This design comes from an exercise in tuning for small area and a short achievable clock period on the open sky130 flow, not from production work. RTL that was checked went through simulation tests only; none was proved equivalent to the original. The series may have gaps, and a smaller design here may also do less where the tests do not look. Function not checked in runs 1 to 5: the RTL went through the layout flow alone.

==> flow/design.v <==
module sqrt_16s (
    input         clk,
    input  [15:0] data_i,
    input         vld_i,
    output [15:0] data_o,
    output        vld_o
);
    function [6:0] tbl3;
        input [5:0] v;
        case (v)
            6'd0: tbl3 = {3'd0, 4'd0};
            6'd1: tbl3 = {3'd1, 4'd0};
            6'd2: tbl3 = {3'd1, 4'd1};
            6'd3: tbl3 = {3'd1, 4'd2};
            6'd4: tbl3 = {3'd2, 4'd0};
            6'd5: tbl3 = {3'd2, 4'd1};
            6'd6: tbl3 = {3'd2, 4'd2};
            6'd7: tbl3 = {3'd2, 4'd3};
            6'd8: tbl3 = {3'd2, 4'd4};
            6'd9: tbl3 = {3'd3, 4'd0};
            6'd10: tbl3 = {3'd3, 4'd1};
            6'd11: tbl3 = {3'd3, 4'd2};
            6'd12: tbl3 = {3'd3, 4'd3};
            6'd13: tbl3 = {3'd3, 4'd4};
            6'd14: tbl3 = {3'd3, 4'd5};
            6'd15: tbl3 = {3'd3, 4'd6};
            6'd16: tbl3 = {3'd4, 4'd0};
            6'd17: tbl3 = {3'd4, 4'd1};
            6'd18: tbl3 = {3'd4, 4'd2};
            6'd19: tbl3 = {3'd4, 4'd3};
            6'd20: tbl3 = {3'd4, 4'd4};
            6'd21: tbl3 = {3'd4, 4'd5};
            6'd22: tbl3 = {3'd4, 4'd6};
            6'd23: tbl3 = {3'd4, 4'd7};
            6'd24: tbl3 = {3'd4, 4'd8};
            6'd25: tbl3 = {3'd5, 4'd0};
            6'd26: tbl3 = {3'd5, 4'd1};
            6'd27: tbl3 = {3'd5, 4'd2};
            6'd28: tbl3 = {3'd5, 4'd3};
            6'd29: tbl3 = {3'd5, 4'd4};
            6'd30: tbl3 = {3'd5, 4'd5};
            6'd31: tbl3 = {3'd5, 4'd6};
            6'd32: tbl3 = {3'd5, 4'd7};
            6'd33: tbl3 = {3'd5, 4'd8};
            6'd34: tbl3 = {3'd5, 4'd9};
            6'd35: tbl3 = {3'd5, 4'd10};
            6'd36: tbl3 = {3'd6, 4'd0};
            6'd37: tbl3 = {3'd6, 4'd1};
            6'd38: tbl3 = {3'd6, 4'd2};
            6'd39: tbl3 = {3'd6, 4'd3};
            6'd40: tbl3 = {3'd6, 4'd4};
            6'd41: tbl3 = {3'd6, 4'd5};
            6'd42: tbl3 = {3'd6, 4'd6};
            6'd43: tbl3 = {3'd6, 4'd7};
            6'd44: tbl3 = {3'd6, 4'd8};
            6'd45: tbl3 = {3'd6, 4'd9};
            6'd46: tbl3 = {3'd6, 4'd10};
            6'd47: tbl3 = {3'd6, 4'd11};
            6'd48: tbl3 = {3'd6, 4'd12};
            6'd49: tbl3 = {3'd7, 4'd0};
            6'd50: tbl3 = {3'd7, 4'd1};
            6'd51: tbl3 = {3'd7, 4'd2};
            6'd52: tbl3 = {3'd7, 4'd3};
            6'd53: tbl3 = {3'd7, 4'd4};
            6'd54: tbl3 = {3'd7, 4'd5};
            6'd55: tbl3 = {3'd7, 4'd6};
            6'd56: tbl3 = {3'd7, 4'd7};
            6'd57: tbl3 = {3'd7, 4'd8};
            6'd58: tbl3 = {3'd7, 4'd9};
            6'd59: tbl3 = {3'd7, 4'd10};
            6'd60: tbl3 = {3'd7, 4'd11};
            6'd61: tbl3 = {3'd7, 4'd12};
            6'd62: tbl3 = {3'd7, 4'd13};
            6'd63: tbl3 = {3'd7, 4'd14};
            default: tbl3 = 7'bx;
        endcase
    endfunction
    wire [6:0] t3 = tbl3(data_i[15:10]);
    wire [2:0] q3 = t3[6:4];
    wire [3:0] r3 = t3[3:0];
    wire [9:0] x3 = data_i[9:0];
    wire [5:0] a4 = {r3, x3[9:8]};
    wire [5:0] b4 = {1'b0, q3, 2'b01};
    wire [5:0] g4_0 = ~a4 & b4;
    wire [5:0] p4_0 = ~a4 | b4;
    wire g4_1_1 = g4_0[1] | (p4_0[1] & g4_0[0]);
    wire p4_1_1 = p4_0[1] & p4_0[0];
    wire g4_1_3 = g4_0[3] | (p4_0[3] & g4_0[2]);
    wire p4_1_3 = p4_0[3] & p4_0[2];
    wire g4_1_5 = g4_0[5] | (p4_0[5] & g4_0[4]);
    wire p4_1_5 = p4_0[5] & p4_0[4];
    wire g4_2_2 = g4_0[2] | (p4_0[2] & g4_1_1);
    wire p4_2_2 = p4_0[2] & p4_1_1;
    wire g4_2_3 = g4_1_3 | (p4_1_3 & g4_1_1);
    wire p4_2_3 = p4_1_3 & p4_1_1;
    wire g4_3_4 = g4_0[4] | (p4_0[4] & g4_2_3);
    wire p4_3_4 = p4_0[4] & p4_2_3;
    wire g4_3_5 = g4_1_5 | (p4_1_5 & g4_2_3);
    wire p4_3_5 = p4_1_5 & p4_2_3;
    wire s4 = g4_3_5;
    wire [4:0] c4 = {g4_2_3, g4_2_2, g4_1_1, g4_0[0], 1'b0};
    wire [4:0] r4 = a4[4:0] ^ ({5{~s4}} & (b4[4:0] ^ c4));
    wire [3:0] q4 = {q3, ~s4};
    wire [7:0] x4 = x3[7:0];
    reg  [3:0] q_r4;
    always @(posedge clk) q_r4 <= q4;
    reg  [4:0] r_r4;
    always @(posedge clk) r_r4 <= r4;
    reg  [7:0] x_r4;
    always @(posedge clk) x_r4 <= x4;
    reg  [0:0] v_r4;
    always @(posedge clk) v_r4 <= vld_i;
    wire [6:0] a5 = {r_r4, x_r4[7:6]};
    wire [6:0] b5 = {1'b0, q_r4, 2'b01};
    wire [6:0] g5_0 = ~a5 & b5;
    wire [6:0] p5_0 = ~a5 | b5;
    wire g5_1_1 = g5_0[1] | (p5_0[1] & g5_0[0]);
    wire p5_1_1 = p5_0[1] & p5_0[0];
    wire g5_1_3 = g5_0[3] | (p5_0[3] & g5_0[2]);
    wire p5_1_3 = p5_0[3] & p5_0[2];
    wire g5_1_5 = g5_0[5] | (p5_0[5] & g5_0[4]);
    wire p5_1_5 = p5_0[5] & p5_0[4];
    wire g5_2_2 = g5_0[2] | (p5_0[2] & g5_1_1);
    wire p5_2_2 = p5_0[2] & p5_1_1;
    wire g5_2_3 = g5_1_3 | (p5_1_3 & g5_1_1);
    wire p5_2_3 = p5_1_3 & p5_1_1;
    wire g5_2_6 = g5_0[6] | (p5_0[6] & g5_1_5);
    wire p5_2_6 = p5_0[6] & p5_1_5;
    wire g5_3_4 = g5_0[4] | (p5_0[4] & g5_2_3);
    wire p5_3_4 = p5_0[4] & p5_2_3;
    wire g5_3_5 = g5_1_5 | (p5_1_5 & g5_2_3);
    wire p5_3_5 = p5_1_5 & p5_2_3;
    wire g5_3_6 = g5_2_6 | (p5_2_6 & g5_2_3);
    wire p5_3_6 = p5_2_6 & p5_2_3;
    wire s5 = g5_3_6;
    wire [5:0] c5 = {g5_3_4, g5_2_3, g5_2_2, g5_1_1, g5_0[0], 1'b0};
    wire [5:0] r5 = a5[5:0] ^ ({6{~s5}} & (b5[5:0] ^ c5));
    wire [4:0] q5 = {q_r4, ~s5};
    wire [5:0] x5 = x_r4[5:0];
    reg  [4:0] q_r5;
    always @(posedge clk) q_r5 <= q5;
    reg  [5:0] r_r5;
    always @(posedge clk) r_r5 <= r5;
    reg  [5:0] x_r5;
    always @(posedge clk) x_r5 <= x5;
    reg  [0:0] v_r5;
    always @(posedge clk) v_r5 <= v_r4;
    wire [7:0] a6 = {r_r5, x_r5[5:4]};
    wire [7:0] b6 = {1'b0, q_r5, 2'b01};
    wire [7:0] g6_0 = ~a6 & b6;
    wire [7:0] p6_0 = ~a6 | b6;
    wire g6_1_1 = g6_0[1] | (p6_0[1] & g6_0[0]);
    wire p6_1_1 = p6_0[1] & p6_0[0];
    wire g6_1_3 = g6_0[3] | (p6_0[3] & g6_0[2]);
    wire p6_1_3 = p6_0[3] & p6_0[2];
    wire g6_1_5 = g6_0[5] | (p6_0[5] & g6_0[4]);
    wire p6_1_5 = p6_0[5] & p6_0[4];
    wire g6_1_7 = g6_0[7] | (p6_0[7] & g6_0[6]);
    wire p6_1_7 = p6_0[7] & p6_0[6];
    wire g6_2_2 = g6_0[2] | (p6_0[2] & g6_1_1);
    wire p6_2_2 = p6_0[2] & p6_1_1;
    wire g6_2_3 = g6_1_3 | (p6_1_3 & g6_1_1);
    wire p6_2_3 = p6_1_3 & p6_1_1;
    wire g6_2_6 = g6_0[6] | (p6_0[6] & g6_1_5);
    wire p6_2_6 = p6_0[6] & p6_1_5;
    wire g6_2_7 = g6_1_7 | (p6_1_7 & g6_1_5);
    wire p6_2_7 = p6_1_7 & p6_1_5;
    wire g6_3_4 = g6_0[4] | (p6_0[4] & g6_2_3);
    wire p6_3_4 = p6_0[4] & p6_2_3;
    wire g6_3_5 = g6_1_5 | (p6_1_5 & g6_2_3);
    wire p6_3_5 = p6_1_5 & p6_2_3;
    wire g6_3_6 = g6_2_6 | (p6_2_6 & g6_2_3);
    wire p6_3_6 = p6_2_6 & p6_2_3;
    wire g6_3_7 = g6_2_7 | (p6_2_7 & g6_2_3);
    wire p6_3_7 = p6_2_7 & p6_2_3;
    wire s6 = g6_3_7;
    wire [6:0] c6 = {g6_3_5, g6_3_4, g6_2_3, g6_2_2, g6_1_1, g6_0[0], 1'b0};
    wire [6:0] r6 = a6[6:0] ^ ({7{~s6}} & (b6[6:0] ^ c6));
    wire [5:0] q6 = {q_r5, ~s6};
    wire [3:0] x6 = x_r5[3:0];
    reg  [5:0] q_r6;
    always @(posedge clk) q_r6 <= q6;
    reg  [6:0] r_r6;
    always @(posedge clk) r_r6 <= r6;
    reg  [3:0] x_r6;
    always @(posedge clk) x_r6 <= x6;
    reg  [0:0] v_r6;
    always @(posedge clk) v_r6 <= v_r5;
    wire [8:0] a7 = {r_r6, x_r6[3:2]};
    wire [8:0] b7 = {1'b0, q_r6, 2'b01};
    wire [8:0] g7_0 = ~a7 & b7;
    wire [8:0] p7_0 = ~a7 | b7;
    wire g7_1_1 = g7_0[1] | (p7_0[1] & g7_0[0]);
    wire p7_1_1 = p7_0[1] & p7_0[0];
    wire g7_1_3 = g7_0[3] | (p7_0[3] & g7_0[2]);
    wire p7_1_3 = p7_0[3] & p7_0[2];
    wire g7_1_5 = g7_0[5] | (p7_0[5] & g7_0[4]);
    wire p7_1_5 = p7_0[5] & p7_0[4];
    wire g7_1_7 = g7_0[7] | (p7_0[7] & g7_0[6]);
    wire p7_1_7 = p7_0[7] & p7_0[6];
    wire g7_2_2 = g7_0[2] | (p7_0[2] & g7_1_1);
    wire p7_2_2 = p7_0[2] & p7_1_1;
    wire g7_2_3 = g7_1_3 | (p7_1_3 & g7_1_1);
    wire p7_2_3 = p7_1_3 & p7_1_1;
    wire g7_2_6 = g7_0[6] | (p7_0[6] & g7_1_5);
    wire p7_2_6 = p7_0[6] & p7_1_5;
    wire g7_2_7 = g7_1_7 | (p7_1_7 & g7_1_5);
    wire p7_2_7 = p7_1_7 & p7_1_5;
    wire g7_3_4 = g7_0[4] | (p7_0[4] & g7_2_3);
    wire p7_3_4 = p7_0[4] & p7_2_3;
    wire g7_3_5 = g7_1_5 | (p7_1_5 & g7_2_3);
    wire p7_3_5 = p7_1_5 & p7_2_3;
    wire g7_3_6 = g7_2_6 | (p7_2_6 & g7_2_3);
    wire p7_3_6 = p7_2_6 & p7_2_3;
    wire g7_3_7 = g7_2_7 | (p7_2_7 & g7_2_3);
    wire p7_3_7 = p7_2_7 & p7_2_3;
    wire g7_4_8 = g7_0[8] | (p7_0[8] & g7_3_7);
    wire p7_4_8 = p7_0[8] & p7_3_7;
    wire s7 = g7_4_8;
    wire [7:0] c7 = {g7_3_6, g7_3_5, g7_3_4, g7_2_3, g7_2_2, g7_1_1, g7_0[0], 1'b0};
    wire [7:0] r7 = a7[7:0] ^ ({8{~s7}} & (b7[7:0] ^ c7));
    wire [6:0] q7 = {q_r6, ~s7};
    wire [1:0] x7 = x_r6[1:0];
    reg  [6:0] q_r7;
    always @(posedge clk) q_r7 <= q7;
    reg  [7:0] r_r7;
    always @(posedge clk) r_r7 <= r7;
    reg  [1:0] x_r7;
    always @(posedge clk) x_r7 <= x7;
    reg  [0:0] v_r7;
    always @(posedge clk) v_r7 <= v_r6;
    wire [9:0] a8 = {r_r7, x_r7[1:0]};
    wire [9:0] b8 = {1'b0, q_r7, 2'b01};
    wire [9:0] g8_0 = ~a8 & b8;
    wire [9:0] p8_0 = ~a8 | b8;
    wire g8_1_1 = g8_0[1] | (p8_0[1] & g8_0[0]);
    wire p8_1_1 = p8_0[1] & p8_0[0];
    wire g8_1_3 = g8_0[3] | (p8_0[3] & g8_0[2]);
    wire p8_1_3 = p8_0[3] & p8_0[2];
    wire g8_1_5 = g8_0[5] | (p8_0[5] & g8_0[4]);
    wire p8_1_5 = p8_0[5] & p8_0[4];
    wire g8_1_7 = g8_0[7] | (p8_0[7] & g8_0[6]);
    wire p8_1_7 = p8_0[7] & p8_0[6];
    wire g8_1_9 = g8_0[9] | (p8_0[9] & g8_0[8]);
    wire p8_1_9 = p8_0[9] & p8_0[8];
    wire g8_2_2 = g8_0[2] | (p8_0[2] & g8_1_1);
    wire p8_2_2 = p8_0[2] & p8_1_1;
    wire g8_2_3 = g8_1_3 | (p8_1_3 & g8_1_1);
    wire p8_2_3 = p8_1_3 & p8_1_1;
    wire g8_2_6 = g8_0[6] | (p8_0[6] & g8_1_5);
    wire p8_2_6 = p8_0[6] & p8_1_5;
    wire g8_2_7 = g8_1_7 | (p8_1_7 & g8_1_5);
    wire p8_2_7 = p8_1_7 & p8_1_5;
    wire g8_3_4 = g8_0[4] | (p8_0[4] & g8_2_3);
    wire p8_3_4 = p8_0[4] & p8_2_3;
    wire g8_3_5 = g8_1_5 | (p8_1_5 & g8_2_3);
    wire p8_3_5 = p8_1_5 & p8_2_3;
    wire g8_3_6 = g8_2_6 | (p8_2_6 & g8_2_3);
    wire p8_3_6 = p8_2_6 & p8_2_3;
    wire g8_3_7 = g8_2_7 | (p8_2_7 & g8_2_3);
    wire p8_3_7 = p8_2_7 & p8_2_3;
    wire g8_4_8 = g8_0[8] | (p8_0[8] & g8_3_7);
    wire p8_4_8 = p8_0[8] & p8_3_7;
    wire g8_4_9 = g8_1_9 | (p8_1_9 & g8_3_7);
    wire p8_4_9 = p8_1_9 & p8_3_7;
    wire s8 = g8_4_9;
    wire [8:0] c8 = {g8_3_7, g8_3_6, g8_3_5, g8_3_4, g8_2_3, g8_2_2, g8_1_1, g8_0[0], 1'b0};
    wire [8:0] r8 = a8[8:0] ^ ({9{~s8}} & (b8[8:0] ^ c8));
    wire [7:0] q8 = {q_r7, ~s8};
    reg  [7:0] q_r8;
    always @(posedge clk) q_r8 <= q8;
    reg  [8:0] r_r8;
    always @(posedge clk) r_r8 <= r8;
    reg  [0:0] v_r8;
    always @(posedge clk) v_r8 <= v_r7;
    wire [10:0] a9 = {r_r8, 2'b00};
    wire [10:0] b9 = {1'b0, q_r8, 2'b01};
    wire [10:0] g9_0 = ~a9 & b9;
    wire [10:0] p9_0 = ~a9 | b9;
    wire g9_1_1 = g9_0[1] | (p9_0[1] & g9_0[0]);
    wire p9_1_1 = p9_0[1] & p9_0[0];
    wire g9_1_3 = g9_0[3] | (p9_0[3] & g9_0[2]);
    wire p9_1_3 = p9_0[3] & p9_0[2];
    wire g9_1_5 = g9_0[5] | (p9_0[5] & g9_0[4]);
    wire p9_1_5 = p9_0[5] & p9_0[4];
    wire g9_1_7 = g9_0[7] | (p9_0[7] & g9_0[6]);
    wire p9_1_7 = p9_0[7] & p9_0[6];
    wire g9_1_9 = g9_0[9] | (p9_0[9] & g9_0[8]);
    wire p9_1_9 = p9_0[9] & p9_0[8];
    wire g9_2_2 = g9_0[2] | (p9_0[2] & g9_1_1);
    wire p9_2_2 = p9_0[2] & p9_1_1;
    wire g9_2_3 = g9_1_3 | (p9_1_3 & g9_1_1);
    wire p9_2_3 = p9_1_3 & p9_1_1;
    wire g9_2_6 = g9_0[6] | (p9_0[6] & g9_1_5);
    wire p9_2_6 = p9_0[6] & p9_1_5;
    wire g9_2_7 = g9_1_7 | (p9_1_7 & g9_1_5);
    wire p9_2_7 = p9_1_7 & p9_1_5;
    wire g9_2_10 = g9_0[10] | (p9_0[10] & g9_1_9);
    wire p9_2_10 = p9_0[10] & p9_1_9;
    wire g9_3_4 = g9_0[4] | (p9_0[4] & g9_2_3);
    wire p9_3_4 = p9_0[4] & p9_2_3;
    wire g9_3_5 = g9_1_5 | (p9_1_5 & g9_2_3);
    wire p9_3_5 = p9_1_5 & p9_2_3;
    wire g9_3_6 = g9_2_6 | (p9_2_6 & g9_2_3);
    wire p9_3_6 = p9_2_6 & p9_2_3;
    wire g9_3_7 = g9_2_7 | (p9_2_7 & g9_2_3);
    wire p9_3_7 = p9_2_7 & p9_2_3;
    wire g9_4_8 = g9_0[8] | (p9_0[8] & g9_3_7);
    wire p9_4_8 = p9_0[8] & p9_3_7;
    wire g9_4_9 = g9_1_9 | (p9_1_9 & g9_3_7);
    wire p9_4_9 = p9_1_9 & p9_3_7;
    wire g9_4_10 = g9_2_10 | (p9_2_10 & g9_3_7);
    wire p9_4_10 = p9_2_10 & p9_3_7;
    wire s9 = g9_4_10;
    wire [9:0] c9 = {g9_4_8, g9_3_7, g9_3_6, g9_3_5, g9_3_4, g9_2_3, g9_2_2, g9_1_1, g9_0[0], 1'b0};
    wire [9:0] r9 = a9[9:0] ^ ({10{~s9}} & (b9[9:0] ^ c9));
    wire [8:0] q9 = {q_r8, ~s9};
    reg  [8:0] q_r9;
    always @(posedge clk) q_r9 <= q9;
    reg  [9:0] r_r9;
    always @(posedge clk) r_r9 <= r9;
    reg  [0:0] v_r9;
    always @(posedge clk) v_r9 <= v_r8;
    wire [11:0] a10 = {r_r9, 2'b00};
    wire [11:0] b10 = {1'b0, q_r9, 2'b01};
    wire [11:0] g10_0 = ~a10 & b10;
    wire [11:0] p10_0 = ~a10 | b10;
    wire g10_1_1 = g10_0[1] | (p10_0[1] & g10_0[0]);
    wire p10_1_1 = p10_0[1] & p10_0[0];
    wire g10_1_3 = g10_0[3] | (p10_0[3] & g10_0[2]);
    wire p10_1_3 = p10_0[3] & p10_0[2];
    wire g10_1_5 = g10_0[5] | (p10_0[5] & g10_0[4]);
    wire p10_1_5 = p10_0[5] & p10_0[4];
    wire g10_1_7 = g10_0[7] | (p10_0[7] & g10_0[6]);
    wire p10_1_7 = p10_0[7] & p10_0[6];
    wire g10_1_9 = g10_0[9] | (p10_0[9] & g10_0[8]);
    wire p10_1_9 = p10_0[9] & p10_0[8];
    wire g10_1_11 = g10_0[11] | (p10_0[11] & g10_0[10]);
    wire p10_1_11 = p10_0[11] & p10_0[10];
    wire g10_2_2 = g10_0[2] | (p10_0[2] & g10_1_1);
    wire p10_2_2 = p10_0[2] & p10_1_1;
    wire g10_2_3 = g10_1_3 | (p10_1_3 & g10_1_1);
    wire p10_2_3 = p10_1_3 & p10_1_1;
    wire g10_2_6 = g10_0[6] | (p10_0[6] & g10_1_5);
    wire p10_2_6 = p10_0[6] & p10_1_5;
    wire g10_2_7 = g10_1_7 | (p10_1_7 & g10_1_5);
    wire p10_2_7 = p10_1_7 & p10_1_5;
    wire g10_2_10 = g10_0[10] | (p10_0[10] & g10_1_9);
    wire p10_2_10 = p10_0[10] & p10_1_9;
    wire g10_2_11 = g10_1_11 | (p10_1_11 & g10_1_9);
    wire p10_2_11 = p10_1_11 & p10_1_9;
    wire g10_3_4 = g10_0[4] | (p10_0[4] & g10_2_3);
    wire p10_3_4 = p10_0[4] & p10_2_3;
    wire g10_3_5 = g10_1_5 | (p10_1_5 & g10_2_3);
    wire p10_3_5 = p10_1_5 & p10_2_3;
    wire g10_3_6 = g10_2_6 | (p10_2_6 & g10_2_3);
    wire p10_3_6 = p10_2_6 & p10_2_3;
    wire g10_3_7 = g10_2_7 | (p10_2_7 & g10_2_3);
    wire p10_3_7 = p10_2_7 & p10_2_3;
    wire g10_4_8 = g10_0[8] | (p10_0[8] & g10_3_7);
    wire p10_4_8 = p10_0[8] & p10_3_7;
    wire g10_4_9 = g10_1_9 | (p10_1_9 & g10_3_7);
    wire p10_4_9 = p10_1_9 & p10_3_7;
    wire g10_4_10 = g10_2_10 | (p10_2_10 & g10_3_7);
    wire p10_4_10 = p10_2_10 & p10_3_7;
    wire g10_4_11 = g10_2_11 | (p10_2_11 & g10_3_7);
    wire p10_4_11 = p10_2_11 & p10_3_7;
    wire s10 = g10_4_11;
    wire [10:0] c10 = {g10_4_9, g10_4_8, g10_3_7, g10_3_6, g10_3_5, g10_3_4, g10_2_3, g10_2_2, g10_1_1, g10_0[0], 1'b0};
    wire [10:0] r10 = a10[10:0] ^ ({11{~s10}} & (b10[10:0] ^ c10));
    wire [9:0] q10 = {q_r9, ~s10};
    reg  [9:0] q_r10;
    always @(posedge clk) q_r10 <= q10;
    reg  [10:0] r_r10;
    always @(posedge clk) r_r10 <= r10;
    reg  [0:0] v_r10;
    always @(posedge clk) v_r10 <= v_r9;
    wire [12:0] a11 = {r_r10, 2'b00};
    wire [12:0] b11 = {1'b0, q_r10, 2'b01};
    wire [12:0] g11_0 = ~a11 & b11;
    wire [12:0] p11_0 = ~a11 | b11;
    wire g11_1_1 = g11_0[1] | (p11_0[1] & g11_0[0]);
    wire p11_1_1 = p11_0[1] & p11_0[0];
    wire g11_1_3 = g11_0[3] | (p11_0[3] & g11_0[2]);
    wire p11_1_3 = p11_0[3] & p11_0[2];
    wire g11_1_5 = g11_0[5] | (p11_0[5] & g11_0[4]);
    wire p11_1_5 = p11_0[5] & p11_0[4];
    wire g11_1_7 = g11_0[7] | (p11_0[7] & g11_0[6]);
    wire p11_1_7 = p11_0[7] & p11_0[6];
    wire g11_1_9 = g11_0[9] | (p11_0[9] & g11_0[8]);
    wire p11_1_9 = p11_0[9] & p11_0[8];
    wire g11_1_11 = g11_0[11] | (p11_0[11] & g11_0[10]);
    wire p11_1_11 = p11_0[11] & p11_0[10];
    wire g11_2_2 = g11_0[2] | (p11_0[2] & g11_1_1);
    wire p11_2_2 = p11_0[2] & p11_1_1;
    wire g11_2_3 = g11_1_3 | (p11_1_3 & g11_1_1);
    wire p11_2_3 = p11_1_3 & p11_1_1;
    wire g11_2_6 = g11_0[6] | (p11_0[6] & g11_1_5);
    wire p11_2_6 = p11_0[6] & p11_1_5;
    wire g11_2_7 = g11_1_7 | (p11_1_7 & g11_1_5);
    wire p11_2_7 = p11_1_7 & p11_1_5;
    wire g11_2_10 = g11_0[10] | (p11_0[10] & g11_1_9);
    wire p11_2_10 = p11_0[10] & p11_1_9;
    wire g11_2_11 = g11_1_11 | (p11_1_11 & g11_1_9);
    wire p11_2_11 = p11_1_11 & p11_1_9;
    wire g11_3_4 = g11_0[4] | (p11_0[4] & g11_2_3);
    wire p11_3_4 = p11_0[4] & p11_2_3;
    wire g11_3_5 = g11_1_5 | (p11_1_5 & g11_2_3);
    wire p11_3_5 = p11_1_5 & p11_2_3;
    wire g11_3_6 = g11_2_6 | (p11_2_6 & g11_2_3);
    wire p11_3_6 = p11_2_6 & p11_2_3;
    wire g11_3_7 = g11_2_7 | (p11_2_7 & g11_2_3);
    wire p11_3_7 = p11_2_7 & p11_2_3;
    wire g11_3_12 = g11_0[12] | (p11_0[12] & g11_2_11);
    wire p11_3_12 = p11_0[12] & p11_2_11;
    wire g11_4_8 = g11_0[8] | (p11_0[8] & g11_3_7);
    wire p11_4_8 = p11_0[8] & p11_3_7;
    wire g11_4_9 = g11_1_9 | (p11_1_9 & g11_3_7);
    wire p11_4_9 = p11_1_9 & p11_3_7;
    wire g11_4_10 = g11_2_10 | (p11_2_10 & g11_3_7);
    wire p11_4_10 = p11_2_10 & p11_3_7;
    wire g11_4_11 = g11_2_11 | (p11_2_11 & g11_3_7);
    wire p11_4_11 = p11_2_11 & p11_3_7;
    wire g11_4_12 = g11_3_12 | (p11_3_12 & g11_3_7);
    wire p11_4_12 = p11_3_12 & p11_3_7;
    wire s11 = g11_4_12;
    wire [11:0] c11 = {g11_4_10, g11_4_9, g11_4_8, g11_3_7, g11_3_6, g11_3_5, g11_3_4, g11_2_3, g11_2_2, g11_1_1, g11_0[0], 1'b0};
    wire [11:0] r11 = a11[11:0] ^ ({12{~s11}} & (b11[11:0] ^ c11));
    wire [10:0] q11 = {q_r10, ~s11};
    reg  [10:0] q_r11;
    always @(posedge clk) q_r11 <= q11;
    reg  [11:0] r_r11;
    always @(posedge clk) r_r11 <= r11;
    reg  [0:0] v_r11;
    always @(posedge clk) v_r11 <= v_r10;
    wire [13:0] a12 = {r_r11, 2'b00};
    wire [13:0] b12 = {1'b0, q_r11, 2'b01};
    wire [13:0] g12_0 = ~a12 & b12;
    wire [13:0] p12_0 = ~a12 | b12;
    wire g12_1_1 = g12_0[1] | (p12_0[1] & g12_0[0]);
    wire p12_1_1 = p12_0[1] & p12_0[0];
    wire g12_1_3 = g12_0[3] | (p12_0[3] & g12_0[2]);
    wire p12_1_3 = p12_0[3] & p12_0[2];
    wire g12_1_5 = g12_0[5] | (p12_0[5] & g12_0[4]);
    wire p12_1_5 = p12_0[5] & p12_0[4];
    wire g12_1_7 = g12_0[7] | (p12_0[7] & g12_0[6]);
    wire p12_1_7 = p12_0[7] & p12_0[6];
    wire g12_1_9 = g12_0[9] | (p12_0[9] & g12_0[8]);
    wire p12_1_9 = p12_0[9] & p12_0[8];
    wire g12_1_11 = g12_0[11] | (p12_0[11] & g12_0[10]);
    wire p12_1_11 = p12_0[11] & p12_0[10];
    wire g12_1_13 = g12_0[13] | (p12_0[13] & g12_0[12]);
    wire p12_1_13 = p12_0[13] & p12_0[12];
    wire g12_2_2 = g12_0[2] | (p12_0[2] & g12_1_1);
    wire p12_2_2 = p12_0[2] & p12_1_1;
    wire g12_2_3 = g12_1_3 | (p12_1_3 & g12_1_1);
    wire p12_2_3 = p12_1_3 & p12_1_1;
    wire g12_2_6 = g12_0[6] | (p12_0[6] & g12_1_5);
    wire p12_2_6 = p12_0[6] & p12_1_5;
    wire g12_2_7 = g12_1_7 | (p12_1_7 & g12_1_5);
    wire p12_2_7 = p12_1_7 & p12_1_5;
    wire g12_2_10 = g12_0[10] | (p12_0[10] & g12_1_9);
    wire p12_2_10 = p12_0[10] & p12_1_9;
    wire g12_2_11 = g12_1_11 | (p12_1_11 & g12_1_9);
    wire p12_2_11 = p12_1_11 & p12_1_9;
    wire g12_3_4 = g12_0[4] | (p12_0[4] & g12_2_3);
    wire p12_3_4 = p12_0[4] & p12_2_3;
    wire g12_3_5 = g12_1_5 | (p12_1_5 & g12_2_3);
    wire p12_3_5 = p12_1_5 & p12_2_3;
    wire g12_3_6 = g12_2_6 | (p12_2_6 & g12_2_3);
    wire p12_3_6 = p12_2_6 & p12_2_3;
    wire g12_3_7 = g12_2_7 | (p12_2_7 & g12_2_3);
    wire p12_3_7 = p12_2_7 & p12_2_3;
    wire g12_3_12 = g12_0[12] | (p12_0[12] & g12_2_11);
    wire p12_3_12 = p12_0[12] & p12_2_11;
    wire g12_3_13 = g12_1_13 | (p12_1_13 & g12_2_11);
    wire p12_3_13 = p12_1_13 & p12_2_11;
    wire g12_4_8 = g12_0[8] | (p12_0[8] & g12_3_7);
    wire p12_4_8 = p12_0[8] & p12_3_7;
    wire g12_4_9 = g12_1_9 | (p12_1_9 & g12_3_7);
    wire p12_4_9 = p12_1_9 & p12_3_7;
    wire g12_4_10 = g12_2_10 | (p12_2_10 & g12_3_7);
    wire p12_4_10 = p12_2_10 & p12_3_7;
    wire g12_4_11 = g12_2_11 | (p12_2_11 & g12_3_7);
    wire p12_4_11 = p12_2_11 & p12_3_7;
    wire g12_4_12 = g12_3_12 | (p12_3_12 & g12_3_7);
    wire p12_4_12 = p12_3_12 & p12_3_7;
    wire g12_4_13 = g12_3_13 | (p12_3_13 & g12_3_7);
    wire p12_4_13 = p12_3_13 & p12_3_7;
    wire s12 = g12_4_13;
    wire [12:0] c12 = {g12_4_11, g12_4_10, g12_4_9, g12_4_8, g12_3_7, g12_3_6, g12_3_5, g12_3_4, g12_2_3, g12_2_2, g12_1_1, g12_0[0], 1'b0};
    wire [12:0] r12 = a12[12:0] ^ ({13{~s12}} & (b12[12:0] ^ c12));
    wire [11:0] q12 = {q_r11, ~s12};
    reg  [11:0] q_r12;
    always @(posedge clk) q_r12 <= q12;
    reg  [12:0] r_r12;
    always @(posedge clk) r_r12 <= r12;
    reg  [0:0] v_r12;
    always @(posedge clk) v_r12 <= v_r11;
    wire [14:0] a13 = {r_r12, 2'b00};
    wire [14:0] b13 = {1'b0, q_r12, 2'b01};
    wire [14:0] g13_0 = ~a13 & b13;
    wire [14:0] p13_0 = ~a13 | b13;
    wire g13_1_1 = g13_0[1] | (p13_0[1] & g13_0[0]);
    wire p13_1_1 = p13_0[1] & p13_0[0];
    wire g13_1_3 = g13_0[3] | (p13_0[3] & g13_0[2]);
    wire p13_1_3 = p13_0[3] & p13_0[2];
    wire g13_1_5 = g13_0[5] | (p13_0[5] & g13_0[4]);
    wire p13_1_5 = p13_0[5] & p13_0[4];
    wire g13_1_7 = g13_0[7] | (p13_0[7] & g13_0[6]);
    wire p13_1_7 = p13_0[7] & p13_0[6];
    wire g13_1_9 = g13_0[9] | (p13_0[9] & g13_0[8]);
    wire p13_1_9 = p13_0[9] & p13_0[8];
    wire g13_1_11 = g13_0[11] | (p13_0[11] & g13_0[10]);
    wire p13_1_11 = p13_0[11] & p13_0[10];
    wire g13_1_13 = g13_0[13] | (p13_0[13] & g13_0[12]);
    wire p13_1_13 = p13_0[13] & p13_0[12];
    wire g13_2_2 = g13_0[2] | (p13_0[2] & g13_1_1);
    wire p13_2_2 = p13_0[2] & p13_1_1;
    wire g13_2_3 = g13_1_3 | (p13_1_3 & g13_1_1);
    wire p13_2_3 = p13_1_3 & p13_1_1;
    wire g13_2_6 = g13_0[6] | (p13_0[6] & g13_1_5);
    wire p13_2_6 = p13_0[6] & p13_1_5;
    wire g13_2_7 = g13_1_7 | (p13_1_7 & g13_1_5);
    wire p13_2_7 = p13_1_7 & p13_1_5;
    wire g13_2_10 = g13_0[10] | (p13_0[10] & g13_1_9);
    wire p13_2_10 = p13_0[10] & p13_1_9;
    wire g13_2_11 = g13_1_11 | (p13_1_11 & g13_1_9);
    wire p13_2_11 = p13_1_11 & p13_1_9;
    wire g13_2_14 = g13_0[14] | (p13_0[14] & g13_1_13);
    wire p13_2_14 = p13_0[14] & p13_1_13;
    wire g13_3_4 = g13_0[4] | (p13_0[4] & g13_2_3);
    wire p13_3_4 = p13_0[4] & p13_2_3;
    wire g13_3_5 = g13_1_5 | (p13_1_5 & g13_2_3);
    wire p13_3_5 = p13_1_5 & p13_2_3;
    wire g13_3_6 = g13_2_6 | (p13_2_6 & g13_2_3);
    wire p13_3_6 = p13_2_6 & p13_2_3;
    wire g13_3_7 = g13_2_7 | (p13_2_7 & g13_2_3);
    wire p13_3_7 = p13_2_7 & p13_2_3;
    wire g13_3_12 = g13_0[12] | (p13_0[12] & g13_2_11);
    wire p13_3_12 = p13_0[12] & p13_2_11;
    wire g13_3_13 = g13_1_13 | (p13_1_13 & g13_2_11);
    wire p13_3_13 = p13_1_13 & p13_2_11;
    wire g13_3_14 = g13_2_14 | (p13_2_14 & g13_2_11);
    wire p13_3_14 = p13_2_14 & p13_2_11;
    wire g13_4_8 = g13_0[8] | (p13_0[8] & g13_3_7);
    wire p13_4_8 = p13_0[8] & p13_3_7;
    wire g13_4_9 = g13_1_9 | (p13_1_9 & g13_3_7);
    wire p13_4_9 = p13_1_9 & p13_3_7;
    wire g13_4_10 = g13_2_10 | (p13_2_10 & g13_3_7);
    wire p13_4_10 = p13_2_10 & p13_3_7;
    wire g13_4_11 = g13_2_11 | (p13_2_11 & g13_3_7);
    wire p13_4_11 = p13_2_11 & p13_3_7;
    wire g13_4_12 = g13_3_12 | (p13_3_12 & g13_3_7);
    wire p13_4_12 = p13_3_12 & p13_3_7;
    wire g13_4_13 = g13_3_13 | (p13_3_13 & g13_3_7);
    wire p13_4_13 = p13_3_13 & p13_3_7;
    wire g13_4_14 = g13_3_14 | (p13_3_14 & g13_3_7);
    wire p13_4_14 = p13_3_14 & p13_3_7;
    wire s13 = g13_4_14;
    wire [13:0] c13 = {g13_4_12, g13_4_11, g13_4_10, g13_4_9, g13_4_8, g13_3_7, g13_3_6, g13_3_5, g13_3_4, g13_2_3, g13_2_2, g13_1_1, g13_0[0], 1'b0};
    wire [13:0] r13 = a13[13:0] ^ ({14{~s13}} & (b13[13:0] ^ c13));
    wire [12:0] q13 = {q_r12, ~s13};
    reg  [12:0] q_r13;
    always @(posedge clk) q_r13 <= q13;
    reg  [13:0] r_r13;
    always @(posedge clk) r_r13 <= r13;
    reg  [0:0] v_r13;
    always @(posedge clk) v_r13 <= v_r12;
    wire [15:0] a14 = {r_r13, 2'b00};
    wire [15:0] b14 = {1'b0, q_r13, 2'b01};
    wire [15:0] g14_0 = ~a14 & b14;
    wire [15:0] p14_0 = ~a14 | b14;
    wire g14_1_1 = g14_0[1] | (p14_0[1] & g14_0[0]);
    wire p14_1_1 = p14_0[1] & p14_0[0];
    wire g14_1_3 = g14_0[3] | (p14_0[3] & g14_0[2]);
    wire p14_1_3 = p14_0[3] & p14_0[2];
    wire g14_1_5 = g14_0[5] | (p14_0[5] & g14_0[4]);
    wire p14_1_5 = p14_0[5] & p14_0[4];
    wire g14_1_7 = g14_0[7] | (p14_0[7] & g14_0[6]);
    wire p14_1_7 = p14_0[7] & p14_0[6];
    wire g14_1_9 = g14_0[9] | (p14_0[9] & g14_0[8]);
    wire p14_1_9 = p14_0[9] & p14_0[8];
    wire g14_1_11 = g14_0[11] | (p14_0[11] & g14_0[10]);
    wire p14_1_11 = p14_0[11] & p14_0[10];
    wire g14_1_13 = g14_0[13] | (p14_0[13] & g14_0[12]);
    wire p14_1_13 = p14_0[13] & p14_0[12];
    wire g14_1_15 = g14_0[15] | (p14_0[15] & g14_0[14]);
    wire p14_1_15 = p14_0[15] & p14_0[14];
    wire g14_2_2 = g14_0[2] | (p14_0[2] & g14_1_1);
    wire p14_2_2 = p14_0[2] & p14_1_1;
    wire g14_2_3 = g14_1_3 | (p14_1_3 & g14_1_1);
    wire p14_2_3 = p14_1_3 & p14_1_1;
    wire g14_2_6 = g14_0[6] | (p14_0[6] & g14_1_5);
    wire p14_2_6 = p14_0[6] & p14_1_5;
    wire g14_2_7 = g14_1_7 | (p14_1_7 & g14_1_5);
    wire p14_2_7 = p14_1_7 & p14_1_5;
    wire g14_2_10 = g14_0[10] | (p14_0[10] & g14_1_9);
    wire p14_2_10 = p14_0[10] & p14_1_9;
    wire g14_2_11 = g14_1_11 | (p14_1_11 & g14_1_9);
    wire p14_2_11 = p14_1_11 & p14_1_9;
    wire g14_2_14 = g14_0[14] | (p14_0[14] & g14_1_13);
    wire p14_2_14 = p14_0[14] & p14_1_13;
    wire g14_2_15 = g14_1_15 | (p14_1_15 & g14_1_13);
    wire p14_2_15 = p14_1_15 & p14_1_13;
    wire g14_3_4 = g14_0[4] | (p14_0[4] & g14_2_3);
    wire p14_3_4 = p14_0[4] & p14_2_3;
    wire g14_3_5 = g14_1_5 | (p14_1_5 & g14_2_3);
    wire p14_3_5 = p14_1_5 & p14_2_3;
    wire g14_3_6 = g14_2_6 | (p14_2_6 & g14_2_3);
    wire p14_3_6 = p14_2_6 & p14_2_3;
    wire g14_3_7 = g14_2_7 | (p14_2_7 & g14_2_3);
    wire p14_3_7 = p14_2_7 & p14_2_3;
    wire g14_3_12 = g14_0[12] | (p14_0[12] & g14_2_11);
    wire p14_3_12 = p14_0[12] & p14_2_11;
    wire g14_3_13 = g14_1_13 | (p14_1_13 & g14_2_11);
    wire p14_3_13 = p14_1_13 & p14_2_11;
    wire g14_3_14 = g14_2_14 | (p14_2_14 & g14_2_11);
    wire p14_3_14 = p14_2_14 & p14_2_11;
    wire g14_3_15 = g14_2_15 | (p14_2_15 & g14_2_11);
    wire p14_3_15 = p14_2_15 & p14_2_11;
    wire g14_4_8 = g14_0[8] | (p14_0[8] & g14_3_7);
    wire p14_4_8 = p14_0[8] & p14_3_7;
    wire g14_4_9 = g14_1_9 | (p14_1_9 & g14_3_7);
    wire p14_4_9 = p14_1_9 & p14_3_7;
    wire g14_4_10 = g14_2_10 | (p14_2_10 & g14_3_7);
    wire p14_4_10 = p14_2_10 & p14_3_7;
    wire g14_4_11 = g14_2_11 | (p14_2_11 & g14_3_7);
    wire p14_4_11 = p14_2_11 & p14_3_7;
    wire g14_4_12 = g14_3_12 | (p14_3_12 & g14_3_7);
    wire p14_4_12 = p14_3_12 & p14_3_7;
    wire g14_4_13 = g14_3_13 | (p14_3_13 & g14_3_7);
    wire p14_4_13 = p14_3_13 & p14_3_7;
    wire g14_4_14 = g14_3_14 | (p14_3_14 & g14_3_7);
    wire p14_4_14 = p14_3_14 & p14_3_7;
    wire g14_4_15 = g14_3_15 | (p14_3_15 & g14_3_7);
    wire p14_4_15 = p14_3_15 & p14_3_7;
    wire s14 = g14_4_15;
    wire [14:0] c14 = {g14_4_13, g14_4_12, g14_4_11, g14_4_10, g14_4_9, g14_4_8, g14_3_7, g14_3_6, g14_3_5, g14_3_4, g14_2_3, g14_2_2, g14_1_1, g14_0[0], 1'b0};
    wire [14:0] r14 = a14[14:0] ^ ({15{~s14}} & (b14[14:0] ^ c14));
    wire [13:0] q14 = {q_r13, ~s14};
    reg  [13:0] q_r14;
    always @(posedge clk) q_r14 <= q14;
    reg  [14:0] r_r14;
    always @(posedge clk) r_r14 <= r14;
    reg  [0:0] v_r14;
    always @(posedge clk) v_r14 <= v_r13;
    wire [16:0] a15 = {r_r14, 2'b00};
    wire [16:0] b15 = {1'b0, q_r14, 2'b01};
    wire [16:0] g15_0 = ~a15 & b15;
    wire [16:0] p15_0 = ~a15 | b15;
    wire g15_1_1 = g15_0[1] | (p15_0[1] & g15_0[0]);
    wire p15_1_1 = p15_0[1] & p15_0[0];
    wire g15_1_3 = g15_0[3] | (p15_0[3] & g15_0[2]);
    wire p15_1_3 = p15_0[3] & p15_0[2];
    wire g15_1_5 = g15_0[5] | (p15_0[5] & g15_0[4]);
    wire p15_1_5 = p15_0[5] & p15_0[4];
    wire g15_1_7 = g15_0[7] | (p15_0[7] & g15_0[6]);
    wire p15_1_7 = p15_0[7] & p15_0[6];
    wire g15_1_9 = g15_0[9] | (p15_0[9] & g15_0[8]);
    wire p15_1_9 = p15_0[9] & p15_0[8];
    wire g15_1_11 = g15_0[11] | (p15_0[11] & g15_0[10]);
    wire p15_1_11 = p15_0[11] & p15_0[10];
    wire g15_1_13 = g15_0[13] | (p15_0[13] & g15_0[12]);
    wire p15_1_13 = p15_0[13] & p15_0[12];
    wire g15_1_15 = g15_0[15] | (p15_0[15] & g15_0[14]);
    wire p15_1_15 = p15_0[15] & p15_0[14];
    wire g15_2_2 = g15_0[2] | (p15_0[2] & g15_1_1);
    wire p15_2_2 = p15_0[2] & p15_1_1;
    wire g15_2_3 = g15_1_3 | (p15_1_3 & g15_1_1);
    wire p15_2_3 = p15_1_3 & p15_1_1;
    wire g15_2_6 = g15_0[6] | (p15_0[6] & g15_1_5);
    wire p15_2_6 = p15_0[6] & p15_1_5;
    wire g15_2_7 = g15_1_7 | (p15_1_7 & g15_1_5);
    wire p15_2_7 = p15_1_7 & p15_1_5;
    wire g15_2_10 = g15_0[10] | (p15_0[10] & g15_1_9);
    wire p15_2_10 = p15_0[10] & p15_1_9;
    wire g15_2_11 = g15_1_11 | (p15_1_11 & g15_1_9);
    wire p15_2_11 = p15_1_11 & p15_1_9;
    wire g15_2_14 = g15_0[14] | (p15_0[14] & g15_1_13);
    wire p15_2_14 = p15_0[14] & p15_1_13;
    wire g15_2_15 = g15_1_15 | (p15_1_15 & g15_1_13);
    wire p15_2_15 = p15_1_15 & p15_1_13;
    wire g15_3_4 = g15_0[4] | (p15_0[4] & g15_2_3);
    wire p15_3_4 = p15_0[4] & p15_2_3;
    wire g15_3_5 = g15_1_5 | (p15_1_5 & g15_2_3);
    wire p15_3_5 = p15_1_5 & p15_2_3;
    wire g15_3_6 = g15_2_6 | (p15_2_6 & g15_2_3);
    wire p15_3_6 = p15_2_6 & p15_2_3;
    wire g15_3_7 = g15_2_7 | (p15_2_7 & g15_2_3);
    wire p15_3_7 = p15_2_7 & p15_2_3;
    wire g15_3_12 = g15_0[12] | (p15_0[12] & g15_2_11);
    wire p15_3_12 = p15_0[12] & p15_2_11;
    wire g15_3_13 = g15_1_13 | (p15_1_13 & g15_2_11);
    wire p15_3_13 = p15_1_13 & p15_2_11;
    wire g15_3_14 = g15_2_14 | (p15_2_14 & g15_2_11);
    wire p15_3_14 = p15_2_14 & p15_2_11;
    wire g15_3_15 = g15_2_15 | (p15_2_15 & g15_2_11);
    wire p15_3_15 = p15_2_15 & p15_2_11;
    wire g15_4_8 = g15_0[8] | (p15_0[8] & g15_3_7);
    wire p15_4_8 = p15_0[8] & p15_3_7;
    wire g15_4_9 = g15_1_9 | (p15_1_9 & g15_3_7);
    wire p15_4_9 = p15_1_9 & p15_3_7;
    wire g15_4_10 = g15_2_10 | (p15_2_10 & g15_3_7);
    wire p15_4_10 = p15_2_10 & p15_3_7;
    wire g15_4_11 = g15_2_11 | (p15_2_11 & g15_3_7);
    wire p15_4_11 = p15_2_11 & p15_3_7;
    wire g15_4_12 = g15_3_12 | (p15_3_12 & g15_3_7);
    wire p15_4_12 = p15_3_12 & p15_3_7;
    wire g15_4_13 = g15_3_13 | (p15_3_13 & g15_3_7);
    wire p15_4_13 = p15_3_13 & p15_3_7;
    wire g15_4_14 = g15_3_14 | (p15_3_14 & g15_3_7);
    wire p15_4_14 = p15_3_14 & p15_3_7;
    wire g15_4_15 = g15_3_15 | (p15_3_15 & g15_3_7);
    wire p15_4_15 = p15_3_15 & p15_3_7;
    wire g15_5_16 = g15_0[16] | (p15_0[16] & g15_4_15);
    wire p15_5_16 = p15_0[16] & p15_4_15;
    wire s15 = g15_5_16;
    wire [15:0] c15 = {g15_4_14, g15_4_13, g15_4_12, g15_4_11, g15_4_10, g15_4_9, g15_4_8, g15_3_7, g15_3_6, g15_3_5, g15_3_4, g15_2_3, g15_2_2, g15_1_1, g15_0[0], 1'b0};
    wire [15:0] r15 = a15[15:0] ^ ({16{~s15}} & (b15[15:0] ^ c15));
    wire [14:0] q15 = {q_r14, ~s15};
    reg  [14:0] q_r15;
    always @(posedge clk) q_r15 <= q15;
    reg  [15:0] r_r15;
    always @(posedge clk) r_r15 <= r15;
    reg  [0:0] v_r15;
    always @(posedge clk) v_r15 <= v_r14;
    wire [17:0] a16 = {r_r15, 2'b00};
    wire [17:0] b16 = {1'b0, q_r15, 2'b01};
    wire [17:0] g16_0 = ~a16 & b16;
    wire [17:0] p16_0 = ~a16 | b16;
    wire g16_1_1 = g16_0[1] | (p16_0[1] & g16_0[0]);
    wire p16_1_1 = p16_0[1] & p16_0[0];
    wire g16_1_3 = g16_0[3] | (p16_0[3] & g16_0[2]);
    wire p16_1_3 = p16_0[3] & p16_0[2];
    wire g16_1_5 = g16_0[5] | (p16_0[5] & g16_0[4]);
    wire p16_1_5 = p16_0[5] & p16_0[4];
    wire g16_1_7 = g16_0[7] | (p16_0[7] & g16_0[6]);
    wire p16_1_7 = p16_0[7] & p16_0[6];
    wire g16_1_9 = g16_0[9] | (p16_0[9] & g16_0[8]);
    wire p16_1_9 = p16_0[9] & p16_0[8];
    wire g16_1_11 = g16_0[11] | (p16_0[11] & g16_0[10]);
    wire p16_1_11 = p16_0[11] & p16_0[10];
    wire g16_1_13 = g16_0[13] | (p16_0[13] & g16_0[12]);
    wire p16_1_13 = p16_0[13] & p16_0[12];
    wire g16_1_15 = g16_0[15] | (p16_0[15] & g16_0[14]);
    wire p16_1_15 = p16_0[15] & p16_0[14];
    wire g16_1_17 = g16_0[17] | (p16_0[17] & g16_0[16]);
    wire p16_1_17 = p16_0[17] & p16_0[16];
    wire g16_2_2 = g16_0[2] | (p16_0[2] & g16_1_1);
    wire p16_2_2 = p16_0[2] & p16_1_1;
    wire g16_2_3 = g16_1_3 | (p16_1_3 & g16_1_1);
    wire p16_2_3 = p16_1_3 & p16_1_1;
    wire g16_2_6 = g16_0[6] | (p16_0[6] & g16_1_5);
    wire p16_2_6 = p16_0[6] & p16_1_5;
    wire g16_2_7 = g16_1_7 | (p16_1_7 & g16_1_5);
    wire p16_2_7 = p16_1_7 & p16_1_5;
    wire g16_2_10 = g16_0[10] | (p16_0[10] & g16_1_9);
    wire p16_2_10 = p16_0[10] & p16_1_9;
    wire g16_2_11 = g16_1_11 | (p16_1_11 & g16_1_9);
    wire p16_2_11 = p16_1_11 & p16_1_9;
    wire g16_2_14 = g16_0[14] | (p16_0[14] & g16_1_13);
    wire p16_2_14 = p16_0[14] & p16_1_13;
    wire g16_2_15 = g16_1_15 | (p16_1_15 & g16_1_13);
    wire p16_2_15 = p16_1_15 & p16_1_13;
    wire g16_3_4 = g16_0[4] | (p16_0[4] & g16_2_3);
    wire p16_3_4 = p16_0[4] & p16_2_3;
    wire g16_3_5 = g16_1_5 | (p16_1_5 & g16_2_3);
    wire p16_3_5 = p16_1_5 & p16_2_3;
    wire g16_3_6 = g16_2_6 | (p16_2_6 & g16_2_3);
    wire p16_3_6 = p16_2_6 & p16_2_3;
    wire g16_3_7 = g16_2_7 | (p16_2_7 & g16_2_3);
    wire p16_3_7 = p16_2_7 & p16_2_3;
    wire g16_3_12 = g16_0[12] | (p16_0[12] & g16_2_11);
    wire p16_3_12 = p16_0[12] & p16_2_11;
    wire g16_3_13 = g16_1_13 | (p16_1_13 & g16_2_11);
    wire p16_3_13 = p16_1_13 & p16_2_11;
    wire g16_3_14 = g16_2_14 | (p16_2_14 & g16_2_11);
    wire p16_3_14 = p16_2_14 & p16_2_11;
    wire g16_3_15 = g16_2_15 | (p16_2_15 & g16_2_11);
    wire p16_3_15 = p16_2_15 & p16_2_11;
    wire g16_4_8 = g16_0[8] | (p16_0[8] & g16_3_7);
    wire p16_4_8 = p16_0[8] & p16_3_7;
    wire g16_4_9 = g16_1_9 | (p16_1_9 & g16_3_7);
    wire p16_4_9 = p16_1_9 & p16_3_7;
    wire g16_4_10 = g16_2_10 | (p16_2_10 & g16_3_7);
    wire p16_4_10 = p16_2_10 & p16_3_7;
    wire g16_4_11 = g16_2_11 | (p16_2_11 & g16_3_7);
    wire p16_4_11 = p16_2_11 & p16_3_7;
    wire g16_4_12 = g16_3_12 | (p16_3_12 & g16_3_7);
    wire p16_4_12 = p16_3_12 & p16_3_7;
    wire g16_4_13 = g16_3_13 | (p16_3_13 & g16_3_7);
    wire p16_4_13 = p16_3_13 & p16_3_7;
    wire g16_4_14 = g16_3_14 | (p16_3_14 & g16_3_7);
    wire p16_4_14 = p16_3_14 & p16_3_7;
    wire g16_4_15 = g16_3_15 | (p16_3_15 & g16_3_7);
    wire p16_4_15 = p16_3_15 & p16_3_7;
    wire g16_5_16 = g16_0[16] | (p16_0[16] & g16_4_15);
    wire p16_5_16 = p16_0[16] & p16_4_15;
    wire g16_5_17 = g16_1_17 | (p16_1_17 & g16_4_15);
    wire p16_5_17 = p16_1_17 & p16_4_15;
    wire s16 = g16_5_17;
    wire [15:0] q16 = {q_r15, ~s16};
    reg  [15:0] q_r16;
    always @(posedge clk) q_r16 <= q16;
    reg  [0:0] v_r16;
    always @(posedge clk) v_r16 <= v_r15;
    assign data_o = q_r16;
    assign vld_o  = v_r16;
endmodule
==> flow/flow/run.sh <==
#!/bin/bash
# The standard layout (standard.sh: ORFS from synthesis to the final layout) with:
#  - ADDER_MAP_FILE empty: Yosys does not extract full/half-adder cells, so ABC maps
#    all the logic itself (the registers are the same as in the standard synthesis);
#  - buf_2 cells as the input and output port buffers;
#  - a clock tree of clkbuf_8 cells without dummy loads.
# Everything ORFS prints goes to standard.log in this folder; each step's own log stays
# under orfs/logs/.
bash standard.sh \
  "ADDER_MAP_FILE=" \
  "BUFFER_PORTS_ARGS=-buffer_cell sky130_fd_sc_hd__buf_2" \
  "CTS_ARGS=-sink_clustering_enable -repair_clock_nets -dont_use_dummy_load -buf_list sky130_fd_sc_hd__clkbuf_8 -sink_clustering_size 14 -sink_clustering_max_diameter 50" \
  finish > standard.log 2>&1
==> flow/standard.sh <==
#!/bin/bash
# synth_recipe.tcl (not shown) runs the flow's synth.tcl, then flattens the netlist and writes it again
# the make line also repeats each setting of config.mk as NAME=value (left out here)
make -C /OpenROAD-flow-scripts/flow DESIGN_CONFIG=/design/flow/config.mk WORK_HOME=/design/flow/orfs CLKGATE_MAP_FILE= SYNTH_SCRIPT=/design/flow/synth_recipe.tcl "${@:-finish}"
==> flow/config.mk <==
export PLATFORM = sky130hd
export DESIGN_NAME = sqrt_16s
export DESIGN_NICKNAME = sqrt_16s
export VERILOG_FILES = /design/flow/design.v
export SDC_FILE = /design/flow/constraint.sdc
export NUM_CORES = 4
export LEC_CHECK = 0
export ABC_AREA = 1
export CAP_MARGIN = 20
export CORE_MARGIN = 2
export CORE_UTILIZATION = 40
export SETUP_SLACK_MARGIN = 1.2
export SLEW_MARGIN = 20
==> flow/constraint.sdc <==
create_clock -name core_clock -period 3.0 [get_ports {clk}]
set_input_delay 0.6000 -clock core_clock [delete_from_list [all_inputs] [get_ports {clk}]]
set_output_delay 0.6000 -clock core_clock [all_outputs]
set_load 0.01 [all_outputs]
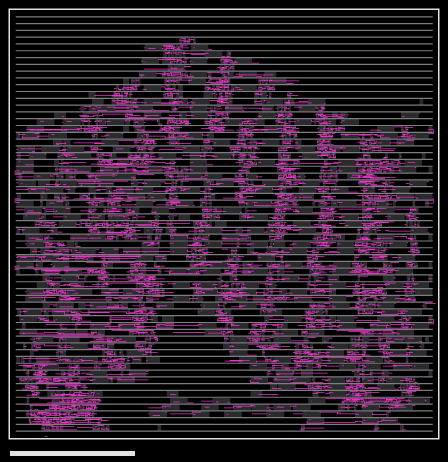
Figure 1: run 1, the metal 1 layer.
The bar under the picture is 50 um long. Supply wires on this layer in gray. Cells faint in the background.
wire length on this layer: 8,210 um
share of all routed wire: 42%
via count: 8,689
GR Layer Usage met1: 13.97%
total routed wirelength: 19,460 um

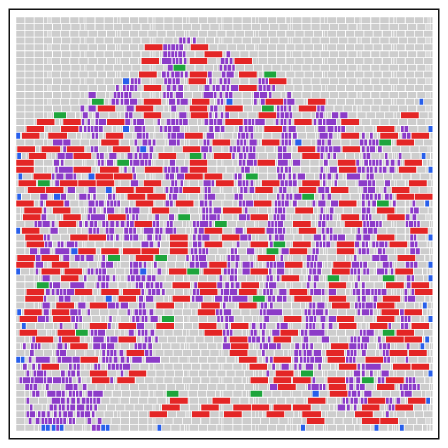
Figure 2: run 1, cell classes on the final placement.
Fill, decap, tap and diode cells in gray.
| class | color | cells |
|---|---|---|
| clock-net drivers | green | 30 |
| remaining logic cells | purple | 1,189 |
| remaining buffers and delay cells | blue | 46 |
| sequential cells | red | 275 |

==> impl_metrics.json, run 1 <==
{
  "status": "complete, no violations",
  "sh_seq_area_pct": 43.70,
  "grt_pass1_vias": 8006,
  "fp-row-count": 61,
  "finalClockSkew_ps": 45.04,
  "path_depth": 11,
  "wl_per_cell_um": 10.14,
  "netlist_area_mm2": 0.01120,
  "clock_cell_area_share_pct": 3.270,
  "netlist.area_leader.share_pct": 49.14,
  "top_register": "q_r16",
  "nets": 1560,
  "cts_resized": 17,
  "grtUsageTotal_pct": 13.19,
  "wl_met3_um": 585,
  "r2r-end": "r_r6[6]$_DFF_P_",
  "via_per_inst": 4.530,
  "drt_pass1_iterations": 5,
  "synthFlopType": "dfxtp_1",
  "clk_pin_slew_ps": 90,
  "slowest_delay_ps": 340,
  "synth_xor_area_share_pct": 9.069,
  "instances_no_fill": 1918,
  "n_antenna_cell": 0,
  "layout_common_cells": "352 x nand2_1, 265 x dfxtp_1, 216 x inv_1",
  "post_cts_buffers": 0,
  "layout-drive-gt1-share_pct": 12.47,
  "synthCells": 1466,
  "synth-edff-count": 0,
  "grt_max_degree": 23,
  "crit_path_end_kind": "flop",
  "n_all_buffers": 46,
  "post-dp-hpwl_um": 14310,
  "synthSimpleGateAreaFrac_pct": 26.51,
  "die_area_mm2": 0.02936,
  "ios": 35,
  "drtIter0Drc": 319,
  "die_w_um": 171.4,
  "synth.distinct_cells": 35,
  "seq_cell_count": 275,
  "required_ps": 3470,
  "slew_violations": 0,
  "buffer_area_share_pct": 2.061,
  "gr-usage-met3_pct": 2.232,
  "postPlaceCellArea_mm2": 0.01184,
  "taps": 378
}
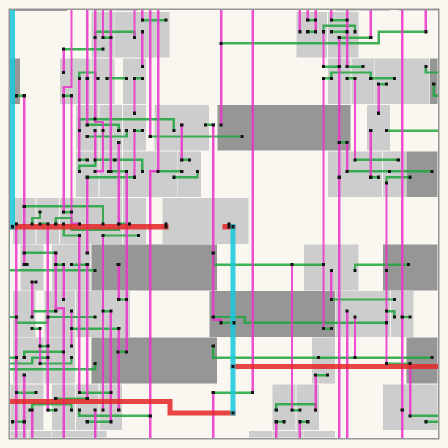
Figure 3: run 1, layout detail.
Region (73, 73) to (98, 98) um. Cells in gray, sequential cells in the stronger gray; small squares are vias.
| layer | color |
|---|---|
| M1 | green |
| M4 | cyan |
| M2 | magenta |
| M3 | red |
sequential cells in the window: 4
most frequent: nand2_1 (10), nor2_1 (9)
netlist names of flops here include: q_r11 (2), r_r11 (2)
cells with their middle in the window: 48

## Run 2: files that changed since run 1, shown whole
removed: flow/flow/run.sh
removed: flow/standard.sh
==> flow/design.v <==
module sqrt_16s (
    input         clk,
    input  [15:0] data_i,
    input         vld_i,
    output [15:0] data_o,
    output        vld_o
);
    wire [2:0] a1 = {1'b0, data_i[15:14]};
    wire [2:0] b1 = 3'b001;
    wire [2:0] g1_0 = ~a1 & b1;
    wire [2:0] p1_0 = ~(a1 ^ b1);
    wire g1_1_1 = g1_0[1] | (p1_0[1] & g1_0[0]);
    wire p1_1_1 = p1_0[1] & p1_0[0];
    wire g1_4_2 = g1_0[2] | (p1_0[2] & g1_1_1);
    wire p1_4_2 = p1_0[2] & p1_1_1;
    wire s1 = g1_4_2;
    wire [1:0] c1 = {g1_0[0], 1'b0};
    wire [1:0] r1 = a1[1:0] ^ ({2{~s1}} & (b1[1:0] ^ c1));
    wire [0:0] q1 = ~s1;
    wire [13:0] x1 = data_i[13:0];
    reg  [0:0] q_r1;
    always @(posedge clk) q_r1 <= q1;
    reg  [1:0] r_r1;
    always @(posedge clk) r_r1 <= r1;
    reg  [13:0] x_r1;
    always @(posedge clk) x_r1 <= x1;
    reg  [0:0] v_r1;
    always @(posedge clk) v_r1 <= vld_i;
    wire [3:0] a2 = {r_r1, x_r1[13:12]};
    wire [3:0] b2 = {1'b0, q_r1, 2'b01};
    wire [3:0] g2_0 = ~a2 & b2;
    wire [3:0] p2_0 = ~(a2 ^ b2);
    wire g2_1_1 = g2_0[1] | (p2_0[1] & g2_0[0]);
    wire p2_1_1 = p2_0[1] & p2_0[0];
    wire g2_1_3 = g2_0[3] | (p2_0[3] & g2_0[2]);
    wire p2_1_3 = p2_0[3] & p2_0[2];
    wire g2_2_3 = g2_1_3 | (p2_1_3 & g2_1_1);
    wire p2_2_3 = p2_1_3 & p2_1_1;
    wire g2_4_2 = g2_0[2] | (p2_0[2] & g2_1_1);
    wire p2_4_2 = p2_0[2] & p2_1_1;
    wire s2 = g2_2_3;
    wire [2:0] c2 = {g2_1_1, g2_0[0], 1'b0};
    wire [2:0] r2 = a2[2:0] ^ ({3{~s2}} & (b2[2:0] ^ c2));
    wire [1:0] q2 = {q_r1, ~s2};
    wire [11:0] x2 = x_r1[11:0];
    reg  [1:0] q_r2;
    always @(posedge clk) q_r2 <= q2;
    reg  [2:0] r_r2;
    always @(posedge clk) r_r2 <= r2;
    reg  [11:0] x_r2;
    always @(posedge clk) x_r2 <= x2;
    reg  [0:0] v_r2;
    always @(posedge clk) v_r2 <= v_r1;
    wire [4:0] a3 = {r_r2, x_r2[11:10]};
    wire [4:0] b3 = {1'b0, q_r2, 2'b01};
    wire [4:0] g3_0 = ~a3 & b3;
    wire [4:0] p3_0 = ~(a3 ^ b3);
    wire g3_1_1 = g3_0[1] | (p3_0[1] & g3_0[0]);
    wire p3_1_1 = p3_0[1] & p3_0[0];
    wire g3_1_3 = g3_0[3] | (p3_0[3] & g3_0[2]);
    wire p3_1_3 = p3_0[3] & p3_0[2];
    wire g3_2_3 = g3_1_3 | (p3_1_3 & g3_1_1);
    wire p3_2_3 = p3_1_3 & p3_1_1;
    wire g3_6_2 = g3_0[2] | (p3_0[2] & g3_1_1);
    wire p3_6_2 = p3_0[2] & p3_1_1;
    wire g3_6_4 = g3_0[4] | (p3_0[4] & g3_2_3);
    wire p3_6_4 = p3_0[4] & p3_2_3;
    wire s3 = g3_6_4;
    wire [3:0] c3 = {g3_6_2, g3_1_1, g3_0[0], 1'b0};
    wire [3:0] r3 = a3[3:0] ^ ({4{~s3}} & (b3[3:0] ^ c3));
    wire [2:0] q3 = {q_r2, ~s3};
    wire [9:0] x3 = x_r2[9:0];
    reg  [2:0] q_r3;
    always @(posedge clk) q_r3 <= q3;
    reg  [3:0] r_r3;
    always @(posedge clk) r_r3 <= r3;
    reg  [9:0] x_r3;
    always @(posedge clk) x_r3 <= x3;
    reg  [0:0] v_r3;
    always @(posedge clk) v_r3 <= v_r2;
    wire [5:0] a4 = {r_r3, x_r3[9:8]};
    wire [5:0] b4 = {1'b0, q_r3, 2'b01};
    wire [5:0] g4_0 = ~a4 & b4;
    wire [5:0] p4_0 = ~(a4 ^ b4);
    wire g4_1_1 = g4_0[1] | (p4_0[1] & g4_0[0]);
    wire p4_1_1 = p4_0[1] & p4_0[0];
    wire g4_1_3 = g4_0[3] | (p4_0[3] & g4_0[2]);
    wire p4_1_3 = p4_0[3] & p4_0[2];
    wire g4_1_5 = g4_0[5] | (p4_0[5] & g4_0[4]);
    wire p4_1_5 = p4_0[5] & p4_0[4];
    wire g4_2_3 = g4_1_3 | (p4_1_3 & g4_1_1);
    wire p4_2_3 = p4_1_3 & p4_1_1;
    wire g4_5_5 = g4_1_5 | (p4_1_5 & g4_2_3);
    wire p4_5_5 = p4_1_5 & p4_2_3;
    wire g4_6_2 = g4_0[2] | (p4_0[2] & g4_1_1);
    wire p4_6_2 = p4_0[2] & p4_1_1;
    wire g4_6_4 = g4_0[4] | (p4_0[4] & g4_2_3);
    wire p4_6_4 = p4_0[4] & p4_2_3;
    wire s4 = g4_5_5;
    wire [4:0] c4 = {g4_2_3, g4_6_2, g4_1_1, g4_0[0], 1'b0};
    wire [4:0] r4 = a4[4:0] ^ ({5{~s4}} & (b4[4:0] ^ c4));
    wire [3:0] q4 = {q_r3, ~s4};
    wire [7:0] x4 = x_r3[7:0];
    reg  [3:0] q_r4;
    always @(posedge clk) q_r4 <= q4;
    reg  [4:0] r_r4;
    always @(posedge clk) r_r4 <= r4;
    reg  [7:0] x_r4;
    always @(posedge clk) x_r4 <= x4;
    reg  [0:0] v_r4;
    always @(posedge clk) v_r4 <= v_r3;
    wire [6:0] a5 = {r_r4, x_r4[7:6]};
    wire [6:0] b5 = {1'b0, q_r4, 2'b01};
    wire [6:0] g5_0 = ~a5 & b5;
    wire [6:0] p5_0 = ~(a5 ^ b5);
    wire g5_1_1 = g5_0[1] | (p5_0[1] & g5_0[0]);
    wire p5_1_1 = p5_0[1] & p5_0[0];
    wire g5_1_3 = g5_0[3] | (p5_0[3] & g5_0[2]);
    wire p5_1_3 = p5_0[3] & p5_0[2];
    wire g5_1_5 = g5_0[5] | (p5_0[5] & g5_0[4]);
    wire p5_1_5 = p5_0[5] & p5_0[4];
    wire g5_2_3 = g5_1_3 | (p5_1_3 & g5_1_1);
    wire p5_2_3 = p5_1_3 & p5_1_1;
    wire g5_5_5 = g5_1_5 | (p5_1_5 & g5_2_3);
    wire p5_5_5 = p5_1_5 & p5_2_3;
    wire g5_6_2 = g5_0[2] | (p5_0[2] & g5_1_1);
    wire p5_6_2 = p5_0[2] & p5_1_1;
    wire g5_6_4 = g5_0[4] | (p5_0[4] & g5_2_3);
    wire p5_6_4 = p5_0[4] & p5_2_3;
    wire g5_6_6 = g5_0[6] | (p5_0[6] & g5_5_5);
    wire p5_6_6 = p5_0[6] & p5_5_5;
    wire s5 = g5_6_6;
    wire [5:0] c5 = {g5_6_4, g5_2_3, g5_6_2, g5_1_1, g5_0[0], 1'b0};
    wire [5:0] r5 = a5[5:0] ^ ({6{~s5}} & (b5[5:0] ^ c5));
    wire [4:0] q5 = {q_r4, ~s5};
    wire [5:0] x5 = x_r4[5:0];
    reg  [4:0] q_r5;
    always @(posedge clk) q_r5 <= q5;
    reg  [5:0] r_r5;
    always @(posedge clk) r_r5 <= r5;
    reg  [5:0] x_r5;
    always @(posedge clk) x_r5 <= x5;
    reg  [0:0] v_r5;
    always @(posedge clk) v_r5 <= v_r4;
    wire [7:0] a6 = {r_r5, x_r5[5:4]};
    wire [7:0] b6 = {1'b0, q_r5, 2'b01};
    wire [7:0] g6_0 = ~a6 & b6;
    wire [7:0] p6_0 = ~(a6 ^ b6);
    wire g6_1_1 = g6_0[1] | (p6_0[1] & g6_0[0]);
    wire p6_1_1 = p6_0[1] & p6_0[0];
    wire g6_1_3 = g6_0[3] | (p6_0[3] & g6_0[2]);
    wire p6_1_3 = p6_0[3] & p6_0[2];
    wire g6_1_5 = g6_0[5] | (p6_0[5] & g6_0[4]);
    wire p6_1_5 = p6_0[5] & p6_0[4];
    wire g6_1_7 = g6_0[7] | (p6_0[7] & g6_0[6]);
    wire p6_1_7 = p6_0[7] & p6_0[6];
    wire g6_2_3 = g6_1_3 | (p6_1_3 & g6_1_1);
    wire p6_2_3 = p6_1_3 & p6_1_1;
    wire g6_2_7 = g6_1_7 | (p6_1_7 & g6_1_5);
    wire p6_2_7 = p6_1_7 & p6_1_5;
    wire g6_3_7 = g6_2_7 | (p6_2_7 & g6_2_3);
    wire p6_3_7 = p6_2_7 & p6_2_3;
    wire g6_5_5 = g6_1_5 | (p6_1_5 & g6_2_3);
    wire p6_5_5 = p6_1_5 & p6_2_3;
    wire g6_6_2 = g6_0[2] | (p6_0[2] & g6_1_1);
    wire p6_6_2 = p6_0[2] & p6_1_1;
    wire g6_6_4 = g6_0[4] | (p6_0[4] & g6_2_3);
    wire p6_6_4 = p6_0[4] & p6_2_3;
    wire g6_6_6 = g6_0[6] | (p6_0[6] & g6_5_5);
    wire p6_6_6 = p6_0[6] & p6_5_5;
    wire s6 = g6_3_7;
    wire [6:0] c6 = {g6_5_5, g6_6_4, g6_2_3, g6_6_2, g6_1_1, g6_0[0], 1'b0};
    wire [6:0] r6 = a6[6:0] ^ ({7{~s6}} & (b6[6:0] ^ c6));
    wire [5:0] q6 = {q_r5, ~s6};
    wire [3:0] x6 = x_r5[3:0];
    reg  [5:0] q_r6;
    always @(posedge clk) q_r6 <= q6;
    reg  [6:0] r_r6;
    always @(posedge clk) r_r6 <= r6;
    reg  [3:0] x_r6;
    always @(posedge clk) x_r6 <= x6;
    reg  [0:0] v_r6;
    always @(posedge clk) v_r6 <= v_r5;
    wire [8:0] a7 = {r_r6, x_r6[3:2]};
    wire [8:0] b7 = {1'b0, q_r6, 2'b01};
    wire [8:0] g7_0 = ~a7 & b7;
    wire [8:0] p7_0 = ~(a7 ^ b7);
    wire g7_1_1 = g7_0[1] | (p7_0[1] & g7_0[0]);
    wire p7_1_1 = p7_0[1] & p7_0[0];
    wire g7_1_3 = g7_0[3] | (p7_0[3] & g7_0[2]);
    wire p7_1_3 = p7_0[3] & p7_0[2];
    wire g7_1_5 = g7_0[5] | (p7_0[5] & g7_0[4]);
    wire p7_1_5 = p7_0[5] & p7_0[4];
    wire g7_1_7 = g7_0[7] | (p7_0[7] & g7_0[6]);
    wire p7_1_7 = p7_0[7] & p7_0[6];
    wire g7_2_3 = g7_1_3 | (p7_1_3 & g7_1_1);
    wire p7_2_3 = p7_1_3 & p7_1_1;
    wire g7_2_7 = g7_1_7 | (p7_1_7 & g7_1_5);
    wire p7_2_7 = p7_1_7 & p7_1_5;
    wire g7_3_7 = g7_2_7 | (p7_2_7 & g7_2_3);
    wire p7_3_7 = p7_2_7 & p7_2_3;
    wire g7_7_5 = g7_1_5 | (p7_1_5 & g7_2_3);
    wire p7_7_5 = p7_1_5 & p7_2_3;
    wire g7_8_2 = g7_0[2] | (p7_0[2] & g7_1_1);
    wire p7_8_2 = p7_0[2] & p7_1_1;
    wire g7_8_4 = g7_0[4] | (p7_0[4] & g7_2_3);
    wire p7_8_4 = p7_0[4] & p7_2_3;
    wire g7_8_6 = g7_0[6] | (p7_0[6] & g7_7_5);
    wire p7_8_6 = p7_0[6] & p7_7_5;
    wire g7_8_8 = g7_0[8] | (p7_0[8] & g7_3_7);
    wire p7_8_8 = p7_0[8] & p7_3_7;
    wire s7 = g7_8_8;
    wire [7:0] c7 = {g7_8_6, g7_7_5, g7_8_4, g7_2_3, g7_8_2, g7_1_1, g7_0[0], 1'b0};
    wire [7:0] r7 = a7[7:0] ^ ({8{~s7}} & (b7[7:0] ^ c7));
    wire [6:0] q7 = {q_r6, ~s7};
    wire [1:0] x7 = x_r6[1:0];
    reg  [6:0] q_r7;
    always @(posedge clk) q_r7 <= q7;
    reg  [7:0] r_r7;
    always @(posedge clk) r_r7 <= r7;
    reg  [1:0] x_r7;
    always @(posedge clk) x_r7 <= x7;
    reg  [0:0] v_r7;
    always @(posedge clk) v_r7 <= v_r6;
    wire [9:0] a8 = {r_r7, x_r7[1:0]};
    wire [9:0] b8 = {1'b0, q_r7, 2'b01};
    wire [9:0] g8_0 = ~a8 & b8;
    wire [9:0] p8_0 = ~(a8 ^ b8);
    wire g8_1_1 = g8_0[1] | (p8_0[1] & g8_0[0]);
    wire p8_1_1 = p8_0[1] & p8_0[0];
    wire g8_1_3 = g8_0[3] | (p8_0[3] & g8_0[2]);
    wire p8_1_3 = p8_0[3] & p8_0[2];
    wire g8_1_5 = g8_0[5] | (p8_0[5] & g8_0[4]);
    wire p8_1_5 = p8_0[5] & p8_0[4];
    wire g8_1_7 = g8_0[7] | (p8_0[7] & g8_0[6]);
    wire p8_1_7 = p8_0[7] & p8_0[6];
    wire g8_1_9 = g8_0[9] | (p8_0[9] & g8_0[8]);
    wire p8_1_9 = p8_0[9] & p8_0[8];
    wire g8_2_3 = g8_1_3 | (p8_1_3 & g8_1_1);
    wire p8_2_3 = p8_1_3 & p8_1_1;
    wire g8_2_7 = g8_1_7 | (p8_1_7 & g8_1_5);
    wire p8_2_7 = p8_1_7 & p8_1_5;
    wire g8_3_7 = g8_2_7 | (p8_2_7 & g8_2_3);
    wire p8_3_7 = p8_2_7 & p8_2_3;
    wire g8_7_5 = g8_1_5 | (p8_1_5 & g8_2_3);
    wire p8_7_5 = p8_1_5 & p8_2_3;
    wire g8_7_9 = g8_1_9 | (p8_1_9 & g8_3_7);
    wire p8_7_9 = p8_1_9 & p8_3_7;
    wire g8_8_2 = g8_0[2] | (p8_0[2] & g8_1_1);
    wire p8_8_2 = p8_0[2] & p8_1_1;
    wire g8_8_4 = g8_0[4] | (p8_0[4] & g8_2_3);
    wire p8_8_4 = p8_0[4] & p8_2_3;
    wire g8_8_6 = g8_0[6] | (p8_0[6] & g8_7_5);
    wire p8_8_6 = p8_0[6] & p8_7_5;
    wire g8_8_8 = g8_0[8] | (p8_0[8] & g8_3_7);
    wire p8_8_8 = p8_0[8] & p8_3_7;
    wire s8 = g8_7_9;
    wire [8:0] c8 = {g8_3_7, g8_8_6, g8_7_5, g8_8_4, g8_2_3, g8_8_2, g8_1_1, g8_0[0], 1'b0};
    wire [8:0] r8 = a8[8:0] ^ ({9{~s8}} & (b8[8:0] ^ c8));
    wire [7:0] q8 = {q_r7, ~s8};
    reg  [7:0] q_r8;
    always @(posedge clk) q_r8 <= q8;
    reg  [8:0] r_r8;
    always @(posedge clk) r_r8 <= r8;
    reg  [0:0] v_r8;
    always @(posedge clk) v_r8 <= v_r7;
    wire [10:0] a9 = {r_r8, 2'b00};
    wire [10:0] b9 = {1'b0, q_r8, 2'b01};
    wire [10:0] g9_0 = ~a9 & b9;
    wire [10:0] p9_0 = ~(a9 ^ b9);
    wire g9_1_1 = g9_0[1] | (p9_0[1] & g9_0[0]);
    wire p9_1_1 = p9_0[1] & p9_0[0];
    wire g9_1_3 = g9_0[3] | (p9_0[3] & g9_0[2]);
    wire p9_1_3 = p9_0[3] & p9_0[2];
    wire g9_1_5 = g9_0[5] | (p9_0[5] & g9_0[4]);
    wire p9_1_5 = p9_0[5] & p9_0[4];
    wire g9_1_7 = g9_0[7] | (p9_0[7] & g9_0[6]);
    wire p9_1_7 = p9_0[7] & p9_0[6];
    wire g9_1_9 = g9_0[9] | (p9_0[9] & g9_0[8]);
    wire p9_1_9 = p9_0[9] & p9_0[8];
    wire g9_2_3 = g9_1_3 | (p9_1_3 & g9_1_1);
    wire p9_2_3 = p9_1_3 & p9_1_1;
    wire g9_2_7 = g9_1_7 | (p9_1_7 & g9_1_5);
    wire p9_2_7 = p9_1_7 & p9_1_5;
    wire g9_3_7 = g9_2_7 | (p9_2_7 & g9_2_3);
    wire p9_3_7 = p9_2_7 & p9_2_3;
    wire g9_7_5 = g9_1_5 | (p9_1_5 & g9_2_3);
    wire p9_7_5 = p9_1_5 & p9_2_3;
    wire g9_7_9 = g9_1_9 | (p9_1_9 & g9_3_7);
    wire p9_7_9 = p9_1_9 & p9_3_7;
    wire g9_8_2 = g9_0[2] | (p9_0[2] & g9_1_1);
    wire p9_8_2 = p9_0[2] & p9_1_1;
    wire g9_8_4 = g9_0[4] | (p9_0[4] & g9_2_3);
    wire p9_8_4 = p9_0[4] & p9_2_3;
    wire g9_8_6 = g9_0[6] | (p9_0[6] & g9_7_5);
    wire p9_8_6 = p9_0[6] & p9_7_5;
    wire g9_8_8 = g9_0[8] | (p9_0[8] & g9_3_7);
    wire p9_8_8 = p9_0[8] & p9_3_7;
    wire g9_8_10 = g9_0[10] | (p9_0[10] & g9_7_9);
    wire p9_8_10 = p9_0[10] & p9_7_9;
    wire s9 = g9_8_10;
    wire [9:0] c9 = {g9_8_8, g9_3_7, g9_8_6, g9_7_5, g9_8_4, g9_2_3, g9_8_2, g9_1_1, g9_0[0], 1'b0};
    wire [9:0] r9 = a9[9:0] ^ ({10{~s9}} & (b9[9:0] ^ c9));
    wire [8:0] q9 = {q_r8, ~s9};
    reg  [8:0] q_r9;
    always @(posedge clk) q_r9 <= q9;
    reg  [9:0] r_r9;
    always @(posedge clk) r_r9 <= r9;
    reg  [0:0] v_r9;
    always @(posedge clk) v_r9 <= v_r8;
    wire [11:0] a10 = {r_r9, 2'b00};
    wire [11:0] b10 = {1'b0, q_r9, 2'b01};
    wire [11:0] g10_0 = ~a10 & b10;
    wire [11:0] p10_0 = ~(a10 ^ b10);
    wire g10_1_1 = g10_0[1] | (p10_0[1] & g10_0[0]);
    wire p10_1_1 = p10_0[1] & p10_0[0];
    wire g10_1_3 = g10_0[3] | (p10_0[3] & g10_0[2]);
    wire p10_1_3 = p10_0[3] & p10_0[2];
    wire g10_1_5 = g10_0[5] | (p10_0[5] & g10_0[4]);
    wire p10_1_5 = p10_0[5] & p10_0[4];
    wire g10_1_7 = g10_0[7] | (p10_0[7] & g10_0[6]);
    wire p10_1_7 = p10_0[7] & p10_0[6];
    wire g10_1_9 = g10_0[9] | (p10_0[9] & g10_0[8]);
    wire p10_1_9 = p10_0[9] & p10_0[8];
    wire g10_1_11 = g10_0[11] | (p10_0[11] & g10_0[10]);
    wire p10_1_11 = p10_0[11] & p10_0[10];
    wire g10_2_3 = g10_1_3 | (p10_1_3 & g10_1_1);
    wire p10_2_3 = p10_1_3 & p10_1_1;
    wire g10_2_7 = g10_1_7 | (p10_1_7 & g10_1_5);
    wire p10_2_7 = p10_1_7 & p10_1_5;
    wire g10_2_11 = g10_1_11 | (p10_1_11 & g10_1_9);
    wire p10_2_11 = p10_1_11 & p10_1_9;
    wire g10_3_7 = g10_2_7 | (p10_2_7 & g10_2_3);
    wire p10_3_7 = p10_2_7 & p10_2_3;
    wire g10_6_11 = g10_2_11 | (p10_2_11 & g10_3_7);
    wire p10_6_11 = p10_2_11 & p10_3_7;
    wire g10_7_5 = g10_1_5 | (p10_1_5 & g10_2_3);
    wire p10_7_5 = p10_1_5 & p10_2_3;
    wire g10_7_9 = g10_1_9 | (p10_1_9 & g10_3_7);
    wire p10_7_9 = p10_1_9 & p10_3_7;
    wire g10_8_2 = g10_0[2] | (p10_0[2] & g10_1_1);
    wire p10_8_2 = p10_0[2] & p10_1_1;
    wire g10_8_4 = g10_0[4] | (p10_0[4] & g10_2_3);
    wire p10_8_4 = p10_0[4] & p10_2_3;
    wire g10_8_6 = g10_0[6] | (p10_0[6] & g10_7_5);
    wire p10_8_6 = p10_0[6] & p10_7_5;
    wire g10_8_8 = g10_0[8] | (p10_0[8] & g10_3_7);
    wire p10_8_8 = p10_0[8] & p10_3_7;
    wire g10_8_10 = g10_0[10] | (p10_0[10] & g10_7_9);
    wire p10_8_10 = p10_0[10] & p10_7_9;
    wire s10 = g10_6_11;
    wire [10:0] c10 = {g10_7_9, g10_8_8, g10_3_7, g10_8_6, g10_7_5, g10_8_4, g10_2_3, g10_8_2, g10_1_1, g10_0[0], 1'b0};
    wire [10:0] r10 = a10[10:0] ^ ({11{~s10}} & (b10[10:0] ^ c10));
    wire [9:0] q10 = {q_r9, ~s10};
    reg  [9:0] q_r10;
    always @(posedge clk) q_r10 <= q10;
    reg  [10:0] r_r10;
    always @(posedge clk) r_r10 <= r10;
    reg  [0:0] v_r10;
    always @(posedge clk) v_r10 <= v_r9;
    wire [12:0] a11 = {r_r10, 2'b00};
    wire [12:0] b11 = {1'b0, q_r10, 2'b01};
    wire [12:0] g11_0 = ~a11 & b11;
    wire [12:0] p11_0 = ~(a11 ^ b11);
    wire g11_1_1 = g11_0[1] | (p11_0[1] & g11_0[0]);
    wire p11_1_1 = p11_0[1] & p11_0[0];
    wire g11_1_3 = g11_0[3] | (p11_0[3] & g11_0[2]);
    wire p11_1_3 = p11_0[3] & p11_0[2];
    wire g11_1_5 = g11_0[5] | (p11_0[5] & g11_0[4]);
    wire p11_1_5 = p11_0[5] & p11_0[4];
    wire g11_1_7 = g11_0[7] | (p11_0[7] & g11_0[6]);
    wire p11_1_7 = p11_0[7] & p11_0[6];
    wire g11_1_9 = g11_0[9] | (p11_0[9] & g11_0[8]);
    wire p11_1_9 = p11_0[9] & p11_0[8];
    wire g11_1_11 = g11_0[11] | (p11_0[11] & g11_0[10]);
    wire p11_1_11 = p11_0[11] & p11_0[10];
    wire g11_2_3 = g11_1_3 | (p11_1_3 & g11_1_1);
    wire p11_2_3 = p11_1_3 & p11_1_1;
    wire g11_2_7 = g11_1_7 | (p11_1_7 & g11_1_5);
    wire p11_2_7 = p11_1_7 & p11_1_5;
    wire g11_2_11 = g11_1_11 | (p11_1_11 & g11_1_9);
    wire p11_2_11 = p11_1_11 & p11_1_9;
    wire g11_3_7 = g11_2_7 | (p11_2_7 & g11_2_3);
    wire p11_3_7 = p11_2_7 & p11_2_3;
    wire g11_6_11 = g11_2_11 | (p11_2_11 & g11_3_7);
    wire p11_6_11 = p11_2_11 & p11_3_7;
    wire g11_7_5 = g11_1_5 | (p11_1_5 & g11_2_3);
    wire p11_7_5 = p11_1_5 & p11_2_3;
    wire g11_7_9 = g11_1_9 | (p11_1_9 & g11_3_7);
    wire p11_7_9 = p11_1_9 & p11_3_7;
    wire g11_8_2 = g11_0[2] | (p11_0[2] & g11_1_1);
    wire p11_8_2 = p11_0[2] & p11_1_1;
    wire g11_8_4 = g11_0[4] | (p11_0[4] & g11_2_3);
    wire p11_8_4 = p11_0[4] & p11_2_3;
    wire g11_8_6 = g11_0[6] | (p11_0[6] & g11_7_5);
    wire p11_8_6 = p11_0[6] & p11_7_5;
    wire g11_8_8 = g11_0[8] | (p11_0[8] & g11_3_7);
    wire p11_8_8 = p11_0[8] & p11_3_7;
    wire g11_8_10 = g11_0[10] | (p11_0[10] & g11_7_9);
    wire p11_8_10 = p11_0[10] & p11_7_9;
    wire g11_8_12 = g11_0[12] | (p11_0[12] & g11_6_11);
    wire p11_8_12 = p11_0[12] & p11_6_11;
    wire s11 = g11_8_12;
    wire [11:0] c11 = {g11_8_10, g11_7_9, g11_8_8, g11_3_7, g11_8_6, g11_7_5, g11_8_4, g11_2_3, g11_8_2, g11_1_1, g11_0[0], 1'b0};
    wire [11:0] r11 = a11[11:0] ^ ({12{~s11}} & (b11[11:0] ^ c11));
    wire [10:0] q11 = {q_r10, ~s11};
    reg  [10:0] q_r11;
    always @(posedge clk) q_r11 <= q11;
    reg  [11:0] r_r11;
    always @(posedge clk) r_r11 <= r11;
    reg  [0:0] v_r11;
    always @(posedge clk) v_r11 <= v_r10;
    wire [13:0] a12 = {r_r11, 2'b00};
    wire [13:0] b12 = {1'b0, q_r11, 2'b01};
    wire [13:0] g12_0 = ~a12 & b12;
    wire [13:0] p12_0 = ~(a12 ^ b12);
    wire g12_1_1 = g12_0[1] | (p12_0[1] & g12_0[0]);
    wire p12_1_1 = p12_0[1] & p12_0[0];
    wire g12_1_3 = g12_0[3] | (p12_0[3] & g12_0[2]);
    wire p12_1_3 = p12_0[3] & p12_0[2];
    wire g12_1_5 = g12_0[5] | (p12_0[5] & g12_0[4]);
    wire p12_1_5 = p12_0[5] & p12_0[4];
    wire g12_1_7 = g12_0[7] | (p12_0[7] & g12_0[6]);
    wire p12_1_7 = p12_0[7] & p12_0[6];
    wire g12_1_9 = g12_0[9] | (p12_0[9] & g12_0[8]);
    wire p12_1_9 = p12_0[9] & p12_0[8];
    wire g12_1_11 = g12_0[11] | (p12_0[11] & g12_0[10]);
    wire p12_1_11 = p12_0[11] & p12_0[10];
    wire g12_1_13 = g12_0[13] | (p12_0[13] & g12_0[12]);
    wire p12_1_13 = p12_0[13] & p12_0[12];
    wire g12_2_3 = g12_1_3 | (p12_1_3 & g12_1_1);
    wire p12_2_3 = p12_1_3 & p12_1_1;
    wire g12_2_7 = g12_1_7 | (p12_1_7 & g12_1_5);
    wire p12_2_7 = p12_1_7 & p12_1_5;
    wire g12_2_11 = g12_1_11 | (p12_1_11 & g12_1_9);
    wire p12_2_11 = p12_1_11 & p12_1_9;
    wire g12_3_7 = g12_2_7 | (p12_2_7 & g12_2_3);
    wire p12_3_7 = p12_2_7 & p12_2_3;
    wire g12_6_11 = g12_2_11 | (p12_2_11 & g12_3_7);
    wire p12_6_11 = p12_2_11 & p12_3_7;
    wire g12_7_5 = g12_1_5 | (p12_1_5 & g12_2_3);
    wire p12_7_5 = p12_1_5 & p12_2_3;
    wire g12_7_9 = g12_1_9 | (p12_1_9 & g12_3_7);
    wire p12_7_9 = p12_1_9 & p12_3_7;
    wire g12_7_13 = g12_1_13 | (p12_1_13 & g12_6_11);
    wire p12_7_13 = p12_1_13 & p12_6_11;
    wire g12_8_2 = g12_0[2] | (p12_0[2] & g12_1_1);
    wire p12_8_2 = p12_0[2] & p12_1_1;
    wire g12_8_4 = g12_0[4] | (p12_0[4] & g12_2_3);
    wire p12_8_4 = p12_0[4] & p12_2_3;
    wire g12_8_6 = g12_0[6] | (p12_0[6] & g12_7_5);
    wire p12_8_6 = p12_0[6] & p12_7_5;
    wire g12_8_8 = g12_0[8] | (p12_0[8] & g12_3_7);
    wire p12_8_8 = p12_0[8] & p12_3_7;
    wire g12_8_10 = g12_0[10] | (p12_0[10] & g12_7_9);
    wire p12_8_10 = p12_0[10] & p12_7_9;
    wire g12_8_12 = g12_0[12] | (p12_0[12] & g12_6_11);
    wire p12_8_12 = p12_0[12] & p12_6_11;
    wire s12 = g12_7_13;
    wire [12:0] c12 = {g12_6_11, g12_8_10, g12_7_9, g12_8_8, g12_3_7, g12_8_6, g12_7_5, g12_8_4, g12_2_3, g12_8_2, g12_1_1, g12_0[0], 1'b0};
    wire [12:0] r12 = a12[12:0] ^ ({13{~s12}} & (b12[12:0] ^ c12));
    wire [11:0] q12 = {q_r11, ~s12};
    reg  [11:0] q_r12;
    always @(posedge clk) q_r12 <= q12;
    reg  [12:0] r_r12;
    always @(posedge clk) r_r12 <= r12;
    reg  [0:0] v_r12;
    always @(posedge clk) v_r12 <= v_r11;
    wire [14:0] a13 = {r_r12, 2'b00};
    wire [14:0] b13 = {1'b0, q_r12, 2'b01};
    wire [14:0] g13_0 = ~a13 & b13;
    wire [14:0] p13_0 = ~(a13 ^ b13);
    wire g13_1_1 = g13_0[1] | (p13_0[1] & g13_0[0]);
    wire p13_1_1 = p13_0[1] & p13_0[0];
    wire g13_1_3 = g13_0[3] | (p13_0[3] & g13_0[2]);
    wire p13_1_3 = p13_0[3] & p13_0[2];
    wire g13_1_5 = g13_0[5] | (p13_0[5] & g13_0[4]);
    wire p13_1_5 = p13_0[5] & p13_0[4];
    wire g13_1_7 = g13_0[7] | (p13_0[7] & g13_0[6]);
    wire p13_1_7 = p13_0[7] & p13_0[6];
    wire g13_1_9 = g13_0[9] | (p13_0[9] & g13_0[8]);
    wire p13_1_9 = p13_0[9] & p13_0[8];
    wire g13_1_11 = g13_0[11] | (p13_0[11] & g13_0[10]);
    wire p13_1_11 = p13_0[11] & p13_0[10];
    wire g13_1_13 = g13_0[13] | (p13_0[13] & g13_0[12]);
    wire p13_1_13 = p13_0[13] & p13_0[12];
    wire g13_2_3 = g13_1_3 | (p13_1_3 & g13_1_1);
    wire p13_2_3 = p13_1_3 & p13_1_1;
    wire g13_2_7 = g13_1_7 | (p13_1_7 & g13_1_5);
    wire p13_2_7 = p13_1_7 & p13_1_5;
    wire g13_2_11 = g13_1_11 | (p13_1_11 & g13_1_9);
    wire p13_2_11 = p13_1_11 & p13_1_9;
    wire g13_3_7 = g13_2_7 | (p13_2_7 & g13_2_3);
    wire p13_3_7 = p13_2_7 & p13_2_3;
    wire g13_6_11 = g13_2_11 | (p13_2_11 & g13_3_7);
    wire p13_6_11 = p13_2_11 & p13_3_7;
    wire g13_7_5 = g13_1_5 | (p13_1_5 & g13_2_3);
    wire p13_7_5 = p13_1_5 & p13_2_3;
    wire g13_7_9 = g13_1_9 | (p13_1_9 & g13_3_7);
    wire p13_7_9 = p13_1_9 & p13_3_7;
    wire g13_7_13 = g13_1_13 | (p13_1_13 & g13_6_11);
    wire p13_7_13 = p13_1_13 & p13_6_11;
    wire g13_8_2 = g13_0[2] | (p13_0[2] & g13_1_1);
    wire p13_8_2 = p13_0[2] & p13_1_1;
    wire g13_8_4 = g13_0[4] | (p13_0[4] & g13_2_3);
    wire p13_8_4 = p13_0[4] & p13_2_3;
    wire g13_8_6 = g13_0[6] | (p13_0[6] & g13_7_5);
    wire p13_8_6 = p13_0[6] & p13_7_5;
    wire g13_8_8 = g13_0[8] | (p13_0[8] & g13_3_7);
    wire p13_8_8 = p13_0[8] & p13_3_7;
    wire g13_8_10 = g13_0[10] | (p13_0[10] & g13_7_9);
    wire p13_8_10 = p13_0[10] & p13_7_9;
    wire g13_8_12 = g13_0[12] | (p13_0[12] & g13_6_11);
    wire p13_8_12 = p13_0[12] & p13_6_11;
    wire g13_8_14 = g13_0[14] | (p13_0[14] & g13_7_13);
    wire p13_8_14 = p13_0[14] & p13_7_13;
    wire s13 = g13_8_14;
    wire [13:0] c13 = {g13_8_12, g13_6_11, g13_8_10, g13_7_9, g13_8_8, g13_3_7, g13_8_6, g13_7_5, g13_8_4, g13_2_3, g13_8_2, g13_1_1, g13_0[0], 1'b0};
    wire [13:0] r13 = a13[13:0] ^ ({14{~s13}} & (b13[13:0] ^ c13));
    wire [12:0] q13 = {q_r12, ~s13};
    reg  [12:0] q_r13;
    always @(posedge clk) q_r13 <= q13;
    reg  [13:0] r_r13;
    always @(posedge clk) r_r13 <= r13;
    reg  [0:0] v_r13;
    always @(posedge clk) v_r13 <= v_r12;
    wire [15:0] a14 = {r_r13, 2'b00};
    wire [15:0] b14 = {1'b0, q_r13, 2'b01};
    wire [15:0] g14_0 = ~a14 & b14;
    wire [15:0] p14_0 = ~(a14 ^ b14);
    wire g14_1_1 = g14_0[1] | (p14_0[1] & g14_0[0]);
    wire p14_1_1 = p14_0[1] & p14_0[0];
    wire g14_1_3 = g14_0[3] | (p14_0[3] & g14_0[2]);
    wire p14_1_3 = p14_0[3] & p14_0[2];
    wire g14_1_5 = g14_0[5] | (p14_0[5] & g14_0[4]);
    wire p14_1_5 = p14_0[5] & p14_0[4];
    wire g14_1_7 = g14_0[7] | (p14_0[7] & g14_0[6]);
    wire p14_1_7 = p14_0[7] & p14_0[6];
    wire g14_1_9 = g14_0[9] | (p14_0[9] & g14_0[8]);
    wire p14_1_9 = p14_0[9] & p14_0[8];
    wire g14_1_11 = g14_0[11] | (p14_0[11] & g14_0[10]);
    wire p14_1_11 = p14_0[11] & p14_0[10];
    wire g14_1_13 = g14_0[13] | (p14_0[13] & g14_0[12]);
    wire p14_1_13 = p14_0[13] & p14_0[12];
    wire g14_1_15 = g14_0[15] | (p14_0[15] & g14_0[14]);
    wire p14_1_15 = p14_0[15] & p14_0[14];
    wire g14_2_3 = g14_1_3 | (p14_1_3 & g14_1_1);
    wire p14_2_3 = p14_1_3 & p14_1_1;
    wire g14_2_7 = g14_1_7 | (p14_1_7 & g14_1_5);
    wire p14_2_7 = p14_1_7 & p14_1_5;
    wire g14_2_11 = g14_1_11 | (p14_1_11 & g14_1_9);
    wire p14_2_11 = p14_1_11 & p14_1_9;
    wire g14_2_15 = g14_1_15 | (p14_1_15 & g14_1_13);
    wire p14_2_15 = p14_1_15 & p14_1_13;
    wire g14_3_7 = g14_2_7 | (p14_2_7 & g14_2_3);
    wire p14_3_7 = p14_2_7 & p14_2_3;
    wire g14_3_15 = g14_2_15 | (p14_2_15 & g14_2_11);
    wire p14_3_15 = p14_2_15 & p14_2_11;
    wire g14_4_15 = g14_3_15 | (p14_3_15 & g14_3_7);
    wire p14_4_15 = p14_3_15 & p14_3_7;
    wire g14_6_11 = g14_2_11 | (p14_2_11 & g14_3_7);
    wire p14_6_11 = p14_2_11 & p14_3_7;
    wire g14_7_5 = g14_1_5 | (p14_1_5 & g14_2_3);
    wire p14_7_5 = p14_1_5 & p14_2_3;
    wire g14_7_9 = g14_1_9 | (p14_1_9 & g14_3_7);
    wire p14_7_9 = p14_1_9 & p14_3_7;
    wire g14_7_13 = g14_1_13 | (p14_1_13 & g14_6_11);
    wire p14_7_13 = p14_1_13 & p14_6_11;
    wire g14_8_2 = g14_0[2] | (p14_0[2] & g14_1_1);
    wire p14_8_2 = p14_0[2] & p14_1_1;
    wire g14_8_4 = g14_0[4] | (p14_0[4] & g14_2_3);
    wire p14_8_4 = p14_0[4] & p14_2_3;
    wire g14_8_6 = g14_0[6] | (p14_0[6] & g14_7_5);
    wire p14_8_6 = p14_0[6] & p14_7_5;
    wire g14_8_8 = g14_0[8] | (p14_0[8] & g14_3_7);
    wire p14_8_8 = p14_0[8] & p14_3_7;
    wire g14_8_10 = g14_0[10] | (p14_0[10] & g14_7_9);
    wire p14_8_10 = p14_0[10] & p14_7_9;
    wire g14_8_12 = g14_0[12] | (p14_0[12] & g14_6_11);
    wire p14_8_12 = p14_0[12] & p14_6_11;
    wire g14_8_14 = g14_0[14] | (p14_0[14] & g14_7_13);
    wire p14_8_14 = p14_0[14] & p14_7_13;
    wire s14 = g14_4_15;
    wire [14:0] c14 = {g14_7_13, g14_8_12, g14_6_11, g14_8_10, g14_7_9, g14_8_8, g14_3_7, g14_8_6, g14_7_5, g14_8_4, g14_2_3, g14_8_2, g14_1_1, g14_0[0], 1'b0};
    wire [14:0] r14 = a14[14:0] ^ ({15{~s14}} & (b14[14:0] ^ c14));
    wire [13:0] q14 = {q_r13, ~s14};
    reg  [13:0] q_r14;
    always @(posedge clk) q_r14 <= q14;
    reg  [14:0] r_r14;
    always @(posedge clk) r_r14 <= r14;
    reg  [0:0] v_r14;
    always @(posedge clk) v_r14 <= v_r13;
    wire [16:0] a15 = {r_r14, 2'b00};
    wire [16:0] b15 = {1'b0, q_r14, 2'b01};
    wire [16:0] g15_0 = ~a15 & b15;
    wire [16:0] p15_0 = ~(a15 ^ b15);
    wire g15_1_1 = g15_0[1] | (p15_0[1] & g15_0[0]);
    wire p15_1_1 = p15_0[1] & p15_0[0];
    wire g15_1_3 = g15_0[3] | (p15_0[3] & g15_0[2]);
    wire p15_1_3 = p15_0[3] & p15_0[2];
    wire g15_1_5 = g15_0[5] | (p15_0[5] & g15_0[4]);
    wire p15_1_5 = p15_0[5] & p15_0[4];
    wire g15_1_7 = g15_0[7] | (p15_0[7] & g15_0[6]);
    wire p15_1_7 = p15_0[7] & p15_0[6];
    wire g15_1_9 = g15_0[9] | (p15_0[9] & g15_0[8]);
    wire p15_1_9 = p15_0[9] & p15_0[8];
    wire g15_1_11 = g15_0[11] | (p15_0[11] & g15_0[10]);
    wire p15_1_11 = p15_0[11] & p15_0[10];
    wire g15_1_13 = g15_0[13] | (p15_0[13] & g15_0[12]);
    wire p15_1_13 = p15_0[13] & p15_0[12];
    wire g15_1_15 = g15_0[15] | (p15_0[15] & g15_0[14]);
    wire p15_1_15 = p15_0[15] & p15_0[14];
    wire g15_2_3 = g15_1_3 | (p15_1_3 & g15_1_1);
    wire p15_2_3 = p15_1_3 & p15_1_1;
    wire g15_2_7 = g15_1_7 | (p15_1_7 & g15_1_5);
    wire p15_2_7 = p15_1_7 & p15_1_5;
    wire g15_2_11 = g15_1_11 | (p15_1_11 & g15_1_9);
    wire p15_2_11 = p15_1_11 & p15_1_9;
    wire g15_2_15 = g15_1_15 | (p15_1_15 & g15_1_13);
    wire p15_2_15 = p15_1_15 & p15_1_13;
    wire g15_3_7 = g15_2_7 | (p15_2_7 & g15_2_3);
    wire p15_3_7 = p15_2_7 & p15_2_3;
    wire g15_3_15 = g15_2_15 | (p15_2_15 & g15_2_11);
    wire p15_3_15 = p15_2_15 & p15_2_11;
    wire g15_4_15 = g15_3_15 | (p15_3_15 & g15_3_7);
    wire p15_4_15 = p15_3_15 & p15_3_7;
    wire g15_8_11 = g15_2_11 | (p15_2_11 & g15_3_7);
    wire p15_8_11 = p15_2_11 & p15_3_7;
    wire g15_9_5 = g15_1_5 | (p15_1_5 & g15_2_3);
    wire p15_9_5 = p15_1_5 & p15_2_3;
    wire g15_9_9 = g15_1_9 | (p15_1_9 & g15_3_7);
    wire p15_9_9 = p15_1_9 & p15_3_7;
    wire g15_9_13 = g15_1_13 | (p15_1_13 & g15_8_11);
    wire p15_9_13 = p15_1_13 & p15_8_11;
    wire g15_10_2 = g15_0[2] | (p15_0[2] & g15_1_1);
    wire p15_10_2 = p15_0[2] & p15_1_1;
    wire g15_10_4 = g15_0[4] | (p15_0[4] & g15_2_3);
    wire p15_10_4 = p15_0[4] & p15_2_3;
    wire g15_10_6 = g15_0[6] | (p15_0[6] & g15_9_5);
    wire p15_10_6 = p15_0[6] & p15_9_5;
    wire g15_10_8 = g15_0[8] | (p15_0[8] & g15_3_7);
    wire p15_10_8 = p15_0[8] & p15_3_7;
    wire g15_10_10 = g15_0[10] | (p15_0[10] & g15_9_9);
    wire p15_10_10 = p15_0[10] & p15_9_9;
    wire g15_10_12 = g15_0[12] | (p15_0[12] & g15_8_11);
    wire p15_10_12 = p15_0[12] & p15_8_11;
    wire g15_10_14 = g15_0[14] | (p15_0[14] & g15_9_13);
    wire p15_10_14 = p15_0[14] & p15_9_13;
    wire g15_10_16 = g15_0[16] | (p15_0[16] & g15_4_15);
    wire p15_10_16 = p15_0[16] & p15_4_15;
    wire s15 = g15_10_16;
    wire [15:0] c15 = {g15_10_14, g15_9_13, g15_10_12, g15_8_11, g15_10_10, g15_9_9, g15_10_8, g15_3_7, g15_10_6, g15_9_5, g15_10_4, g15_2_3, g15_10_2, g15_1_1, g15_0[0], 1'b0};
    wire [15:0] r15 = a15[15:0] ^ ({16{~s15}} & (b15[15:0] ^ c15));
    wire [14:0] q15 = {q_r14, ~s15};
    reg  [14:0] q_r15;
    always @(posedge clk) q_r15 <= q15;
    reg  [15:0] r_r15;
    always @(posedge clk) r_r15 <= r15;
    reg  [0:0] v_r15;
    always @(posedge clk) v_r15 <= v_r14;
    wire [17:0] a16 = {r_r15, 2'b00};
    wire [17:0] b16 = {1'b0, q_r15, 2'b01};
    wire [17:0] g16_0 = ~a16 & b16;
    wire [17:0] p16_0 = ~(a16 ^ b16);
    wire g16_1_1 = g16_0[1] | (p16_0[1] & g16_0[0]);
    wire p16_1_1 = p16_0[1] & p16_0[0];
    wire g16_1_3 = g16_0[3] | (p16_0[3] & g16_0[2]);
    wire p16_1_3 = p16_0[3] & p16_0[2];
    wire g16_1_5 = g16_0[5] | (p16_0[5] & g16_0[4]);
    wire p16_1_5 = p16_0[5] & p16_0[4];
    wire g16_1_7 = g16_0[7] | (p16_0[7] & g16_0[6]);
    wire p16_1_7 = p16_0[7] & p16_0[6];
    wire g16_1_9 = g16_0[9] | (p16_0[9] & g16_0[8]);
    wire p16_1_9 = p16_0[9] & p16_0[8];
    wire g16_1_11 = g16_0[11] | (p16_0[11] & g16_0[10]);
    wire p16_1_11 = p16_0[11] & p16_0[10];
    wire g16_1_13 = g16_0[13] | (p16_0[13] & g16_0[12]);
    wire p16_1_13 = p16_0[13] & p16_0[12];
    wire g16_1_15 = g16_0[15] | (p16_0[15] & g16_0[14]);
    wire p16_1_15 = p16_0[15] & p16_0[14];
    wire g16_1_17 = g16_0[17] | (p16_0[17] & g16_0[16]);
    wire p16_1_17 = p16_0[17] & p16_0[16];
    wire g16_2_3 = g16_1_3 | (p16_1_3 & g16_1_1);
    wire p16_2_3 = p16_1_3 & p16_1_1;
    wire g16_2_7 = g16_1_7 | (p16_1_7 & g16_1_5);
    wire p16_2_7 = p16_1_7 & p16_1_5;
    wire g16_2_11 = g16_1_11 | (p16_1_11 & g16_1_9);
    wire p16_2_11 = p16_1_11 & p16_1_9;
    wire g16_2_15 = g16_1_15 | (p16_1_15 & g16_1_13);
    wire p16_2_15 = p16_1_15 & p16_1_13;
    wire g16_3_7 = g16_2_7 | (p16_2_7 & g16_2_3);
    wire p16_3_7 = p16_2_7 & p16_2_3;
    wire g16_3_15 = g16_2_15 | (p16_2_15 & g16_2_11);
    wire p16_3_15 = p16_2_15 & p16_2_11;
    wire g16_4_15 = g16_3_15 | (p16_3_15 & g16_3_7);
    wire p16_4_15 = p16_3_15 & p16_3_7;
    wire g16_8_11 = g16_2_11 | (p16_2_11 & g16_3_7);
    wire p16_8_11 = p16_2_11 & p16_3_7;
    wire g16_9_5 = g16_1_5 | (p16_1_5 & g16_2_3);
    wire p16_9_5 = p16_1_5 & p16_2_3;
    wire g16_9_9 = g16_1_9 | (p16_1_9 & g16_3_7);
    wire p16_9_9 = p16_1_9 & p16_3_7;
    wire g16_9_13 = g16_1_13 | (p16_1_13 & g16_8_11);
    wire p16_9_13 = p16_1_13 & p16_8_11;
    wire g16_9_17 = g16_1_17 | (p16_1_17 & g16_4_15);
    wire p16_9_17 = p16_1_17 & p16_4_15;
    wire g16_10_2 = g16_0[2] | (p16_0[2] & g16_1_1);
    wire p16_10_2 = p16_0[2] & p16_1_1;
    wire g16_10_4 = g16_0[4] | (p16_0[4] & g16_2_3);
    wire p16_10_4 = p16_0[4] & p16_2_3;
    wire g16_10_6 = g16_0[6] | (p16_0[6] & g16_9_5);
    wire p16_10_6 = p16_0[6] & p16_9_5;
    wire g16_10_8 = g16_0[8] | (p16_0[8] & g16_3_7);
    wire p16_10_8 = p16_0[8] & p16_3_7;
    wire g16_10_10 = g16_0[10] | (p16_0[10] & g16_9_9);
    wire p16_10_10 = p16_0[10] & p16_9_9;
    wire g16_10_12 = g16_0[12] | (p16_0[12] & g16_8_11);
    wire p16_10_12 = p16_0[12] & p16_8_11;
    wire g16_10_14 = g16_0[14] | (p16_0[14] & g16_9_13);
    wire p16_10_14 = p16_0[14] & p16_9_13;
    wire g16_10_16 = g16_0[16] | (p16_0[16] & g16_4_15);
    wire p16_10_16 = p16_0[16] & p16_4_15;
    wire s16 = g16_9_17;
    wire [15:0] q16 = {q_r15, ~s16};
    reg  [15:0] q_r16;
    always @(posedge clk) q_r16 <= q16;
    reg  [0:0] v_r16;
    always @(posedge clk) v_r16 <= v_r15;
    assign data_o = q_r16;
    assign vld_o  = v_r16;
endmodule
==> flow/run.sh <==
#!/bin/bash
# synth_recipe.tcl (not shown) runs the flow's synth.tcl, then flattens the netlist and writes it again
# the make line also repeats each setting of config.mk as NAME=value (left out here)
make -C /OpenROAD-flow-scripts/flow DESIGN_CONFIG=/design/flow/config.mk WORK_HOME=/design/flow/orfs CLKGATE_MAP_FILE= SYNTH_SCRIPT=/design/flow/synth_recipe.tcl finish
==> flow/config.mk <==
export PLATFORM = sky130hd
export DESIGN_NAME = sqrt_16s
export DESIGN_NICKNAME = sqrt_16s
export VERILOG_FILES = /design/flow/design.v
export SDC_FILE = /design/flow/constraint.sdc
export NUM_CORES = 4
export LEC_CHECK = 0
export ABC_AREA = 1
export CAP_MARGIN = 20
export CORE_MARGIN = 2
export CORE_UTILIZATION = 40
export SLEW_MARGIN = 20
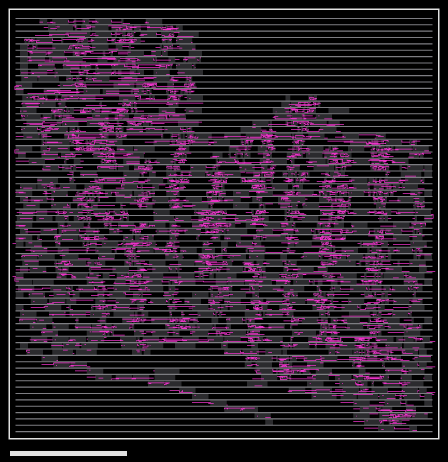
Figure 4: run 2, the metal 1 layer.
The bar under the picture is 50 um long. Supply wires on this layer in gray. Cells faint in the background.
nets with wire on the layer: 1,470
wire length on this layer: 7,830 um
longest straight run: 36.1 um
main direction: horizontal
total routed wirelength: 18,710 um
GR Layer Usage met1: 12.27%
via count: 8,164

==> run 2 against run 1 <==
Critical path type unchanged. Area after synthesis grew 15%. Non-clock buffer count shrank 12. Die area grew 14%. Largest cell class unchanged. Still clean.
==> impl_metrics.json, run 2 <==
{
  "status": "complete, no violations",
  "n_all_buffers": 34,
  "cts_resized": 0,
  "gr-usage-met3_pct": 2.740,
  "finalClockSkew_ps": 14.82,
  "drt_pass1_iterations": 5,
  "wl_met3_um": 717,
  "synthSimpleGateAreaFrac_pct": 15.37,
  "taps": 402,
  "synth-edff-count": 0,
  "ios": 35,
  "nets": 1552,
  "postPlaceCellArea_mm2": 0.01363,
  "path_depth": 9,
  "via_per_inst": 4.425,
  "clock_cell_area_share_pct": 7.918,
  "seq_cell_count": 329,
  "instances_no_fill": 1845,
  "grtUsageTotal_pct": 11.90,
  "synthCells": 1353,
  "netlist.area_leader.share_pct": 51.31,
  "synth_xor_area_share_pct": 9.211,
  "buffer_area_share_pct": 2.298,
  "top_register": "q_r16",
  "post_cts_buffers": 0,
  "cts.sinks": 329,
  "r2r-end": "r_r12[6]$_DFF_P_",
  "fp-row-count": 65,
  "synthFlopType": "dfxtp_1",
  "die_w_um": 183.1,
  "slowest_delay_ps": 340,
  "required_ps": 3400,
  "slew_violations": 0,
  "crit_path_end_kind": "flop",
  "netlist_area_mm2": 0.01284,
  "post-dp-hpwl_um": 14220,
  "wl_per_cell_um": 10.14,
  "clk_pin_slew_ps": 60,
  "synth.distinct_cells": 44
}
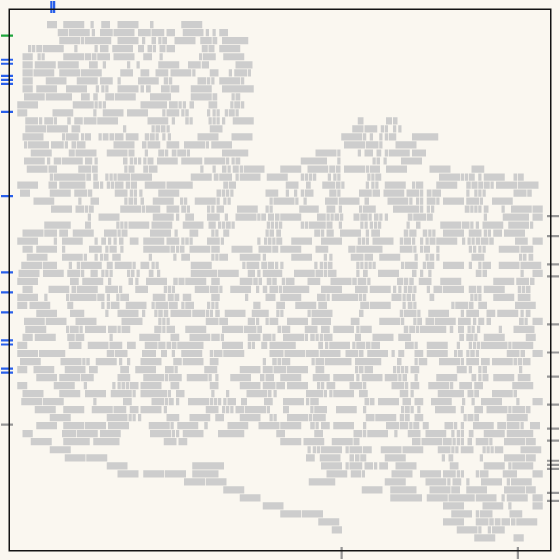
Figure 5: run 2, I/O pins on the die edge.
Pins as bars across the die edge, other pins in gray.
| port | color | pins | direction | edge |
|---|---|---|---|---|
| data_i | blue | 16 | input | 14 left, 2 top |
| clk | green | 1 | input | left |
all pins by edge: 16 left, 15 right, 2 top, 2 bottom

==> run 3, diff against run 2 <==
--- a/flow/design.v
+++ b/flow/design.v
@@ -8,7 +8,7 @@
     wire [2:0] a1 = {1'b0, data_i[15:14]};
     wire [2:0] b1 = 3'b001;
     wire [2:0] g1_0 = ~a1 & b1;
-    wire [2:0] p1_0 = ~(a1 ^ b1);
+    wire [2:0] p1_0 = ~a1 | b1;
     wire g1_1_1 = g1_0[1] | (p1_0[1] & g1_0[0]);
     wire p1_1_1 = p1_0[1] & p1_0[0];
     wire g1_4_2 = g1_0[2] | (p1_0[2] & g1_1_1);
@@ -29,7 +29,7 @@
     wire [3:0] a2 = {r_r1, x_r1[13:12]};
     wire [3:0] b2 = {1'b0, q_r1, 2'b01};
     wire [3:0] g2_0 = ~a2 & b2;
-    wire [3:0] p2_0 = ~(a2 ^ b2);
+    wire [3:0] p2_0 = ~a2 | b2;
     wire g2_1_1 = g2_0[1] | (p2_0[1] & g2_0[0]);
     wire p2_1_1 = p2_0[1] & p2_0[0];
     wire g2_1_3 = g2_0[3] | (p2_0[3] & g2_0[2]);
@@ -54,7 +54,7 @@
     wire [4:0] a3 = {r_r2, x_r2[11:10]};
     wire [4:0] b3 = {1'b0, q_r2, 2'b01};
     wire [4:0] g3_0 = ~a3 & b3;
-    wire [4:0] p3_0 = ~(a3 ^ b3);
+    wire [4:0] p3_0 = ~a3 | b3;
     wire g3_1_1 = g3_0[1] | (p3_0[1] & g3_0[0]);
     wire p3_1_1 = p3_0[1] & p3_0[0];
     wire g3_1_3 = g3_0[3] | (p3_0[3] & g3_0[2]);
@@ -81,7 +81,7 @@
     wire [5:0] a4 = {r_r3, x_r3[9:8]};
     wire [5:0] b4 = {1'b0, q_r3, 2'b01};
     wire [5:0] g4_0 = ~a4 & b4;
-    wire [5:0] p4_0 = ~(a4 ^ b4);
+    wire [5:0] p4_0 = ~a4 | b4;
     wire g4_1_1 = g4_0[1] | (p4_0[1] & g4_0[0]);
     wire p4_1_1 = p4_0[1] & p4_0[0];
     wire g4_1_3 = g4_0[3] | (p4_0[3] & g4_0[2]);
@@ -112,7 +112,7 @@
     wire [6:0] a5 = {r_r4, x_r4[7:6]};
     wire [6:0] b5 = {1'b0, q_r4, 2'b01};
     wire [6:0] g5_0 = ~a5 & b5;
-    wire [6:0] p5_0 = ~(a5 ^ b5);
+    wire [6:0] p5_0 = ~a5 | b5;
     wire g5_1_1 = g5_0[1] | (p5_0[1] & g5_0[0]);
     wire p5_1_1 = p5_0[1] & p5_0[0];
     wire g5_1_3 = g5_0[3] | (p5_0[3] & g5_0[2]);
@@ -145,7 +145,7 @@
     wire [7:0] a6 = {r_r5, x_r5[5:4]};
     wire [7:0] b6 = {1'b0, q_r5, 2'b01};
     wire [7:0] g6_0 = ~a6 & b6;
-    wire [7:0] p6_0 = ~(a6 ^ b6);
+    wire [7:0] p6_0 = ~a6 | b6;
     wire g6_1_1 = g6_0[1] | (p6_0[1] & g6_0[0]);
     wire p6_1_1 = p6_0[1] & p6_0[0];
     wire g6_1_3 = g6_0[3] | (p6_0[3] & g6_0[2]);
@@ -184,7 +184,7 @@
     wire [8:0] a7 = {r_r6, x_r6[3:2]};
     wire [8:0] b7 = {1'b0, q_r6, 2'b01};
     wire [8:0] g7_0 = ~a7 & b7;
-    wire [8:0] p7_0 = ~(a7 ^ b7);
+    wire [8:0] p7_0 = ~a7 | b7;
     wire g7_1_1 = g7_0[1] | (p7_0[1] & g7_0[0]);
     wire p7_1_1 = p7_0[1] & p7_0[0];
     wire g7_1_3 = g7_0[3] | (p7_0[3] & g7_0[2]);
@@ -225,7 +225,7 @@
     wire [9:0] a8 = {r_r7, x_r7[1:0]};
     wire [9:0] b8 = {1'b0, q_r7, 2'b01};
     wire [9:0] g8_0 = ~a8 & b8;
-    wire [9:0] p8_0 = ~(a8 ^ b8);
+    wire [9:0] p8_0 = ~a8 | b8;
     wire g8_1_1 = g8_0[1] | (p8_0[1] & g8_0[0]);
     wire p8_1_1 = p8_0[1] & p8_0[0];
     wire g8_1_3 = g8_0[3] | (p8_0[3] & g8_0[2]);
@@ -267,7 +267,7 @@
     wire [10:0] a9 = {r_r8, 2'b00};
     wire [10:0] b9 = {1'b0, q_r8, 2'b01};
     wire [10:0] g9_0 = ~a9 & b9;
-    wire [10:0] p9_0 = ~(a9 ^ b9);
+    wire [10:0] p9_0 = ~a9 | b9;
     wire g9_1_1 = g9_0[1] | (p9_0[1] & g9_0[0]);
     wire p9_1_1 = p9_0[1] & p9_0[0];
     wire g9_1_3 = g9_0[3] | (p9_0[3] & g9_0[2]);
@@ -311,7 +311,7 @@
     wire [11:0] a10 = {r_r9, 2'b00};
     wire [11:0] b10 = {1'b0, q_r9, 2'b01};
     wire [11:0] g10_0 = ~a10 & b10;
-    wire [11:0] p10_0 = ~(a10 ^ b10);
+    wire [11:0] p10_0 = ~a10 | b10;
     wire g10_1_1 = g10_0[1] | (p10_0[1] & g10_0[0]);
     wire p10_1_1 = p10_0[1] & p10_0[0];
     wire g10_1_3 = g10_0[3] | (p10_0[3] & g10_0[2]);
@@ -361,7 +361,7 @@
     wire [12:0] a11 = {r_r10, 2'b00};
     wire [12:0] b11 = {1'b0, q_r10, 2'b01};
     wire [12:0] g11_0 = ~a11 & b11;
-    wire [12:0] p11_0 = ~(a11 ^ b11);
+    wire [12:0] p11_0 = ~a11 | b11;
     wire g11_1_1 = g11_0[1] | (p11_0[1] & g11_0[0]);
     wire p11_1_1 = p11_0[1] & p11_0[0];
     wire g11_1_3 = g11_0[3] | (p11_0[3] & g11_0[2]);
@@ -413,7 +413,7 @@
     wire [13:0] a12 = {r_r11, 2'b00};
     wire [13:0] b12 = {1'b0, q_r11, 2'b01};
     wire [13:0] g12_0 = ~a12 & b12;
-    wire [13:0] p12_0 = ~(a12 ^ b12);
+    wire [13:0] p12_0 = ~a12 | b12;
     wire g12_1_1 = g12_0[1] | (p12_0[1] & g12_0[0]);
     wire p12_1_1 = p12_0[1] & p12_0[0];
     wire g12_1_3 = g12_0[3] | (p12_0[3] & g12_0[2]);
@@ -469,7 +469,7 @@
     wire [14:0] a13 = {r_r12, 2'b00};
     wire [14:0] b13 = {1'b0, q_r12, 2'b01};
     wire [14:0] g13_0 = ~a13 & b13;
-    wire [14:0] p13_0 = ~(a13 ^ b13);
+    wire [14:0] p13_0 = ~a13 | b13;
     wire g13_1_1 = g13_0[1] | (p13_0[1] & g13_0[0]);
     wire p13_1_1 = p13_0[1] & p13_0[0];
     wire g13_1_3 = g13_0[3] | (p13_0[3] & g13_0[2]);
@@ -527,7 +527,7 @@
     wire [15:0] a14 = {r_r13, 2'b00};
     wire [15:0] b14 = {1'b0, q_r13, 2'b01};
     wire [15:0] g14_0 = ~a14 & b14;
-    wire [15:0] p14_0 = ~(a14 ^ b14);
+    wire [15:0] p14_0 = ~a14 | b14;
     wire g14_1_1 = g14_0[1] | (p14_0[1] & g14_0[0]);
     wire p14_1_1 = p14_0[1] & p14_0[0];
     wire g14_1_3 = g14_0[3] | (p14_0[3] & g14_0[2]);
@@ -593,7 +593,7 @@
     wire [16:0] a15 = {r_r14, 2'b00};
     wire [16:0] b15 = {1'b0, q_r14, 2'b01};
     wire [16:0] g15_0 = ~a15 & b15;
-    wire [16:0] p15_0 = ~(a15 ^ b15);
+    wire [16:0] p15_0 = ~a15 | b15;
     wire g15_1_1 = g15_0[1] | (p15_0[1] & g15_0[0]);
     wire p15_1_1 = p15_0[1] & p15_0[0];
     wire g15_1_3 = g15_0[3] | (p15_0[3] & g15_0[2]);
@@ -661,7 +661,7 @@
     wire [17:0] a16 = {r_r15, 2'b00};
     wire [17:0] b16 = {1'b0, q_r15, 2'b01};
     wire [17:0] g16_0 = ~a16 & b16;
-    wire [17:0] p16_0 = ~(a16 ^ b16);
+    wire [17:0] p16_0 = ~a16 | b16;
     wire g16_1_1 = g16_0[1] | (p16_0[1] & g16_0[0]);
     wire p16_1_1 = p16_0[1] & p16_0[0];
     wire g16_1_3 = g16_0[3] | (p16_0[3] & g16_0[2]);
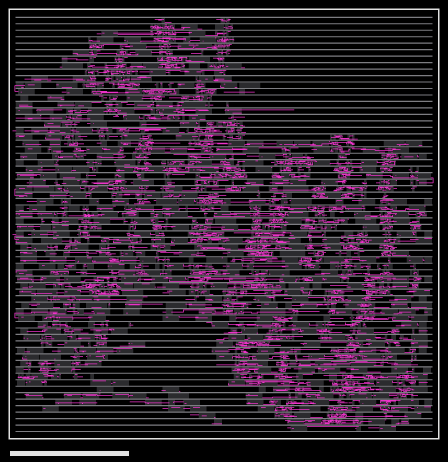
Figure 6: run 3, the metal 1 layer.
The bar under the picture is 50 um long. Supply wires on this layer in gray. Cells faint in the background.
main direction: horizontal
longest straight run: 30.4 um
share of all routed wire: 41%
wire length on this layer: 8,170 um

==> run 3 against run 2 <==
Critical endpoint is now data_o[7]. Register-to-register slack improved by 160 ps.
==> impl_metrics.json, run 3 <==
{
  "grtUsageTotal_pct": 12.73,
  "largest_reg_flops": 16,
  "netlist.area_leader.share_pct": 53.24,
  "synth_xor_area_share_pct": 8.485,
  "cts_resized": 0,
  "nets": 1544,
  "synth.distinct_cells": 53,
  "layout-drive-gt1-share_pct": 10.30,
  "wl_um": 19950,
  "grt_max_degree": 17,
  "startpoint_type": "flop",
  "sh_seq_area_pct": 45.69,
  "taps": 396,
  "status": "complete, no violations",
  "n_all_buffers": 34,
  "post_cts_buffers": 0,
  "synth-edff-count": 0,
  "wl_per_cell_um": 10.29,
  "synthSimpleGateAreaFrac_pct": 22.54,
  "synthFlopType": "dfxtp_1",
  "top_register": "q_r16",
  "route.vias.total": 8630,
  "n_all_inverters": 250,
  "cts-hold-fix-buffers": 0,
  "path_depth": 1,
  "fp-row-count": 64,
  "fin_ws_ps": 1043,
  "buffer_area_share_pct": 2.361,
  "drt_pass1_iterations": 6,
  "slowest_delay_ps": 530,
  "drtIter0Drc": 309,
  "grt_pass1_vias": 8281,
  "via_per_inst": 4.451,
  "finalClockSkew_ps": 29.03,
  "synthCells": 1450,
  "die_w_um": 179.9,
  "netlist_area_mm2": 0.01237,
  "clock_cell_area_share_pct": 8.906,
  "r2r-end": "r_r8[1]$_DFF_P_",
  "clk_pin_slew_ps": 60,
  "met1_usage_pct": 13.38,
  "crit_path_end_kind": "output port",
  "n_antenna_cell": 0,
  "clockBufferDepth": 3,
  "die_area_mm2": 0.03235,
  "seq_cell_count": 329,
  "cts.sinks": 329,
  "layout_common_cells": "329 x dfxtp_1, 326 x nand2_1, 239 x inv_1",
  "slew_violations": 0,
  "postPlaceCellArea_mm2": 0.01313
}
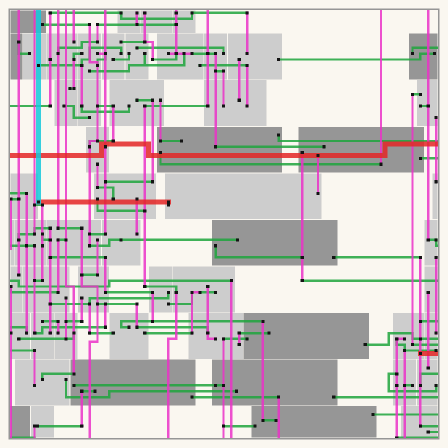
Figure 7: run 3, layout detail.
Region (77, 77) to (102, 102) um. Cells in gray, sequential cells in the stronger gray; small squares are vias.
| layer | color |
|---|---|
| M1 | green |
| M3 | red |
| M2 | magenta |
| M4 | cyan |
netlist names of flops here include: q_r11 (4), r_r11 (3)
cells with their middle in the window: 43
most frequent: nand2_1 (9), dfxtp_1 (7), xor2_1 (5)
sequential cells in the window: 7

==> run 4, diff against run 3 <==
--- a/flow/config.mk
+++ b/flow/config.mk
@@ -9,4 +9,5 @@
 export CAP_MARGIN = 20
 export CORE_MARGIN = 2
 export CORE_UTILIZATION = 40
+export SETUP_SLACK_MARGIN = 1.1
 export SLEW_MARGIN = 20
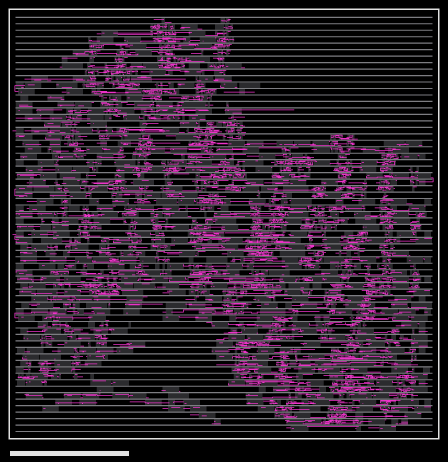
Figure 8: run 4, the metal 1 layer.
The bar under the picture is 50 um long. Supply wires on this layer in gray. Cells faint in the background.
main direction: horizontal
longest straight run: 30.4 um
nets with wire on the layer: 1,449
share of all routed wire: 41%
wire length on this layer: 8,260 um

==> run 4 against run 3 <==
Global-route usage about the same. Count of clock-buffer cells in the layout unchanged. Sequential share of layout area decreased by 0.29 points. Design area increased by 0.69%. First-iteration DRC count increased by 2.6%. Fmax increased by 11%. Critical endpoint is now r_r8[1]$_DFF_P_. Largest cell class unchanged. Highest routed layer unchanged.
==> impl_metrics.json, run 4 <==
{
  "fin_crit_sh_pct": 59.04,
  "mostFrequentLayoutCell": "dfxtp_1",
  "grt_pass1_vias": 8290,
  "clock_cell_area_share_pct": 8.846,
  "met1_usage_pct": 13.34,
  "synthFlopType": "dfxtp_1",
  "synthesis.nets": 1475,
  "rr_worst_depth": 11,
  "status": "complete, no violations",
  "ios": 35,
  "drtIter0Drc": 317,
  "gr-usage-met3_pct": 2.188,
  "die_area_mm2": 0.03235,
  "wl_met3_um": 592,
  "instances_no_fill": 1942,
  "synth.area.top_cells": "dfxtp_1 53%, nand2_1 9.9%, inv_1 7.3%",
  "n_antenna_cell": 0,
  "path_depth": 11,
  "synth-seq-area-share_pct": 53.24,
  "clockBufferDepth": 3,
  "synthSimpleGateAreaFrac_pct": 22.54,
  "synth_commonest_cells": "329 x dfxtp_1, 326 x nand2_1, 239 x inv_1",
  "multiInputGateArea_mm2": 0.004853,
  "slowest_delay_ps": 380,
  "synth_top_family_by_area": "simple AND/OR/NAND/NOR gates",
  "taps": 396,
  "n_all_buffers": 37,
  "fin_ws_ps": 1229,
  "design.core.area_mm2": 0.03051,
  "sh_seq_area_pct": 45.41,
  "wl_um": 20140,
  "via_per_inst": 4.456,
  "maxCapViolations": 0,
  "largest_reg_flops": 16,
  "crit_path_end_kind": "flop",
  "cp.arrival_ps": 2170,
  "cts_buffers": 38,
  "finalClockSkew_ps": 28.30,
  "startpoint_type": "flop",
  "cts-hold-fix-buffers": 0,
  "min_path_type": "reg2reg",
  "layout-drive-gt1-share_pct": 11.38,
  "slew_violations": 0,
  "synth-edff-count": 0,
  "buffer_area_share_pct": 2.354,
  "tritoncts": "built",
  "clk_pin_slew_ps": 60,
  "slowest_stage": "dfxtp_1",
  "cts.sinks": 329,
  "drt.antenna.violating_nets": 0,
  "drt_pass1_iterations": 4,
  "worstHoldStart": "x_r4[0]$_DFF_P_",
  "synth.distinct_cells": 53,
  "nets": 1547,
  "rrSetupSlack_ps": 1230,
  "seq_cell_count": 329,
  "r2r-end": "r_r8[1]$_DFF_P_",
  "grt_max_degree": 17,
  "synth_xor_area_share_pct": 8.485,
  "synthArstFlopShare_pct": 0,
  "max_freq_ghz": 0.5646,
  "layout_common_cells": "326 x dfxtp_1, 319 x nand2_1, 238 x inv_1",
  "post_cts_buffers": 1,
  "drc": 0,
  "fp-row-count": 64,
  "netlist.area_leader.share_pct": 53.24,
  "required_ps": 3400,
  "synthCells": 1450,
  "synth_seq_cells": 329,
  "period_minus_slack_ps": 1771,
  "nMultiInputCombCells": 866,
  "netlist_area_mm2": 0.01237,
  "post-dp-hpwl_um": 15020,
  "route.vias.total": 8654,
  "holdWs_ps": 322.0,
  "yosysMostFrequentCell": "dfxtp_1",
  "hold_depth": 0,
  "wl_per_cell_um": 10.37,
  "postPlaceCellArea_mm2": 0.01313,
  "cts_resized": 19,
  "use_met2_pct": 24.93,
  "grtUsageTotal_pct": 12.74,
  "n_all_inverters": 250,
  "top_register": "q_r16"
}
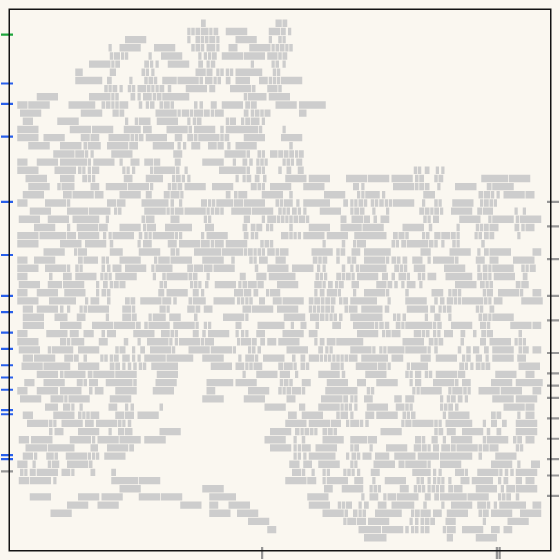
Figure 9: run 4, I/O pins on the die edge.
Pins as bars across the die edge, other pins in gray.
| port | color | pins | direction | edge |
|---|---|---|---|---|
| data_i | blue | 16 | input | left |
| clk | green | 1 | input | left |
Die Ht: 179.9 um
Die X-Extent: 179.9 um
I/O Buffers: 34

==> run 5, diff against run 4 <==
--- a/flow/config.mk
+++ b/flow/config.mk
@@ -9,5 +9,5 @@
 export CAP_MARGIN = 20
 export CORE_MARGIN = 2
 export CORE_UTILIZATION = 40
-export SETUP_SLACK_MARGIN = 1.1
+export CTS_BUF_LIST = sky130_fd_sc_hd__clkbuf_4 sky130_fd_sc_hd__clkbuf_8
 export SLEW_MARGIN = 20
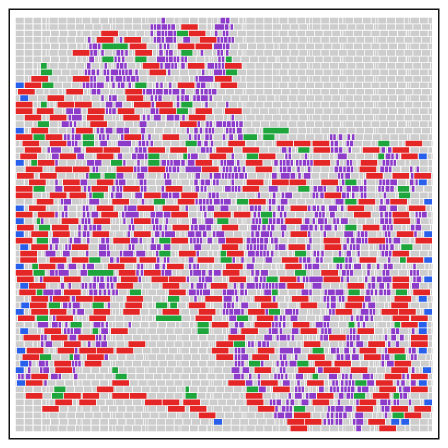
Figure 10: run 5, cell classes on the final placement.
Fill, decap, tap and diode cells in gray.
| class | color | cells |
|---|---|---|
| sequential cells | red | 329 |
| remaining buffers and delay cells | blue | 34 |
| clock drivers and dummy loads | green | 103 |
| remaining logic cells | purple | 1,116 |
Seq area share: 45.52%
Core Rows: 64
core box area: 0.03051 mm^2
post-route cell area: 0.01447 mm^2
final core occ: 47.42%

==> run 5 against run 4 <==
Worst hold slack better by 0.99 ps. Critical path depth down 10. Sequential share of layout area up 0.11 points. Die area unchanged. First-iteration DRC count up 5.4%. Synthesized cell count unchanged. Clock skew up 1.5 ps. Core utilization down 0.14 points. Fmax down 12%. Critical path type is now reg2out.
==> impl_metrics.json, run 5 <==
{
  "met1_usage_pct": 13.35,
  "max_freq_ghz": 0.4957,
  "mostFrequentLayoutCell": "dfxtp_1",
  "crit_path_end_kind": "output port",
  "cts-hold-fix-buffers": 0,
  "cts.sinks": 329,
  "synth-seq-area-share_pct": 53.24,
  "post_cts_buffers": 0,
  "min_path_type": "reg2reg",
  "required_ps": 2400,
  "synth_top_family_by_area": "simple AND/OR/NAND/NOR gates",
  "seq_cell_count": 329,
  "status": "complete, no violations",
  "route.vias.total": 8691,
  "synth_seq_cells": 329,
  "cts_buffers": 55,
  "nMultiInputCombCells": 866,
  "numPortBuffers": 34,
  "die_w_um": 179.9,
  "fin_crit_sh_pct": 67.25,
  "n_antenna_cell": 0,
  "grtUsageTotal_pct": 12.80,
  "slowest_stage": "clkdlybuf4s50_1",
  "worstHoldStart": "v_r6$_DFF_P_",
  "synthesis.nets": 1475,
  "maxCapViolations": 0,
  "rr_worst_depth": 12,
  "synth_xor_area_share_pct": 8.485,
  "wl_met3_um": 818,
  "hold_depth": 0,
  "top_register": "q_r16",
  "startpoint_type": "flop",
  "n_all_buffers": 34,
  "synth.area.top_cells": "dfxtp_1 53%, nand2_1 9.9%, inv_1 7.3%",
  "synth-edff-count": 0,
  "wl_um": 20080,
  "tritoncts": "built",
  "synth.distinct_cells": 53,
  "yosysMostFrequentCell": "dfxtp_1",
  "synth_commonest_cells": "329 x dfxtp_1, 326 x nand2_1, 239 x inv_1",
  "nets": 1561
}
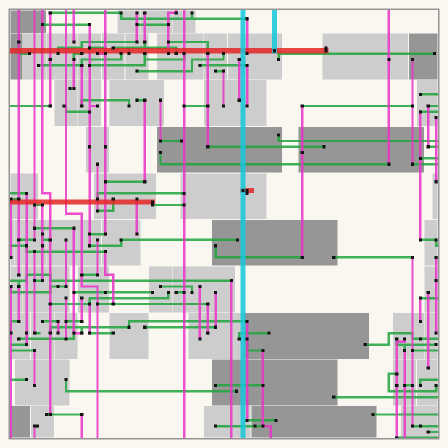
Figure 11: run 5, layout detail.
Region (77, 77) to (102, 102) um. Cells in gray, sequential cells in the stronger gray; small squares are vias.
| layer | color |
|---|---|
| M2 | magenta |
| M3 | red |
| M4 | cyan |
| M1 | green |
most frequent: nand2_1 (9), dfxtp_1 (6), xor2_1 (5)
netlist names of flops here include: q_r11 (3), r_r11 (3)
sequential cells in the window: 6
cells with their middle in the window: 44

==> run 6, diff against run 5 <==
--- a/flow/design.v
+++ b/flow/design.v
@@ -5,71 +5,80 @@
     output [15:0] data_o,
     output        vld_o
 );
-    wire [2:0] a1 = {1'b0, data_i[15:14]};
-    wire [2:0] b1 = 3'b001;
-    wire [2:0] g1_0 = ~a1 & b1;
-    wire [2:0] p1_0 = ~a1 | b1;
-    wire g1_1_1 = g1_0[1] | (p1_0[1] & g1_0[0]);
-    wire p1_1_1 = p1_0[1] & p1_0[0];
-    wire g1_4_2 = g1_0[2] | (p1_0[2] & g1_1_1);
-    wire p1_4_2 = p1_0[2] & p1_1_1;
-    wire s1 = g1_4_2;
-    wire [1:0] c1 = {g1_0[0], 1'b0};
-    wire [1:0] r1 = a1[1:0] ^ ({2{~s1}} & (b1[1:0] ^ c1));
-    wire [0:0] q1 = ~s1;
-    wire [13:0] x1 = data_i[13:0];
-    reg  [0:0] q_r1;
-    always @(posedge clk) q_r1 <= q1;
-    reg  [1:0] r_r1;
-    always @(posedge clk) r_r1 <= r1;
-    reg  [13:0] x_r1;
-    always @(posedge clk) x_r1 <= x1;
-    reg  [0:0] v_r1;
-    always @(posedge clk) v_r1 <= vld_i;
-    wire [3:0] a2 = {r_r1, x_r1[13:12]};
-    wire [3:0] b2 = {1'b0, q_r1, 2'b01};
-    wire [3:0] g2_0 = ~a2 & b2;
-    wire [3:0] p2_0 = ~a2 | b2;
-    wire g2_1_1 = g2_0[1] | (p2_0[1] & g2_0[0]);
-    wire p2_1_1 = p2_0[1] & p2_0[0];
-    wire g2_1_3 = g2_0[3] | (p2_0[3] & g2_0[2]);
-    wire p2_1_3 = p2_0[3] & p2_0[2];
-    wire g2_2_3 = g2_1_3 | (p2_1_3 & g2_1_1);
-    wire p2_2_3 = p2_1_3 & p2_1_1;
-    wire g2_4_2 = g2_0[2] | (p2_0[2] & g2_1_1);
-    wire p2_4_2 = p2_0[2] & p2_1_1;
-    wire s2 = g2_2_3;
-    wire [2:0] c2 = {g2_1_1, g2_0[0], 1'b0};
-    wire [2:0] r2 = a2[2:0] ^ ({3{~s2}} & (b2[2:0] ^ c2));
-    wire [1:0] q2 = {q_r1, ~s2};
-    wire [11:0] x2 = x_r1[11:0];
-    reg  [1:0] q_r2;
-    always @(posedge clk) q_r2 <= q2;
-    reg  [2:0] r_r2;
-    always @(posedge clk) r_r2 <= r2;
-    reg  [11:0] x_r2;
-    always @(posedge clk) x_r2 <= x2;
-    reg  [0:0] v_r2;
-    always @(posedge clk) v_r2 <= v_r1;
-    wire [4:0] a3 = {r_r2, x_r2[11:10]};
-    wire [4:0] b3 = {1'b0, q_r2, 2'b01};
-    wire [4:0] g3_0 = ~a3 & b3;
-    wire [4:0] p3_0 = ~a3 | b3;
-    wire g3_1_1 = g3_0[1] | (p3_0[1] & g3_0[0]);
-    wire p3_1_1 = p3_0[1] & p3_0[0];
-    wire g3_1_3 = g3_0[3] | (p3_0[3] & g3_0[2]);
-    wire p3_1_3 = p3_0[3] & p3_0[2];
-    wire g3_2_3 = g3_1_3 | (p3_1_3 & g3_1_1);
-    wire p3_2_3 = p3_1_3 & p3_1_1;
-    wire g3_6_2 = g3_0[2] | (p3_0[2] & g3_1_1);
-    wire p3_6_2 = p3_0[2] & p3_1_1;
-    wire g3_6_4 = g3_0[4] | (p3_0[4] & g3_2_3);
-    wire p3_6_4 = p3_0[4] & p3_2_3;
-    wire s3 = g3_6_4;
-    wire [3:0] c3 = {g3_6_2, g3_1_1, g3_0[0], 1'b0};
-    wire [3:0] r3 = a3[3:0] ^ ({4{~s3}} & (b3[3:0] ^ c3));
-    wire [2:0] q3 = {q_r2, ~s3};
-    wire [9:0] x3 = x_r2[9:0];
+    function [6:0] tbl3;
+        input [5:0] v;
+        case (v)
+            6'd0: tbl3 = {3'd0, 4'd0};
+            6'd1: tbl3 = {3'd1, 4'd0};
+            6'd2: tbl3 = {3'd1, 4'd1};
+            6'd3: tbl3 = {3'd1, 4'd2};
+            6'd4: tbl3 = {3'd2, 4'd0};
+            6'd5: tbl3 = {3'd2, 4'd1};
+            6'd6: tbl3 = {3'd2, 4'd2};
+            6'd7: tbl3 = {3'd2, 4'd3};
+            6'd8: tbl3 = {3'd2, 4'd4};
+            6'd9: tbl3 = {3'd3, 4'd0};
+            6'd10: tbl3 = {3'd3, 4'd1};
+            6'd11: tbl3 = {3'd3, 4'd2};
+            6'd12: tbl3 = {3'd3, 4'd3};
+            6'd13: tbl3 = {3'd3, 4'd4};
+            6'd14: tbl3 = {3'd3, 4'd5};
+            6'd15: tbl3 = {3'd3, 4'd6};
+            6'd16: tbl3 = {3'd4, 4'd0};
+            6'd17: tbl3 = {3'd4, 4'd1};
+            6'd18: tbl3 = {3'd4, 4'd2};
+            6'd19: tbl3 = {3'd4, 4'd3};
+            6'd20: tbl3 = {3'd4, 4'd4};
+            6'd21: tbl3 = {3'd4, 4'd5};
+            6'd22: tbl3 = {3'd4, 4'd6};
+            6'd23: tbl3 = {3'd4, 4'd7};
+            6'd24: tbl3 = {3'd4, 4'd8};
+            6'd25: tbl3 = {3'd5, 4'd0};
+            6'd26: tbl3 = {3'd5, 4'd1};
+            6'd27: tbl3 = {3'd5, 4'd2};
+            6'd28: tbl3 = {3'd5, 4'd3};
+            6'd29: tbl3 = {3'd5, 4'd4};
+            6'd30: tbl3 = {3'd5, 4'd5};
+            6'd31: tbl3 = {3'd5, 4'd6};
+            6'd32: tbl3 = {3'd5, 4'd7};
+            6'd33: tbl3 = {3'd5, 4'd8};
+            6'd34: tbl3 = {3'd5, 4'd9};
+            6'd35: tbl3 = {3'd5, 4'd10};
+            6'd36: tbl3 = {3'd6, 4'd0};
+            6'd37: tbl3 = {3'd6, 4'd1};
+            6'd38: tbl3 = {3'd6, 4'd2};
+            6'd39: tbl3 = {3'd6, 4'd3};
+            6'd40: tbl3 = {3'd6, 4'd4};
+            6'd41: tbl3 = {3'd6, 4'd5};
+            6'd42: tbl3 = {3'd6, 4'd6};
+            6'd43: tbl3 = {3'd6, 4'd7};
+            6'd44: tbl3 = {3'd6, 4'd8};
+            6'd45: tbl3 = {3'd6, 4'd9};
+            6'd46: tbl3 = {3'd6, 4'd10};
+            6'd47: tbl3 = {3'd6, 4'd11};
+            6'd48: tbl3 = {3'd6, 4'd12};
+            6'd49: tbl3 = {3'd7, 4'd0};
+            6'd50: tbl3 = {3'd7, 4'd1};
+            6'd51: tbl3 = {3'd7, 4'd2};
+            6'd52: tbl3 = {3'd7, 4'd3};
+            6'd53: tbl3 = {3'd7, 4'd4};
+            6'd54: tbl3 = {3'd7, 4'd5};
+            6'd55: tbl3 = {3'd7, 4'd6};
+            6'd56: tbl3 = {3'd7, 4'd7};
+            6'd57: tbl3 = {3'd7, 4'd8};
+            6'd58: tbl3 = {3'd7, 4'd9};
+            6'd59: tbl3 = {3'd7, 4'd10};
+            6'd60: tbl3 = {3'd7, 4'd11};
+            6'd61: tbl3 = {3'd7, 4'd12};
+            6'd62: tbl3 = {3'd7, 4'd13};
+            6'd63: tbl3 = {3'd7, 4'd14};
+            default: tbl3 = 7'bx;
+        endcase
+    endfunction
+    wire [6:0] t3 = tbl3(data_i[15:10]);
+    wire [2:0] q3 = t3[6:4];
+    wire [3:0] r3 = t3[3:0];
+    wire [9:0] x3 = data_i[9:0];
     reg  [2:0] q_r3;
     always @(posedge clk) q_r3 <= q3;
     reg  [3:0] r_r3;
@@ -77,7 +86,7 @@
     reg  [9:0] x_r3;
     always @(posedge clk) x_r3 <= x3;
     reg  [0:0] v_r3;
-    always @(posedge clk) v_r3 <= v_r2;
+    always @(posedge clk) v_r3 <= vld_i;
     wire [5:0] a4 = {r_r3, x_r3[9:8]};
     wire [5:0] b4 = {1'b0, q_r3, 2'b01};
     wire [5:0] g4_0 = ~a4 & b4;
--- a/flow/config.mk
+++ b/flow/config.mk
@@ -9,5 +9,5 @@
 export CAP_MARGIN = 20
 export CORE_MARGIN = 2
 export CORE_UTILIZATION = 40
-export CTS_BUF_LIST = sky130_fd_sc_hd__clkbuf_4 sky130_fd_sc_hd__clkbuf_8
+export SETUP_SLACK_MARGIN = 1.4
 export SLEW_MARGIN = 20
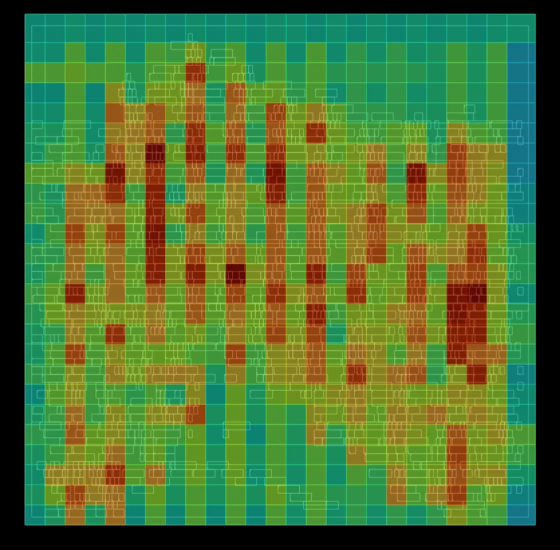
Figure 12: run 6, routing congestion.
final core occ: 53.86%
Avg WL per Cell: 10.99 um

==> run 6 against run 5 <==
Still clean. Worst hold slack worse by 13 ps. Flip-flop and latch count down 36. Sequential share of layout area down 7.1 points. Via count up 5.2%. Critical path depth up 9. Die area down 5.0%.
==> impl_metrics.json, run 6 <==
{
  "status": "complete, no violations",
  "synth.area.top_cells": "dfxtp_1 50%, nand2_1 11%, inv_1 7.6%",
  "crit_path_end_kind": "flop",
  "cts.sinks": 293,
  "n_antenna_cell": 0,
  "sh_seq_area_pct": 38.39,
  "slew_violations": 0,
  "path_depth": 10,
  "fin_ws_ps": 1345,
  "cts_buffers": 30,
  "n_all_inverters": 253,
  "synthArstFlopShare_pct": 0,
  "instances_no_fill": 2004,
  "wl_um": 22030,
  "grt_pass1_vias": 8680,
  "mostFrequentLayoutCell": "nand2_1",
  "drc": 0,
  "drtIter0Drc": 299,
  "use_met2_pct": 28.15,
  "required_ps": 3430,
  "slowest_stage": "dfxtp_2",
  "layout-drive-gt1-share_pct": 34.38,
  "ios": 35,
  "rrSetupSlack_ps": 1340,
  "design.core.area_mm2": 0.02878,
  "synth_top_family_by_area": "simple AND/OR/NAND/NOR gates",
  "synth_commonest_cells": "339 x nand2_1, 293 x dfxtp_1, 238 x inv_1",
  "cp.arrival_ps": 2090,
  "synth-seq-area-share_pct": 49.95,
  "holdWs_ps": 309.7,
  "yosysMostFrequentCell": "nand2_1",
  "cts_resized": 241,
  "die_area_mm2": 0.03074,
  "hold_depth": 0,
  "synth-edff-count": 0,
  "buffer_area_share_pct": 5.981,
  "netlist_area_mm2": 0.01174,
  "gr-usage-met3_pct": 2.165,
  "fin_crit_sh_pct": 55.18,
  "met1_usage_pct": 12.72,
  "layout_common_cells": "240 x nand2_1, 227 x dfxtp_1, 193 x inv_1",
  "clock_cell_area_share_pct": 6.554,
  "period_minus_slack_ps": 1655,
  "postPlaceCellArea_mm2": 0.01249,
  "largest_reg_flops": 16,
  "synthFlopType": "dfxtp_1",
  "clk_pin_slew_ps": 60,
  "synth_xor_area_share_pct": 8.567,
  "maxCapViolations": 0,
  "max_freq_ghz": 0.6041,
  "synthesis.nets": 1476,
  "seq_cell_count": 293,
  "slowest_delay_ps": 310,
  "nets": 1625
}
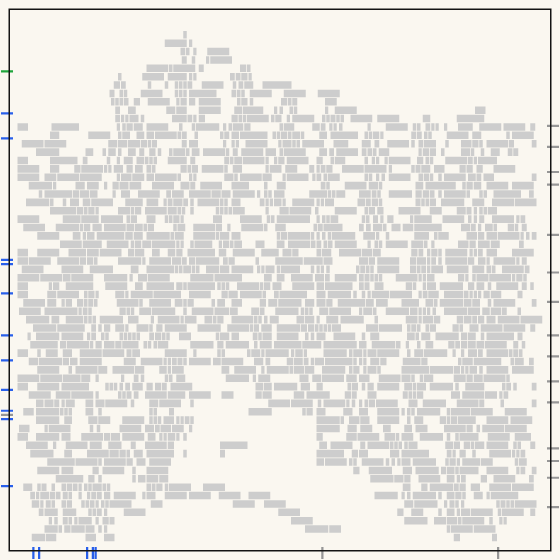
Figure 13: run 6, I/O pins on the die edge.
Pins as bars across the die edge, other pins in gray.
| port | color | pins | direction | edge |
|---|---|---|---|---|
| data_i | blue | 16 | input | 11 left, 5 bottom |
| clk | green | 1 | input | left |
Die Ht: 175.3 um
Die X-Extent: 175.3 um

==> run 7, diff against run 6 <==
--- a/flow/config.mk
+++ b/flow/config.mk
@@ -9,5 +9,5 @@
 export CAP_MARGIN = 20
 export CORE_MARGIN = 2
 export CORE_UTILIZATION = 40
-export SETUP_SLACK_MARGIN = 1.4
+export SETUP_SLACK_MARGIN = 1.1
 export SLEW_MARGIN = 20
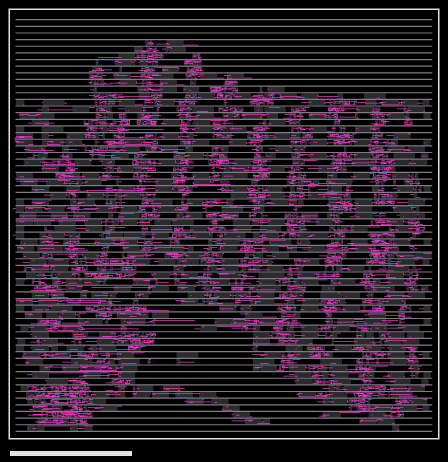
Figure 14: run 7, the metal 1 layer.
The bar under the picture is 50 um long. Supply wires on this layer in gray. Cells faint in the background.
main direction: horizontal
wire length on this layer: 7,230 um
share of all routed wire: 40%
longest straight run: 28.1 um
nets with wire on the layer: 1,434
GR Layer Usage met1: 12.24%
total routed wirelength: 18,240 um
via count: 8,471

==> run 7 against run 6 <==
Worst setup slack lost 100 ps. Synthesized cell count is the same. Worst hold slack gained 1.3 ps. Clock skew grew 1.0 ps. First-iteration DRC count shrank 13%. Highest routed layer unchanged. Critical endpoint is now r_r8[1]$_DFF_P_. Still clean on timing, DRC and antenna. Count of clock-buffer cells in the layout is the same.
==> impl_metrics.json, run 7 <==
{
  "status": "complete, no violations",
  "slowest_stage": "dfxtp_1",
  "netlist_area_mm2": 0.01174,
  "gr-usage-met3_pct": 2.078,
  "cts_resized": 17,
  "numPortBuffers": 34,
  "slew_violations": 0,
  "required_ps": 3430,
  "via_per_inst": 4.419,
  "finalClockSkew_ps": 20.76,
  "yosysMostFrequentCell": "nand2_1",
  "wl_met3_um": 571,
  "rrSetupSlack_ps": 1240,
  "period_minus_slack_ps": 1760,
  "wl_per_cell_um": 9.515,
  "grt_max_degree": 17,
  "fp-row-count": 62,
  "post_cts_buffers": 0,
  "layout-drive-gt1-share_pct": 9.654,
  "slowest_delay_ps": 300,
  "ios": 35,
  "maxCapViolations": 0,
  "clk_pin_slew_ps": 60,
  "synth.distinct_cells": 48,
  "cts-hold-fix-buffers": 0,
  "buffer_area_share_pct": 2.509,
  "synth_xor_area_share_pct": 8.567,
  "multiInputGateArea_mm2": 0.004954,
  "drc": 0,
  "taps": 384,
  "r2r-end": "r_r8[1]$_DFF_P_",
  "synth-edff-count": 0,
  "layout_common_cells": "335 x nand2_1, 290 x dfxtp_1, 238 x inv_1",
  "nMultiInputCombCells": 898,
  "drt.antenna.violating_nets": 0,
  "max_freq_ghz": 0.5681,
  "post-dp-hpwl_um": 13910,
  "grtUsageTotal_pct": 12.44,
  "use_met2_pct": 25.51,
  "mostFrequentLayoutCell": "nand2_1",
  "synth_seq_cells": 293,
  "grt_pass1_vias": 8134,
  "path_depth": 12,
  "drtIter0Drc": 260,
  "synth_top_family_by_area": "simple AND/OR/NAND/NOR gates",
  "cts.sinks": 293,
  "synthCells": 1449,
  "rr_worst_depth": 12,
  "hold_depth": 0,
  "startpoint_type": "flop",
  "fin_crit_sh_pct": 58.67,
  "synth_commonest_cells": "339 x nand2_1, 293 x dfxtp_1, 238 x inv_1",
  "synth.area.top_cells": "dfxtp_1 50%, nand2_1 11%, inv_1 7.6%",
  "synthFlopType": "dfxtp_1",
  "drt_pass1_iterations": 4,
  "n_all_buffers": 37,
  "min_path_type": "reg2reg",
  "worstHoldStart": "v_r13$_DFF_P_",
  "n_all_inverters": 251,
  "crit_path_end_kind": "flop",
  "nets": 1538
}
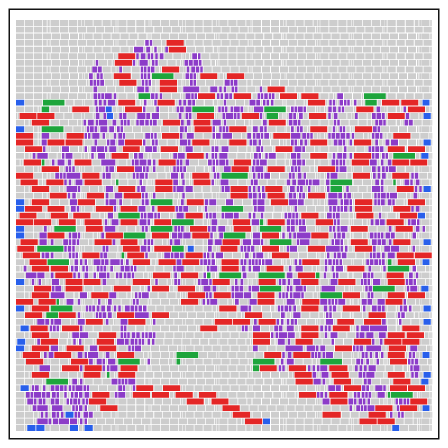
Figure 15: run 7, cell classes on the final placement.
Fill, decap, tap and diode cells in gray.
| class | color | cells |
|---|---|---|
| sequential cells | red | 293 |
| remaining logic cells | purple | 1,149 |
| clock drivers and dummy loads | green | 54 |
| remaining buffers and delay cells | blue | 37 |
final core occ: 47.30%
Seq area share: 43.12%
core box area: 0.02878 mm^2

==> run 8, diff against run 7 <==
--- a/flow/config.mk
+++ b/flow/config.mk
@@ -9,5 +9,8 @@
 export CAP_MARGIN = 20
 export CORE_MARGIN = 2
 export CORE_UTILIZATION = 40
+export CTS_BUF_LIST = sky130_fd_sc_hd__clkbuf_8
+export CTS_CLUSTER_DIAMETER = 60
+export CTS_CLUSTER_SIZE = 25
 export SETUP_SLACK_MARGIN = 1.1
 export SLEW_MARGIN = 20
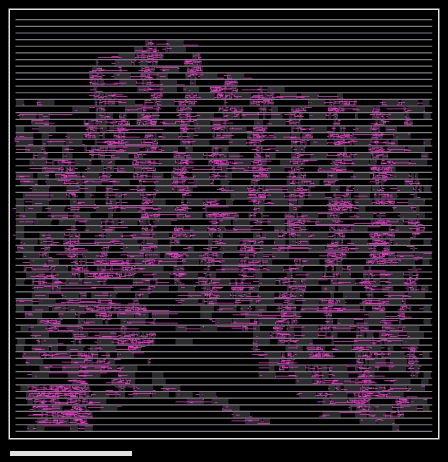
Figure 16: run 8, the metal 1 layer.
The bar under the picture is 50 um long. Supply wires on this layer in gray. Cells faint in the background.
nets with wire on the layer: 1,435
wire length on this layer: 7,160 um
longest straight run: 23.0 um
via count: 8,488
GR Layer Usage met1: 12.10%
total routed wirelength: 18,130 um

==> run 8 against run 7 <==
Highest routed layer unchanged. Still clean on timing, DRC and antenna. Worst hold slack gained 14 ps. Die area is the same. Count of clock-buffer cells in the layout shrank 16. Critical path depth shrank 3. Wire length shrank 0.59%. Area after synthesis is the same. Via count grew 0.20%. Largest cell class unchanged. Critical path type unchanged. Cell count shrank 0.26%.
==> impl_metrics.json, run 8 <==
{
  "status": "complete, no violations",
  "synth_xor_area_share_pct": 8.567,
  "numPortBuffers": 34,
  "layout_common_cells": "336 x nand2_1, 285 x dfxtp_1, 236 x inv_1",
  "multiInputGateArea_mm2": 0.004956,
  "fin_crit_sh_pct": 58.94,
  "startpoint_type": "flop",
  "slowest_stage": "maj3_1",
  "layout-drive-gt1-share_pct": 10.34,
  "grt_pass1_wl_um": 32680,
  "netlist_area_mm2": 0.01174,
  "clockBufferDepth": 3,
  "path_max_fanout": 5,
  "synth-edff-count": 0,
  "design.core.area_mm2": 0.02878,
  "tritoncts": "built",
  "min_path_type": "reg2reg",
  "synth_top_family_by_area": "simple AND/OR/NAND/NOR gates",
  "worstHoldStart": "v_r13$_DFF_P_",
  "postPlaceCellArea_mm2": 0.01249,
  "clock_cell_area_share_pct": 4.878,
  "finalClockSkew_ps": 19.46,
  "slowest_delay_ps": 400,
  "slew_violations": 0,
  "rr_worst_depth": 9,
  "synthArstFlopShare_pct": 0,
  "grt_pass1_vias": 8107,
  "clk_pin_slew_ps": 110,
  "required_ps": 3500,
  "synth.distinct_cells": 48,
  "drt_pass1_iterations": 4,
  "seq_cell_count": 293,
  "r2r-end": "r_r5[1]$_DFF_P_",
  "maxCapViolations": 0,
  "n_all_buffers": 38,
  "design_area_mm2": 0.01326,
  "holdWs_ps": 325.4,
  "cts.sinks": 293,
  "nets": 1535,
  "rrSetupSlack_ps": 1230,
  "crit_path_end_kind": "flop",
  "n_all_inverters": 251,
  "final-seq-area_mm2": 0.005876,
  "cp.arrival_ps": 2270,
  "drt.antenna.violating_nets": 0,
  "synth_seq_cells": 293,
  "top_register": "q_r16",
  "max_freq_ghz": 0.5655,
  "largest_reg_flops": 16,
  "drtIter0Drc": 299,
  "synth-seq-area-share_pct": 49.95,
  "yosysWarningCount": 1,
  "via_per_inst": 4.439,
  "wl_met3_um": 609,
  "buffer_area_share_pct": 2.633,
  "fp-row-count": 62,
  "mostFrequentLayoutCell": "nand2_1",
  "fin_ws_ps": 1232,
  "cts_resized": 17,
  "netlist.area_leader.share_pct": 49.95,
  "hold_depth": 0,
  "critical_path.endpoint": "r_r5[1]$_DFF_P_",
  "start_util_pct": 40.80,
  "instances_no_fill": 1912,
  "yosysMostFrequentCell": "nand2_1",
  "post_cts_buffers": 0,
  "use_met2_pct": 25.08,
  "period_minus_slack_ps": 1768,
  "drc": 0,
  "grt_max_degree": 23,
  "synth.area.top_cells": "dfxtp_1 50%, nand2_1 11%, inv_1 7.6%",
  "n_antenna_cell": 0,
  "top_layer_used": "met4",
  "path_depth": 9,
  "die_area_mm2": 0.03074,
  "ios": 35,
  "final.fill_count": 2747,
  "nMultiInputCombCells": 898,
  "sh_seq_area_pct": 44.31,
  "synthFlopType": "dfxtp_1",
  "synth_commonest_cells": "339 x nand2_1, 293 x dfxtp_1, 238 x inv_1",
  "synthCells": 1449,
  "synthSimpleGateAreaFrac_pct": 23.54,
  "synthesis.nets": 1476,
  "post-dp-hpwl_um": 13910,
  "cts_buffers": 26,
  "finish.utilization_pct": 46.07,
  "cts-hold-fix-buffers": 0
}
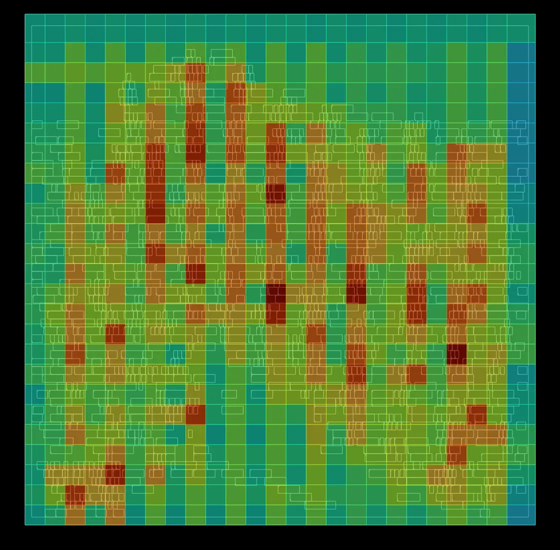
Figure 17: run 8, routing congestion.
Total GRT Usage: 12.35%
Avg WL per Cell: 9.484 um

==> run 9, diff against run 8 <==
--- a/flow/config.mk
+++ b/flow/config.mk
@@ -11,6 +11,6 @@
 export CORE_UTILIZATION = 40
 export CTS_BUF_LIST = sky130_fd_sc_hd__clkbuf_8
 export CTS_CLUSTER_DIAMETER = 60
-export CTS_CLUSTER_SIZE = 25
-export SETUP_SLACK_MARGIN = 1.1
+export CTS_CLUSTER_SIZE = 20
+export SETUP_SLACK_MARGIN = 1.3
 export SLEW_MARGIN = 20
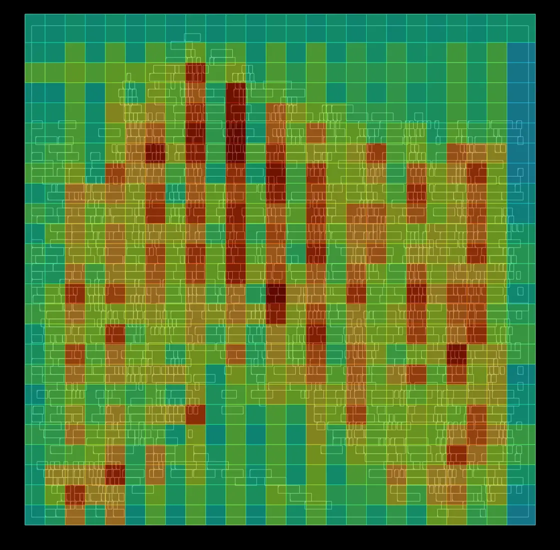
Figure 18: run 9, routing congestion.
GR Layer Usage met1: 12.11%
Total GRT Usage: 12.54%
Avg WL per Cell: 10.59 um
gr busiest metal: met2

==> run 9 against run 8 <==
Area after synthesis stayed put. Critical path depth is 2 higher. Flip-flop and latch count stayed put. Worst setup slack better by 110 ps.
==> impl_metrics.json, run 9 <==
{
  "route.vias.total": 9001,
  "yosysMostFrequentCell": "nand2_1",
  "drtIter0Drc": 277,
  "n_all_inverters": 253,
  "n_all_buffers": 105,
  "finalClockSkew_ps": 25.62,
  "crit_path_end_kind": "flop",
  "layout_common_cells": "293 x nand2_1, 242 x dfxtp_1, 221 x inv_1",
  "buffer_area_share_pct": 5.641,
  "holdWs_ps": 327.1,
  "slew_violations": 0,
  "post-dp-hpwl_um": 13910,
  "post_cts_buffers": 15,
  "synth-seq-area-share_pct": 49.95,
  "clk_pin_slew_ps": 100,
  "status": "complete, no violations",
  "fin_ws_ps": 1343,
  "synthSimpleGateAreaFrac_pct": 23.54,
  "synthFlopType": "dfxtp_1",
  "cp.arrival_ps": 2130,
  "ios": 35,
  "hold_depth": 0,
  "critical_path.endpoint": "r_r6[1]$_DFF_P_",
  "taps": 384,
  "synth.area.top_cells": "dfxtp_1 50%, nand2_1 11%, inv_1 7.6%",
  "nMultiInputCombCells": 903,
  "cts_resized": 110,
  "largest_reg_flops": 16,
  "worstHoldStart": "x_r3[4]$_DFF_P_",
  "die_area_mm2": 0.03074,
  "via_per_inst": 4.535,
  "grt_pass1_wl_um": 33150,
  "final-seq-area_mm2": 0.005932,
  "drt.antenna.violating_nets": 0,
  "instances_no_fill": 1985,
  "fin_crit_sh_pct": 55.23,
  "synth_top_family_by_area": "simple AND/OR/NAND/NOR gates",
  "max_freq_ghz": 0.6036,
  "start_util_pct": 40.80,
  "synth_xor_area_share_pct": 8.567,
  "sh_seq_area_pct": 40.83,
  "clock_cell_area_share_pct": 3.996,
  "grt_max_degree": 21,
  "drc": 0,
  "use_met2_pct": 25.67,
  "netlist_area_mm2": 0.01174,
  "grt_pass1_vias": 8249,
  "synthCells": 1449,
  "synth-edff-count": 0,
  "cts-hold-fix-buffers": 0,
  "required_ps": 3470,
  "synthesis.nets": 1476,
  "rrSetupSlack_ps": 1340,
  "slowest_stage": "dfxtp_2",
  "nets": 1609
}
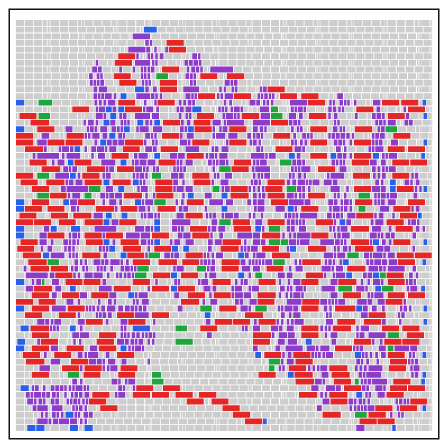
Figure 19: run 9, cell classes on the final placement.
Fill, decap, tap and diode cells in gray.
| class | color | cells |
|---|---|---|
| remaining logic cells | purple | 1,156 |
| remaining buffers and delay cells | blue | 105 |
| clock drivers and dummy loads | green | 47 |
| sequential cells | red | 293 |
final core occ: 50.48%
post-route cell area: 0.01453 mm^2
Core Rows: 62

==> run 10, diff against run 9 <==
==> flow/flow/run.sh (new file) <==
#!/bin/bash
bash standard.sh > standard.log 2>&1
==> flow/standard.sh (new file) <==
#!/bin/bash
# synth_recipe.tcl (not shown) runs the flow's synth.tcl, then flattens the netlist and writes it again
# the make line also repeats each setting of config.mk as NAME=value (left out here)
make -C /OpenROAD-flow-scripts/flow DESIGN_CONFIG=/design/flow/config.mk WORK_HOME=/design/flow/orfs CLKGATE_MAP_FILE= SYNTH_SCRIPT=/design/flow/synth_recipe.tcl "${@:-finish}"
--- a/flow/config.mk
+++ b/flow/config.mk
@@ -9,8 +9,5 @@
 export CAP_MARGIN = 20
 export CORE_MARGIN = 2
 export CORE_UTILIZATION = 40
-export CTS_BUF_LIST = sky130_fd_sc_hd__clkbuf_8
-export CTS_CLUSTER_DIAMETER = 60
-export CTS_CLUSTER_SIZE = 20
-export SETUP_SLACK_MARGIN = 1.3
+export SETUP_SLACK_MARGIN = 1.1
 export SLEW_MARGIN = 20
removed: flow/run.sh
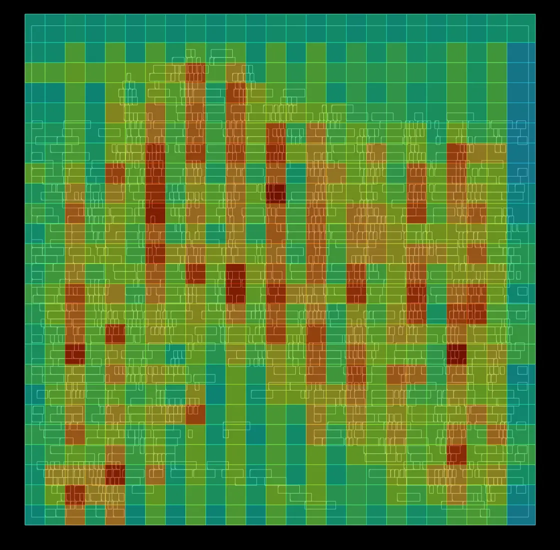
Figure 20: run 10, routing congestion.
met3 usage in global routing: 2.078%
met2 Resource Use GR: 25.51%
Avg WL per Cell: 9.515 um

==> run 10 against run 9 <==
Register-to-register slack worse by 100 ps. Sequential share of layout area rose by 2.3 points. Critical path depth rose by 1. Die area is the same. Largest cell class unchanged.
==> impl_metrics.json, run 10 <==
{
  "status": "complete, no violations",
  "cp.arrival_ps": 2190,
  "finalClockSkew_ps": 20.76,
  "drtIter0Drc": 260,
  "rrSetupSlack_ps": 1240,
  "synthesis.nets": 1476,
  "cts.sinks": 293,
  "synthSimpleGateAreaFrac_pct": 23.54,
  "nMultiInputCombCells": 898,
  "post-dp-hpwl_um": 13910,
  "synthArstFlopShare_pct": 0,
  "synth_xor_area_share_pct": 8.567,
  "synth-seq-area-share_pct": 49.95,
  "buffer_area_share_pct": 2.509,
  "holdWs_ps": 311.0,
  "die_h_um": 175.3,
  "finish.utilization_pct": 47.30,
  "netlist.area_leader.share_pct": 49.95,
  "grt_max_degree": 17,
  "design_area_mm2": 0.01361,
  "cts_buffers": 30,
  "drt.antenna.violating_nets": 0,
  "postPlaceCellArea_mm2": 0.01249,
  "die_w_um": 175.3,
  "mostFrequentLayoutCell": "nand2_1",
  "n_all_inverters": 251,
  "n_antenna_cell": 0,
  "tritoncts": "built",
  "n_all_buffers": 37,
  "grtUsageTotal_pct": 12.44,
  "period_minus_slack_ps": 1760,
  "required_ps": 3430,
  "synth.area.top_cells": "dfxtp_1 50%, nand2_1 11%, inv_1 7.6%",
  "instances_no_fill": 1917,
  "sh_seq_area_pct": 43.12,
  "wl_um": 18240,
  "synthCells": 1449,
  "startpoint_type": "flop",
  "hold_depth": 0,
  "r2r-end": "r_r8[1]$_DFF_P_",
  "met1_usage_pct": 12.24,
  "multiInputGateArea_mm2": 0.004954,
  "numPortBuffers": 34,
  "max_freq_ghz": 0.5681,
  "final.fill_count": 2722,
  "die_area_mm2": 0.03074,
  "ios": 35,
  "grt_pass1_wl_um": 32930,
  "wl_met3_um": 571,
  "clk_pin_slew_ps": 60,
  "layout_common_cells": "335 x nand2_1, 290 x dfxtp_1, 238 x inv_1",
  "slowest_delay_ps": 300,
  "drc": 0,
  "gr-max-usage-layer": "met2",
  "top_layer_used": "met4",
  "grt_pass1_vias": 8134,
  "path_max_fanout": 7,
  "fin_crit_sh_pct": 58.67,
  "min_path_type": "reg2reg",
  "layout-drive-gt1-share_pct": 9.654,
  "yosysMostFrequentCell": "nand2_1",
  "rr_worst_depth": 12
}
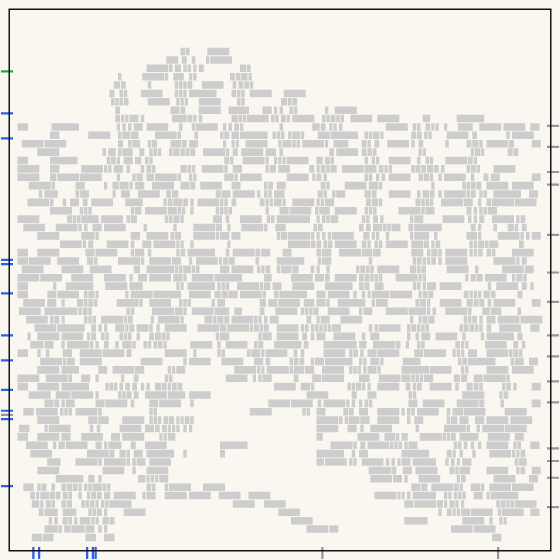
Figure 21: run 10, I/O pins on the die edge.
Pins as bars across the die edge, other pins in gray.
| port | color | pins | direction | edge |
|---|---|---|---|---|
| clk | green | 1 | input | left |
| data_i | blue | 16 | input | 11 left, 5 bottom |
all pins by edge: 15 right, 13 left, 7 bottom

==> run 11, diff against run 10 <==
==> flow/run.sh (new file) <==
#!/bin/bash
# synth_recipe.tcl (not shown) runs the flow's synth.tcl, then flattens the netlist and writes it again
# the make line also repeats each setting of config.mk as NAME=value (left out here)
make -C /OpenROAD-flow-scripts/flow DESIGN_CONFIG=/design/flow/config.mk WORK_HOME=/design/flow/orfs CLKGATE_MAP_FILE= SYNTH_SCRIPT=/design/flow/synth_recipe.tcl finish
--- a/flow/config.mk
+++ b/flow/config.mk
@@ -9,5 +9,5 @@
 export CAP_MARGIN = 20
 export CORE_MARGIN = 2
 export CORE_UTILIZATION = 40
-export SETUP_SLACK_MARGIN = 1.1
+export SETUP_SLACK_MARGIN = 1.2
 export SLEW_MARGIN = 20
removed: flow/flow/run.sh
removed: flow/standard.sh
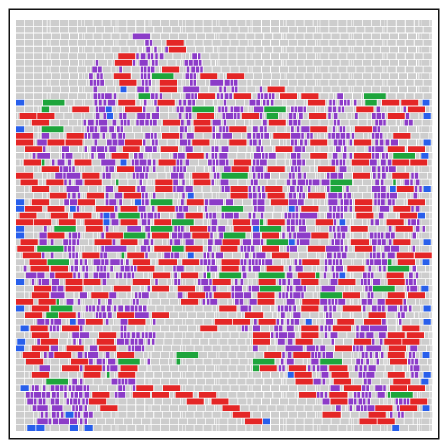
Figure 22: run 11, cell classes on the final placement.
Fill, decap, tap and diode cells in gray.
| class | color | cells |
|---|---|---|
| remaining buffers and delay cells | blue | 53 |
| remaining logic cells | purple | 1,151 |
| sequential cells | red | 293 |
| clock drivers and dummy loads | green | 54 |
post-route cell area: 0.01394 mm^2
Seq area share: 42.22%
final core occ: 48.43%

==> run 11 against run 10 <==
Area after synthesis stayed put. Critical endpoint is now data_o[7]. Largest cell class unchanged.
==> impl_metrics.json, run 11 <==
{
  "grt_pass1_wl_um": 32950,
  "n_all_inverters": 251,
  "synth.area.top_cells": "dfxtp_1 50%, nand2_1 11%, inv_1 7.6%",
  "status": "complete, no violations",
  "clockBufferDepth": 3,
  "synthCells": 1449,
  "n_antenna_cell": 0,
  "rrSetupSlack_ps": 1300,
  "cts_resized": 19,
  "synth_xor_area_share_pct": 8.567,
  "path_depth": 1,
  "synthFlopType": "dfxtp_1",
  "synth_commonest_cells": "339 x nand2_1, 293 x dfxtp_1, 238 x inv_1",
  "largest_reg_flops": 16,
  "top_register": "q_r16",
  "route.vias.total": 8634,
  "slowest_stage": "dfxtp_1",
  "synth-edff-count": 0,
  "grt_max_degree": 17,
  "postPlaceCellArea_mm2": 0.01249,
  "crit_path_end_kind": "output port",
  "grt_pass1_vias": 8138,
  "via_per_inst": 4.462,
  "cts-hold-fix-buffers": 0,
  "yosysMostFrequentCell": "nand2_1",
  "finalClockSkew_ps": 20.33,
  "ios": 35,
  "drc": 0,
  "gr-max-usage-layer": "met2",
  "holdWs_ps": 311.7,
  "netlist.area_leader.share_pct": 49.95,
  "fin_crit_sh_pct": 57.13,
  "start_util_pct": 40.80,
  "post-dp-hpwl_um": 13910,
  "grtUsageTotal_pct": 12.44,
  "wl_met3_um": 578,
  "nMultiInputCombCells": 900,
  "use_met2_pct": 25.51,
  "synthSimpleGateAreaFrac_pct": 23.54,
  "buffer_area_share_pct": 3.312,
  "slowest_delay_ps": 300,
  "hold_depth": 0,
  "tritoncts": "built",
  "n_all_buffers": 53,
  "layout-drive-gt1-share_pct": 14.06,
  "nets": 1556,
  "path_max_fanout": 1,
  "gr-usage-met3_pct": 2.078,
  "r2r-end": "r_r13[7]$_DFF_P_",
  "fp-row-count": 62,
  "layout_common_cells": "320 x nand2_1, 278 x dfxtp_1, 233 x inv_1",
  "yosysWarningCount": 1,
  "clock_cell_area_share_pct": 7.289,
  "cp.arrival_ps": 1110,
  "synth_top_family_by_area": "simple AND/OR/NAND/NOR gates",
  "rr_worst_depth": 5,
  "fin_ws_ps": 1286,
  "top_layer_used": "met4",
  "die_h_um": 175.3,
  "wl_um": 18850,
  "met1_usage_pct": 12.25,
  "die_w_um": 175.3,
  "instances_no_fill": 1935,
  "cts_buffers": 30,
  "required_ps": 2400,
  "drt.antenna.violating_nets": 0,
  "startpoint_type": "flop",
  "design.core.area_mm2": 0.02878,
  "multiInputGateArea_mm2": 0.005136,
  "synth_seq_cells": 293,
  "die_area_mm2": 0.03074,
  "cts.sinks": 293,
  "synth-seq-area-share_pct": 49.95,
  "period_minus_slack_ps": 1714,
  "max_freq_ghz": 0.5835,
  "final.fill_count": 2696,
  "seq_cell_count": 293,
  "taps": 384,
  "slew_violations": 0,
  "clk_pin_slew_ps": 60,
  "maxCapViolations": 0,
  "numPortBuffers": 34,
  "wl_per_cell_um": 9.743,
  "min_path_type": "reg2reg",
  "netlist_area_mm2": 0.01174,
  "worstHoldStart": "v_r13$_DFF_P_",
  "post_cts_buffers": 0,
  "drtIter0Drc": 269
}
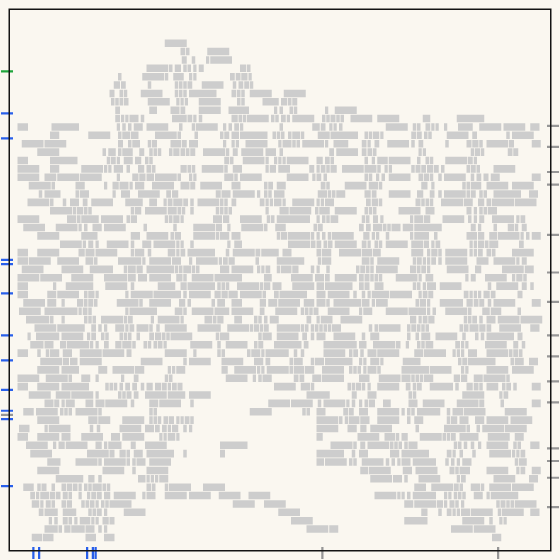
Figure 23: run 11, I/O pins on the die edge.
Pins as bars across the die edge, other pins in gray.
| port | color | pins | direction | edge |
|---|---|---|---|---|
| data_i | blue | 16 | input | 11 left, 5 bottom |
| clk | green | 1 | input | left |
all pins by edge: 15 right, 13 left, 7 bottom

==> run 12, diff against run 11 <==
==> flow/flow/run.sh (new file) <==
#!/bin/bash
# The standard layout, with buf_2 port buffers and a clock tree without dummy loads.
bash standard.sh \
  "BUFFER_PORTS_ARGS=-buffer_cell sky130_fd_sc_hd__buf_2" \
  "CTS_ARGS=-sink_clustering_enable -repair_clock_nets -dont_use_dummy_load -buf_list sky130_fd_sc_hd__clkbuf_8 -sink_clustering_size 20 -sink_clustering_max_diameter 60" \
  RECOVER_POWER=100 \
  finish > standard.log 2>&1
==> flow/standard.sh (new file) <==
#!/bin/bash
# synth_recipe.tcl (not shown) runs the flow's synth.tcl, then flattens the netlist and writes it again
# the make line also repeats each setting of config.mk as NAME=value (left out here)
make -C /OpenROAD-flow-scripts/flow DESIGN_CONFIG=/design/flow/config.mk WORK_HOME=/design/flow/orfs CLKGATE_MAP_FILE= SYNTH_SCRIPT=/design/flow/synth_recipe.tcl "${@:-finish}"
removed: flow/run.sh
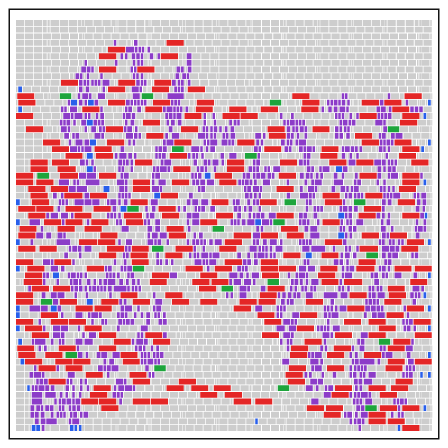
Figure 24: run 12, cell classes on the final placement.
Fill, decap, tap and diode cells in gray.
| class | color | cells |
|---|---|---|
| sequential cells | red | 293 |
| remaining buffers and delay cells | blue | 52 |
| clock-net drivers | green | 23 |
| remaining logic cells | purple | 1,152 |

==> run 12 against run 11 <==
Register-to-register slack got worse by 510 ps. Wire length rose by 4.5%. Still clean. Fmax decreased by 22%. Largest cell class unchanged. Flip-flop and latch count stayed put.
==> impl_metrics.json, run 12 <==
{
  "status": "complete, no violations",
  "fin_crit_sh_pct": 73.66,
  "synthSimpleGateAreaFrac_pct": 23.54,
  "critical_path.endpoint": "r_r14[10]$_DFF_P_",
  "post-dp-hpwl_um": 14740,
  "die_h_um": 175.3,
  "top_layer_used": "met4",
  "n_all_buffers": 52,
  "startpoint_type": "flop",
  "instances_no_fill": 1904,
  "slowest_stage": "clkinvlp_2",
  "synthCells": 1449,
  "crit_path_end_kind": "flop",
  "grt_pass1_wl_um": 32990,
  "holdWs_ps": 151.3,
  "maxCapViolations": 0,
  "synth_commonest_cells": "339 x nand2_1, 293 x dfxtp_1, 238 x inv_1",
  "via_per_inst": 4.499,
  "slew_violations": 0,
  "synthArstFlopShare_pct": 0,
  "yosysWarningCount": 1,
  "gr-max-usage-layer": "met2",
  "ios": 35,
  "taps": 384,
  "die_w_um": 175.3,
  "cts_resized": 4,
  "path_max_fanout": 14,
  "n_antenna_cell": 0,
  "rr_worst_depth": 11,
  "design.core.area_mm2": 0.02878,
  "tritoncts": "built",
  "rrSetupSlack_ps": 790,
  "clockBufferDepth": 3,
  "start_util_pct": 40.80,
  "wl_per_cell_um": 10.35,
  "seq_cell_count": 293,
  "design_area_mm2": 0.01270,
  "drc": 0,
  "buffer_area_share_pct": 2.206,
  "synth_xor_area_share_pct": 8.567,
  "met1_usage_pct": 13.02,
  "gr-usage-met3_pct": 2.078,
  "grt_max_degree": 21,
  "drtIter0Drc": 314,
  "final.fill_count": 2869,
  "fp-row-count": 62,
  "postPlaceCellArea_mm2": 0.01232,
  "grt_pass1_vias": 7864,
  "required_ps": 3420,
  "cts-hold-fix-buffers": 0,
  "min_path_type": "in2reg",
  "hold_depth": 1,
  "netlist_area_mm2": 0.01174,
  "route.vias.total": 8567,
  "numPortBuffers": 34,
  "final-seq-area_mm2": 0.005877,
  "layout-drive-gt1-share_pct": 8.882,
  "grtUsageTotal_pct": 12.63,
  "finish.utilization_pct": 44.14,
  "slowest_delay_ps": 350,
  "drt_pass1_iterations": 4,
  "synth-seq-area-share_pct": 49.95,
  "post_cts_buffers": 0,
  "use_met2_pct": 25.33,
  "multiInputGateArea_mm2": 0.004795,
  "clock_cell_area_share_pct": 2.492,
  "wl_um": 19700,
  "r2r-end": "r_r14[10]$_DFF_P_",
  "yosysMostFrequentCell": "nand2_1",
  "synth_seq_cells": 293,
  "synthesis.nets": 1476,
  "finalClockSkew_ps": 44.21,
  "netlist.area_leader.share_pct": 49.95,
  "top_register": "q_r16",
  "sh_seq_area_pct": 46.26,
  "path_depth": 11
}
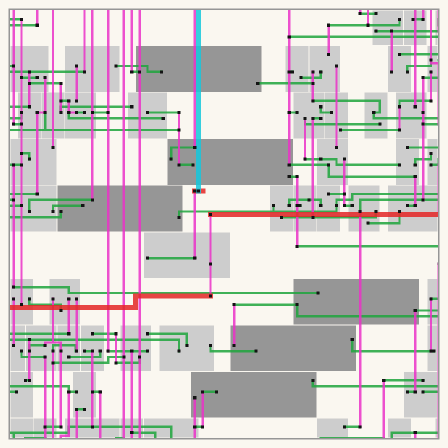
Figure 25: run 12, layout detail.
Region (75, 75) to (100, 100) um. Cells in gray, sequential cells in the stronger gray; small squares are vias.
| layer | color |
|---|---|
| M4 | cyan |
| M3 | red |
| M1 | green |
| M2 | magenta |
netlist names of flops here include: r_r11 (4), q_r11 (2)
most frequent: nand2_1 (9), inv_1 (6), dfxtp_1 (6)
sequential cells in the window: 6
cells with their middle in the window: 42

==> run 13, diff against run 12 <==
--- a/flow/flow/run.sh
+++ b/flow/flow/run.sh
@@ -3,5 +3,4 @@
 bash standard.sh \
   "BUFFER_PORTS_ARGS=-buffer_cell sky130_fd_sc_hd__buf_2" \
   "CTS_ARGS=-sink_clustering_enable -repair_clock_nets -dont_use_dummy_load -buf_list sky130_fd_sc_hd__clkbuf_8 -sink_clustering_size 20 -sink_clustering_max_diameter 60" \
-  RECOVER_POWER=100 \
   finish > standard.log 2>&1
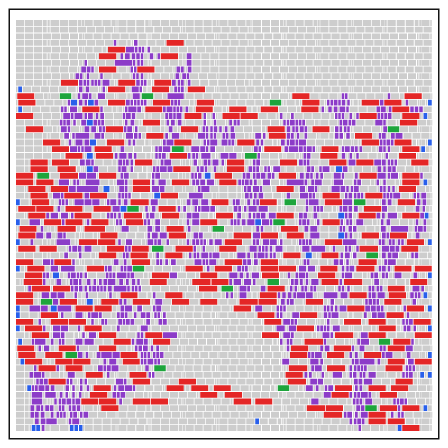
Figure 26: run 13, cell classes on the final placement.
Fill, decap, tap and diode cells in gray.
| class | color | cells |
|---|---|---|
| remaining buffers and delay cells | blue | 52 |
| remaining logic cells | purple | 1,152 |
| sequential cells | red | 293 |
| clock-net drivers | green | 23 |
final core occ: 45.46%
post-route cell area: 0.01308 mm^2

==> run 13 against run 12 <==
Still clean on timing, DRC and antenna. Count of clock-buffer cells in the layout did not move. Design area rose by 3.0%. Area after synthesis did not move.
==> impl_metrics.json, run 13 <==
{
  "path_depth": 10,
  "synth.distinct_cells": 48,
  "via_per_inst": 4.486,
  "gr-usage-met3_pct": 2.078,
  "drtIter0Drc": 322,
  "synth.area.top_cells": "dfxtp_1 50%, nand2_1 11%, inv_1 7.6%",
  "synth_xor_area_share_pct": 8.567,
  "wl_met3_um": 552,
  "start_util_pct": 40.80,
  "tritoncts": "built",
  "root_buffer": "clkbuf_8",
  "largest_reg_flops": 16,
  "die_w_um": 175.3,
  "ios": 35,
  "worstHoldStart": "data_i[0]",
  "grt_max_degree": 21,
  "drt_pass1_iterations": 4,
  "design.core.area_mm2": 0.02878,
  "nets": 1549,
  "startpoint_type": "flop",
  "hold_depth": 1,
  "synth_commonest_cells": "339 x nand2_1, 293 x dfxtp_1, 238 x inv_1",
  "taps": 384,
  "slowest_stage": "dfxtp_1",
  "fin_ws_ps": 1254,
  "synthesis.nets": 1476,
  "critical_path.endpoint": "r_r7[1]$_DFF_P_",
  "rrSetupSlack_ps": 1250,
  "cts.sinks": 293,
  "crit_path_end_kind": "flop",
  "mostFrequentLayoutCell": "nand2_1",
  "clock_cell_area_share_pct": 2.419,
  "rr_worst_depth": 10,
  "holdWs_ps": 150.3,
  "n_all_buffers": 52,
  "numPortBuffers": 34,
  "status": "complete, no violations",
  "fp-row-count": 62,
  "max_freq_ghz": 0.5727,
  "cp.arrival_ps": 2160,
  "use_met2_pct": 25.33,
  "synthCells": 1449,
  "clockBufferDepth": 3,
  "fin_crit_sh_pct": 58.20,
  "nClkBuffers": 23,
  "cts-hold-fix-buffers": 0,
  "period_minus_slack_ps": 1746,
  "met1_usage_pct": 13.02,
  "route.vias.total": 8542,
  "post-dp-hpwl_um": 14740,
  "drt.antenna.violating_nets": 0,
  "final-seq-area_mm2": 0.005901,
  "sh_seq_area_pct": 45.10,
  "cts_resized": 4,
  "maxCapViolations": 0,
  "top_layer_used": "met4",
  "seq_cell_count": 293,
  "synthSimpleGateAreaFrac_pct": 23.54,
  "post_cts_buffers": 0,
  "postPlaceCellArea_mm2": 0.01232,
  "layout_common_cells": "320 x nand2_1, 267 x dfxtp_1, 232 x inv_1",
  "layout-drive-gt1-share_pct": 15.53,
  "synthFlopType": "dfxtp_1",
  "synth_seq_cells": 293,
  "slew_violations": 0,
  "nMultiInputCombCells": 900,
  "cts_buffers": 23,
  "n_all_inverters": 252,
  "netlist_area_mm2": 0.01174,
  "top_register": "q_r16",
  "yosysWarningCount": 1,
  "wl_um": 19680,
  "clkLatencyLatePin_ps": 550,
  "multiInputGateArea_mm2": 0.005116,
  "clk_pin_slew_ps": 110,
  "final.fill_count": 2792,
  "synthArstFlopShare_pct": 0,
  "drc": 0,
  "yosysMostFrequentCell": "nand2_1",
  "reg_top3": "q_r16 x16, q_r15 x15",
  "synth_top_family_by_area": "simple AND/OR/NAND/NOR gates",
  "wl_per_cell_um": 10.34,
  "die_area_mm2": 0.03074,
  "required_ps": 3410,
  "gr-max-usage-layer": "met2",
  "instances_no_fill": 1904,
  "grt_pass1_vias": 7864,
  "slowest_delay_ps": 310,
  "buffer_area_share_pct": 2.333
}
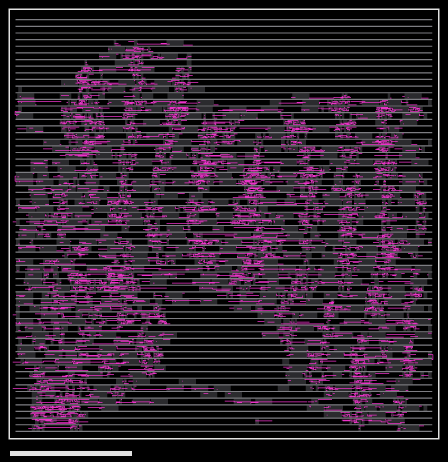
Figure 27: run 13, the metal 1 layer.
The bar under the picture is 50 um long. Supply wires on this layer in gray. Cells faint in the background.
main direction: horizontal
share of all routed wire: 40%
wire length on this layer: 7,920 um
longest straight run: 29.9 um

==> run 14, diff against run 13 <==
==> flow/flow/run.sh (replaced) <==
#!/bin/bash
# The standard layout (standard.sh: ORFS synthesis to final), with buf_2
# cells as the port buffers and a clock tree of clkbuf_8 without dummy loads.
bash standard.sh \
  "BUFFER_PORTS_ARGS=-buffer_cell sky130_fd_sc_hd__buf_2" \
  "CTS_ARGS=-sink_clustering_enable -repair_clock_nets -dont_use_dummy_load -buf_list sky130_fd_sc_hd__clkbuf_8 -sink_clustering_size 14 -sink_clustering_max_diameter 50" \
  finish > standard.log 2>&1
--- a/flow/config.mk
+++ b/flow/config.mk
@@ -9,5 +9,5 @@
 export CAP_MARGIN = 20
 export CORE_MARGIN = 2
 export CORE_UTILIZATION = 40
-export SETUP_SLACK_MARGIN = 1.2
+export SETUP_SLACK_MARGIN = 1.1
 export SLEW_MARGIN = 20
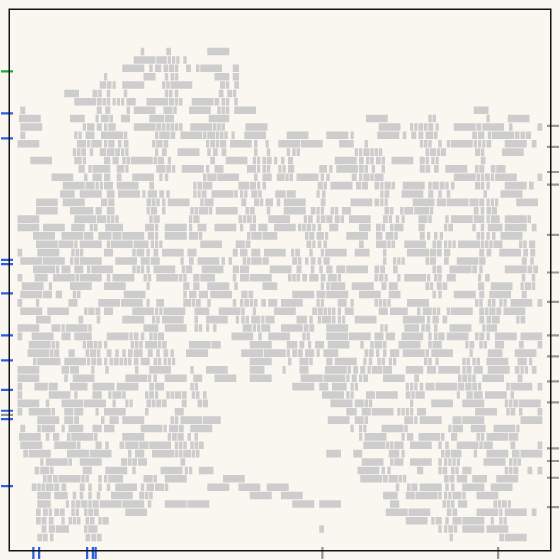
Figure 28: run 14, I/O pins on the die edge.
Pins as bars across the die edge, other pins in gray.
| port | color | pins | direction | edge |
|---|---|---|---|---|
| data_i | blue | 16 | input | 11 left, 5 bottom |
| clk | green | 1 | input | left |
all pins by edge: 15 right, 13 left, 7 bottom

==> run 14 against run 13 <==
Still clean on timing, DRC and antenna. Wire length fell by 1.7%. Global-route usage rose by 0.12 points. Non-clock buffer count fell by 13. Register-to-register slack got worse by 70 ps. Critical path depth rose by 1. Fmax fell by 3.8%. Synthesized cell count did not move.
==> impl_metrics.json, run 14 <==
{
  "die_w_um": 175.3,
  "drt_pass1_iterations": 4,
  "synth.area.top_cells": "dfxtp_1 50%, nand2_1 11%, inv_1 7.6%",
  "synthSimpleGateAreaFrac_pct": 23.54,
  "drt.antenna.violating_nets": 0,
  "top_register": "q_r16",
  "required_ps": 3450,
  "nMultiInputCombCells": 898,
  "n_all_buffers": 39,
  "holdWs_ps": 126.9,
  "finalClockSkew_ps": 32.91,
  "root_buffer": "clkbuf_8",
  "slowest_delay_ps": 400,
  "synthArstFlopShare_pct": 0,
  "synth_top_family_by_area": "simple AND/OR/NAND/NOR gates",
  "wl_met3_um": 580,
  "synthesis.nets": 1476,
  "fin_ws_ps": 1184,
  "grt_pass1_wl_um": 33280,
  "layout_common_cells": "335 x nand2_1, 291 x dfxtp_1, 237 x inv_1",
  "postPlaceCellArea_mm2": 0.01232,
  "slowest_stage": "dfxtp_1",
  "cts.sinks": 293,
  "clkLatencyLatePin_ps": 570,
  "grt_pass1_vias": 7964,
  "synth_commonest_cells": "339 x nand2_1, 293 x dfxtp_1, 238 x inv_1",
  "start_util_pct": 40.80,
  "maxCapViolations": 0,
  "n_all_inverters": 251,
  "instances_no_fill": 1896,
  "path_depth": 11,
  "mostFrequentLayoutCell": "nand2_1",
  "post-dp-hpwl_um": 14740,
  "clockBufferDepth": 3,
  "drtIter0Drc": 326,
  "seq_cell_count": 293,
  "multiInputGateArea_mm2": 0.004910,
  "cp.arrival_ps": 2260,
  "gr-max-usage-layer": "met2",
  "netlist_area_mm2": 0.01174,
  "die_area_mm2": 0.03074,
  "nets": 1541,
  "final-seq-area_mm2": 0.005868,
  "use_met2_pct": 25.28,
  "nClkBuffers": 31,
  "rr_worst_depth": 11,
  "n_antenna_cell": 0,
  "critical_path.endpoint": "r_r8[1]$_DFF_P_",
  "reg_top3": "q_r16 x16, q_r15 x15",
  "die_h_um": 175.3,
  "fin_crit_sh_pct": 60.53,
  "clk_pin_slew_ps": 80,
  "max_freq_ghz": 0.5507,
  "ios": 35,
  "synth.distinct_cells": 48,
  "startpoint_type": "flop",
  "post_cts_buffers": 0,
  "status": "complete, no violations",
  "yosysWarningCount": 1,
  "buffer_area_share_pct": 1.617,
  "via_per_inst": 4.473,
  "top_layer_used": "met4",
  "clock_cell_area_share_pct": 3.322,
  "gr-usage-met3_pct": 2.208,
  "synth-edff-count": 0,
  "design.core.area_mm2": 0.02878,
  "layout-drive-gt1-share_pct": 11.11,
  "yosysMostFrequentCell": "nand2_1",
  "design_area_mm2": 0.01284,
  "rrSetupSlack_ps": 1180,
  "largest_reg_flops": 16,
  "period_minus_slack_ps": 1816,
  "hold_violations": 0,
  "synth_xor_area_share_pct": 8.567,
  "path_max_fanout": 7,
  "hold_depth": 1,
  "cts_resized": 0,
  "route.vias.total": 8480,
  "cts_buffers": 31,
  "synthFlopType": "dfxtp_1",
  "sh_seq_area_pct": 45.69,
  "tritoncts": "built",
  "synthCells": 1449,
  "slew_violations": 0
}
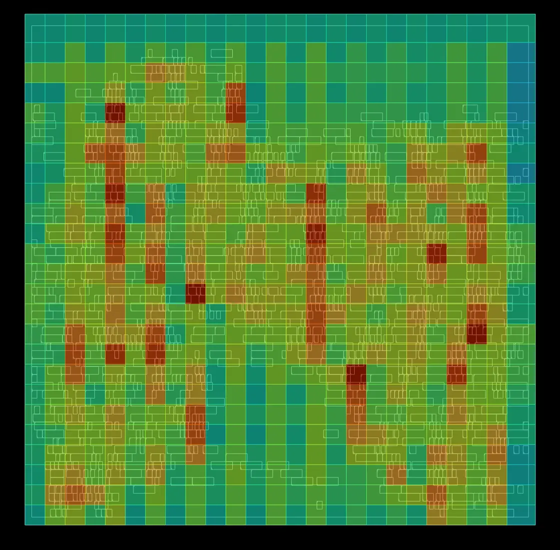
Figure 29: run 14, routing congestion.
final core occ: 44.62%
GR Layer Usage met1: 13.14%
Avg WL per Cell: 10.21 um
Total GRT Usage: 12.74%

==> run 15, diff against run 14 <==
--- a/flow/design.v
+++ b/flow/design.v
@@ -79,16 +79,8 @@
     wire [2:0] q3 = t3[6:4];
     wire [3:0] r3 = t3[3:0];
     wire [9:0] x3 = data_i[9:0];
-    reg  [2:0] q_r3;
-    always @(posedge clk) q_r3 <= q3;
-    reg  [3:0] r_r3;
-    always @(posedge clk) r_r3 <= r3;
-    reg  [9:0] x_r3;
-    always @(posedge clk) x_r3 <= x3;
-    reg  [0:0] v_r3;
-    always @(posedge clk) v_r3 <= vld_i;
-    wire [5:0] a4 = {r_r3, x_r3[9:8]};
-    wire [5:0] b4 = {1'b0, q_r3, 2'b01};
+    wire [5:0] a4 = {r3, x3[9:8]};
+    wire [5:0] b4 = {1'b0, q3, 2'b01};
     wire [5:0] g4_0 = ~a4 & b4;
     wire [5:0] p4_0 = ~a4 | b4;
     wire g4_1_1 = g4_0[1] | (p4_0[1] & g4_0[0]);
@@ -108,8 +100,8 @@
     wire s4 = g4_5_5;
     wire [4:0] c4 = {g4_2_3, g4_6_2, g4_1_1, g4_0[0], 1'b0};
     wire [4:0] r4 = a4[4:0] ^ ({5{~s4}} & (b4[4:0] ^ c4));
-    wire [3:0] q4 = {q_r3, ~s4};
-    wire [7:0] x4 = x_r3[7:0];
+    wire [3:0] q4 = {q3, ~s4};
+    wire [7:0] x4 = x3[7:0];
     reg  [3:0] q_r4;
     always @(posedge clk) q_r4 <= q4;
     reg  [4:0] r_r4;
@@ -117,7 +109,7 @@
     reg  [7:0] x_r4;
     always @(posedge clk) x_r4 <= x4;
     reg  [0:0] v_r4;
-    always @(posedge clk) v_r4 <= v_r3;
+    always @(posedge clk) v_r4 <= vld_i;
     wire [6:0] a5 = {r_r4, x_r4[7:6]};
     wire [6:0] b5 = {1'b0, q_r4, 2'b01};
     wire [6:0] g5_0 = ~a5 & b5;
--- a/flow/config.mk
+++ b/flow/config.mk
@@ -9,5 +9,6 @@
 export CAP_MARGIN = 20
 export CORE_MARGIN = 2
 export CORE_UTILIZATION = 40
+export PLACE_DENSITY = 0.8
 export SETUP_SLACK_MARGIN = 1.1
 export SLEW_MARGIN = 20
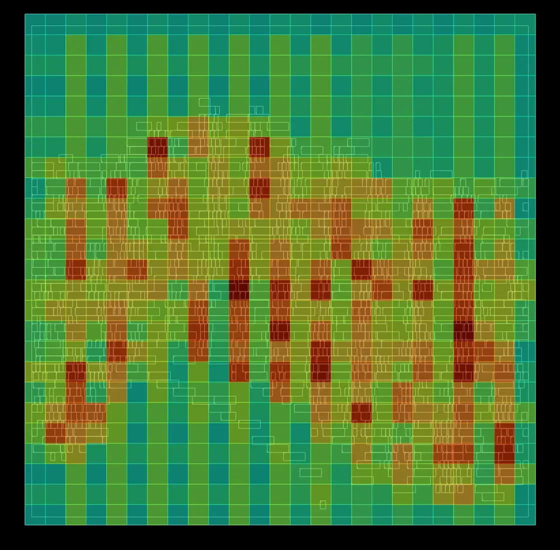
Figure 30: run 15, routing congestion.
GR Layer Usage met1: 11.94%
met2 Resource Use GR: 26.36%
met3 usage in global routing: 1.957%
Total GRT Usage: 12.52%

==> run 15 against run 14 <==
Still clean on timing, DRC and antenna. Fmax grew 1.8%. Synthesized cell count fell by 0.41%. Sequential share of layout area fell by 1.8 points. Via count is 1.7% higher. Flip-flop and latch count decreased by 18. Core utilization grew 0.48 points. Design area is 2.2% lower.
==> impl_metrics.json, run 15 <==
{
  "drc": 0,
  "final.fill_count": 2622,
  "synthesis.nets": 1470,
  "maxCapViolations": 0,
  "netlist_area_mm2": 0.01137,
  "clk_pin_slew_ps": 80,
  "layout_common_cells": "347 x nand2_1, 265 x dfxtp_1, 239 x inv_1",
  "synth_seq_cells": 275,
  "path_max_fanout": 7,
  "nets": 1530,
  "drt.antenna.violating_nets": 0,
  "crit_path_end_kind": "flop",
  "synthFlopType": "dfxtp_1",
  "layout-drive-gt1-share_pct": 12.86,
  "mostFrequentLayoutCell": "nand2_1",
  "fin_ws_ps": 1216,
  "max_freq_ghz": 0.5604,
  "grt_pass1_vias": 8374,
  "fp-row-count": 61,
  "yosysWarningCount": 1,
  "nMultiInputCombCells": 908,
  "status": "complete, no violations",
  "sh_seq_area_pct": 43.92,
  "numPortBuffers": 34,
  "cts_buffers": 25,
  "cts.sinks": 275,
  "instances_no_fill": 1879,
  "design.core.area_mm2": 0.02786,
  "synth_xor_area_share_pct": 8.552,
  "wl_met3_um": 588,
  "clockBufferDepth": 3,
  "r2r-end": "r_r8[0]$_DFF_P_",
  "synth_commonest_cells": "361 x nand2_1, 275 x dfxtp_1, 243 x inv_1",
  "synthArstFlopShare_pct": 0,
  "synth.area.top_cells": "dfxtp_1 48%, nand2_1 12%, inv_1 8.0%",
  "grt_max_degree": 17,
  "yosysMostFrequentCell": "nand2_1",
  "largest_reg_flops": 16,
  "n_all_buffers": 40,
  "hold_violations": 0
}
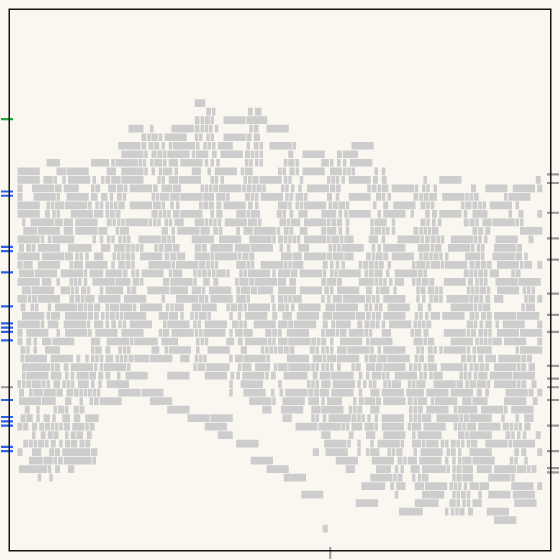
Figure 31: run 15, I/O pins on the die edge.
Pins as bars across the die edge, other pins in gray.
| port | color | pins | direction | edge |
|---|---|---|---|---|
| clk | green | 1 | input | left |
| data_i | blue | 16 | input | left |
Die Ht: 172.6 um
Die X-Extent: 172.6 um

==> run 16, diff against run 15 <==
--- a/flow/config.mk
+++ b/flow/config.mk
@@ -9,6 +9,6 @@
 export CAP_MARGIN = 20
 export CORE_MARGIN = 2
 export CORE_UTILIZATION = 40
-export PLACE_DENSITY = 0.8
+export PLACE_DENSITY = 0.4
 export SETUP_SLACK_MARGIN = 1.1
 export SLEW_MARGIN = 20
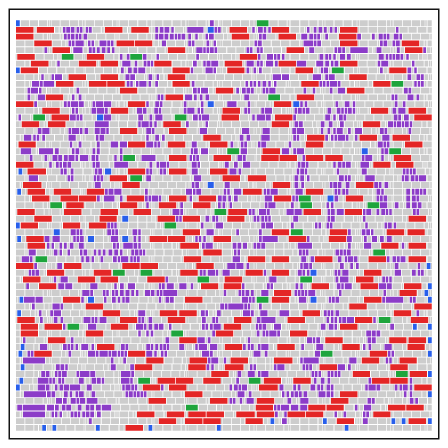
Figure 32: run 16, cell classes on the final placement.
Fill, decap, tap and diode cells in gray.
| class | color | cells |
|---|---|---|
| clock-net drivers | green | 34 |
| remaining buffers and delay cells | blue | 49 |
| remaining logic cells | purple | 1,161 |
| sequential cells | red | 275 |

==> run 16 against run 15 <==
Count of clock-buffer cells in the layout increased by 9. Sequential share of layout area is 0.78 points lower. Cell count is 0.96% higher. Largest cell class unchanged.
==> impl_metrics.json, run 16 <==
{
  "status": "complete, no violations",
  "met1_usage_pct": 16.79,
  "postPlaceCellArea_mm2": 0.01200,
  "n_all_inverters": 253,
  "clock_cell_area_share_pct": 3.657,
  "synth_xor_area_share_pct": 8.552,
  "hold_depth": 1,
  "holdWs_ps": 176.9,
  "critical_path.endpoint": "r_r4[1]$_DFF_P_",
  "wl_um": 20640,
  "startpoint_type": "input port",
  "hold_violations": 0,
  "use_met2_pct": 25.23,
  "netlist.area_leader.share_pct": 48.43,
  "r2r-end": "r_r14[9]$_DFF_P_",
  "yosysMostFrequentCell": "nand2_1",
  "clk_pin_slew_ps": 80,
  "fp-row-count": 61,
  "grtUsageTotal_pct": 14.08,
  "rr_worst_depth": 10,
  "finalClockSkew_ps": 59.47,
  "synth.distinct_cells": 41,
  "synth_commonest_cells": "361 x nand2_1, 275 x dfxtp_1, 243 x inv_1",
  "synthesis.nets": 1470,
  "path_max_fanout": 6,
  "fin_crit_sh_pct": 59.21,
  "layout_common_cells": "347 x nand2_1, 264 x dfxtp_1, 239 x inv_1",
  "multiInputGateArea_mm2": 0.005079,
  "finish.utilization_pct": 45.93,
  "synth-seq-area-share_pct": 48.43,
  "gr-max-usage-layer": "met2",
  "top_register": "q_r16",
  "clockBufferDepth": 3,
  "drt_pass1_iterations": 7,
  "yosysWarningCount": 1,
  "die_area_mm2": 0.02979,
  "synthCells": 1443
}
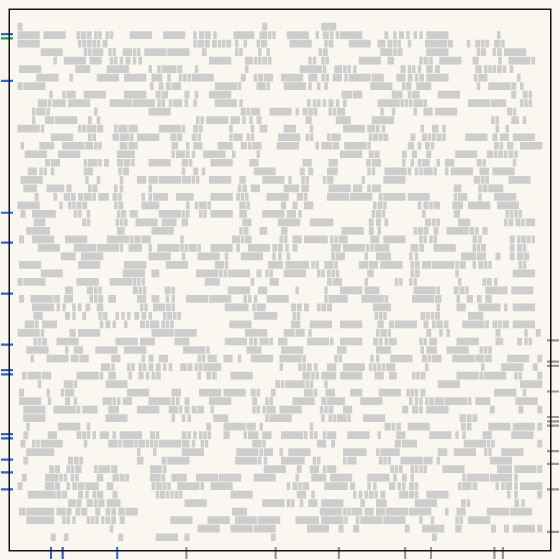
Figure 33: run 16, I/O pins on the die edge.
Pins as bars across the die edge, other pins in gray.
| port | color | pins | direction | edge |
|---|---|---|---|---|
| clk | green | 1 | input | left |
| data_i | blue | 16 | input | 13 left, 3 bottom |

==> run 17, diff against run 16 <==
--- a/flow/config.mk
+++ b/flow/config.mk
@@ -9,6 +9,6 @@
 export CAP_MARGIN = 20
 export CORE_MARGIN = 2
 export CORE_UTILIZATION = 40
-export PLACE_DENSITY = 0.4
+export GPL_TIMING_DRIVEN = 0
 export SETUP_SLACK_MARGIN = 1.1
 export SLEW_MARGIN = 20
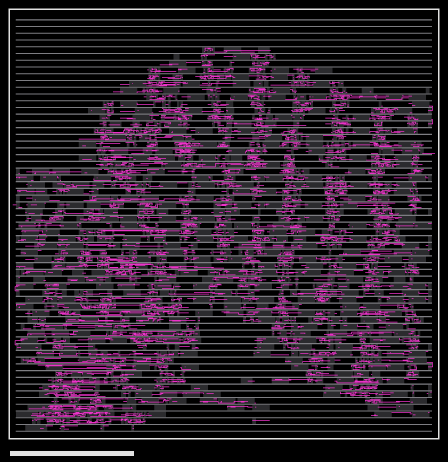
Figure 34: run 17, the metal 1 layer.
The bar under the picture is 50 um long. Supply wires on this layer in gray. Cells faint in the background.
main direction: horizontal
longest straight run: 31.3 um
wire length on this layer: 7,660 um
total routed wirelength: 18,690 um
via count: 8,490

==> run 17 against run 16 <==
Still clean. Global-route usage is 1.5 points lower. Die area stayed put. Count of clock-buffer cells in the layout is 4 lower. Register-to-register slack hardly changed. First-iteration DRC count is 18% higher. Core utilization is 0.13 points lower. Non-clock buffer count is 6 higher. Design area is 0.27% lower. Area after synthesis stayed put.
==> impl_metrics.json, run 17 <==
{
  "netlist_area_mm2": 0.01137,
  "top_register": "q_r16",
  "grt_max_degree": 16,
  "post_cts_buffers": 0,
  "final.fill_count": 2705,
  "die_area_mm2": 0.02979,
  "nMultiInputCombCells": 908,
  "n_antenna_cell": 0,
  "start_util_pct": 40.81,
  "grt_pass1_wl_um": 32340,
  "layout-drive-gt1-share_pct": 13.68,
  "synth_xor_area_share_pct": 8.552,
  "n_all_inverters": 253,
  "critical_path.endpoint": "r_r8[1]$_DFF_P_",
  "fin_ws_ps": 1225,
  "slowest_stage": "dfxtp_1",
  "seq_cell_count": 275,
  "synth-edff-count": 0,
  "nets": 1550,
  "hold_violations": 0,
  "path_max_fanout": 7,
  "cts_buffers": 30,
  "maxCapViolations": 0,
  "clock_cell_area_share_pct": 3.236,
  "postPlaceCellArea_mm2": 0.01207,
  "netlist.area_leader.share_pct": 48.43,
  "design_area_mm2": 0.01276,
  "synth.area.top_cells": "dfxtp_1 48%, nand2_1 12%, inv_1 8.0%",
  "root_buffer": "clkbuf_8",
  "areaGrowthSynthToFinish_pct": 12.25,
  "cp.arrival_ps": 2210,
  "fp-row-count": 61,
  "top_layer_used": "met4",
  "post-dp-hpwl_um": 14410,
  "hold_depth": 1,
  "synthArstFlopShare_pct": 0,
  "ios": 35,
  "numPortBuffers": 33,
  "grtUsageTotal_pct": 12.57,
  "min_path_type": "in2reg",
  "fin_crit_sh_pct": 59.16,
  "yosysWarningCount": 1,
  "antenna_found_initial": 0,
  "holdWs_ps": 147.8,
  "synthesis.nets": 1470,
  "drt_pass1_iterations": 4,
  "status": "complete, no violations",
  "drtIter0Drc": 331,
  "via_per_inst": 4.471,
  "layout_common_cells": "350 x nand2_1, 268 x dfxtp_1, 238 x inv_1",
  "muxShareOfSynthArea_pct": 0,
  "required_ps": 3430,
  "clk_pin_slew_ps": 90,
  "sh_seq_area_pct": 43.21,
  "taps": 378,
  "finish.utilization_pct": 45.81,
  "cts.sinks": 275,
  "finalClockSkew_ps": 65.12,
  "r2r-end": "r_r8[1]$_DFF_P_",
  "finalSetupTns_ps": 0,
  "wl_met3_um": 580,
  "synth-seq-area-share_pct": 48.43,
  "slowest_delay_ps": 300,
  "grt_pass1_vias": 8017,
  "synth.distinct_cells": 41,
  "instances_no_fill": 1899,
  "die_h_um": 172.6,
  "drc": 0,
  "period_minus_slack_ps": 1775,
  "crit_path_end_kind": "flop",
  "drt.antenna.violating_nets": 0,
  "buffer_area_share_pct": 2.804,
  "synthFlopType": "dfxtp_1",
  "die_w_um": 172.6,
  "tritoncts": "built",
  "path_depth": 12,
  "max_freq_ghz": 0.5634,
  "clkLatencyLatePin_ps": 590,
  "startpoint_type": "flop",
  "cts_resized": 1,
  "synth_commonest_cells": "361 x nand2_1, 275 x dfxtp_1, 243 x inv_1",
  "reg_top3": "q_r16 x16, q_r15 x15",
  "rrSetupSlack_ps": 1230,
  "n_all_buffers": 55,
  "design.core.area_mm2": 0.02786,
  "largest_reg_flops": 16,
  "final-seq-area_mm2": 0.005514,
  "use_met2_pct": 24.46,
  "clockBufferDepth": 3,
  "nClkBuffers": 30,
  "met1_usage_pct": 12.73,
  "synth_seq_cells": 275,
  "mostFrequentLayoutCell": "nand2_1",
  "worstHoldStart": "vld_i",
  "synthSimpleGateAreaFrac_pct": 25.04,
  "synth_top_family_by_area": "simple AND/OR/NAND/NOR gates",
  "slew_violations": 0
}
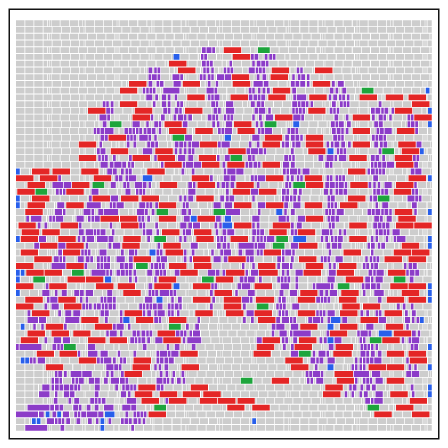
Figure 35: run 17, cell classes on the final placement.
Fill, decap, tap and diode cells in gray.
| class | color | cells |
|---|---|---|
| sequential cells | red | 275 |
| remaining buffers and delay cells | blue | 55 |
| remaining logic cells | purple | 1,161 |
| clock-net drivers | green | 30 |

==> run 18, diff against run 17 <==
--- a/flow/config.mk
+++ b/flow/config.mk
@@ -9,6 +9,6 @@
 export CAP_MARGIN = 20
 export CORE_MARGIN = 2
 export CORE_UTILIZATION = 40
-export GPL_TIMING_DRIVEN = 0
+export GPL_ROUTABILITY_DRIVEN = 0
 export SETUP_SLACK_MARGIN = 1.1
 export SLEW_MARGIN = 20
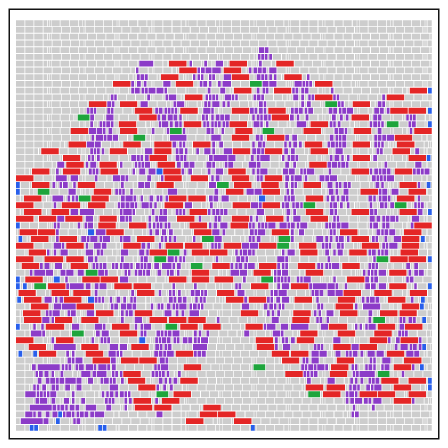
Figure 36: run 18, cell classes on the final placement.
Fill, decap, tap and diode cells in gray.
| class | color | cells |
|---|---|---|
| remaining buffers and delay cells | blue | 40 |
| clock-net drivers | green | 29 |
| sequential cells | red | 275 |
| remaining logic cells | purple | 1,161 |
Core Rows: 61
post-route cell area: 0.01262 mm^2
Seq area share: 43.68%
final core occ: 45.32%
core box area: 0.02786 mm^2

==> run 18 against run 17 <==
Synthesized cell count is the same. Via count shrank 1.5%. Still clean on timing, DRC and antenna.
==> impl_metrics.json, run 18 <==
{
  "status": "complete, no violations",
  "synth_top_family_by_area": "simple AND/OR/NAND/NOR gates",
  "clock_cell_area_share_pct": 3.162,
  "layout_common_cells": "346 x nand2_1, 268 x dfxtp_1, 239 x inv_1",
  "synthSimpleGateAreaFrac_pct": 25.04,
  "synthCells": 1443,
  "synth-edff-count": 0,
  "path_depth": 12,
  "nets": 1534,
  "slew_violations": 0,
  "largest_reg_flops": 16,
  "numPortBuffers": 34,
  "synth-seq-area-share_pct": 48.43,
  "critical_path.endpoint": "r_r8[1]$_DFF_P_",
  "grt_pass1_vias": 7819,
  "buffer_area_share_pct": 1.705,
  "worstHoldStart": "vld_i",
  "die_h_um": 172.6,
  "rr_worst_depth": 12,
  "met1_usage_pct": 13.68,
  "clockBufferDepth": 3,
  "n_antenna_cell": 0,
  "synth_xor_area_share_pct": 8.552,
  "synthFlopType": "dfxtp_1",
  "final-seq-area_mm2": 0.005514,
  "mostFrequentLayoutCell": "nand2_1",
  "synthesis.nets": 1470,
  "die_w_um": 172.6,
  "finalSetupTns_ps": 0,
  "slowest_delay_ps": 310,
  "gr-max-usage-layer": "met2",
  "wl_per_cell_um": 10.05,
  "top_register": "q_r16",
  "period_minus_slack_ps": 1759,
  "cp.arrival_ps": 2200,
  "n_all_inverters": 253,
  "seq_cell_count": 275,
  "nMultiInputCombCells": 908,
  "antenna_found_initial": 0,
  "path_max_fanout": 7,
  "hold_depth": 1,
  "nClkBuffers": 29,
  "n_all_buffers": 40,
  "yosysWarningCount": 1,
  "synth_seq_cells": 275,
  "top_layer_used": "met4",
  "postPlaceCellArea_mm2": 0.01200,
  "min_path_type": "in2reg",
  "cts.sinks": 275,
  "areaGrowthSynthToFinish_pct": 11.05,
  "yosysMostFrequentCell": "nand2_1",
  "cts_resized": 0,
  "grt_max_degree": 17
}
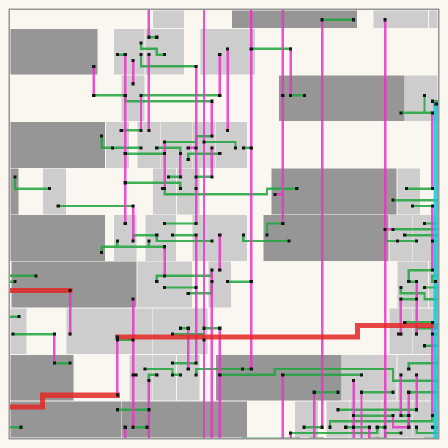
Figure 37: run 18, layout detail.
Region (74, 74) to (99, 99) um. Cells in gray, sequential cells in the stronger gray; small squares are vias.
| layer | color |
|---|---|
| M4 | cyan |
| M2 | magenta |
| M3 | red |
| M1 | green |
netlist names of flops here include: q_r10 (4), q_r11 (3), r_r11 (2)
cells with their middle in the window: 48
sequential cells in the window: 11
most frequent: dfxtp_1 (11), nand2_1 (10), inv_1 (9)

==> run 19, diff against run 18 <==
--- a/flow/config.mk
+++ b/flow/config.mk
@@ -8,7 +8,6 @@
 export ABC_AREA = 1
 export CAP_MARGIN = 20
 export CORE_MARGIN = 2
-export CORE_UTILIZATION = 40
-export GPL_ROUTABILITY_DRIVEN = 0
+export CORE_UTILIZATION = 50
 export SETUP_SLACK_MARGIN = 1.1
 export SLEW_MARGIN = 20
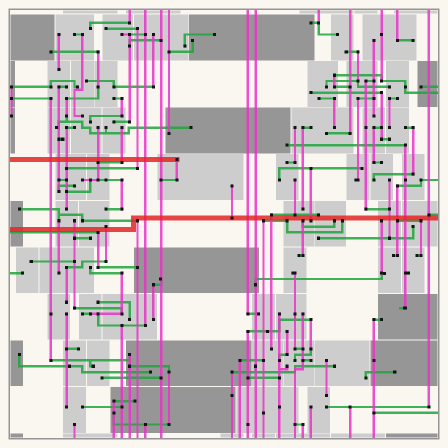
Figure 38: run 19, layout detail.
Region (65, 65) to (90, 90) um. Cells in gray, sequential cells in the stronger gray; small squares are vias.
| layer | color |
|---|---|
| M2 | magenta |
| M1 | green |
| M3 | red |
most frequent: nand2_1 (14), inv_1 (11), dfxtp_1 (6)
cells with their middle in the window: 54
netlist names of flops here include: r_r11 (3), q_r11 (2)
sequential cells in the window: 6

==> run 19 against run 18 <==
Worst hold slack worse by 27 ps. Design area down 1.0%. Area after synthesis unchanged. Worst setup slack worse by 51 ps. Highest routed layer unchanged. Synthesized cell count unchanged. Sequential share of layout area up 0.43 points. Critical path depth unchanged. Flip-flop and latch count unchanged.
==> impl_metrics.json, run 19 <==
{
  "synth_commonest_cells": "361 x nand2_1, 275 x dfxtp_1, 243 x inv_1",
  "post_cts_buffers": 0,
  "drc": 0,
  "grt_pass1_wl_um": 31930,
  "die_area_mm2": 0.02396,
  "start_util_pct": 50.52,
  "postPlaceCellArea_mm2": 0.01189,
  "clk_pin_slew_ps": 80,
  "nMultiInputCombCells": 908,
  "final.fill_count": 2068,
  "layout-drive-gt1-share_pct": 12.62,
  "n_all_buffers": 40,
  "nClkBuffers": 30,
  "status": "complete, no violations",
  "synth_xor_area_share_pct": 8.552,
  "r2r-end": "r_r8[0]$_DFF_P_",
  "largest_reg_flops": 16,
  "n_antenna_cell": 0,
  "fin_crit_sh_pct": 60.31,
  "synthSimpleGateAreaFrac_pct": 25.04,
  "synthArstFlopShare_pct": 0,
  "use_met2_pct": 31.27,
  "required_ps": 3420,
  "top_layer_used": "met4",
  "rr_worst_depth": 12,
  "holdWs_ps": 121.7,
  "via_per_inst": 4.672,
  "path_depth": 12,
  "synth.area.top_cells": "dfxtp_1 48%, nand2_1 12%, inv_1 8.0%",
  "n_all_inverters": 253,
  "startpoint_type": "flop",
  "cts_resized": 1,
  "top_register": "q_r16",
  "drt_pass1_iterations": 4,
  "min_path_type": "in2reg",
  "taps": 285,
  "buffer_area_share_pct": 1.722
}
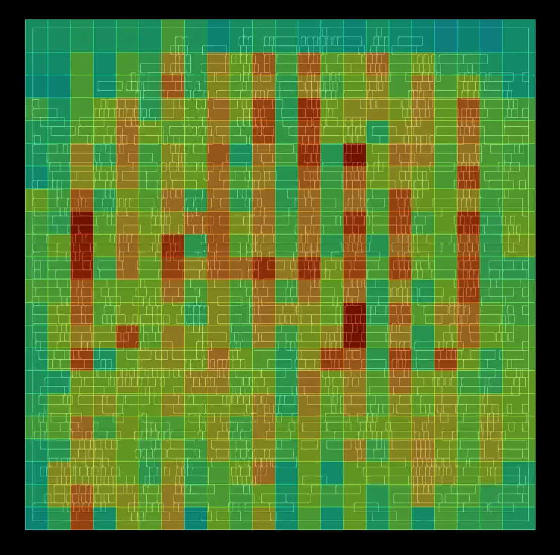
Figure 39: run 19, routing congestion.
GR Layer Usage met1: 16.67%
Avg WL per Cell: 10.18 um

==> run 20, diff against run 19 <==
--- a/flow/config.mk
+++ b/flow/config.mk
@@ -8,6 +8,6 @@
 export ABC_AREA = 1
 export CAP_MARGIN = 20
 export CORE_MARGIN = 2
-export CORE_UTILIZATION = 50
-export SETUP_SLACK_MARGIN = 1.1
+export CORE_UTILIZATION = 40
+export SETUP_SLACK_MARGIN = 1.15
 export SLEW_MARGIN = 20
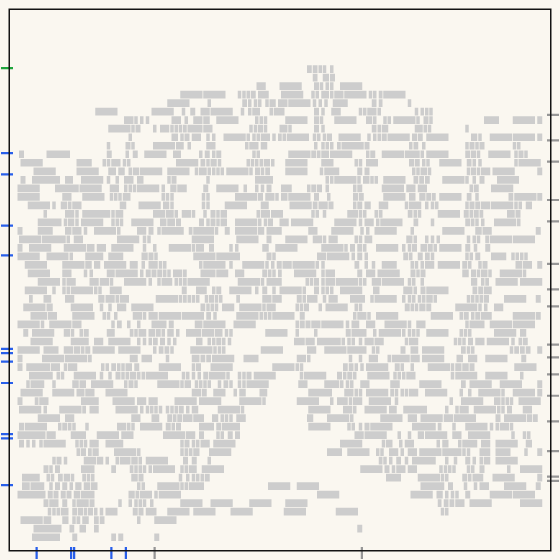
Figure 40: run 20, I/O pins on the die edge.
Pins as bars across the die edge, other pins in gray.
| port | color | pins | direction | edge |
|---|---|---|---|---|
| data_i | blue | 16 | input | 11 left, 5 bottom |
| clk | green | 1 | input | left |

==> run 20 against run 19 <==
Cell count grew 5.9%. Non-clock buffer count grew 10. Critical path depth shrank 2. First-iteration DRC count shrank 13%. Synthesized cell count is the same. Area after synthesis is the same. Largest cell class unchanged. Highest routed layer unchanged.
==> impl_metrics.json, run 20 <==
{
  "gr-usage-met3_pct": 2.441,
  "path_max_fanout": 5,
  "gr-max-usage-layer": "met2",
  "route.vias.total": 8464,
  "start_util_pct": 40.81,
  "maxCapViolations": 0,
  "slew_violations": 0,
  "clkLatencyLatePin_ps": 560,
  "final.fill_count": 2707,
  "cts_resized": 10,
  "finalClockSkew_ps": 45.98,
  "nClkBuffers": 28,
  "synth.area.top_cells": "dfxtp_1 48%, nand2_1 12%, inv_1 8.0%",
  "slowest_stage": "dfxtp_1",
  "post-dp-hpwl_um": 13910,
  "startpoint_type": "flop",
  "numPortBuffers": 34,
  "yosysMostFrequentCell": "nand2_1",
  "cp.arrival_ps": 2190,
  "final-seq-area_mm2": 0.005522,
  "postPlaceCellArea_mm2": 0.01203,
  "cts-hold-fix-buffers": 0,
  "multiInputGateArea_mm2": 0.005192,
  "post_cts_buffers": 0,
  "slowest_delay_ps": 310,
  "reg_top3": "q_r16 x16, q_r15 x15",
  "fin_crit_sh_pct": 58.12,
  "muxShareOfSynthArea_pct": 0,
  "hold_violations": 0,
  "wl_per_cell_um": 10.07,
  "grt_max_degree": 17,
  "met1_usage_pct": 12.92,
  "finalSetupTns_ps": 0,
  "die_w_um": 172.6,
  "r2r-end": "r_r7[1]$_DFF_P_",
  "via_per_inst": 4.464,
  "layout-drive-gt1-share_pct": 15.15,
  "areaGrowthSynthToFinish_pct": 13.17,
  "fp-row-count": 61,
  "nMultiInputCombCells": 911,
  "rr_worst_depth": 10,
  "rrSetupSlack_ps": 1260,
  "die_area_mm2": 0.02979,
  "drt.antenna.violating_nets": 0,
  "fin_ws_ps": 1256,
  "layout_common_cells": "340 x nand2_1, 262 x dfxtp_1, 236 x inv_1",
  "status": "complete, no violations",
  "taps": 378,
  "buffer_area_share_pct": 2.295,
  "instances_no_fill": 1896,
  "largest_reg_flops": 16,
  "grt_pass1_vias": 7843,
  "synth_seq_cells": 275,
  "die_h_um": 172.6,
  "synthFlopType": "dfxtp_1"
}
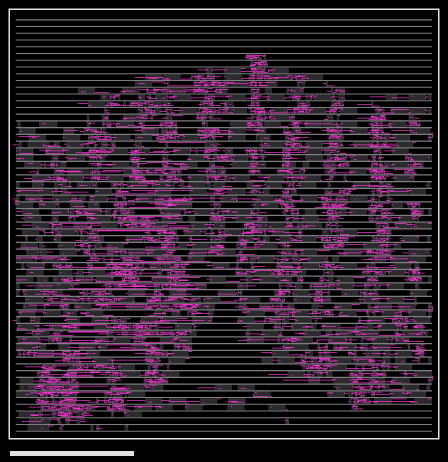
Figure 41: run 20, the metal 1 layer.
The bar under the picture is 50 um long. Supply wires on this layer in gray. Cells faint in the background.
nets with wire on the layer: 1,452
main direction: horizontal
wire length on this layer: 8,100 um
longest straight run: 31.7 um
share of all routed wire: 42%

==> run 21, diff against run 20 <==
--- a/flow/config.mk
+++ b/flow/config.mk
@@ -9,5 +9,5 @@
 export CAP_MARGIN = 20
 export CORE_MARGIN = 2
 export CORE_UTILIZATION = 40
-export SETUP_SLACK_MARGIN = 1.15
+export SETUP_SLACK_MARGIN = 1.05
 export SLEW_MARGIN = 20
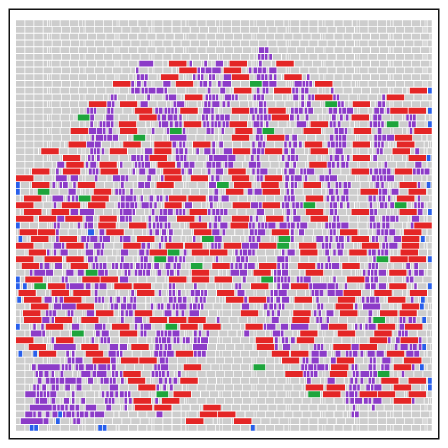
Figure 42: run 21, cell classes on the final placement.
Fill, decap, tap and diode cells in gray.
| class | color | cells |
|---|---|---|
| clock-net drivers | green | 29 |
| remaining logic cells | purple | 1,161 |
| remaining buffers and delay cells | blue | 35 |
| sequential cells | red | 275 |

==> run 21 against run 20 <==
Critical endpoint is now r_r8[1]$_DFF_P_. Count of clock-buffer cells in the layout is 1 higher. Flip-flop and latch count stayed put. Design area is 2.7% lower. Via count is 1.5% lower. Sequential share of layout area is 1.1 points higher. Worst setup slack worse by 44 ps. Synthesized cell count stayed put. Core utilization is 1.2 points lower.
==> impl_metrics.json, run 21 <==
{
  "finalSetupTns_ps": 0,
  "grt_max_degree": 17,
  "layout_common_cells": "352 x nand2_1, 272 x dfxtp_1, 239 x inv_1",
  "synth.distinct_cells": 41,
  "fp-row-count": 61,
  "yosysMostFrequentCell": "nand2_1",
  "drtIter0Drc": 343,
  "n_all_buffers": 35,
  "postPlaceCellArea_mm2": 0.01200,
  "rr_worst_depth": 12,
  "finalClockSkew_ps": 71.18,
  "netlist_area_mm2": 0.01137,
  "hold_depth": 1,
  "yosysWarningCount": 1,
  "multiInputGateArea_mm2": 0.004997,
  "max_freq_ghz": 0.5593,
  "path_depth": 12,
  "n_all_inverters": 253,
  "nClkBuffers": 29,
  "areaGrowthSynthToFinish_pct": 10.11,
  "synth_commonest_cells": "361 x nand2_1, 275 x dfxtp_1, 243 x inv_1",
  "cts.sinks": 275,
  "synth.area.top_cells": "dfxtp_1 48%, nand2_1 12%, inv_1 8.0%",
  "synthFlopType": "dfxtp_1",
  "sh_seq_area_pct": 44.01,
  "min_path_type": "in2reg",
  "critical_path.endpoint": "r_r8[1]$_DFF_P_",
  "n_antenna_cell": 0,
  "drt_pass1_iterations": 5,
  "reg_top3": "q_r16 x16, q_r15 x15",
  "instances_no_fill": 1878,
  "mostFrequentLayoutCell": "nand2_1",
  "synthSimpleGateAreaFrac_pct": 25.04,
  "holdWs_ps": 151.0,
  "nMultiInputCombCells": 908,
  "maxCapViolations": 0,
  "taps": 378,
  "final-seq-area_mm2": 0.005509,
  "ios": 35,
  "start_util_pct": 40.81,
  "synthCells": 1443,
  "finish.utilization_pct": 44.94,
  "clock_cell_area_share_pct": 3.188,
  "required_ps": 3440,
  "r2r-end": "r_r8[1]$_DFF_P_",
  "status": "complete, no violations",
  "startpoint_type": "flop",
  "numPortBuffers": 34,
  "synth_seq_cells": 275,
  "die_area_mm2": 0.02979,
  "muxShareOfSynthArea_pct": 0,
  "synth-seq-area-share_pct": 48.43,
  "drc": 0,
  "synth_top_family_by_area": "simple AND/OR/NAND/NOR gates",
  "slowest_delay_ps": 310,
  "via_per_inst": 4.438,
  "period_minus_slack_ps": 1788,
  "fin_ws_ps": 1212,
  "crit_path_end_kind": "flop",
  "cp.arrival_ps": 2220,
  "cts_buffers": 29,
  "path_max_fanout": 7,
  "rrSetupSlack_ps": 1210,
  "final.fill_count": 2753,
  "layout-drive-gt1-share_pct": 11.67,
  "cts_resized": 0,
  "clk_pin_slew_ps": 90,
  "largest_reg_flops": 16,
  "synth_xor_area_share_pct": 8.552,
  "top_layer_used": "met4",
  "seq_cell_count": 275,
  "die_w_um": 172.6,
  "synthArstFlopShare_pct": 0,
  "nets": 1529,
  "drt.antenna.violating_nets": 0,
  "post_cts_buffers": 0,
  "root_buffer": "clkbuf_8",
  "slew_violations": 0,
  "worstHoldStart": "vld_i",
  "clockBufferDepth": 3,
  "wl_per_cell_um": 9.993,
  "grt_pass1_vias": 7819,
  "grtUsageTotal_pct": 12.69,
  "wl_met3_um": 513,
  "cts-hold-fix-buffers": 0,
  "post-dp-hpwl_um": 14500,
  "clkLatencyLatePin_ps": 580,
  "buffer_area_share_pct": 1.419,
  "gr-max-usage-layer": "met2",
  "design.core.area_mm2": 0.02786,
  "fin_crit_sh_pct": 59.60
}
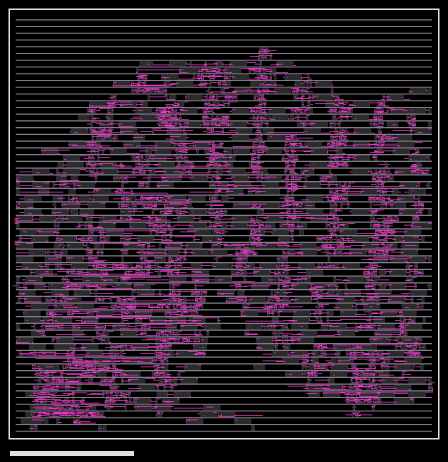
Figure 43: run 21, the metal 1 layer.
The bar under the picture is 50 um long. Supply wires on this layer in gray. Cells faint in the background.
longest straight run: 30.1 um
wire length on this layer: 7,990 um
main direction: horizontal
nets with wire on the layer: 1,432
share of all routed wire: 43%
GR Layer Usage met1: 13.68%
via count: 8,335
total routed wirelength: 18,770 um

==> run 22, diff against run 21 <==
--- a/flow/config.mk
+++ b/flow/config.mk
@@ -9,5 +9,6 @@
 export CAP_MARGIN = 20
 export CORE_MARGIN = 2
 export CORE_UTILIZATION = 40
-export SETUP_SLACK_MARGIN = 1.05
+export PLACE_DENSITY = 0.8
+export SETUP_SLACK_MARGIN = 1.2
 export SLEW_MARGIN = 20
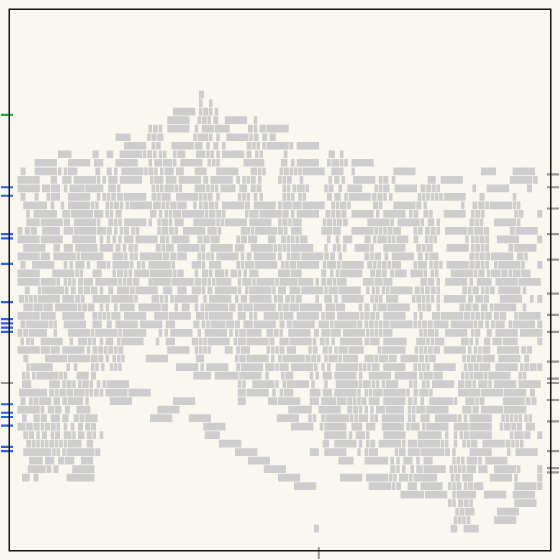
Figure 44: run 22, I/O pins on the die edge.
Pins as bars across the die edge, other pins in gray.
| port | color | pins | direction | edge |
|---|---|---|---|---|
| data_i | blue | 16 | input | left |
| clk | green | 1 | input | left |
all pins by edge: 18 left, 16 right, 1 bottom

==> run 22 against run 21 <==
Sequential share of layout area is 1.3 points lower. Global-route usage is 0.31 points lower. Worst setup slack gained 53 ps. Critical endpoint is now r_r15[12]$_DFF_P_. Critical path depth shrank 2. Fmax is 3.1% higher. Clock skew decreased by 24 ps. Area after synthesis unchanged. First-iteration DRC count is 18% higher. Count of clock-buffer cells in the layout fell by 2. Non-clock buffer count is 20 higher. Still clean on timing, DRC and antenna.
==> impl_metrics.json, run 22 <==
{
  "cts_buffers": 27,
  "status": "complete, no violations",
  "hold_depth": 1,
  "synthesis.nets": 1470,
  "hold_violations": 0,
  "maxCapViolations": 0,
  "finish.utilization_pct": 46.42,
  "post_cts_buffers": 2,
  "synthSimpleGateAreaFrac_pct": 25.04,
  "top_layer_used": "met4",
  "cts-hold-fix-buffers": 0,
  "mostFrequentLayoutCell": "nand2_1",
  "synth_xor_area_share_pct": 8.552,
  "r2r-end": "r_r15[12]$_DFF_P_",
  "via_per_inst": 4.661,
  "design.core.area_mm2": 0.02786,
  "die_h_um": 172.6,
  "root_buffer": "clkbuf_8",
  "finalClockSkew_ps": 46.83,
  "period_minus_slack_ps": 1735,
  "ios": 35,
  "synth_top_family_by_area": "simple AND/OR/NAND/NOR gates",
  "synth.distinct_cells": 41,
  "required_ps": 3410,
  "buffer_area_share_pct": 2.574,
  "gr-usage-met3_pct": 1.803,
  "die_area_mm2": 0.02979,
  "antenna_found_initial": 0,
  "start_util_pct": 40.81,
  "startpoint_type": "flop",
  "clockBufferDepth": 3,
  "path_max_fanout": 8,
  "slowest_delay_ps": 360,
  "nets": 1551,
  "nMultiInputCombCells": 911,
  "holdWs_ps": 134.6,
  "n_all_buffers": 55,
  "n_all_inverters": 254,
  "postPlaceCellArea_mm2": 0.01203,
  "synth.area.top_cells": "dfxtp_1 48%, nand2_1 12%, inv_1 8.0%",
  "multiInputGateArea_mm2": 0.005226,
  "path_depth": 10,
  "yosysWarningCount": 1,
  "design_area_mm2": 0.01293,
  "largest_reg_flops": 16,
  "gr-max-usage-layer": "met2",
  "n_antenna_cell": 0
}
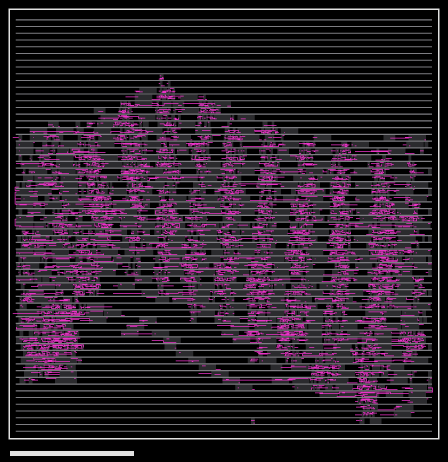
Figure 45: run 22, the metal 1 layer.
The bar under the picture is 50 um long. Supply wires on this layer in gray. Cells faint in the background.
nets with wire on the layer: 1,445
longest straight run: 28.1 um
wire length on this layer: 7,120 um
share of all routed wire: 36%

==> run 23, diff against run 22 <==
==> flow/flow/run.sh (replaced) <==
#!/bin/bash
# The standard layout, with buf_2 port buffers and a clock tree without dummy loads.
bash standard.sh \
  "BUFFER_PORTS_ARGS=-buffer_cell sky130_fd_sc_hd__buf_2" \
  "CTS_ARGS=-sink_clustering_enable -repair_clock_nets -dont_use_dummy_load -buf_list sky130_fd_sc_hd__clkbuf_8 -sink_clustering_size 14 -sink_clustering_max_diameter 50" \
  finish > standard.log 2>&1
--- a/flow/config.mk
+++ b/flow/config.mk
@@ -9,6 +9,5 @@
 export CAP_MARGIN = 20
 export CORE_MARGIN = 2
 export CORE_UTILIZATION = 40
-export PLACE_DENSITY = 0.8
 export SETUP_SLACK_MARGIN = 1.2
 export SLEW_MARGIN = 20
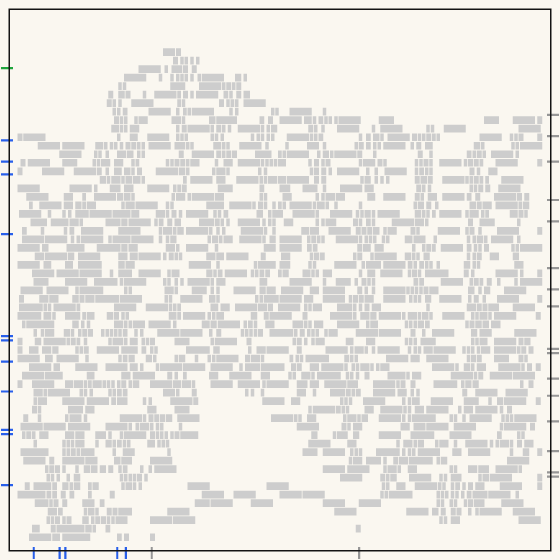
Figure 46: run 23, I/O pins on the die edge.
Pins as bars across the die edge, other pins in gray.
| port | color | pins | direction | edge |
|---|---|---|---|---|
| data_i | blue | 16 | input | 11 left, 5 bottom |
| clk | green | 1 | input | left |
all pins by edge: 16 right, 12 left, 7 bottom

==> run 23 against run 22 <==
Still clean. Global-route usage is 0.28 points lower. Count of clock-buffer cells in the layout is 1 higher. Synthesized cell count unchanged. Highest routed layer unchanged. Area after synthesis unchanged. Die area unchanged. Clock skew grew 4.8 ps. Critical path type is now in2reg.
==> impl_metrics.json, run 23 <==
{
  "synth_xor_area_share_pct": 8.552,
  "route.vias.total": 8586,
  "wl_met3_um": 620,
  "cts.sinks": 275,
  "synthFlopType": "dfxtp_1",
  "root_buffer": "clkbuf_8",
  "drtIter0Drc": 289,
  "grt_pass1_vias": 8013,
  "hold_depth": 1,
  "final.fill_count": 2703,
  "mostFrequentLayoutCell": "nand2_1",
  "tritoncts": "built",
  "finalClockSkew_ps": 51.65,
  "areaGrowthSynthToFinish_pct": 13.71,
  "slew_violations": 0,
  "drt_pass1_iterations": 4,
  "fp-row-count": 61,
  "cts_resized": 9,
  "start_util_pct": 40.81,
  "period_minus_slack_ps": 1751,
  "path_depth": 13,
  "synth-edff-count": 0,
  "yosysWarningCount": 1,
  "gr-max-usage-layer": "met2",
  "min_path_type": "in2reg",
  "postPlaceCellArea_mm2": 0.01203,
  "hold_violations": 0,
  "slowest_stage": "or2_4",
  "n_all_buffers": 57,
  "critical_path.endpoint": "r_r4[1]$_DFF_P_",
  "nClkBuffers": 28,
  "muxShareOfSynthArea_pct": 0,
  "nMultiInputCombCells": 911,
  "die_h_um": 172.6,
  "status": "complete, no violations",
  "startpoint_type": "input port",
  "synthCells": 1443,
  "met1_usage_pct": 11.07,
  "cts-hold-fix-buffers": 0,
  "synth-seq-area-share_pct": 48.43,
  "design.core.area_mm2": 0.02786,
  "clk_pin_slew_ps": 90,
  "layout_common_cells": "337 x nand2_1, 256 x dfxtp_1, 238 x inv_1",
  "fin_ws_ps": 1249,
  "post_cts_buffers": 2,
  "finish.utilization_pct": 46.40,
  "use_met2_pct": 25.40,
  "cp.arrival_ps": 2210,
  "clockBufferDepth": 3,
  "seq_cell_count": 275,
  "grt_max_degree": 17,
  "required_ps": 3460,
  "synth.distinct_cells": 41,
  "netlist_area_mm2": 0.01137,
  "design_area_mm2": 0.01293,
  "yosysMostFrequentCell": "nand2_1",
  "fin_crit_sh_pct": 58.36,
  "synth.area.top_cells": "dfxtp_1 48%, nand2_1 12%, inv_1 8.0%",
  "synthArstFlopShare_pct": 0,
  "final-seq-area_mm2": 0.005529,
  "drc": 0,
  "max_freq_ghz": 0.5712,
  "buffer_area_share_pct": 2.671,
  "instances_no_fill": 1903,
  "clkLatencyLatePin_ps": 550,
  "wl_um": 19130,
  "wl_per_cell_um": 10.05,
  "cts_buffers": 28,
  "maxCapViolations": 0,
  "rrSetupSlack_ps": 1250,
  "crit_path_end_kind": "flop",
  "taps": 378,
  "die_area_mm2": 0.02979,
  "top_register": "q_r16",
  "reg_top3": "q_r16 x16, q_r15 x15",
  "post-dp-hpwl_um": 13950,
  "layout-drive-gt1-share_pct": 16.46,
  "worstHoldStart": "data_i[6]",
  "synth_seq_cells": 275,
  "clock_cell_area_share_pct": 2.981,
  "numPortBuffers": 34,
  "sh_seq_area_pct": 42.77,
  "synth_top_family_by_area": "simple AND/OR/NAND/NOR gates",
  "grt_pass1_wl_um": 31340,
  "top_layer_used": "met4",
  "n_all_inverters": 254,
  "netlist.area_leader.share_pct": 48.43,
  "grtUsageTotal_pct": 12.09,
  "synth_commonest_cells": "361 x nand2_1, 275 x dfxtp_1, 243 x inv_1",
  "holdWs_ps": 143.1,
  "rr_worst_depth": 11,
  "path_max_fanout": 6,
  "finalSetupTns_ps": 0
}
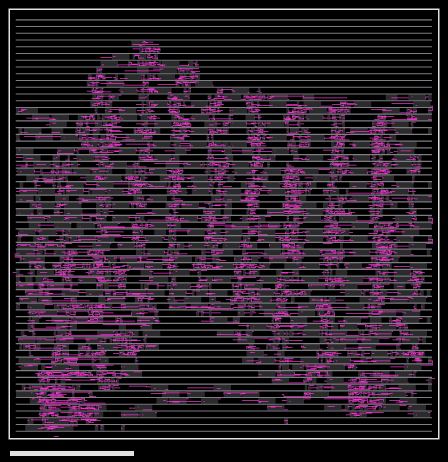
Figure 47: run 23, the metal 1 layer.
The bar under the picture is 50 um long. Supply wires on this layer in gray. Cells faint in the background.
share of all routed wire: 39%
wire length on this layer: 7,440 um
nets with wire on the layer: 1,455
main direction: horizontal
longest straight run: 24.8 um

==> run 24, diff against run 23 <==
--- a/flow/config.mk
+++ b/flow/config.mk
@@ -9,5 +9,5 @@
 export CAP_MARGIN = 20
 export CORE_MARGIN = 2
 export CORE_UTILIZATION = 40
-export SETUP_SLACK_MARGIN = 1.2
+export SETUP_SLACK_MARGIN = 1.3
 export SLEW_MARGIN = 20
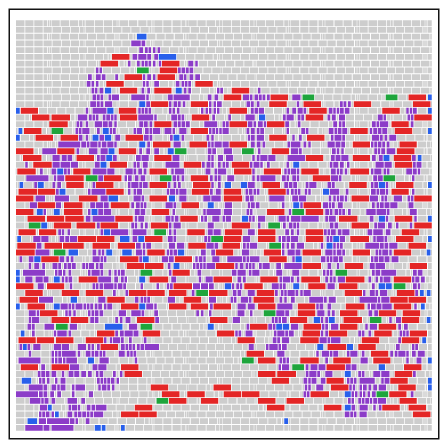
Figure 48: run 24, cell classes on the final placement.
Fill, decap, tap and diode cells in gray.
| class | color | cells |
|---|---|---|
| remaining logic cells | purple | 1,166 |
| clock-net drivers | green | 28 |
| remaining buffers and delay cells | blue | 104 |
| sequential cells | red | 275 |

==> run 24 against run 23 <==
Still clean on timing, DRC and antenna. Core utilization grew 3.3 points. Global-route usage grew 0.30 points. First-iteration DRC count shrank 3.1%. Design area grew 7.1%. Wire length grew 6.1%. Critical path depth shrank 2. Via count grew 3.5%. Clock skew is essentially flat. Critical path type is now reg2reg.
==> impl_metrics.json, run 24 <==
{
  "status": "complete, no violations",
  "synth_commonest_cells": "361 x nand2_1, 275 x dfxtp_1, 243 x inv_1",
  "grt_pass1_vias": 8219,
  "fin_ws_ps": 1328,
  "multiInputGateArea_mm2": 0.005652,
  "wl_met3_um": 666,
  "finish.utilization_pct": 49.68,
  "maxCapViolations": 0,
  "min_path_type": "in2reg",
  "drt_pass1_iterations": 4,
  "layout_common_cells": "302 x nand2_1, 227 x dfxtp_1, 220 x inv_1",
  "drtIter0Drc": 280,
  "n_all_buffers": 104,
  "drc": 0,
  "die_w_um": 172.6,
  "holdWs_ps": 139.1,
  "clock_cell_area_share_pct": 2.785,
  "netlist.area_leader.share_pct": 48.43,
  "design.core.area_mm2": 0.02786,
  "clkLatencyLatePin_ps": 560,
  "hold_depth": 1,
  "use_met2_pct": 26.22,
  "cts.sinks": 275,
  "muxShareOfSynthArea_pct": 0,
  "rr_worst_depth": 11,
  "rrSetupSlack_ps": 1330,
  "synth.distinct_cells": 41,
  "cts_buffers": 28,
  "synthSimpleGateAreaFrac_pct": 25.04,
  "hold_violations": 0,
  "largest_reg_flops": 16,
  "die_area_mm2": 0.02979,
  "buffer_area_share_pct": 5.452,
  "period_minus_slack_ps": 1672,
  "synthesis.nets": 1470,
  "ios": 35,
  "gr-usage-met3_pct": 2.155,
  "mostFrequentLayoutCell": "nand2_1",
  "n_antenna_cell": 0,
  "grt_max_degree": 17,
  "clk_pin_slew_ps": 80,
  "start_util_pct": 40.81,
  "grtUsageTotal_pct": 12.39,
  "path_depth": 11,
  "netlist_area_mm2": 0.01137,
  "top_layer_used": "met4",
  "nClkBuffers": 28,
  "cp.arrival_ps": 2120,
  "via_per_inst": 4.555,
  "fp-row-count": 61,
  "final-seq-area_mm2": 0.005570,
  "gr-max-usage-layer": "met2",
  "die_h_um": 172.6,
  "synth-seq-area-share_pct": 48.43,
  "reg_top3": "q_r16 x16, q_r15 x15",
  "r2r-end": "r_r6[1]$_DFF_P_",
  "grt_pass1_wl_um": 32080,
  "cts-hold-fix-buffers": 0
}
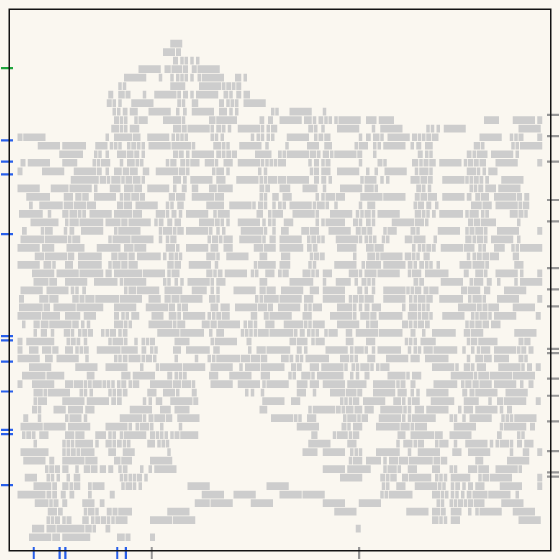
Figure 49: run 24, I/O pins on the die edge.
Pins as bars across the die edge, other pins in gray.
| port | color | pins | direction | edge |
|---|---|---|---|---|
| data_i | blue | 16 | input | 11 left, 5 bottom |
| clk | green | 1 | input | left |
all pins by edge: 16 right, 12 left, 7 bottom

==> run 25, diff against run 24 <==
--- a/flow/config.mk
+++ b/flow/config.mk
@@ -9,5 +9,5 @@
 export CAP_MARGIN = 20
 export CORE_MARGIN = 2
 export CORE_UTILIZATION = 40
-export SETUP_SLACK_MARGIN = 1.3
+export SETUP_SLACK_MARGIN = 0.9
 export SLEW_MARGIN = 20
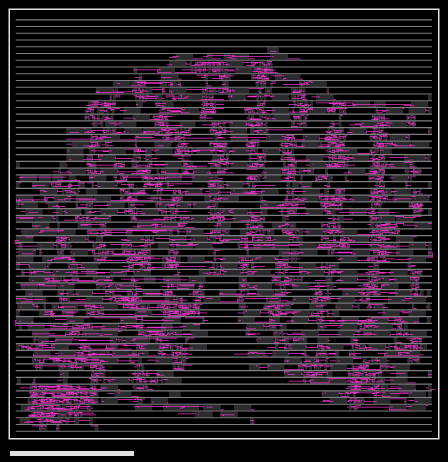
Figure 50: run 25, the metal 1 layer.
The bar under the picture is 50 um long. Supply wires on this layer in gray. Cells faint in the background.
wire length on this layer: 7,770 um
share of all routed wire: 43%
via count: 8,316
GR Layer Usage met1: 13.09%

==> run 25 against run 24 <==
Flip-flop and latch count unchanged. Global-route usage decreased by 0.064 points. Wire length decreased by 9.9%. Core utilization decreased by 5.3 points. Critical path type unchanged. Critical endpoint is now r_r8[1]$_DFF_P_.
==> impl_metrics.json, run 25 <==
{
  "status": "complete, no violations",
  "rrSetupSlack_ps": 1120,
  "instances_no_fill": 1878,
  "max_freq_ghz": 0.5323,
  "synth_commonest_cells": "361 x nand2_1, 275 x dfxtp_1, 243 x inv_1",
  "synth_top_family_by_area": "simple AND/OR/NAND/NOR gates",
  "slowest_delay_ps": 320,
  "mostFrequentLayoutCell": "nand2_1",
  "rr_worst_depth": 12,
  "synth.distinct_cells": 41,
  "slew_violations": 0,
  "via_per_inst": 4.428,
  "cts-hold-fix-buffers": 0,
  "start_util_pct": 40.81,
  "netlist_area_mm2": 0.01137,
  "synth.area.top_cells": "dfxtp_1 48%, nand2_1 12%, inv_1 8.0%",
  "grtUsageTotal_pct": 12.33,
  "sh_seq_area_pct": 44.56,
  "finish.utilization_pct": 44.35,
  "nClkBuffers": 30,
  "drc": 0,
  "root_buffer": "clkbuf_8",
  "n_antenna_cell": 0,
  "path_max_fanout": 7,
  "gr-usage-met3_pct": 2.089,
  "die_w_um": 172.6,
  "ios": 35,
  "design.core.area_mm2": 0.02786,
  "worstHoldStart": "vld_i",
  "cp-startpoint": "x_r7[0]$_DFF_P_",
  "n_all_inverters": 253,
  "taps": 378,
  "clockBufferDepth": 3,
  "r2r-end": "r_r8[1]$_DFF_P_",
  "multiInputGateArea_mm2": 0.004843,
  "cts_buffers": 30,
  "die_area_mm2": 0.02979,
  "buffer_area_share_pct": 1.377,
  "wl_um": 18290,
  "synthSimpleGateAreaFrac_pct": 25.04,
  "fin_crit_sh_pct": 62.63,
  "numPortBuffers": 34,
  "synthFlopType": "dfxtp_1",
  "cts.sinks": 275,
  "critical_path.endpoint": "r_r8[1]$_DFF_P_",
  "required_ps": 3450,
  "layout-drive-gt1-share_pct": 10.07,
  "maxCapViolations": 0,
  "use_met2_pct": 24.58,
  "nets": 1529,
  "synthArstFlopShare_pct": 0,
  "areaGrowthSynthToFinish_pct": 8.672,
  "reg_top3": "q_r16 x16, q_r15 x15",
  "hold_violations": 0,
  "gr-max-usage-layer": "met2",
  "synth_adder_area_share_pct": 1.255,
  "clk_pin_slew_ps": 80,
  "crit_path_end_kind": "flop",
  "n_all_buffers": 34,
  "nMultiInputCombCells": 908,
  "largest_reg_flops": 16,
  "tritoncts": "built",
  "synth-seq-area-share_pct": 48.43,
  "wl_met3_um": 594,
  "drtIter0Drc": 346,
  "post-dp-hpwl_um": 14140,
  "top_layer_used": "met4",
  "wl_per_cell_um": 9.739,
  "die_h_um": 172.6,
  "synthesis.nets": 1470,
  "cp.arrival_ps": 2330,
  "yosysWarningCount": 1,
  "grt_pass1_vias": 7689,
  "min_path_type": "in2reg",
  "clkLatencyLatePin_ps": 560,
  "fp-row-count": 61,
  "yosysMostFrequentCell": "nand2_1",
  "startpoint_type": "flop",
  "cts_resized": 0,
  "synth_xor_area_share_pct": 8.552,
  "synthCells": 1443,
  "final.fill_count": 2736,
  "path_depth": 12,
  "holdWs_ps": 130.9,
  "muxShareOfSynthArea_pct": 0,
  "layout_common_cells": "360 x nand2_1, 275 x dfxtp_1, 243 x inv_1",
  "final-seq-area_mm2": 0.005505,
  "grt_pass1_wl_um": 31930,
  "top_register": "q_r16",
  "postPlaceCellArea_mm2": 0.01194,
  "antenna_found_initial": 0,
  "finalSetupTns_ps": 0,
  "post_cts_buffers": 0,
  "finalClockSkew_ps": 38.58,
  "design_area_mm2": 0.01235,
  "cp_top_family": "simple AND/OR/NAND/NOR gates",
  "seq_cell_count": 275,
  "grt_max_degree": 17
}
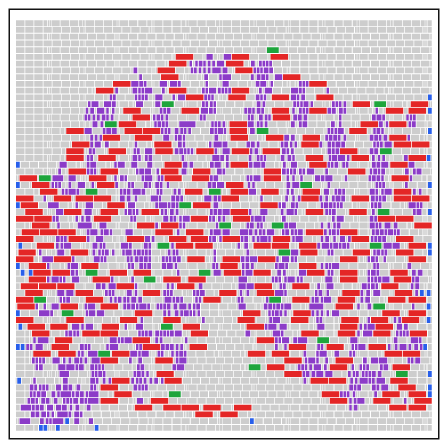
Figure 51: run 25, cell classes on the final placement.
Fill, decap, tap and diode cells in gray.
| class | color | cells |
|---|---|---|
| remaining buffers and delay cells | blue | 34 |
| sequential cells | red | 275 |
| clock-net drivers | green | 30 |
| remaining logic cells | purple | 1,161 |

==> run 26, diff against run 25 <==
--- a/flow/config.mk
+++ b/flow/config.mk
@@ -9,5 +9,5 @@
 export CAP_MARGIN = 20
 export CORE_MARGIN = 2
 export CORE_UTILIZATION = 40
-export SETUP_SLACK_MARGIN = 0.9
+export SETUP_SLACK_MARGIN = 1.0
 export SLEW_MARGIN = 20
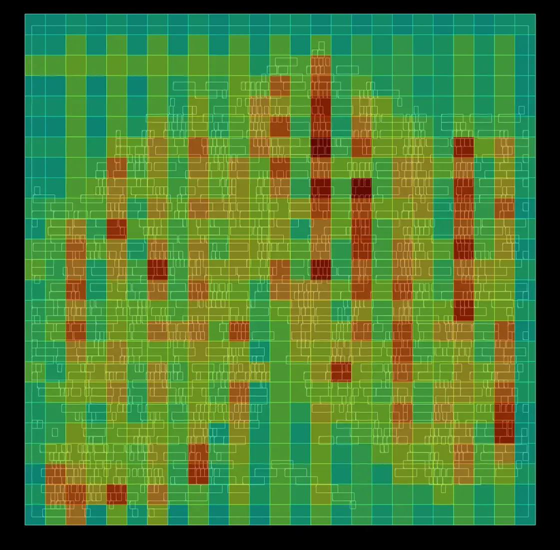
Figure 52: run 26, routing congestion.
final core occ: 44.68%
GR Layer Usage met1: 13.55%
Total GRT Usage: 12.36%

==> run 26 against run 25 <==
Still clean. Count of clock-buffer cells in the layout unchanged. Fmax grew 2.2%. Non-clock buffer count rose by 2. Via count rose by 0.40%. Largest cell class unchanged.
==> impl_metrics.json, run 26 <==
{
  "multiInputGateArea_mm2": 0.004921,
  "gr-usage-met3_pct": 2.067,
  "die_w_um": 172.6,
  "synth-edff-count": 0,
  "synthSimpleGateAreaFrac_pct": 25.04,
  "root_buffer": "clkbuf_8",
  "instances_no_fill": 1880,
  "final-seq-area_mm2": 0.005507,
  "status": "complete, no violations",
  "path_max_fanout": 7,
  "seq_cell_count": 275,
  "cp-startpoint": "x_r7[0]$_DFF_P_",
  "gr-max-usage-layer": "met2",
  "r2r-end": "r_r8[1]$_DFF_P_",
  "nMultiInputCombCells": 908,
  "synth_top_family_by_area": "simple AND/OR/NAND/NOR gates",
  "yosysWarningCount": 1,
  "nets": 1531,
  "finalClockSkew_ps": 39.53,
  "mostFrequentLayoutCell": "nand2_1",
  "synthesis.nets": 1470,
  "synth.distinct_cells": 41,
  "tritoncts": "built",
  "hold_depth": 1,
  "cp_top_family": "simple AND/OR/NAND/NOR gates",
  "cts_resized": 0,
  "holdWs_ps": 138.2,
  "clock_cell_area_share_pct": 3.317,
  "synth_xor_area_share_pct": 8.552,
  "fin_crit_sh_pct": 61.28,
  "final.fill_count": 2728,
  "yosysMostFrequentCell": "nand2_1",
  "rrSetupSlack_ps": 1160,
  "via_per_inst": 4.441,
  "grt_pass1_wl_um": 32140,
  "slowest_delay_ps": 320,
  "slew_violations": 0,
  "synth_adder_area_share_pct": 1.255,
  "n_antenna_cell": 0,
  "clockBufferDepth": 3,
  "rr_worst_depth": 12,
  "muxShareOfSynthArea_pct": 0,
  "path_depth": 12,
  "slowest_stage": "dfxtp_1",
  "hold_violations": 0,
  "period_minus_slack_ps": 1838,
  "synth_seq_cells": 275,
  "layout_common_cells": "354 x nand2_1, 274 x dfxtp_1, 241 x inv_1",
  "n_all_buffers": 36
}
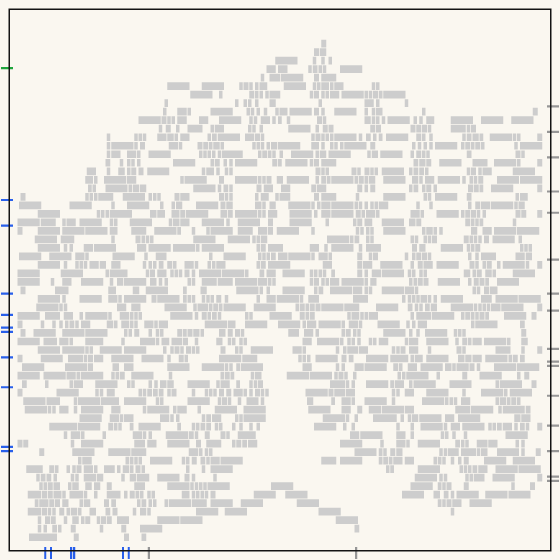
Figure 53: run 26, I/O pins on the die edge.
Pins as bars across the die edge, other pins in gray.
| port | color | pins | direction | edge |
|---|---|---|---|---|
| clk | green | 1 | input | left |
| data_i | blue | 16 | input | 10 left, 6 bottom |
all pins by edge: 16 right, 11 left, 8 bottom

==> run 27, diff against run 26 <==
--- a/flow/config.mk
+++ b/flow/config.mk
@@ -9,5 +9,5 @@
 export CAP_MARGIN = 20
 export CORE_MARGIN = 2
 export CORE_UTILIZATION = 40
-export SETUP_SLACK_MARGIN = 1.0
+export SETUP_SLACK_MARGIN = 1.1
 export SLEW_MARGIN = 20
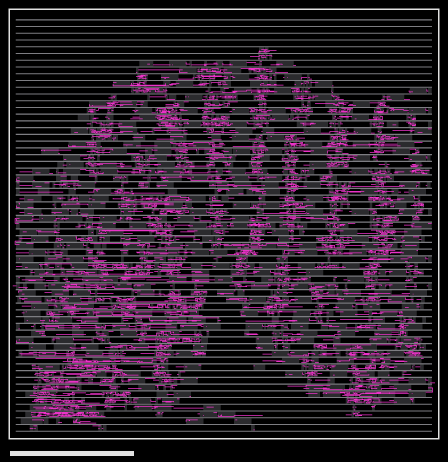
Figure 54: run 27, the metal 1 layer.
The bar under the picture is 50 um long. Supply wires on this layer in gray. Cells faint in the background.
share of all routed wire: 43%
nets with wire on the layer: 1,434
wire length on this layer: 8,060 um
longest straight run: 29.9 um

==> run 27 against run 26 <==
Still clean. Flip-flop and latch count unchanged. Count of clock-buffer cells in the layout decreased by 1. Die area unchanged. Design area increased by 1.4%. Core utilization increased by 0.63 points. Cell count increased by 0.16%. Critical path depth unchanged. Critical endpoint unchanged. Highest routed layer unchanged.
==> impl_metrics.json, run 27 <==
{
  "final-seq-area_mm2": 0.005514,
  "clkLatencyLatePin_ps": 580,
  "die_area_mm2": 0.02979,
  "reg_top3": "q_r16 x16, q_r15 x15",
  "setup_viol": 0,
  "cp.arrival_ps": 2200,
  "required_ps": 3440,
  "instances_no_fill": 1883,
  "drtIter0Drc": 318,
  "gr-usage-met3_pct": 2.023,
  "grt_max_degree": 17,
  "grt_pass1_vias": 7819,
  "top_layer_used": "met4",
  "clk_pin_slew_ps": 90,
  "sh_seq_area_pct": 43.68,
  "worstHoldStart": "vld_i",
  "synth_commonest_cells": "361 x nand2_1, 275 x dfxtp_1, 243 x inv_1",
  "min_path_type": "in2reg",
  "antenna_found_initial": 0,
  "period_minus_slack_ps": 1759,
  "largest_reg_flops": 16,
  "synth-edff-count": 0,
  "drc": 0,
  "cp_top_family": "simple AND/OR/NAND/NOR gates",
  "layout-drive-gt1-share_pct": 12.82,
  "status": "complete, no violations",
  "top_register": "q_r16",
  "synth-seq-area-share_pct": 48.43,
  "clockBufferDepth": 3,
  "path_max_fanout": 7,
  "die_w_um": 172.6,
  "cts_resized": 0,
  "design_area_mm2": 0.01262,
  "post_cts_buffers": 0,
  "synth_adder_area_share_pct": 1.255,
  "post-dp-hpwl_um": 14500,
  "hold_depth": 1,
  "root_buffer": "clkbuf_8",
  "slowest_delay_ps": 310,
  "synth_seq_cells": 275,
  "nets": 1534,
  "synth.area.top_cells": "dfxtp_1 48%, nand2_1 12%, inv_1 8.0%",
  "synth_xor_area_share_pct": 8.552,
  "via_per_inst": 4.442,
  "fin_crit_sh_pct": 58.63,
  "nClkBuffers": 29,
  "startpoint_type": "flop",
  "maxCapViolations": 0,
  "synthArstFlopShare_pct": 0,
  "fp-row-count": 61,
  "cts_buffers": 29,
  "layout_common_cells": "346 x nand2_1, 268 x dfxtp_1, 239 x inv_1",
  "critical_path.endpoint": "r_r8[1]$_DFF_P_",
  "nMultiInputCombCells": 908,
  "multiInputGateArea_mm2": 0.005054,
  "gr-max-usage-layer": "met2",
  "n_all_inverters": 253,
  "crit_path_end_kind": "flop",
  "clock_cell_area_share_pct": 3.162,
  "synth.distinct_cells": 41,
  "synthFlopType": "dfxtp_1",
  "die_h_um": 172.6,
  "holdWs_ps": 148.6,
  "drt.antenna.violating_nets": 0,
  "n_antenna_cell": 0,
  "n_all_buffers": 40,
  "wl_um": 18930,
  "yosysMostFrequentCell": "nand2_1",
  "numPortBuffers": 34,
  "finalSetupTns_ps": 0,
  "design.core.area_mm2": 0.02786,
  "grt_pass1_wl_um": 32770,
  "yosysWarningCount": 1,
  "postPlaceCellArea_mm2": 0.01200,
  "cts-hold-fix-buffers": 0,
  "netlist.area_leader.share_pct": 48.43,
  "seq_cell_count": 275,
  "yosysTopAreaCell": "dfxtp_1",
  "fin_ws_ps": 1241,
  "synthCells": 1443,
  "buffer_area_share_pct": 1.705,
  "synthesis.nets": 1470,
  "muxShareOfSynthArea_pct": 0,
  "mostFrequentLayoutCell": "nand2_1",
  "taps": 378,
  "hold_violations": 0,
  "tritoncts": "built",
  "netlist_area_mm2": 0.01137,
  "start_util_pct": 40.81,
  "synthSimpleGateAreaFrac_pct": 25.04,
  "route.vias.total": 8364,
  "rr_worst_depth": 12,
  "ios": 35,
  "cts.sinks": 275,
  "max_freq_ghz": 0.5686,
  "wl_met3_um": 532
}
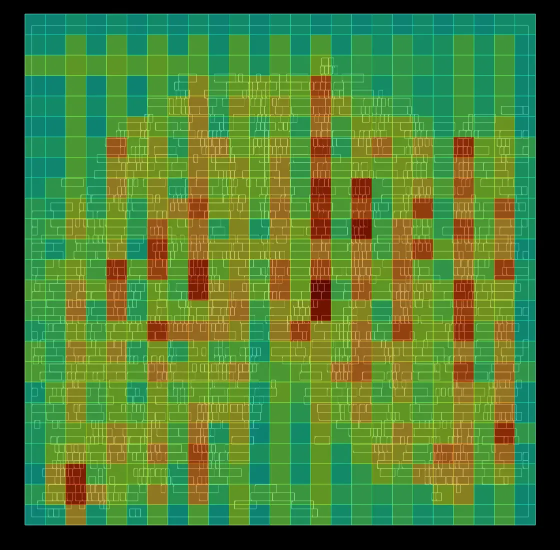
Figure 55: run 27, routing congestion.
Avg WL per Cell: 10.05 um
met2 Resource Use GR: 24.48%
final core occ: 45.32%
GR Layer Usage met1: 13.68%
Total GRT Usage: 12.69%


==> gallery <==
Routing congestion.
image #1
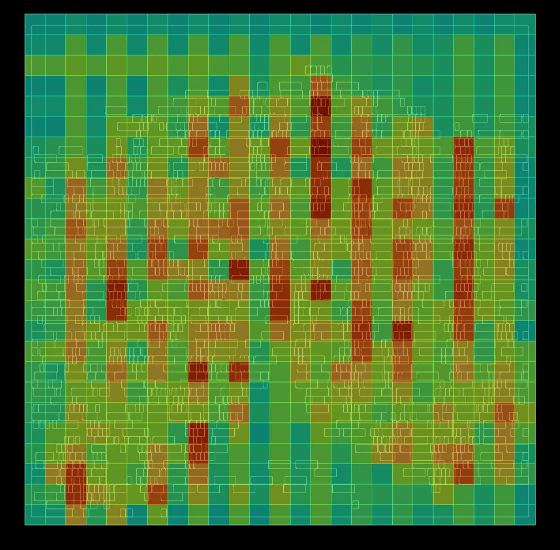
image #2
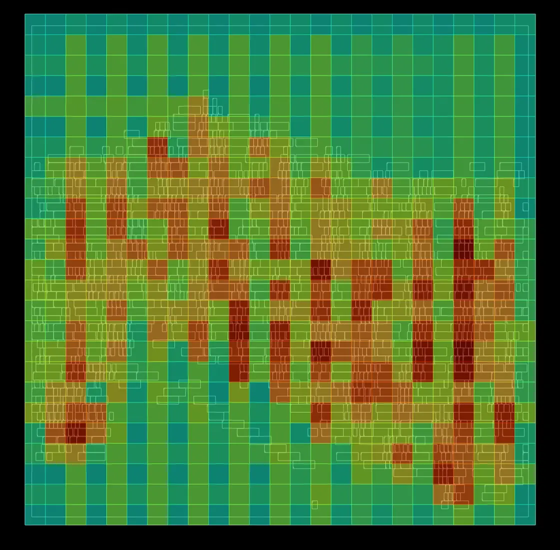
image #3
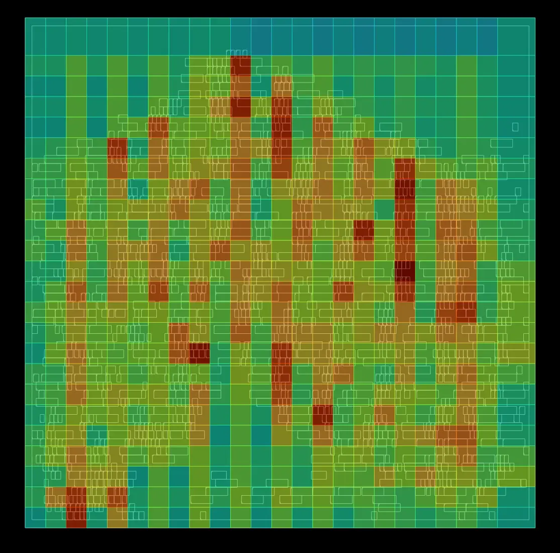
image #4
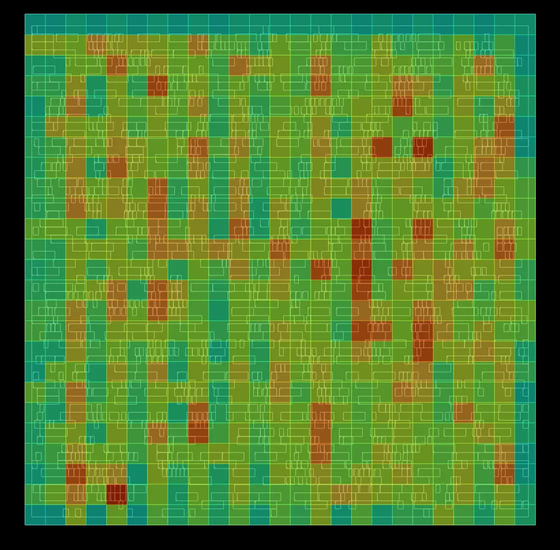
image #5
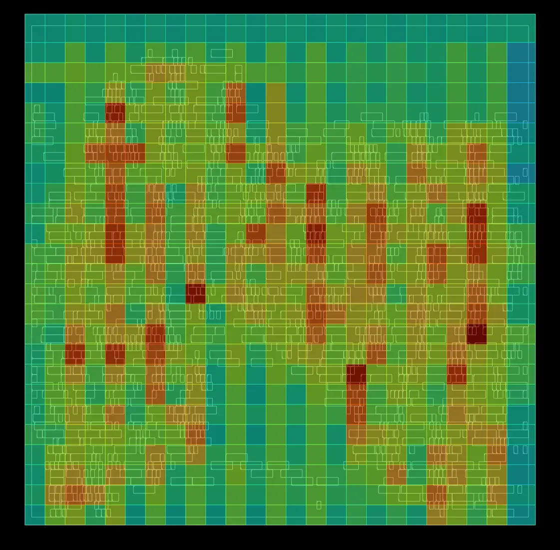
image #6
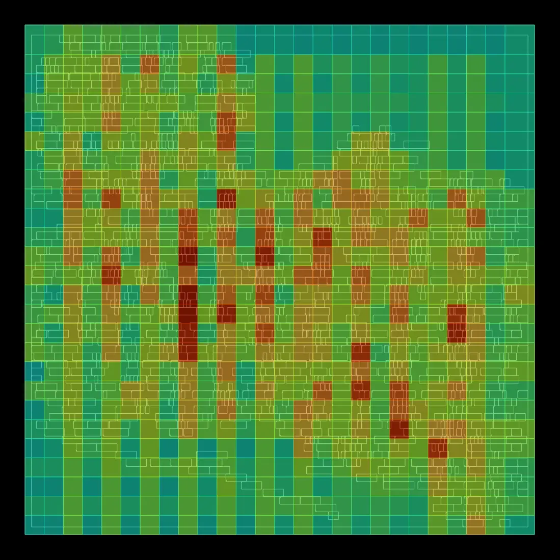
| from | picture |
|---|---|
| run 12 | image #5 |
| run 16 | image #4 |
| run 2 | image #6 |
| run 1 | image #3 |
| run 20 | image #1 |
| run 22 | image #2 |

afterwards: timing with drivers on the ports:
How much do the figures lean on ideal ports? The routed layouts below were timed once more, with nothing changed but the port constraints.
Step 1 assumes that a clkbuf_16 drives the clock port and a buf_2 every other input.
Step 2 moves the port delays by t, midway between the first and last clock arrival at a register: inputs arrive t later, outputs are due t later. That takes back most of the time a late clock gives input paths.
a / b / c = ideal ports / drivers / drivers and shift; a / b = the first two.
run | shift t [ns] | slack for setup (ns) | worst hold slack (ns) | worst register clock-pin slew, ns
run 1 | 0.593 | 1.277 / 1.277 / 0.914 | 0.122 / 0.099 / 0.289 | 0.09 / 0.09
run 2 | 0.553 | 0.961 / 0.961 / 0.961 | 0.320 / 0.320 / 0.320 | 0.06 / 0.06
run 3 | 0.561 | 1.043 / 0.993 / 1.120 | 0.322 / 0.322 / 0.322 | 0.06 / 0.06
run 4 | 0.561 | 1.229 / 1.229 / 1.229 | 0.322 / 0.322 / 0.322 | 0.06 / 0.06
run 5 | 0.617 | 0.983 / 0.937 / 1.119 | 0.323 / 0.323 / 0.323 | 0.06 / 0.06
run 6 | 0.591 | 1.345 / 1.345 / 0.936 | 0.310 / 0.310 / 0.310 | 0.06 / 0.06
run 7 | 0.583 | 1.240 / 1.240 / 0.791 | 0.311 / 0.311 / 0.311 | 0.06 / 0.06
run 8 | 0.603 | 1.232 / 1.216 / 0.809 | 0.325 / 0.325 / 0.325 | 0.12 / 0.12
run 9 | 0.603 | 1.343 / 1.343 / 0.812 | 0.327 / 0.327 / 0.327 | 0.11 / 0.11
run 10 | 0.583 | 1.240 / 1.240 / 0.791 | 0.311 / 0.311 / 0.311 | 0.06 / 0.06
run 11 | 0.584 | 1.286 / 1.239 / 0.783 | 0.312 / 0.312 / 0.312 | 0.06 / 0.06
run 12 | 0.577 | 0.790 / 0.790 / 0.790 | 0.151 / 0.128 / 0.317 | 0.11 / 0.11
run 13 | 0.576 | 1.254 / 1.254 / 1.254 | 0.150 / 0.127 / 0.319 | 0.11 / 0.11
run 14 | 0.593 | 1.184 / 1.184 / 1.184 | 0.127 / 0.106 / 0.310 | 0.09 / 0.09
run 15 | 0.568 | 1.216 / 1.216 / 0.686 | 0.161 / 0.141 / 0.266 | 0.09 / 0.09
run 16 | 0.546 | 1.224 / 1.229 / 0.703 | 0.177 / 0.153 / 0.293 | 0.09 / 0.09
run 17 | 0.591 | 1.225 / 1.225 / 0.677 | 0.148 / 0.130 / 0.285 | 0.09 / 0.09
run 18 | 0.590 | 1.241 / 1.241 / 0.681 | 0.149 / 0.126 / 0.310 | 0.09 / 0.09
run 19 | 0.580 | 1.191 / 1.191 / 0.649 | 0.122 / 0.102 / 0.280 | 0.08 / 0.08
run 20 | 0.583 | 1.256 / 1.256 / 0.690 | 0.136 / 0.118 / 0.328 | 0.09 / 0.09
run 21 | 0.587 | 1.212 / 1.212 / 0.657 | 0.151 / 0.129 / 0.310 | 0.09 / 0.09
run 22 | 0.580 | 1.265 / 1.265 / 0.744 | 0.135 / 0.113 / 0.287 | 0.08 / 0.08
run 23 | 0.575 | 1.249 / 1.250 / 0.701 | 0.143 / 0.120 / 0.303 | 0.09 / 0.09
run 24 | 0.576 | 1.328 / 1.328 / 0.802 | 0.139 / 0.116 / 0.304 | 0.09 / 0.09
run 25 | 0.587 | 1.121 / 1.121 / 0.633 | 0.131 / 0.109 / 0.324 | 0.09 / 0.09
run 26 | 0.583 | 1.162 / 1.162 / 0.668 | 0.138 / 0.118 / 0.283 | 0.09 / 0.09
run 27 | 0.590 | 1.241 / 1.241 / 0.681 | 0.149 / 0.126 / 0.310 | 0.09 / 0.09
After both steps every run listed still meets setup and hold. For run 20, which loses most, drivers alone change the setup slack by 0.000 ns; drivers and shift together by -0.566 ns.
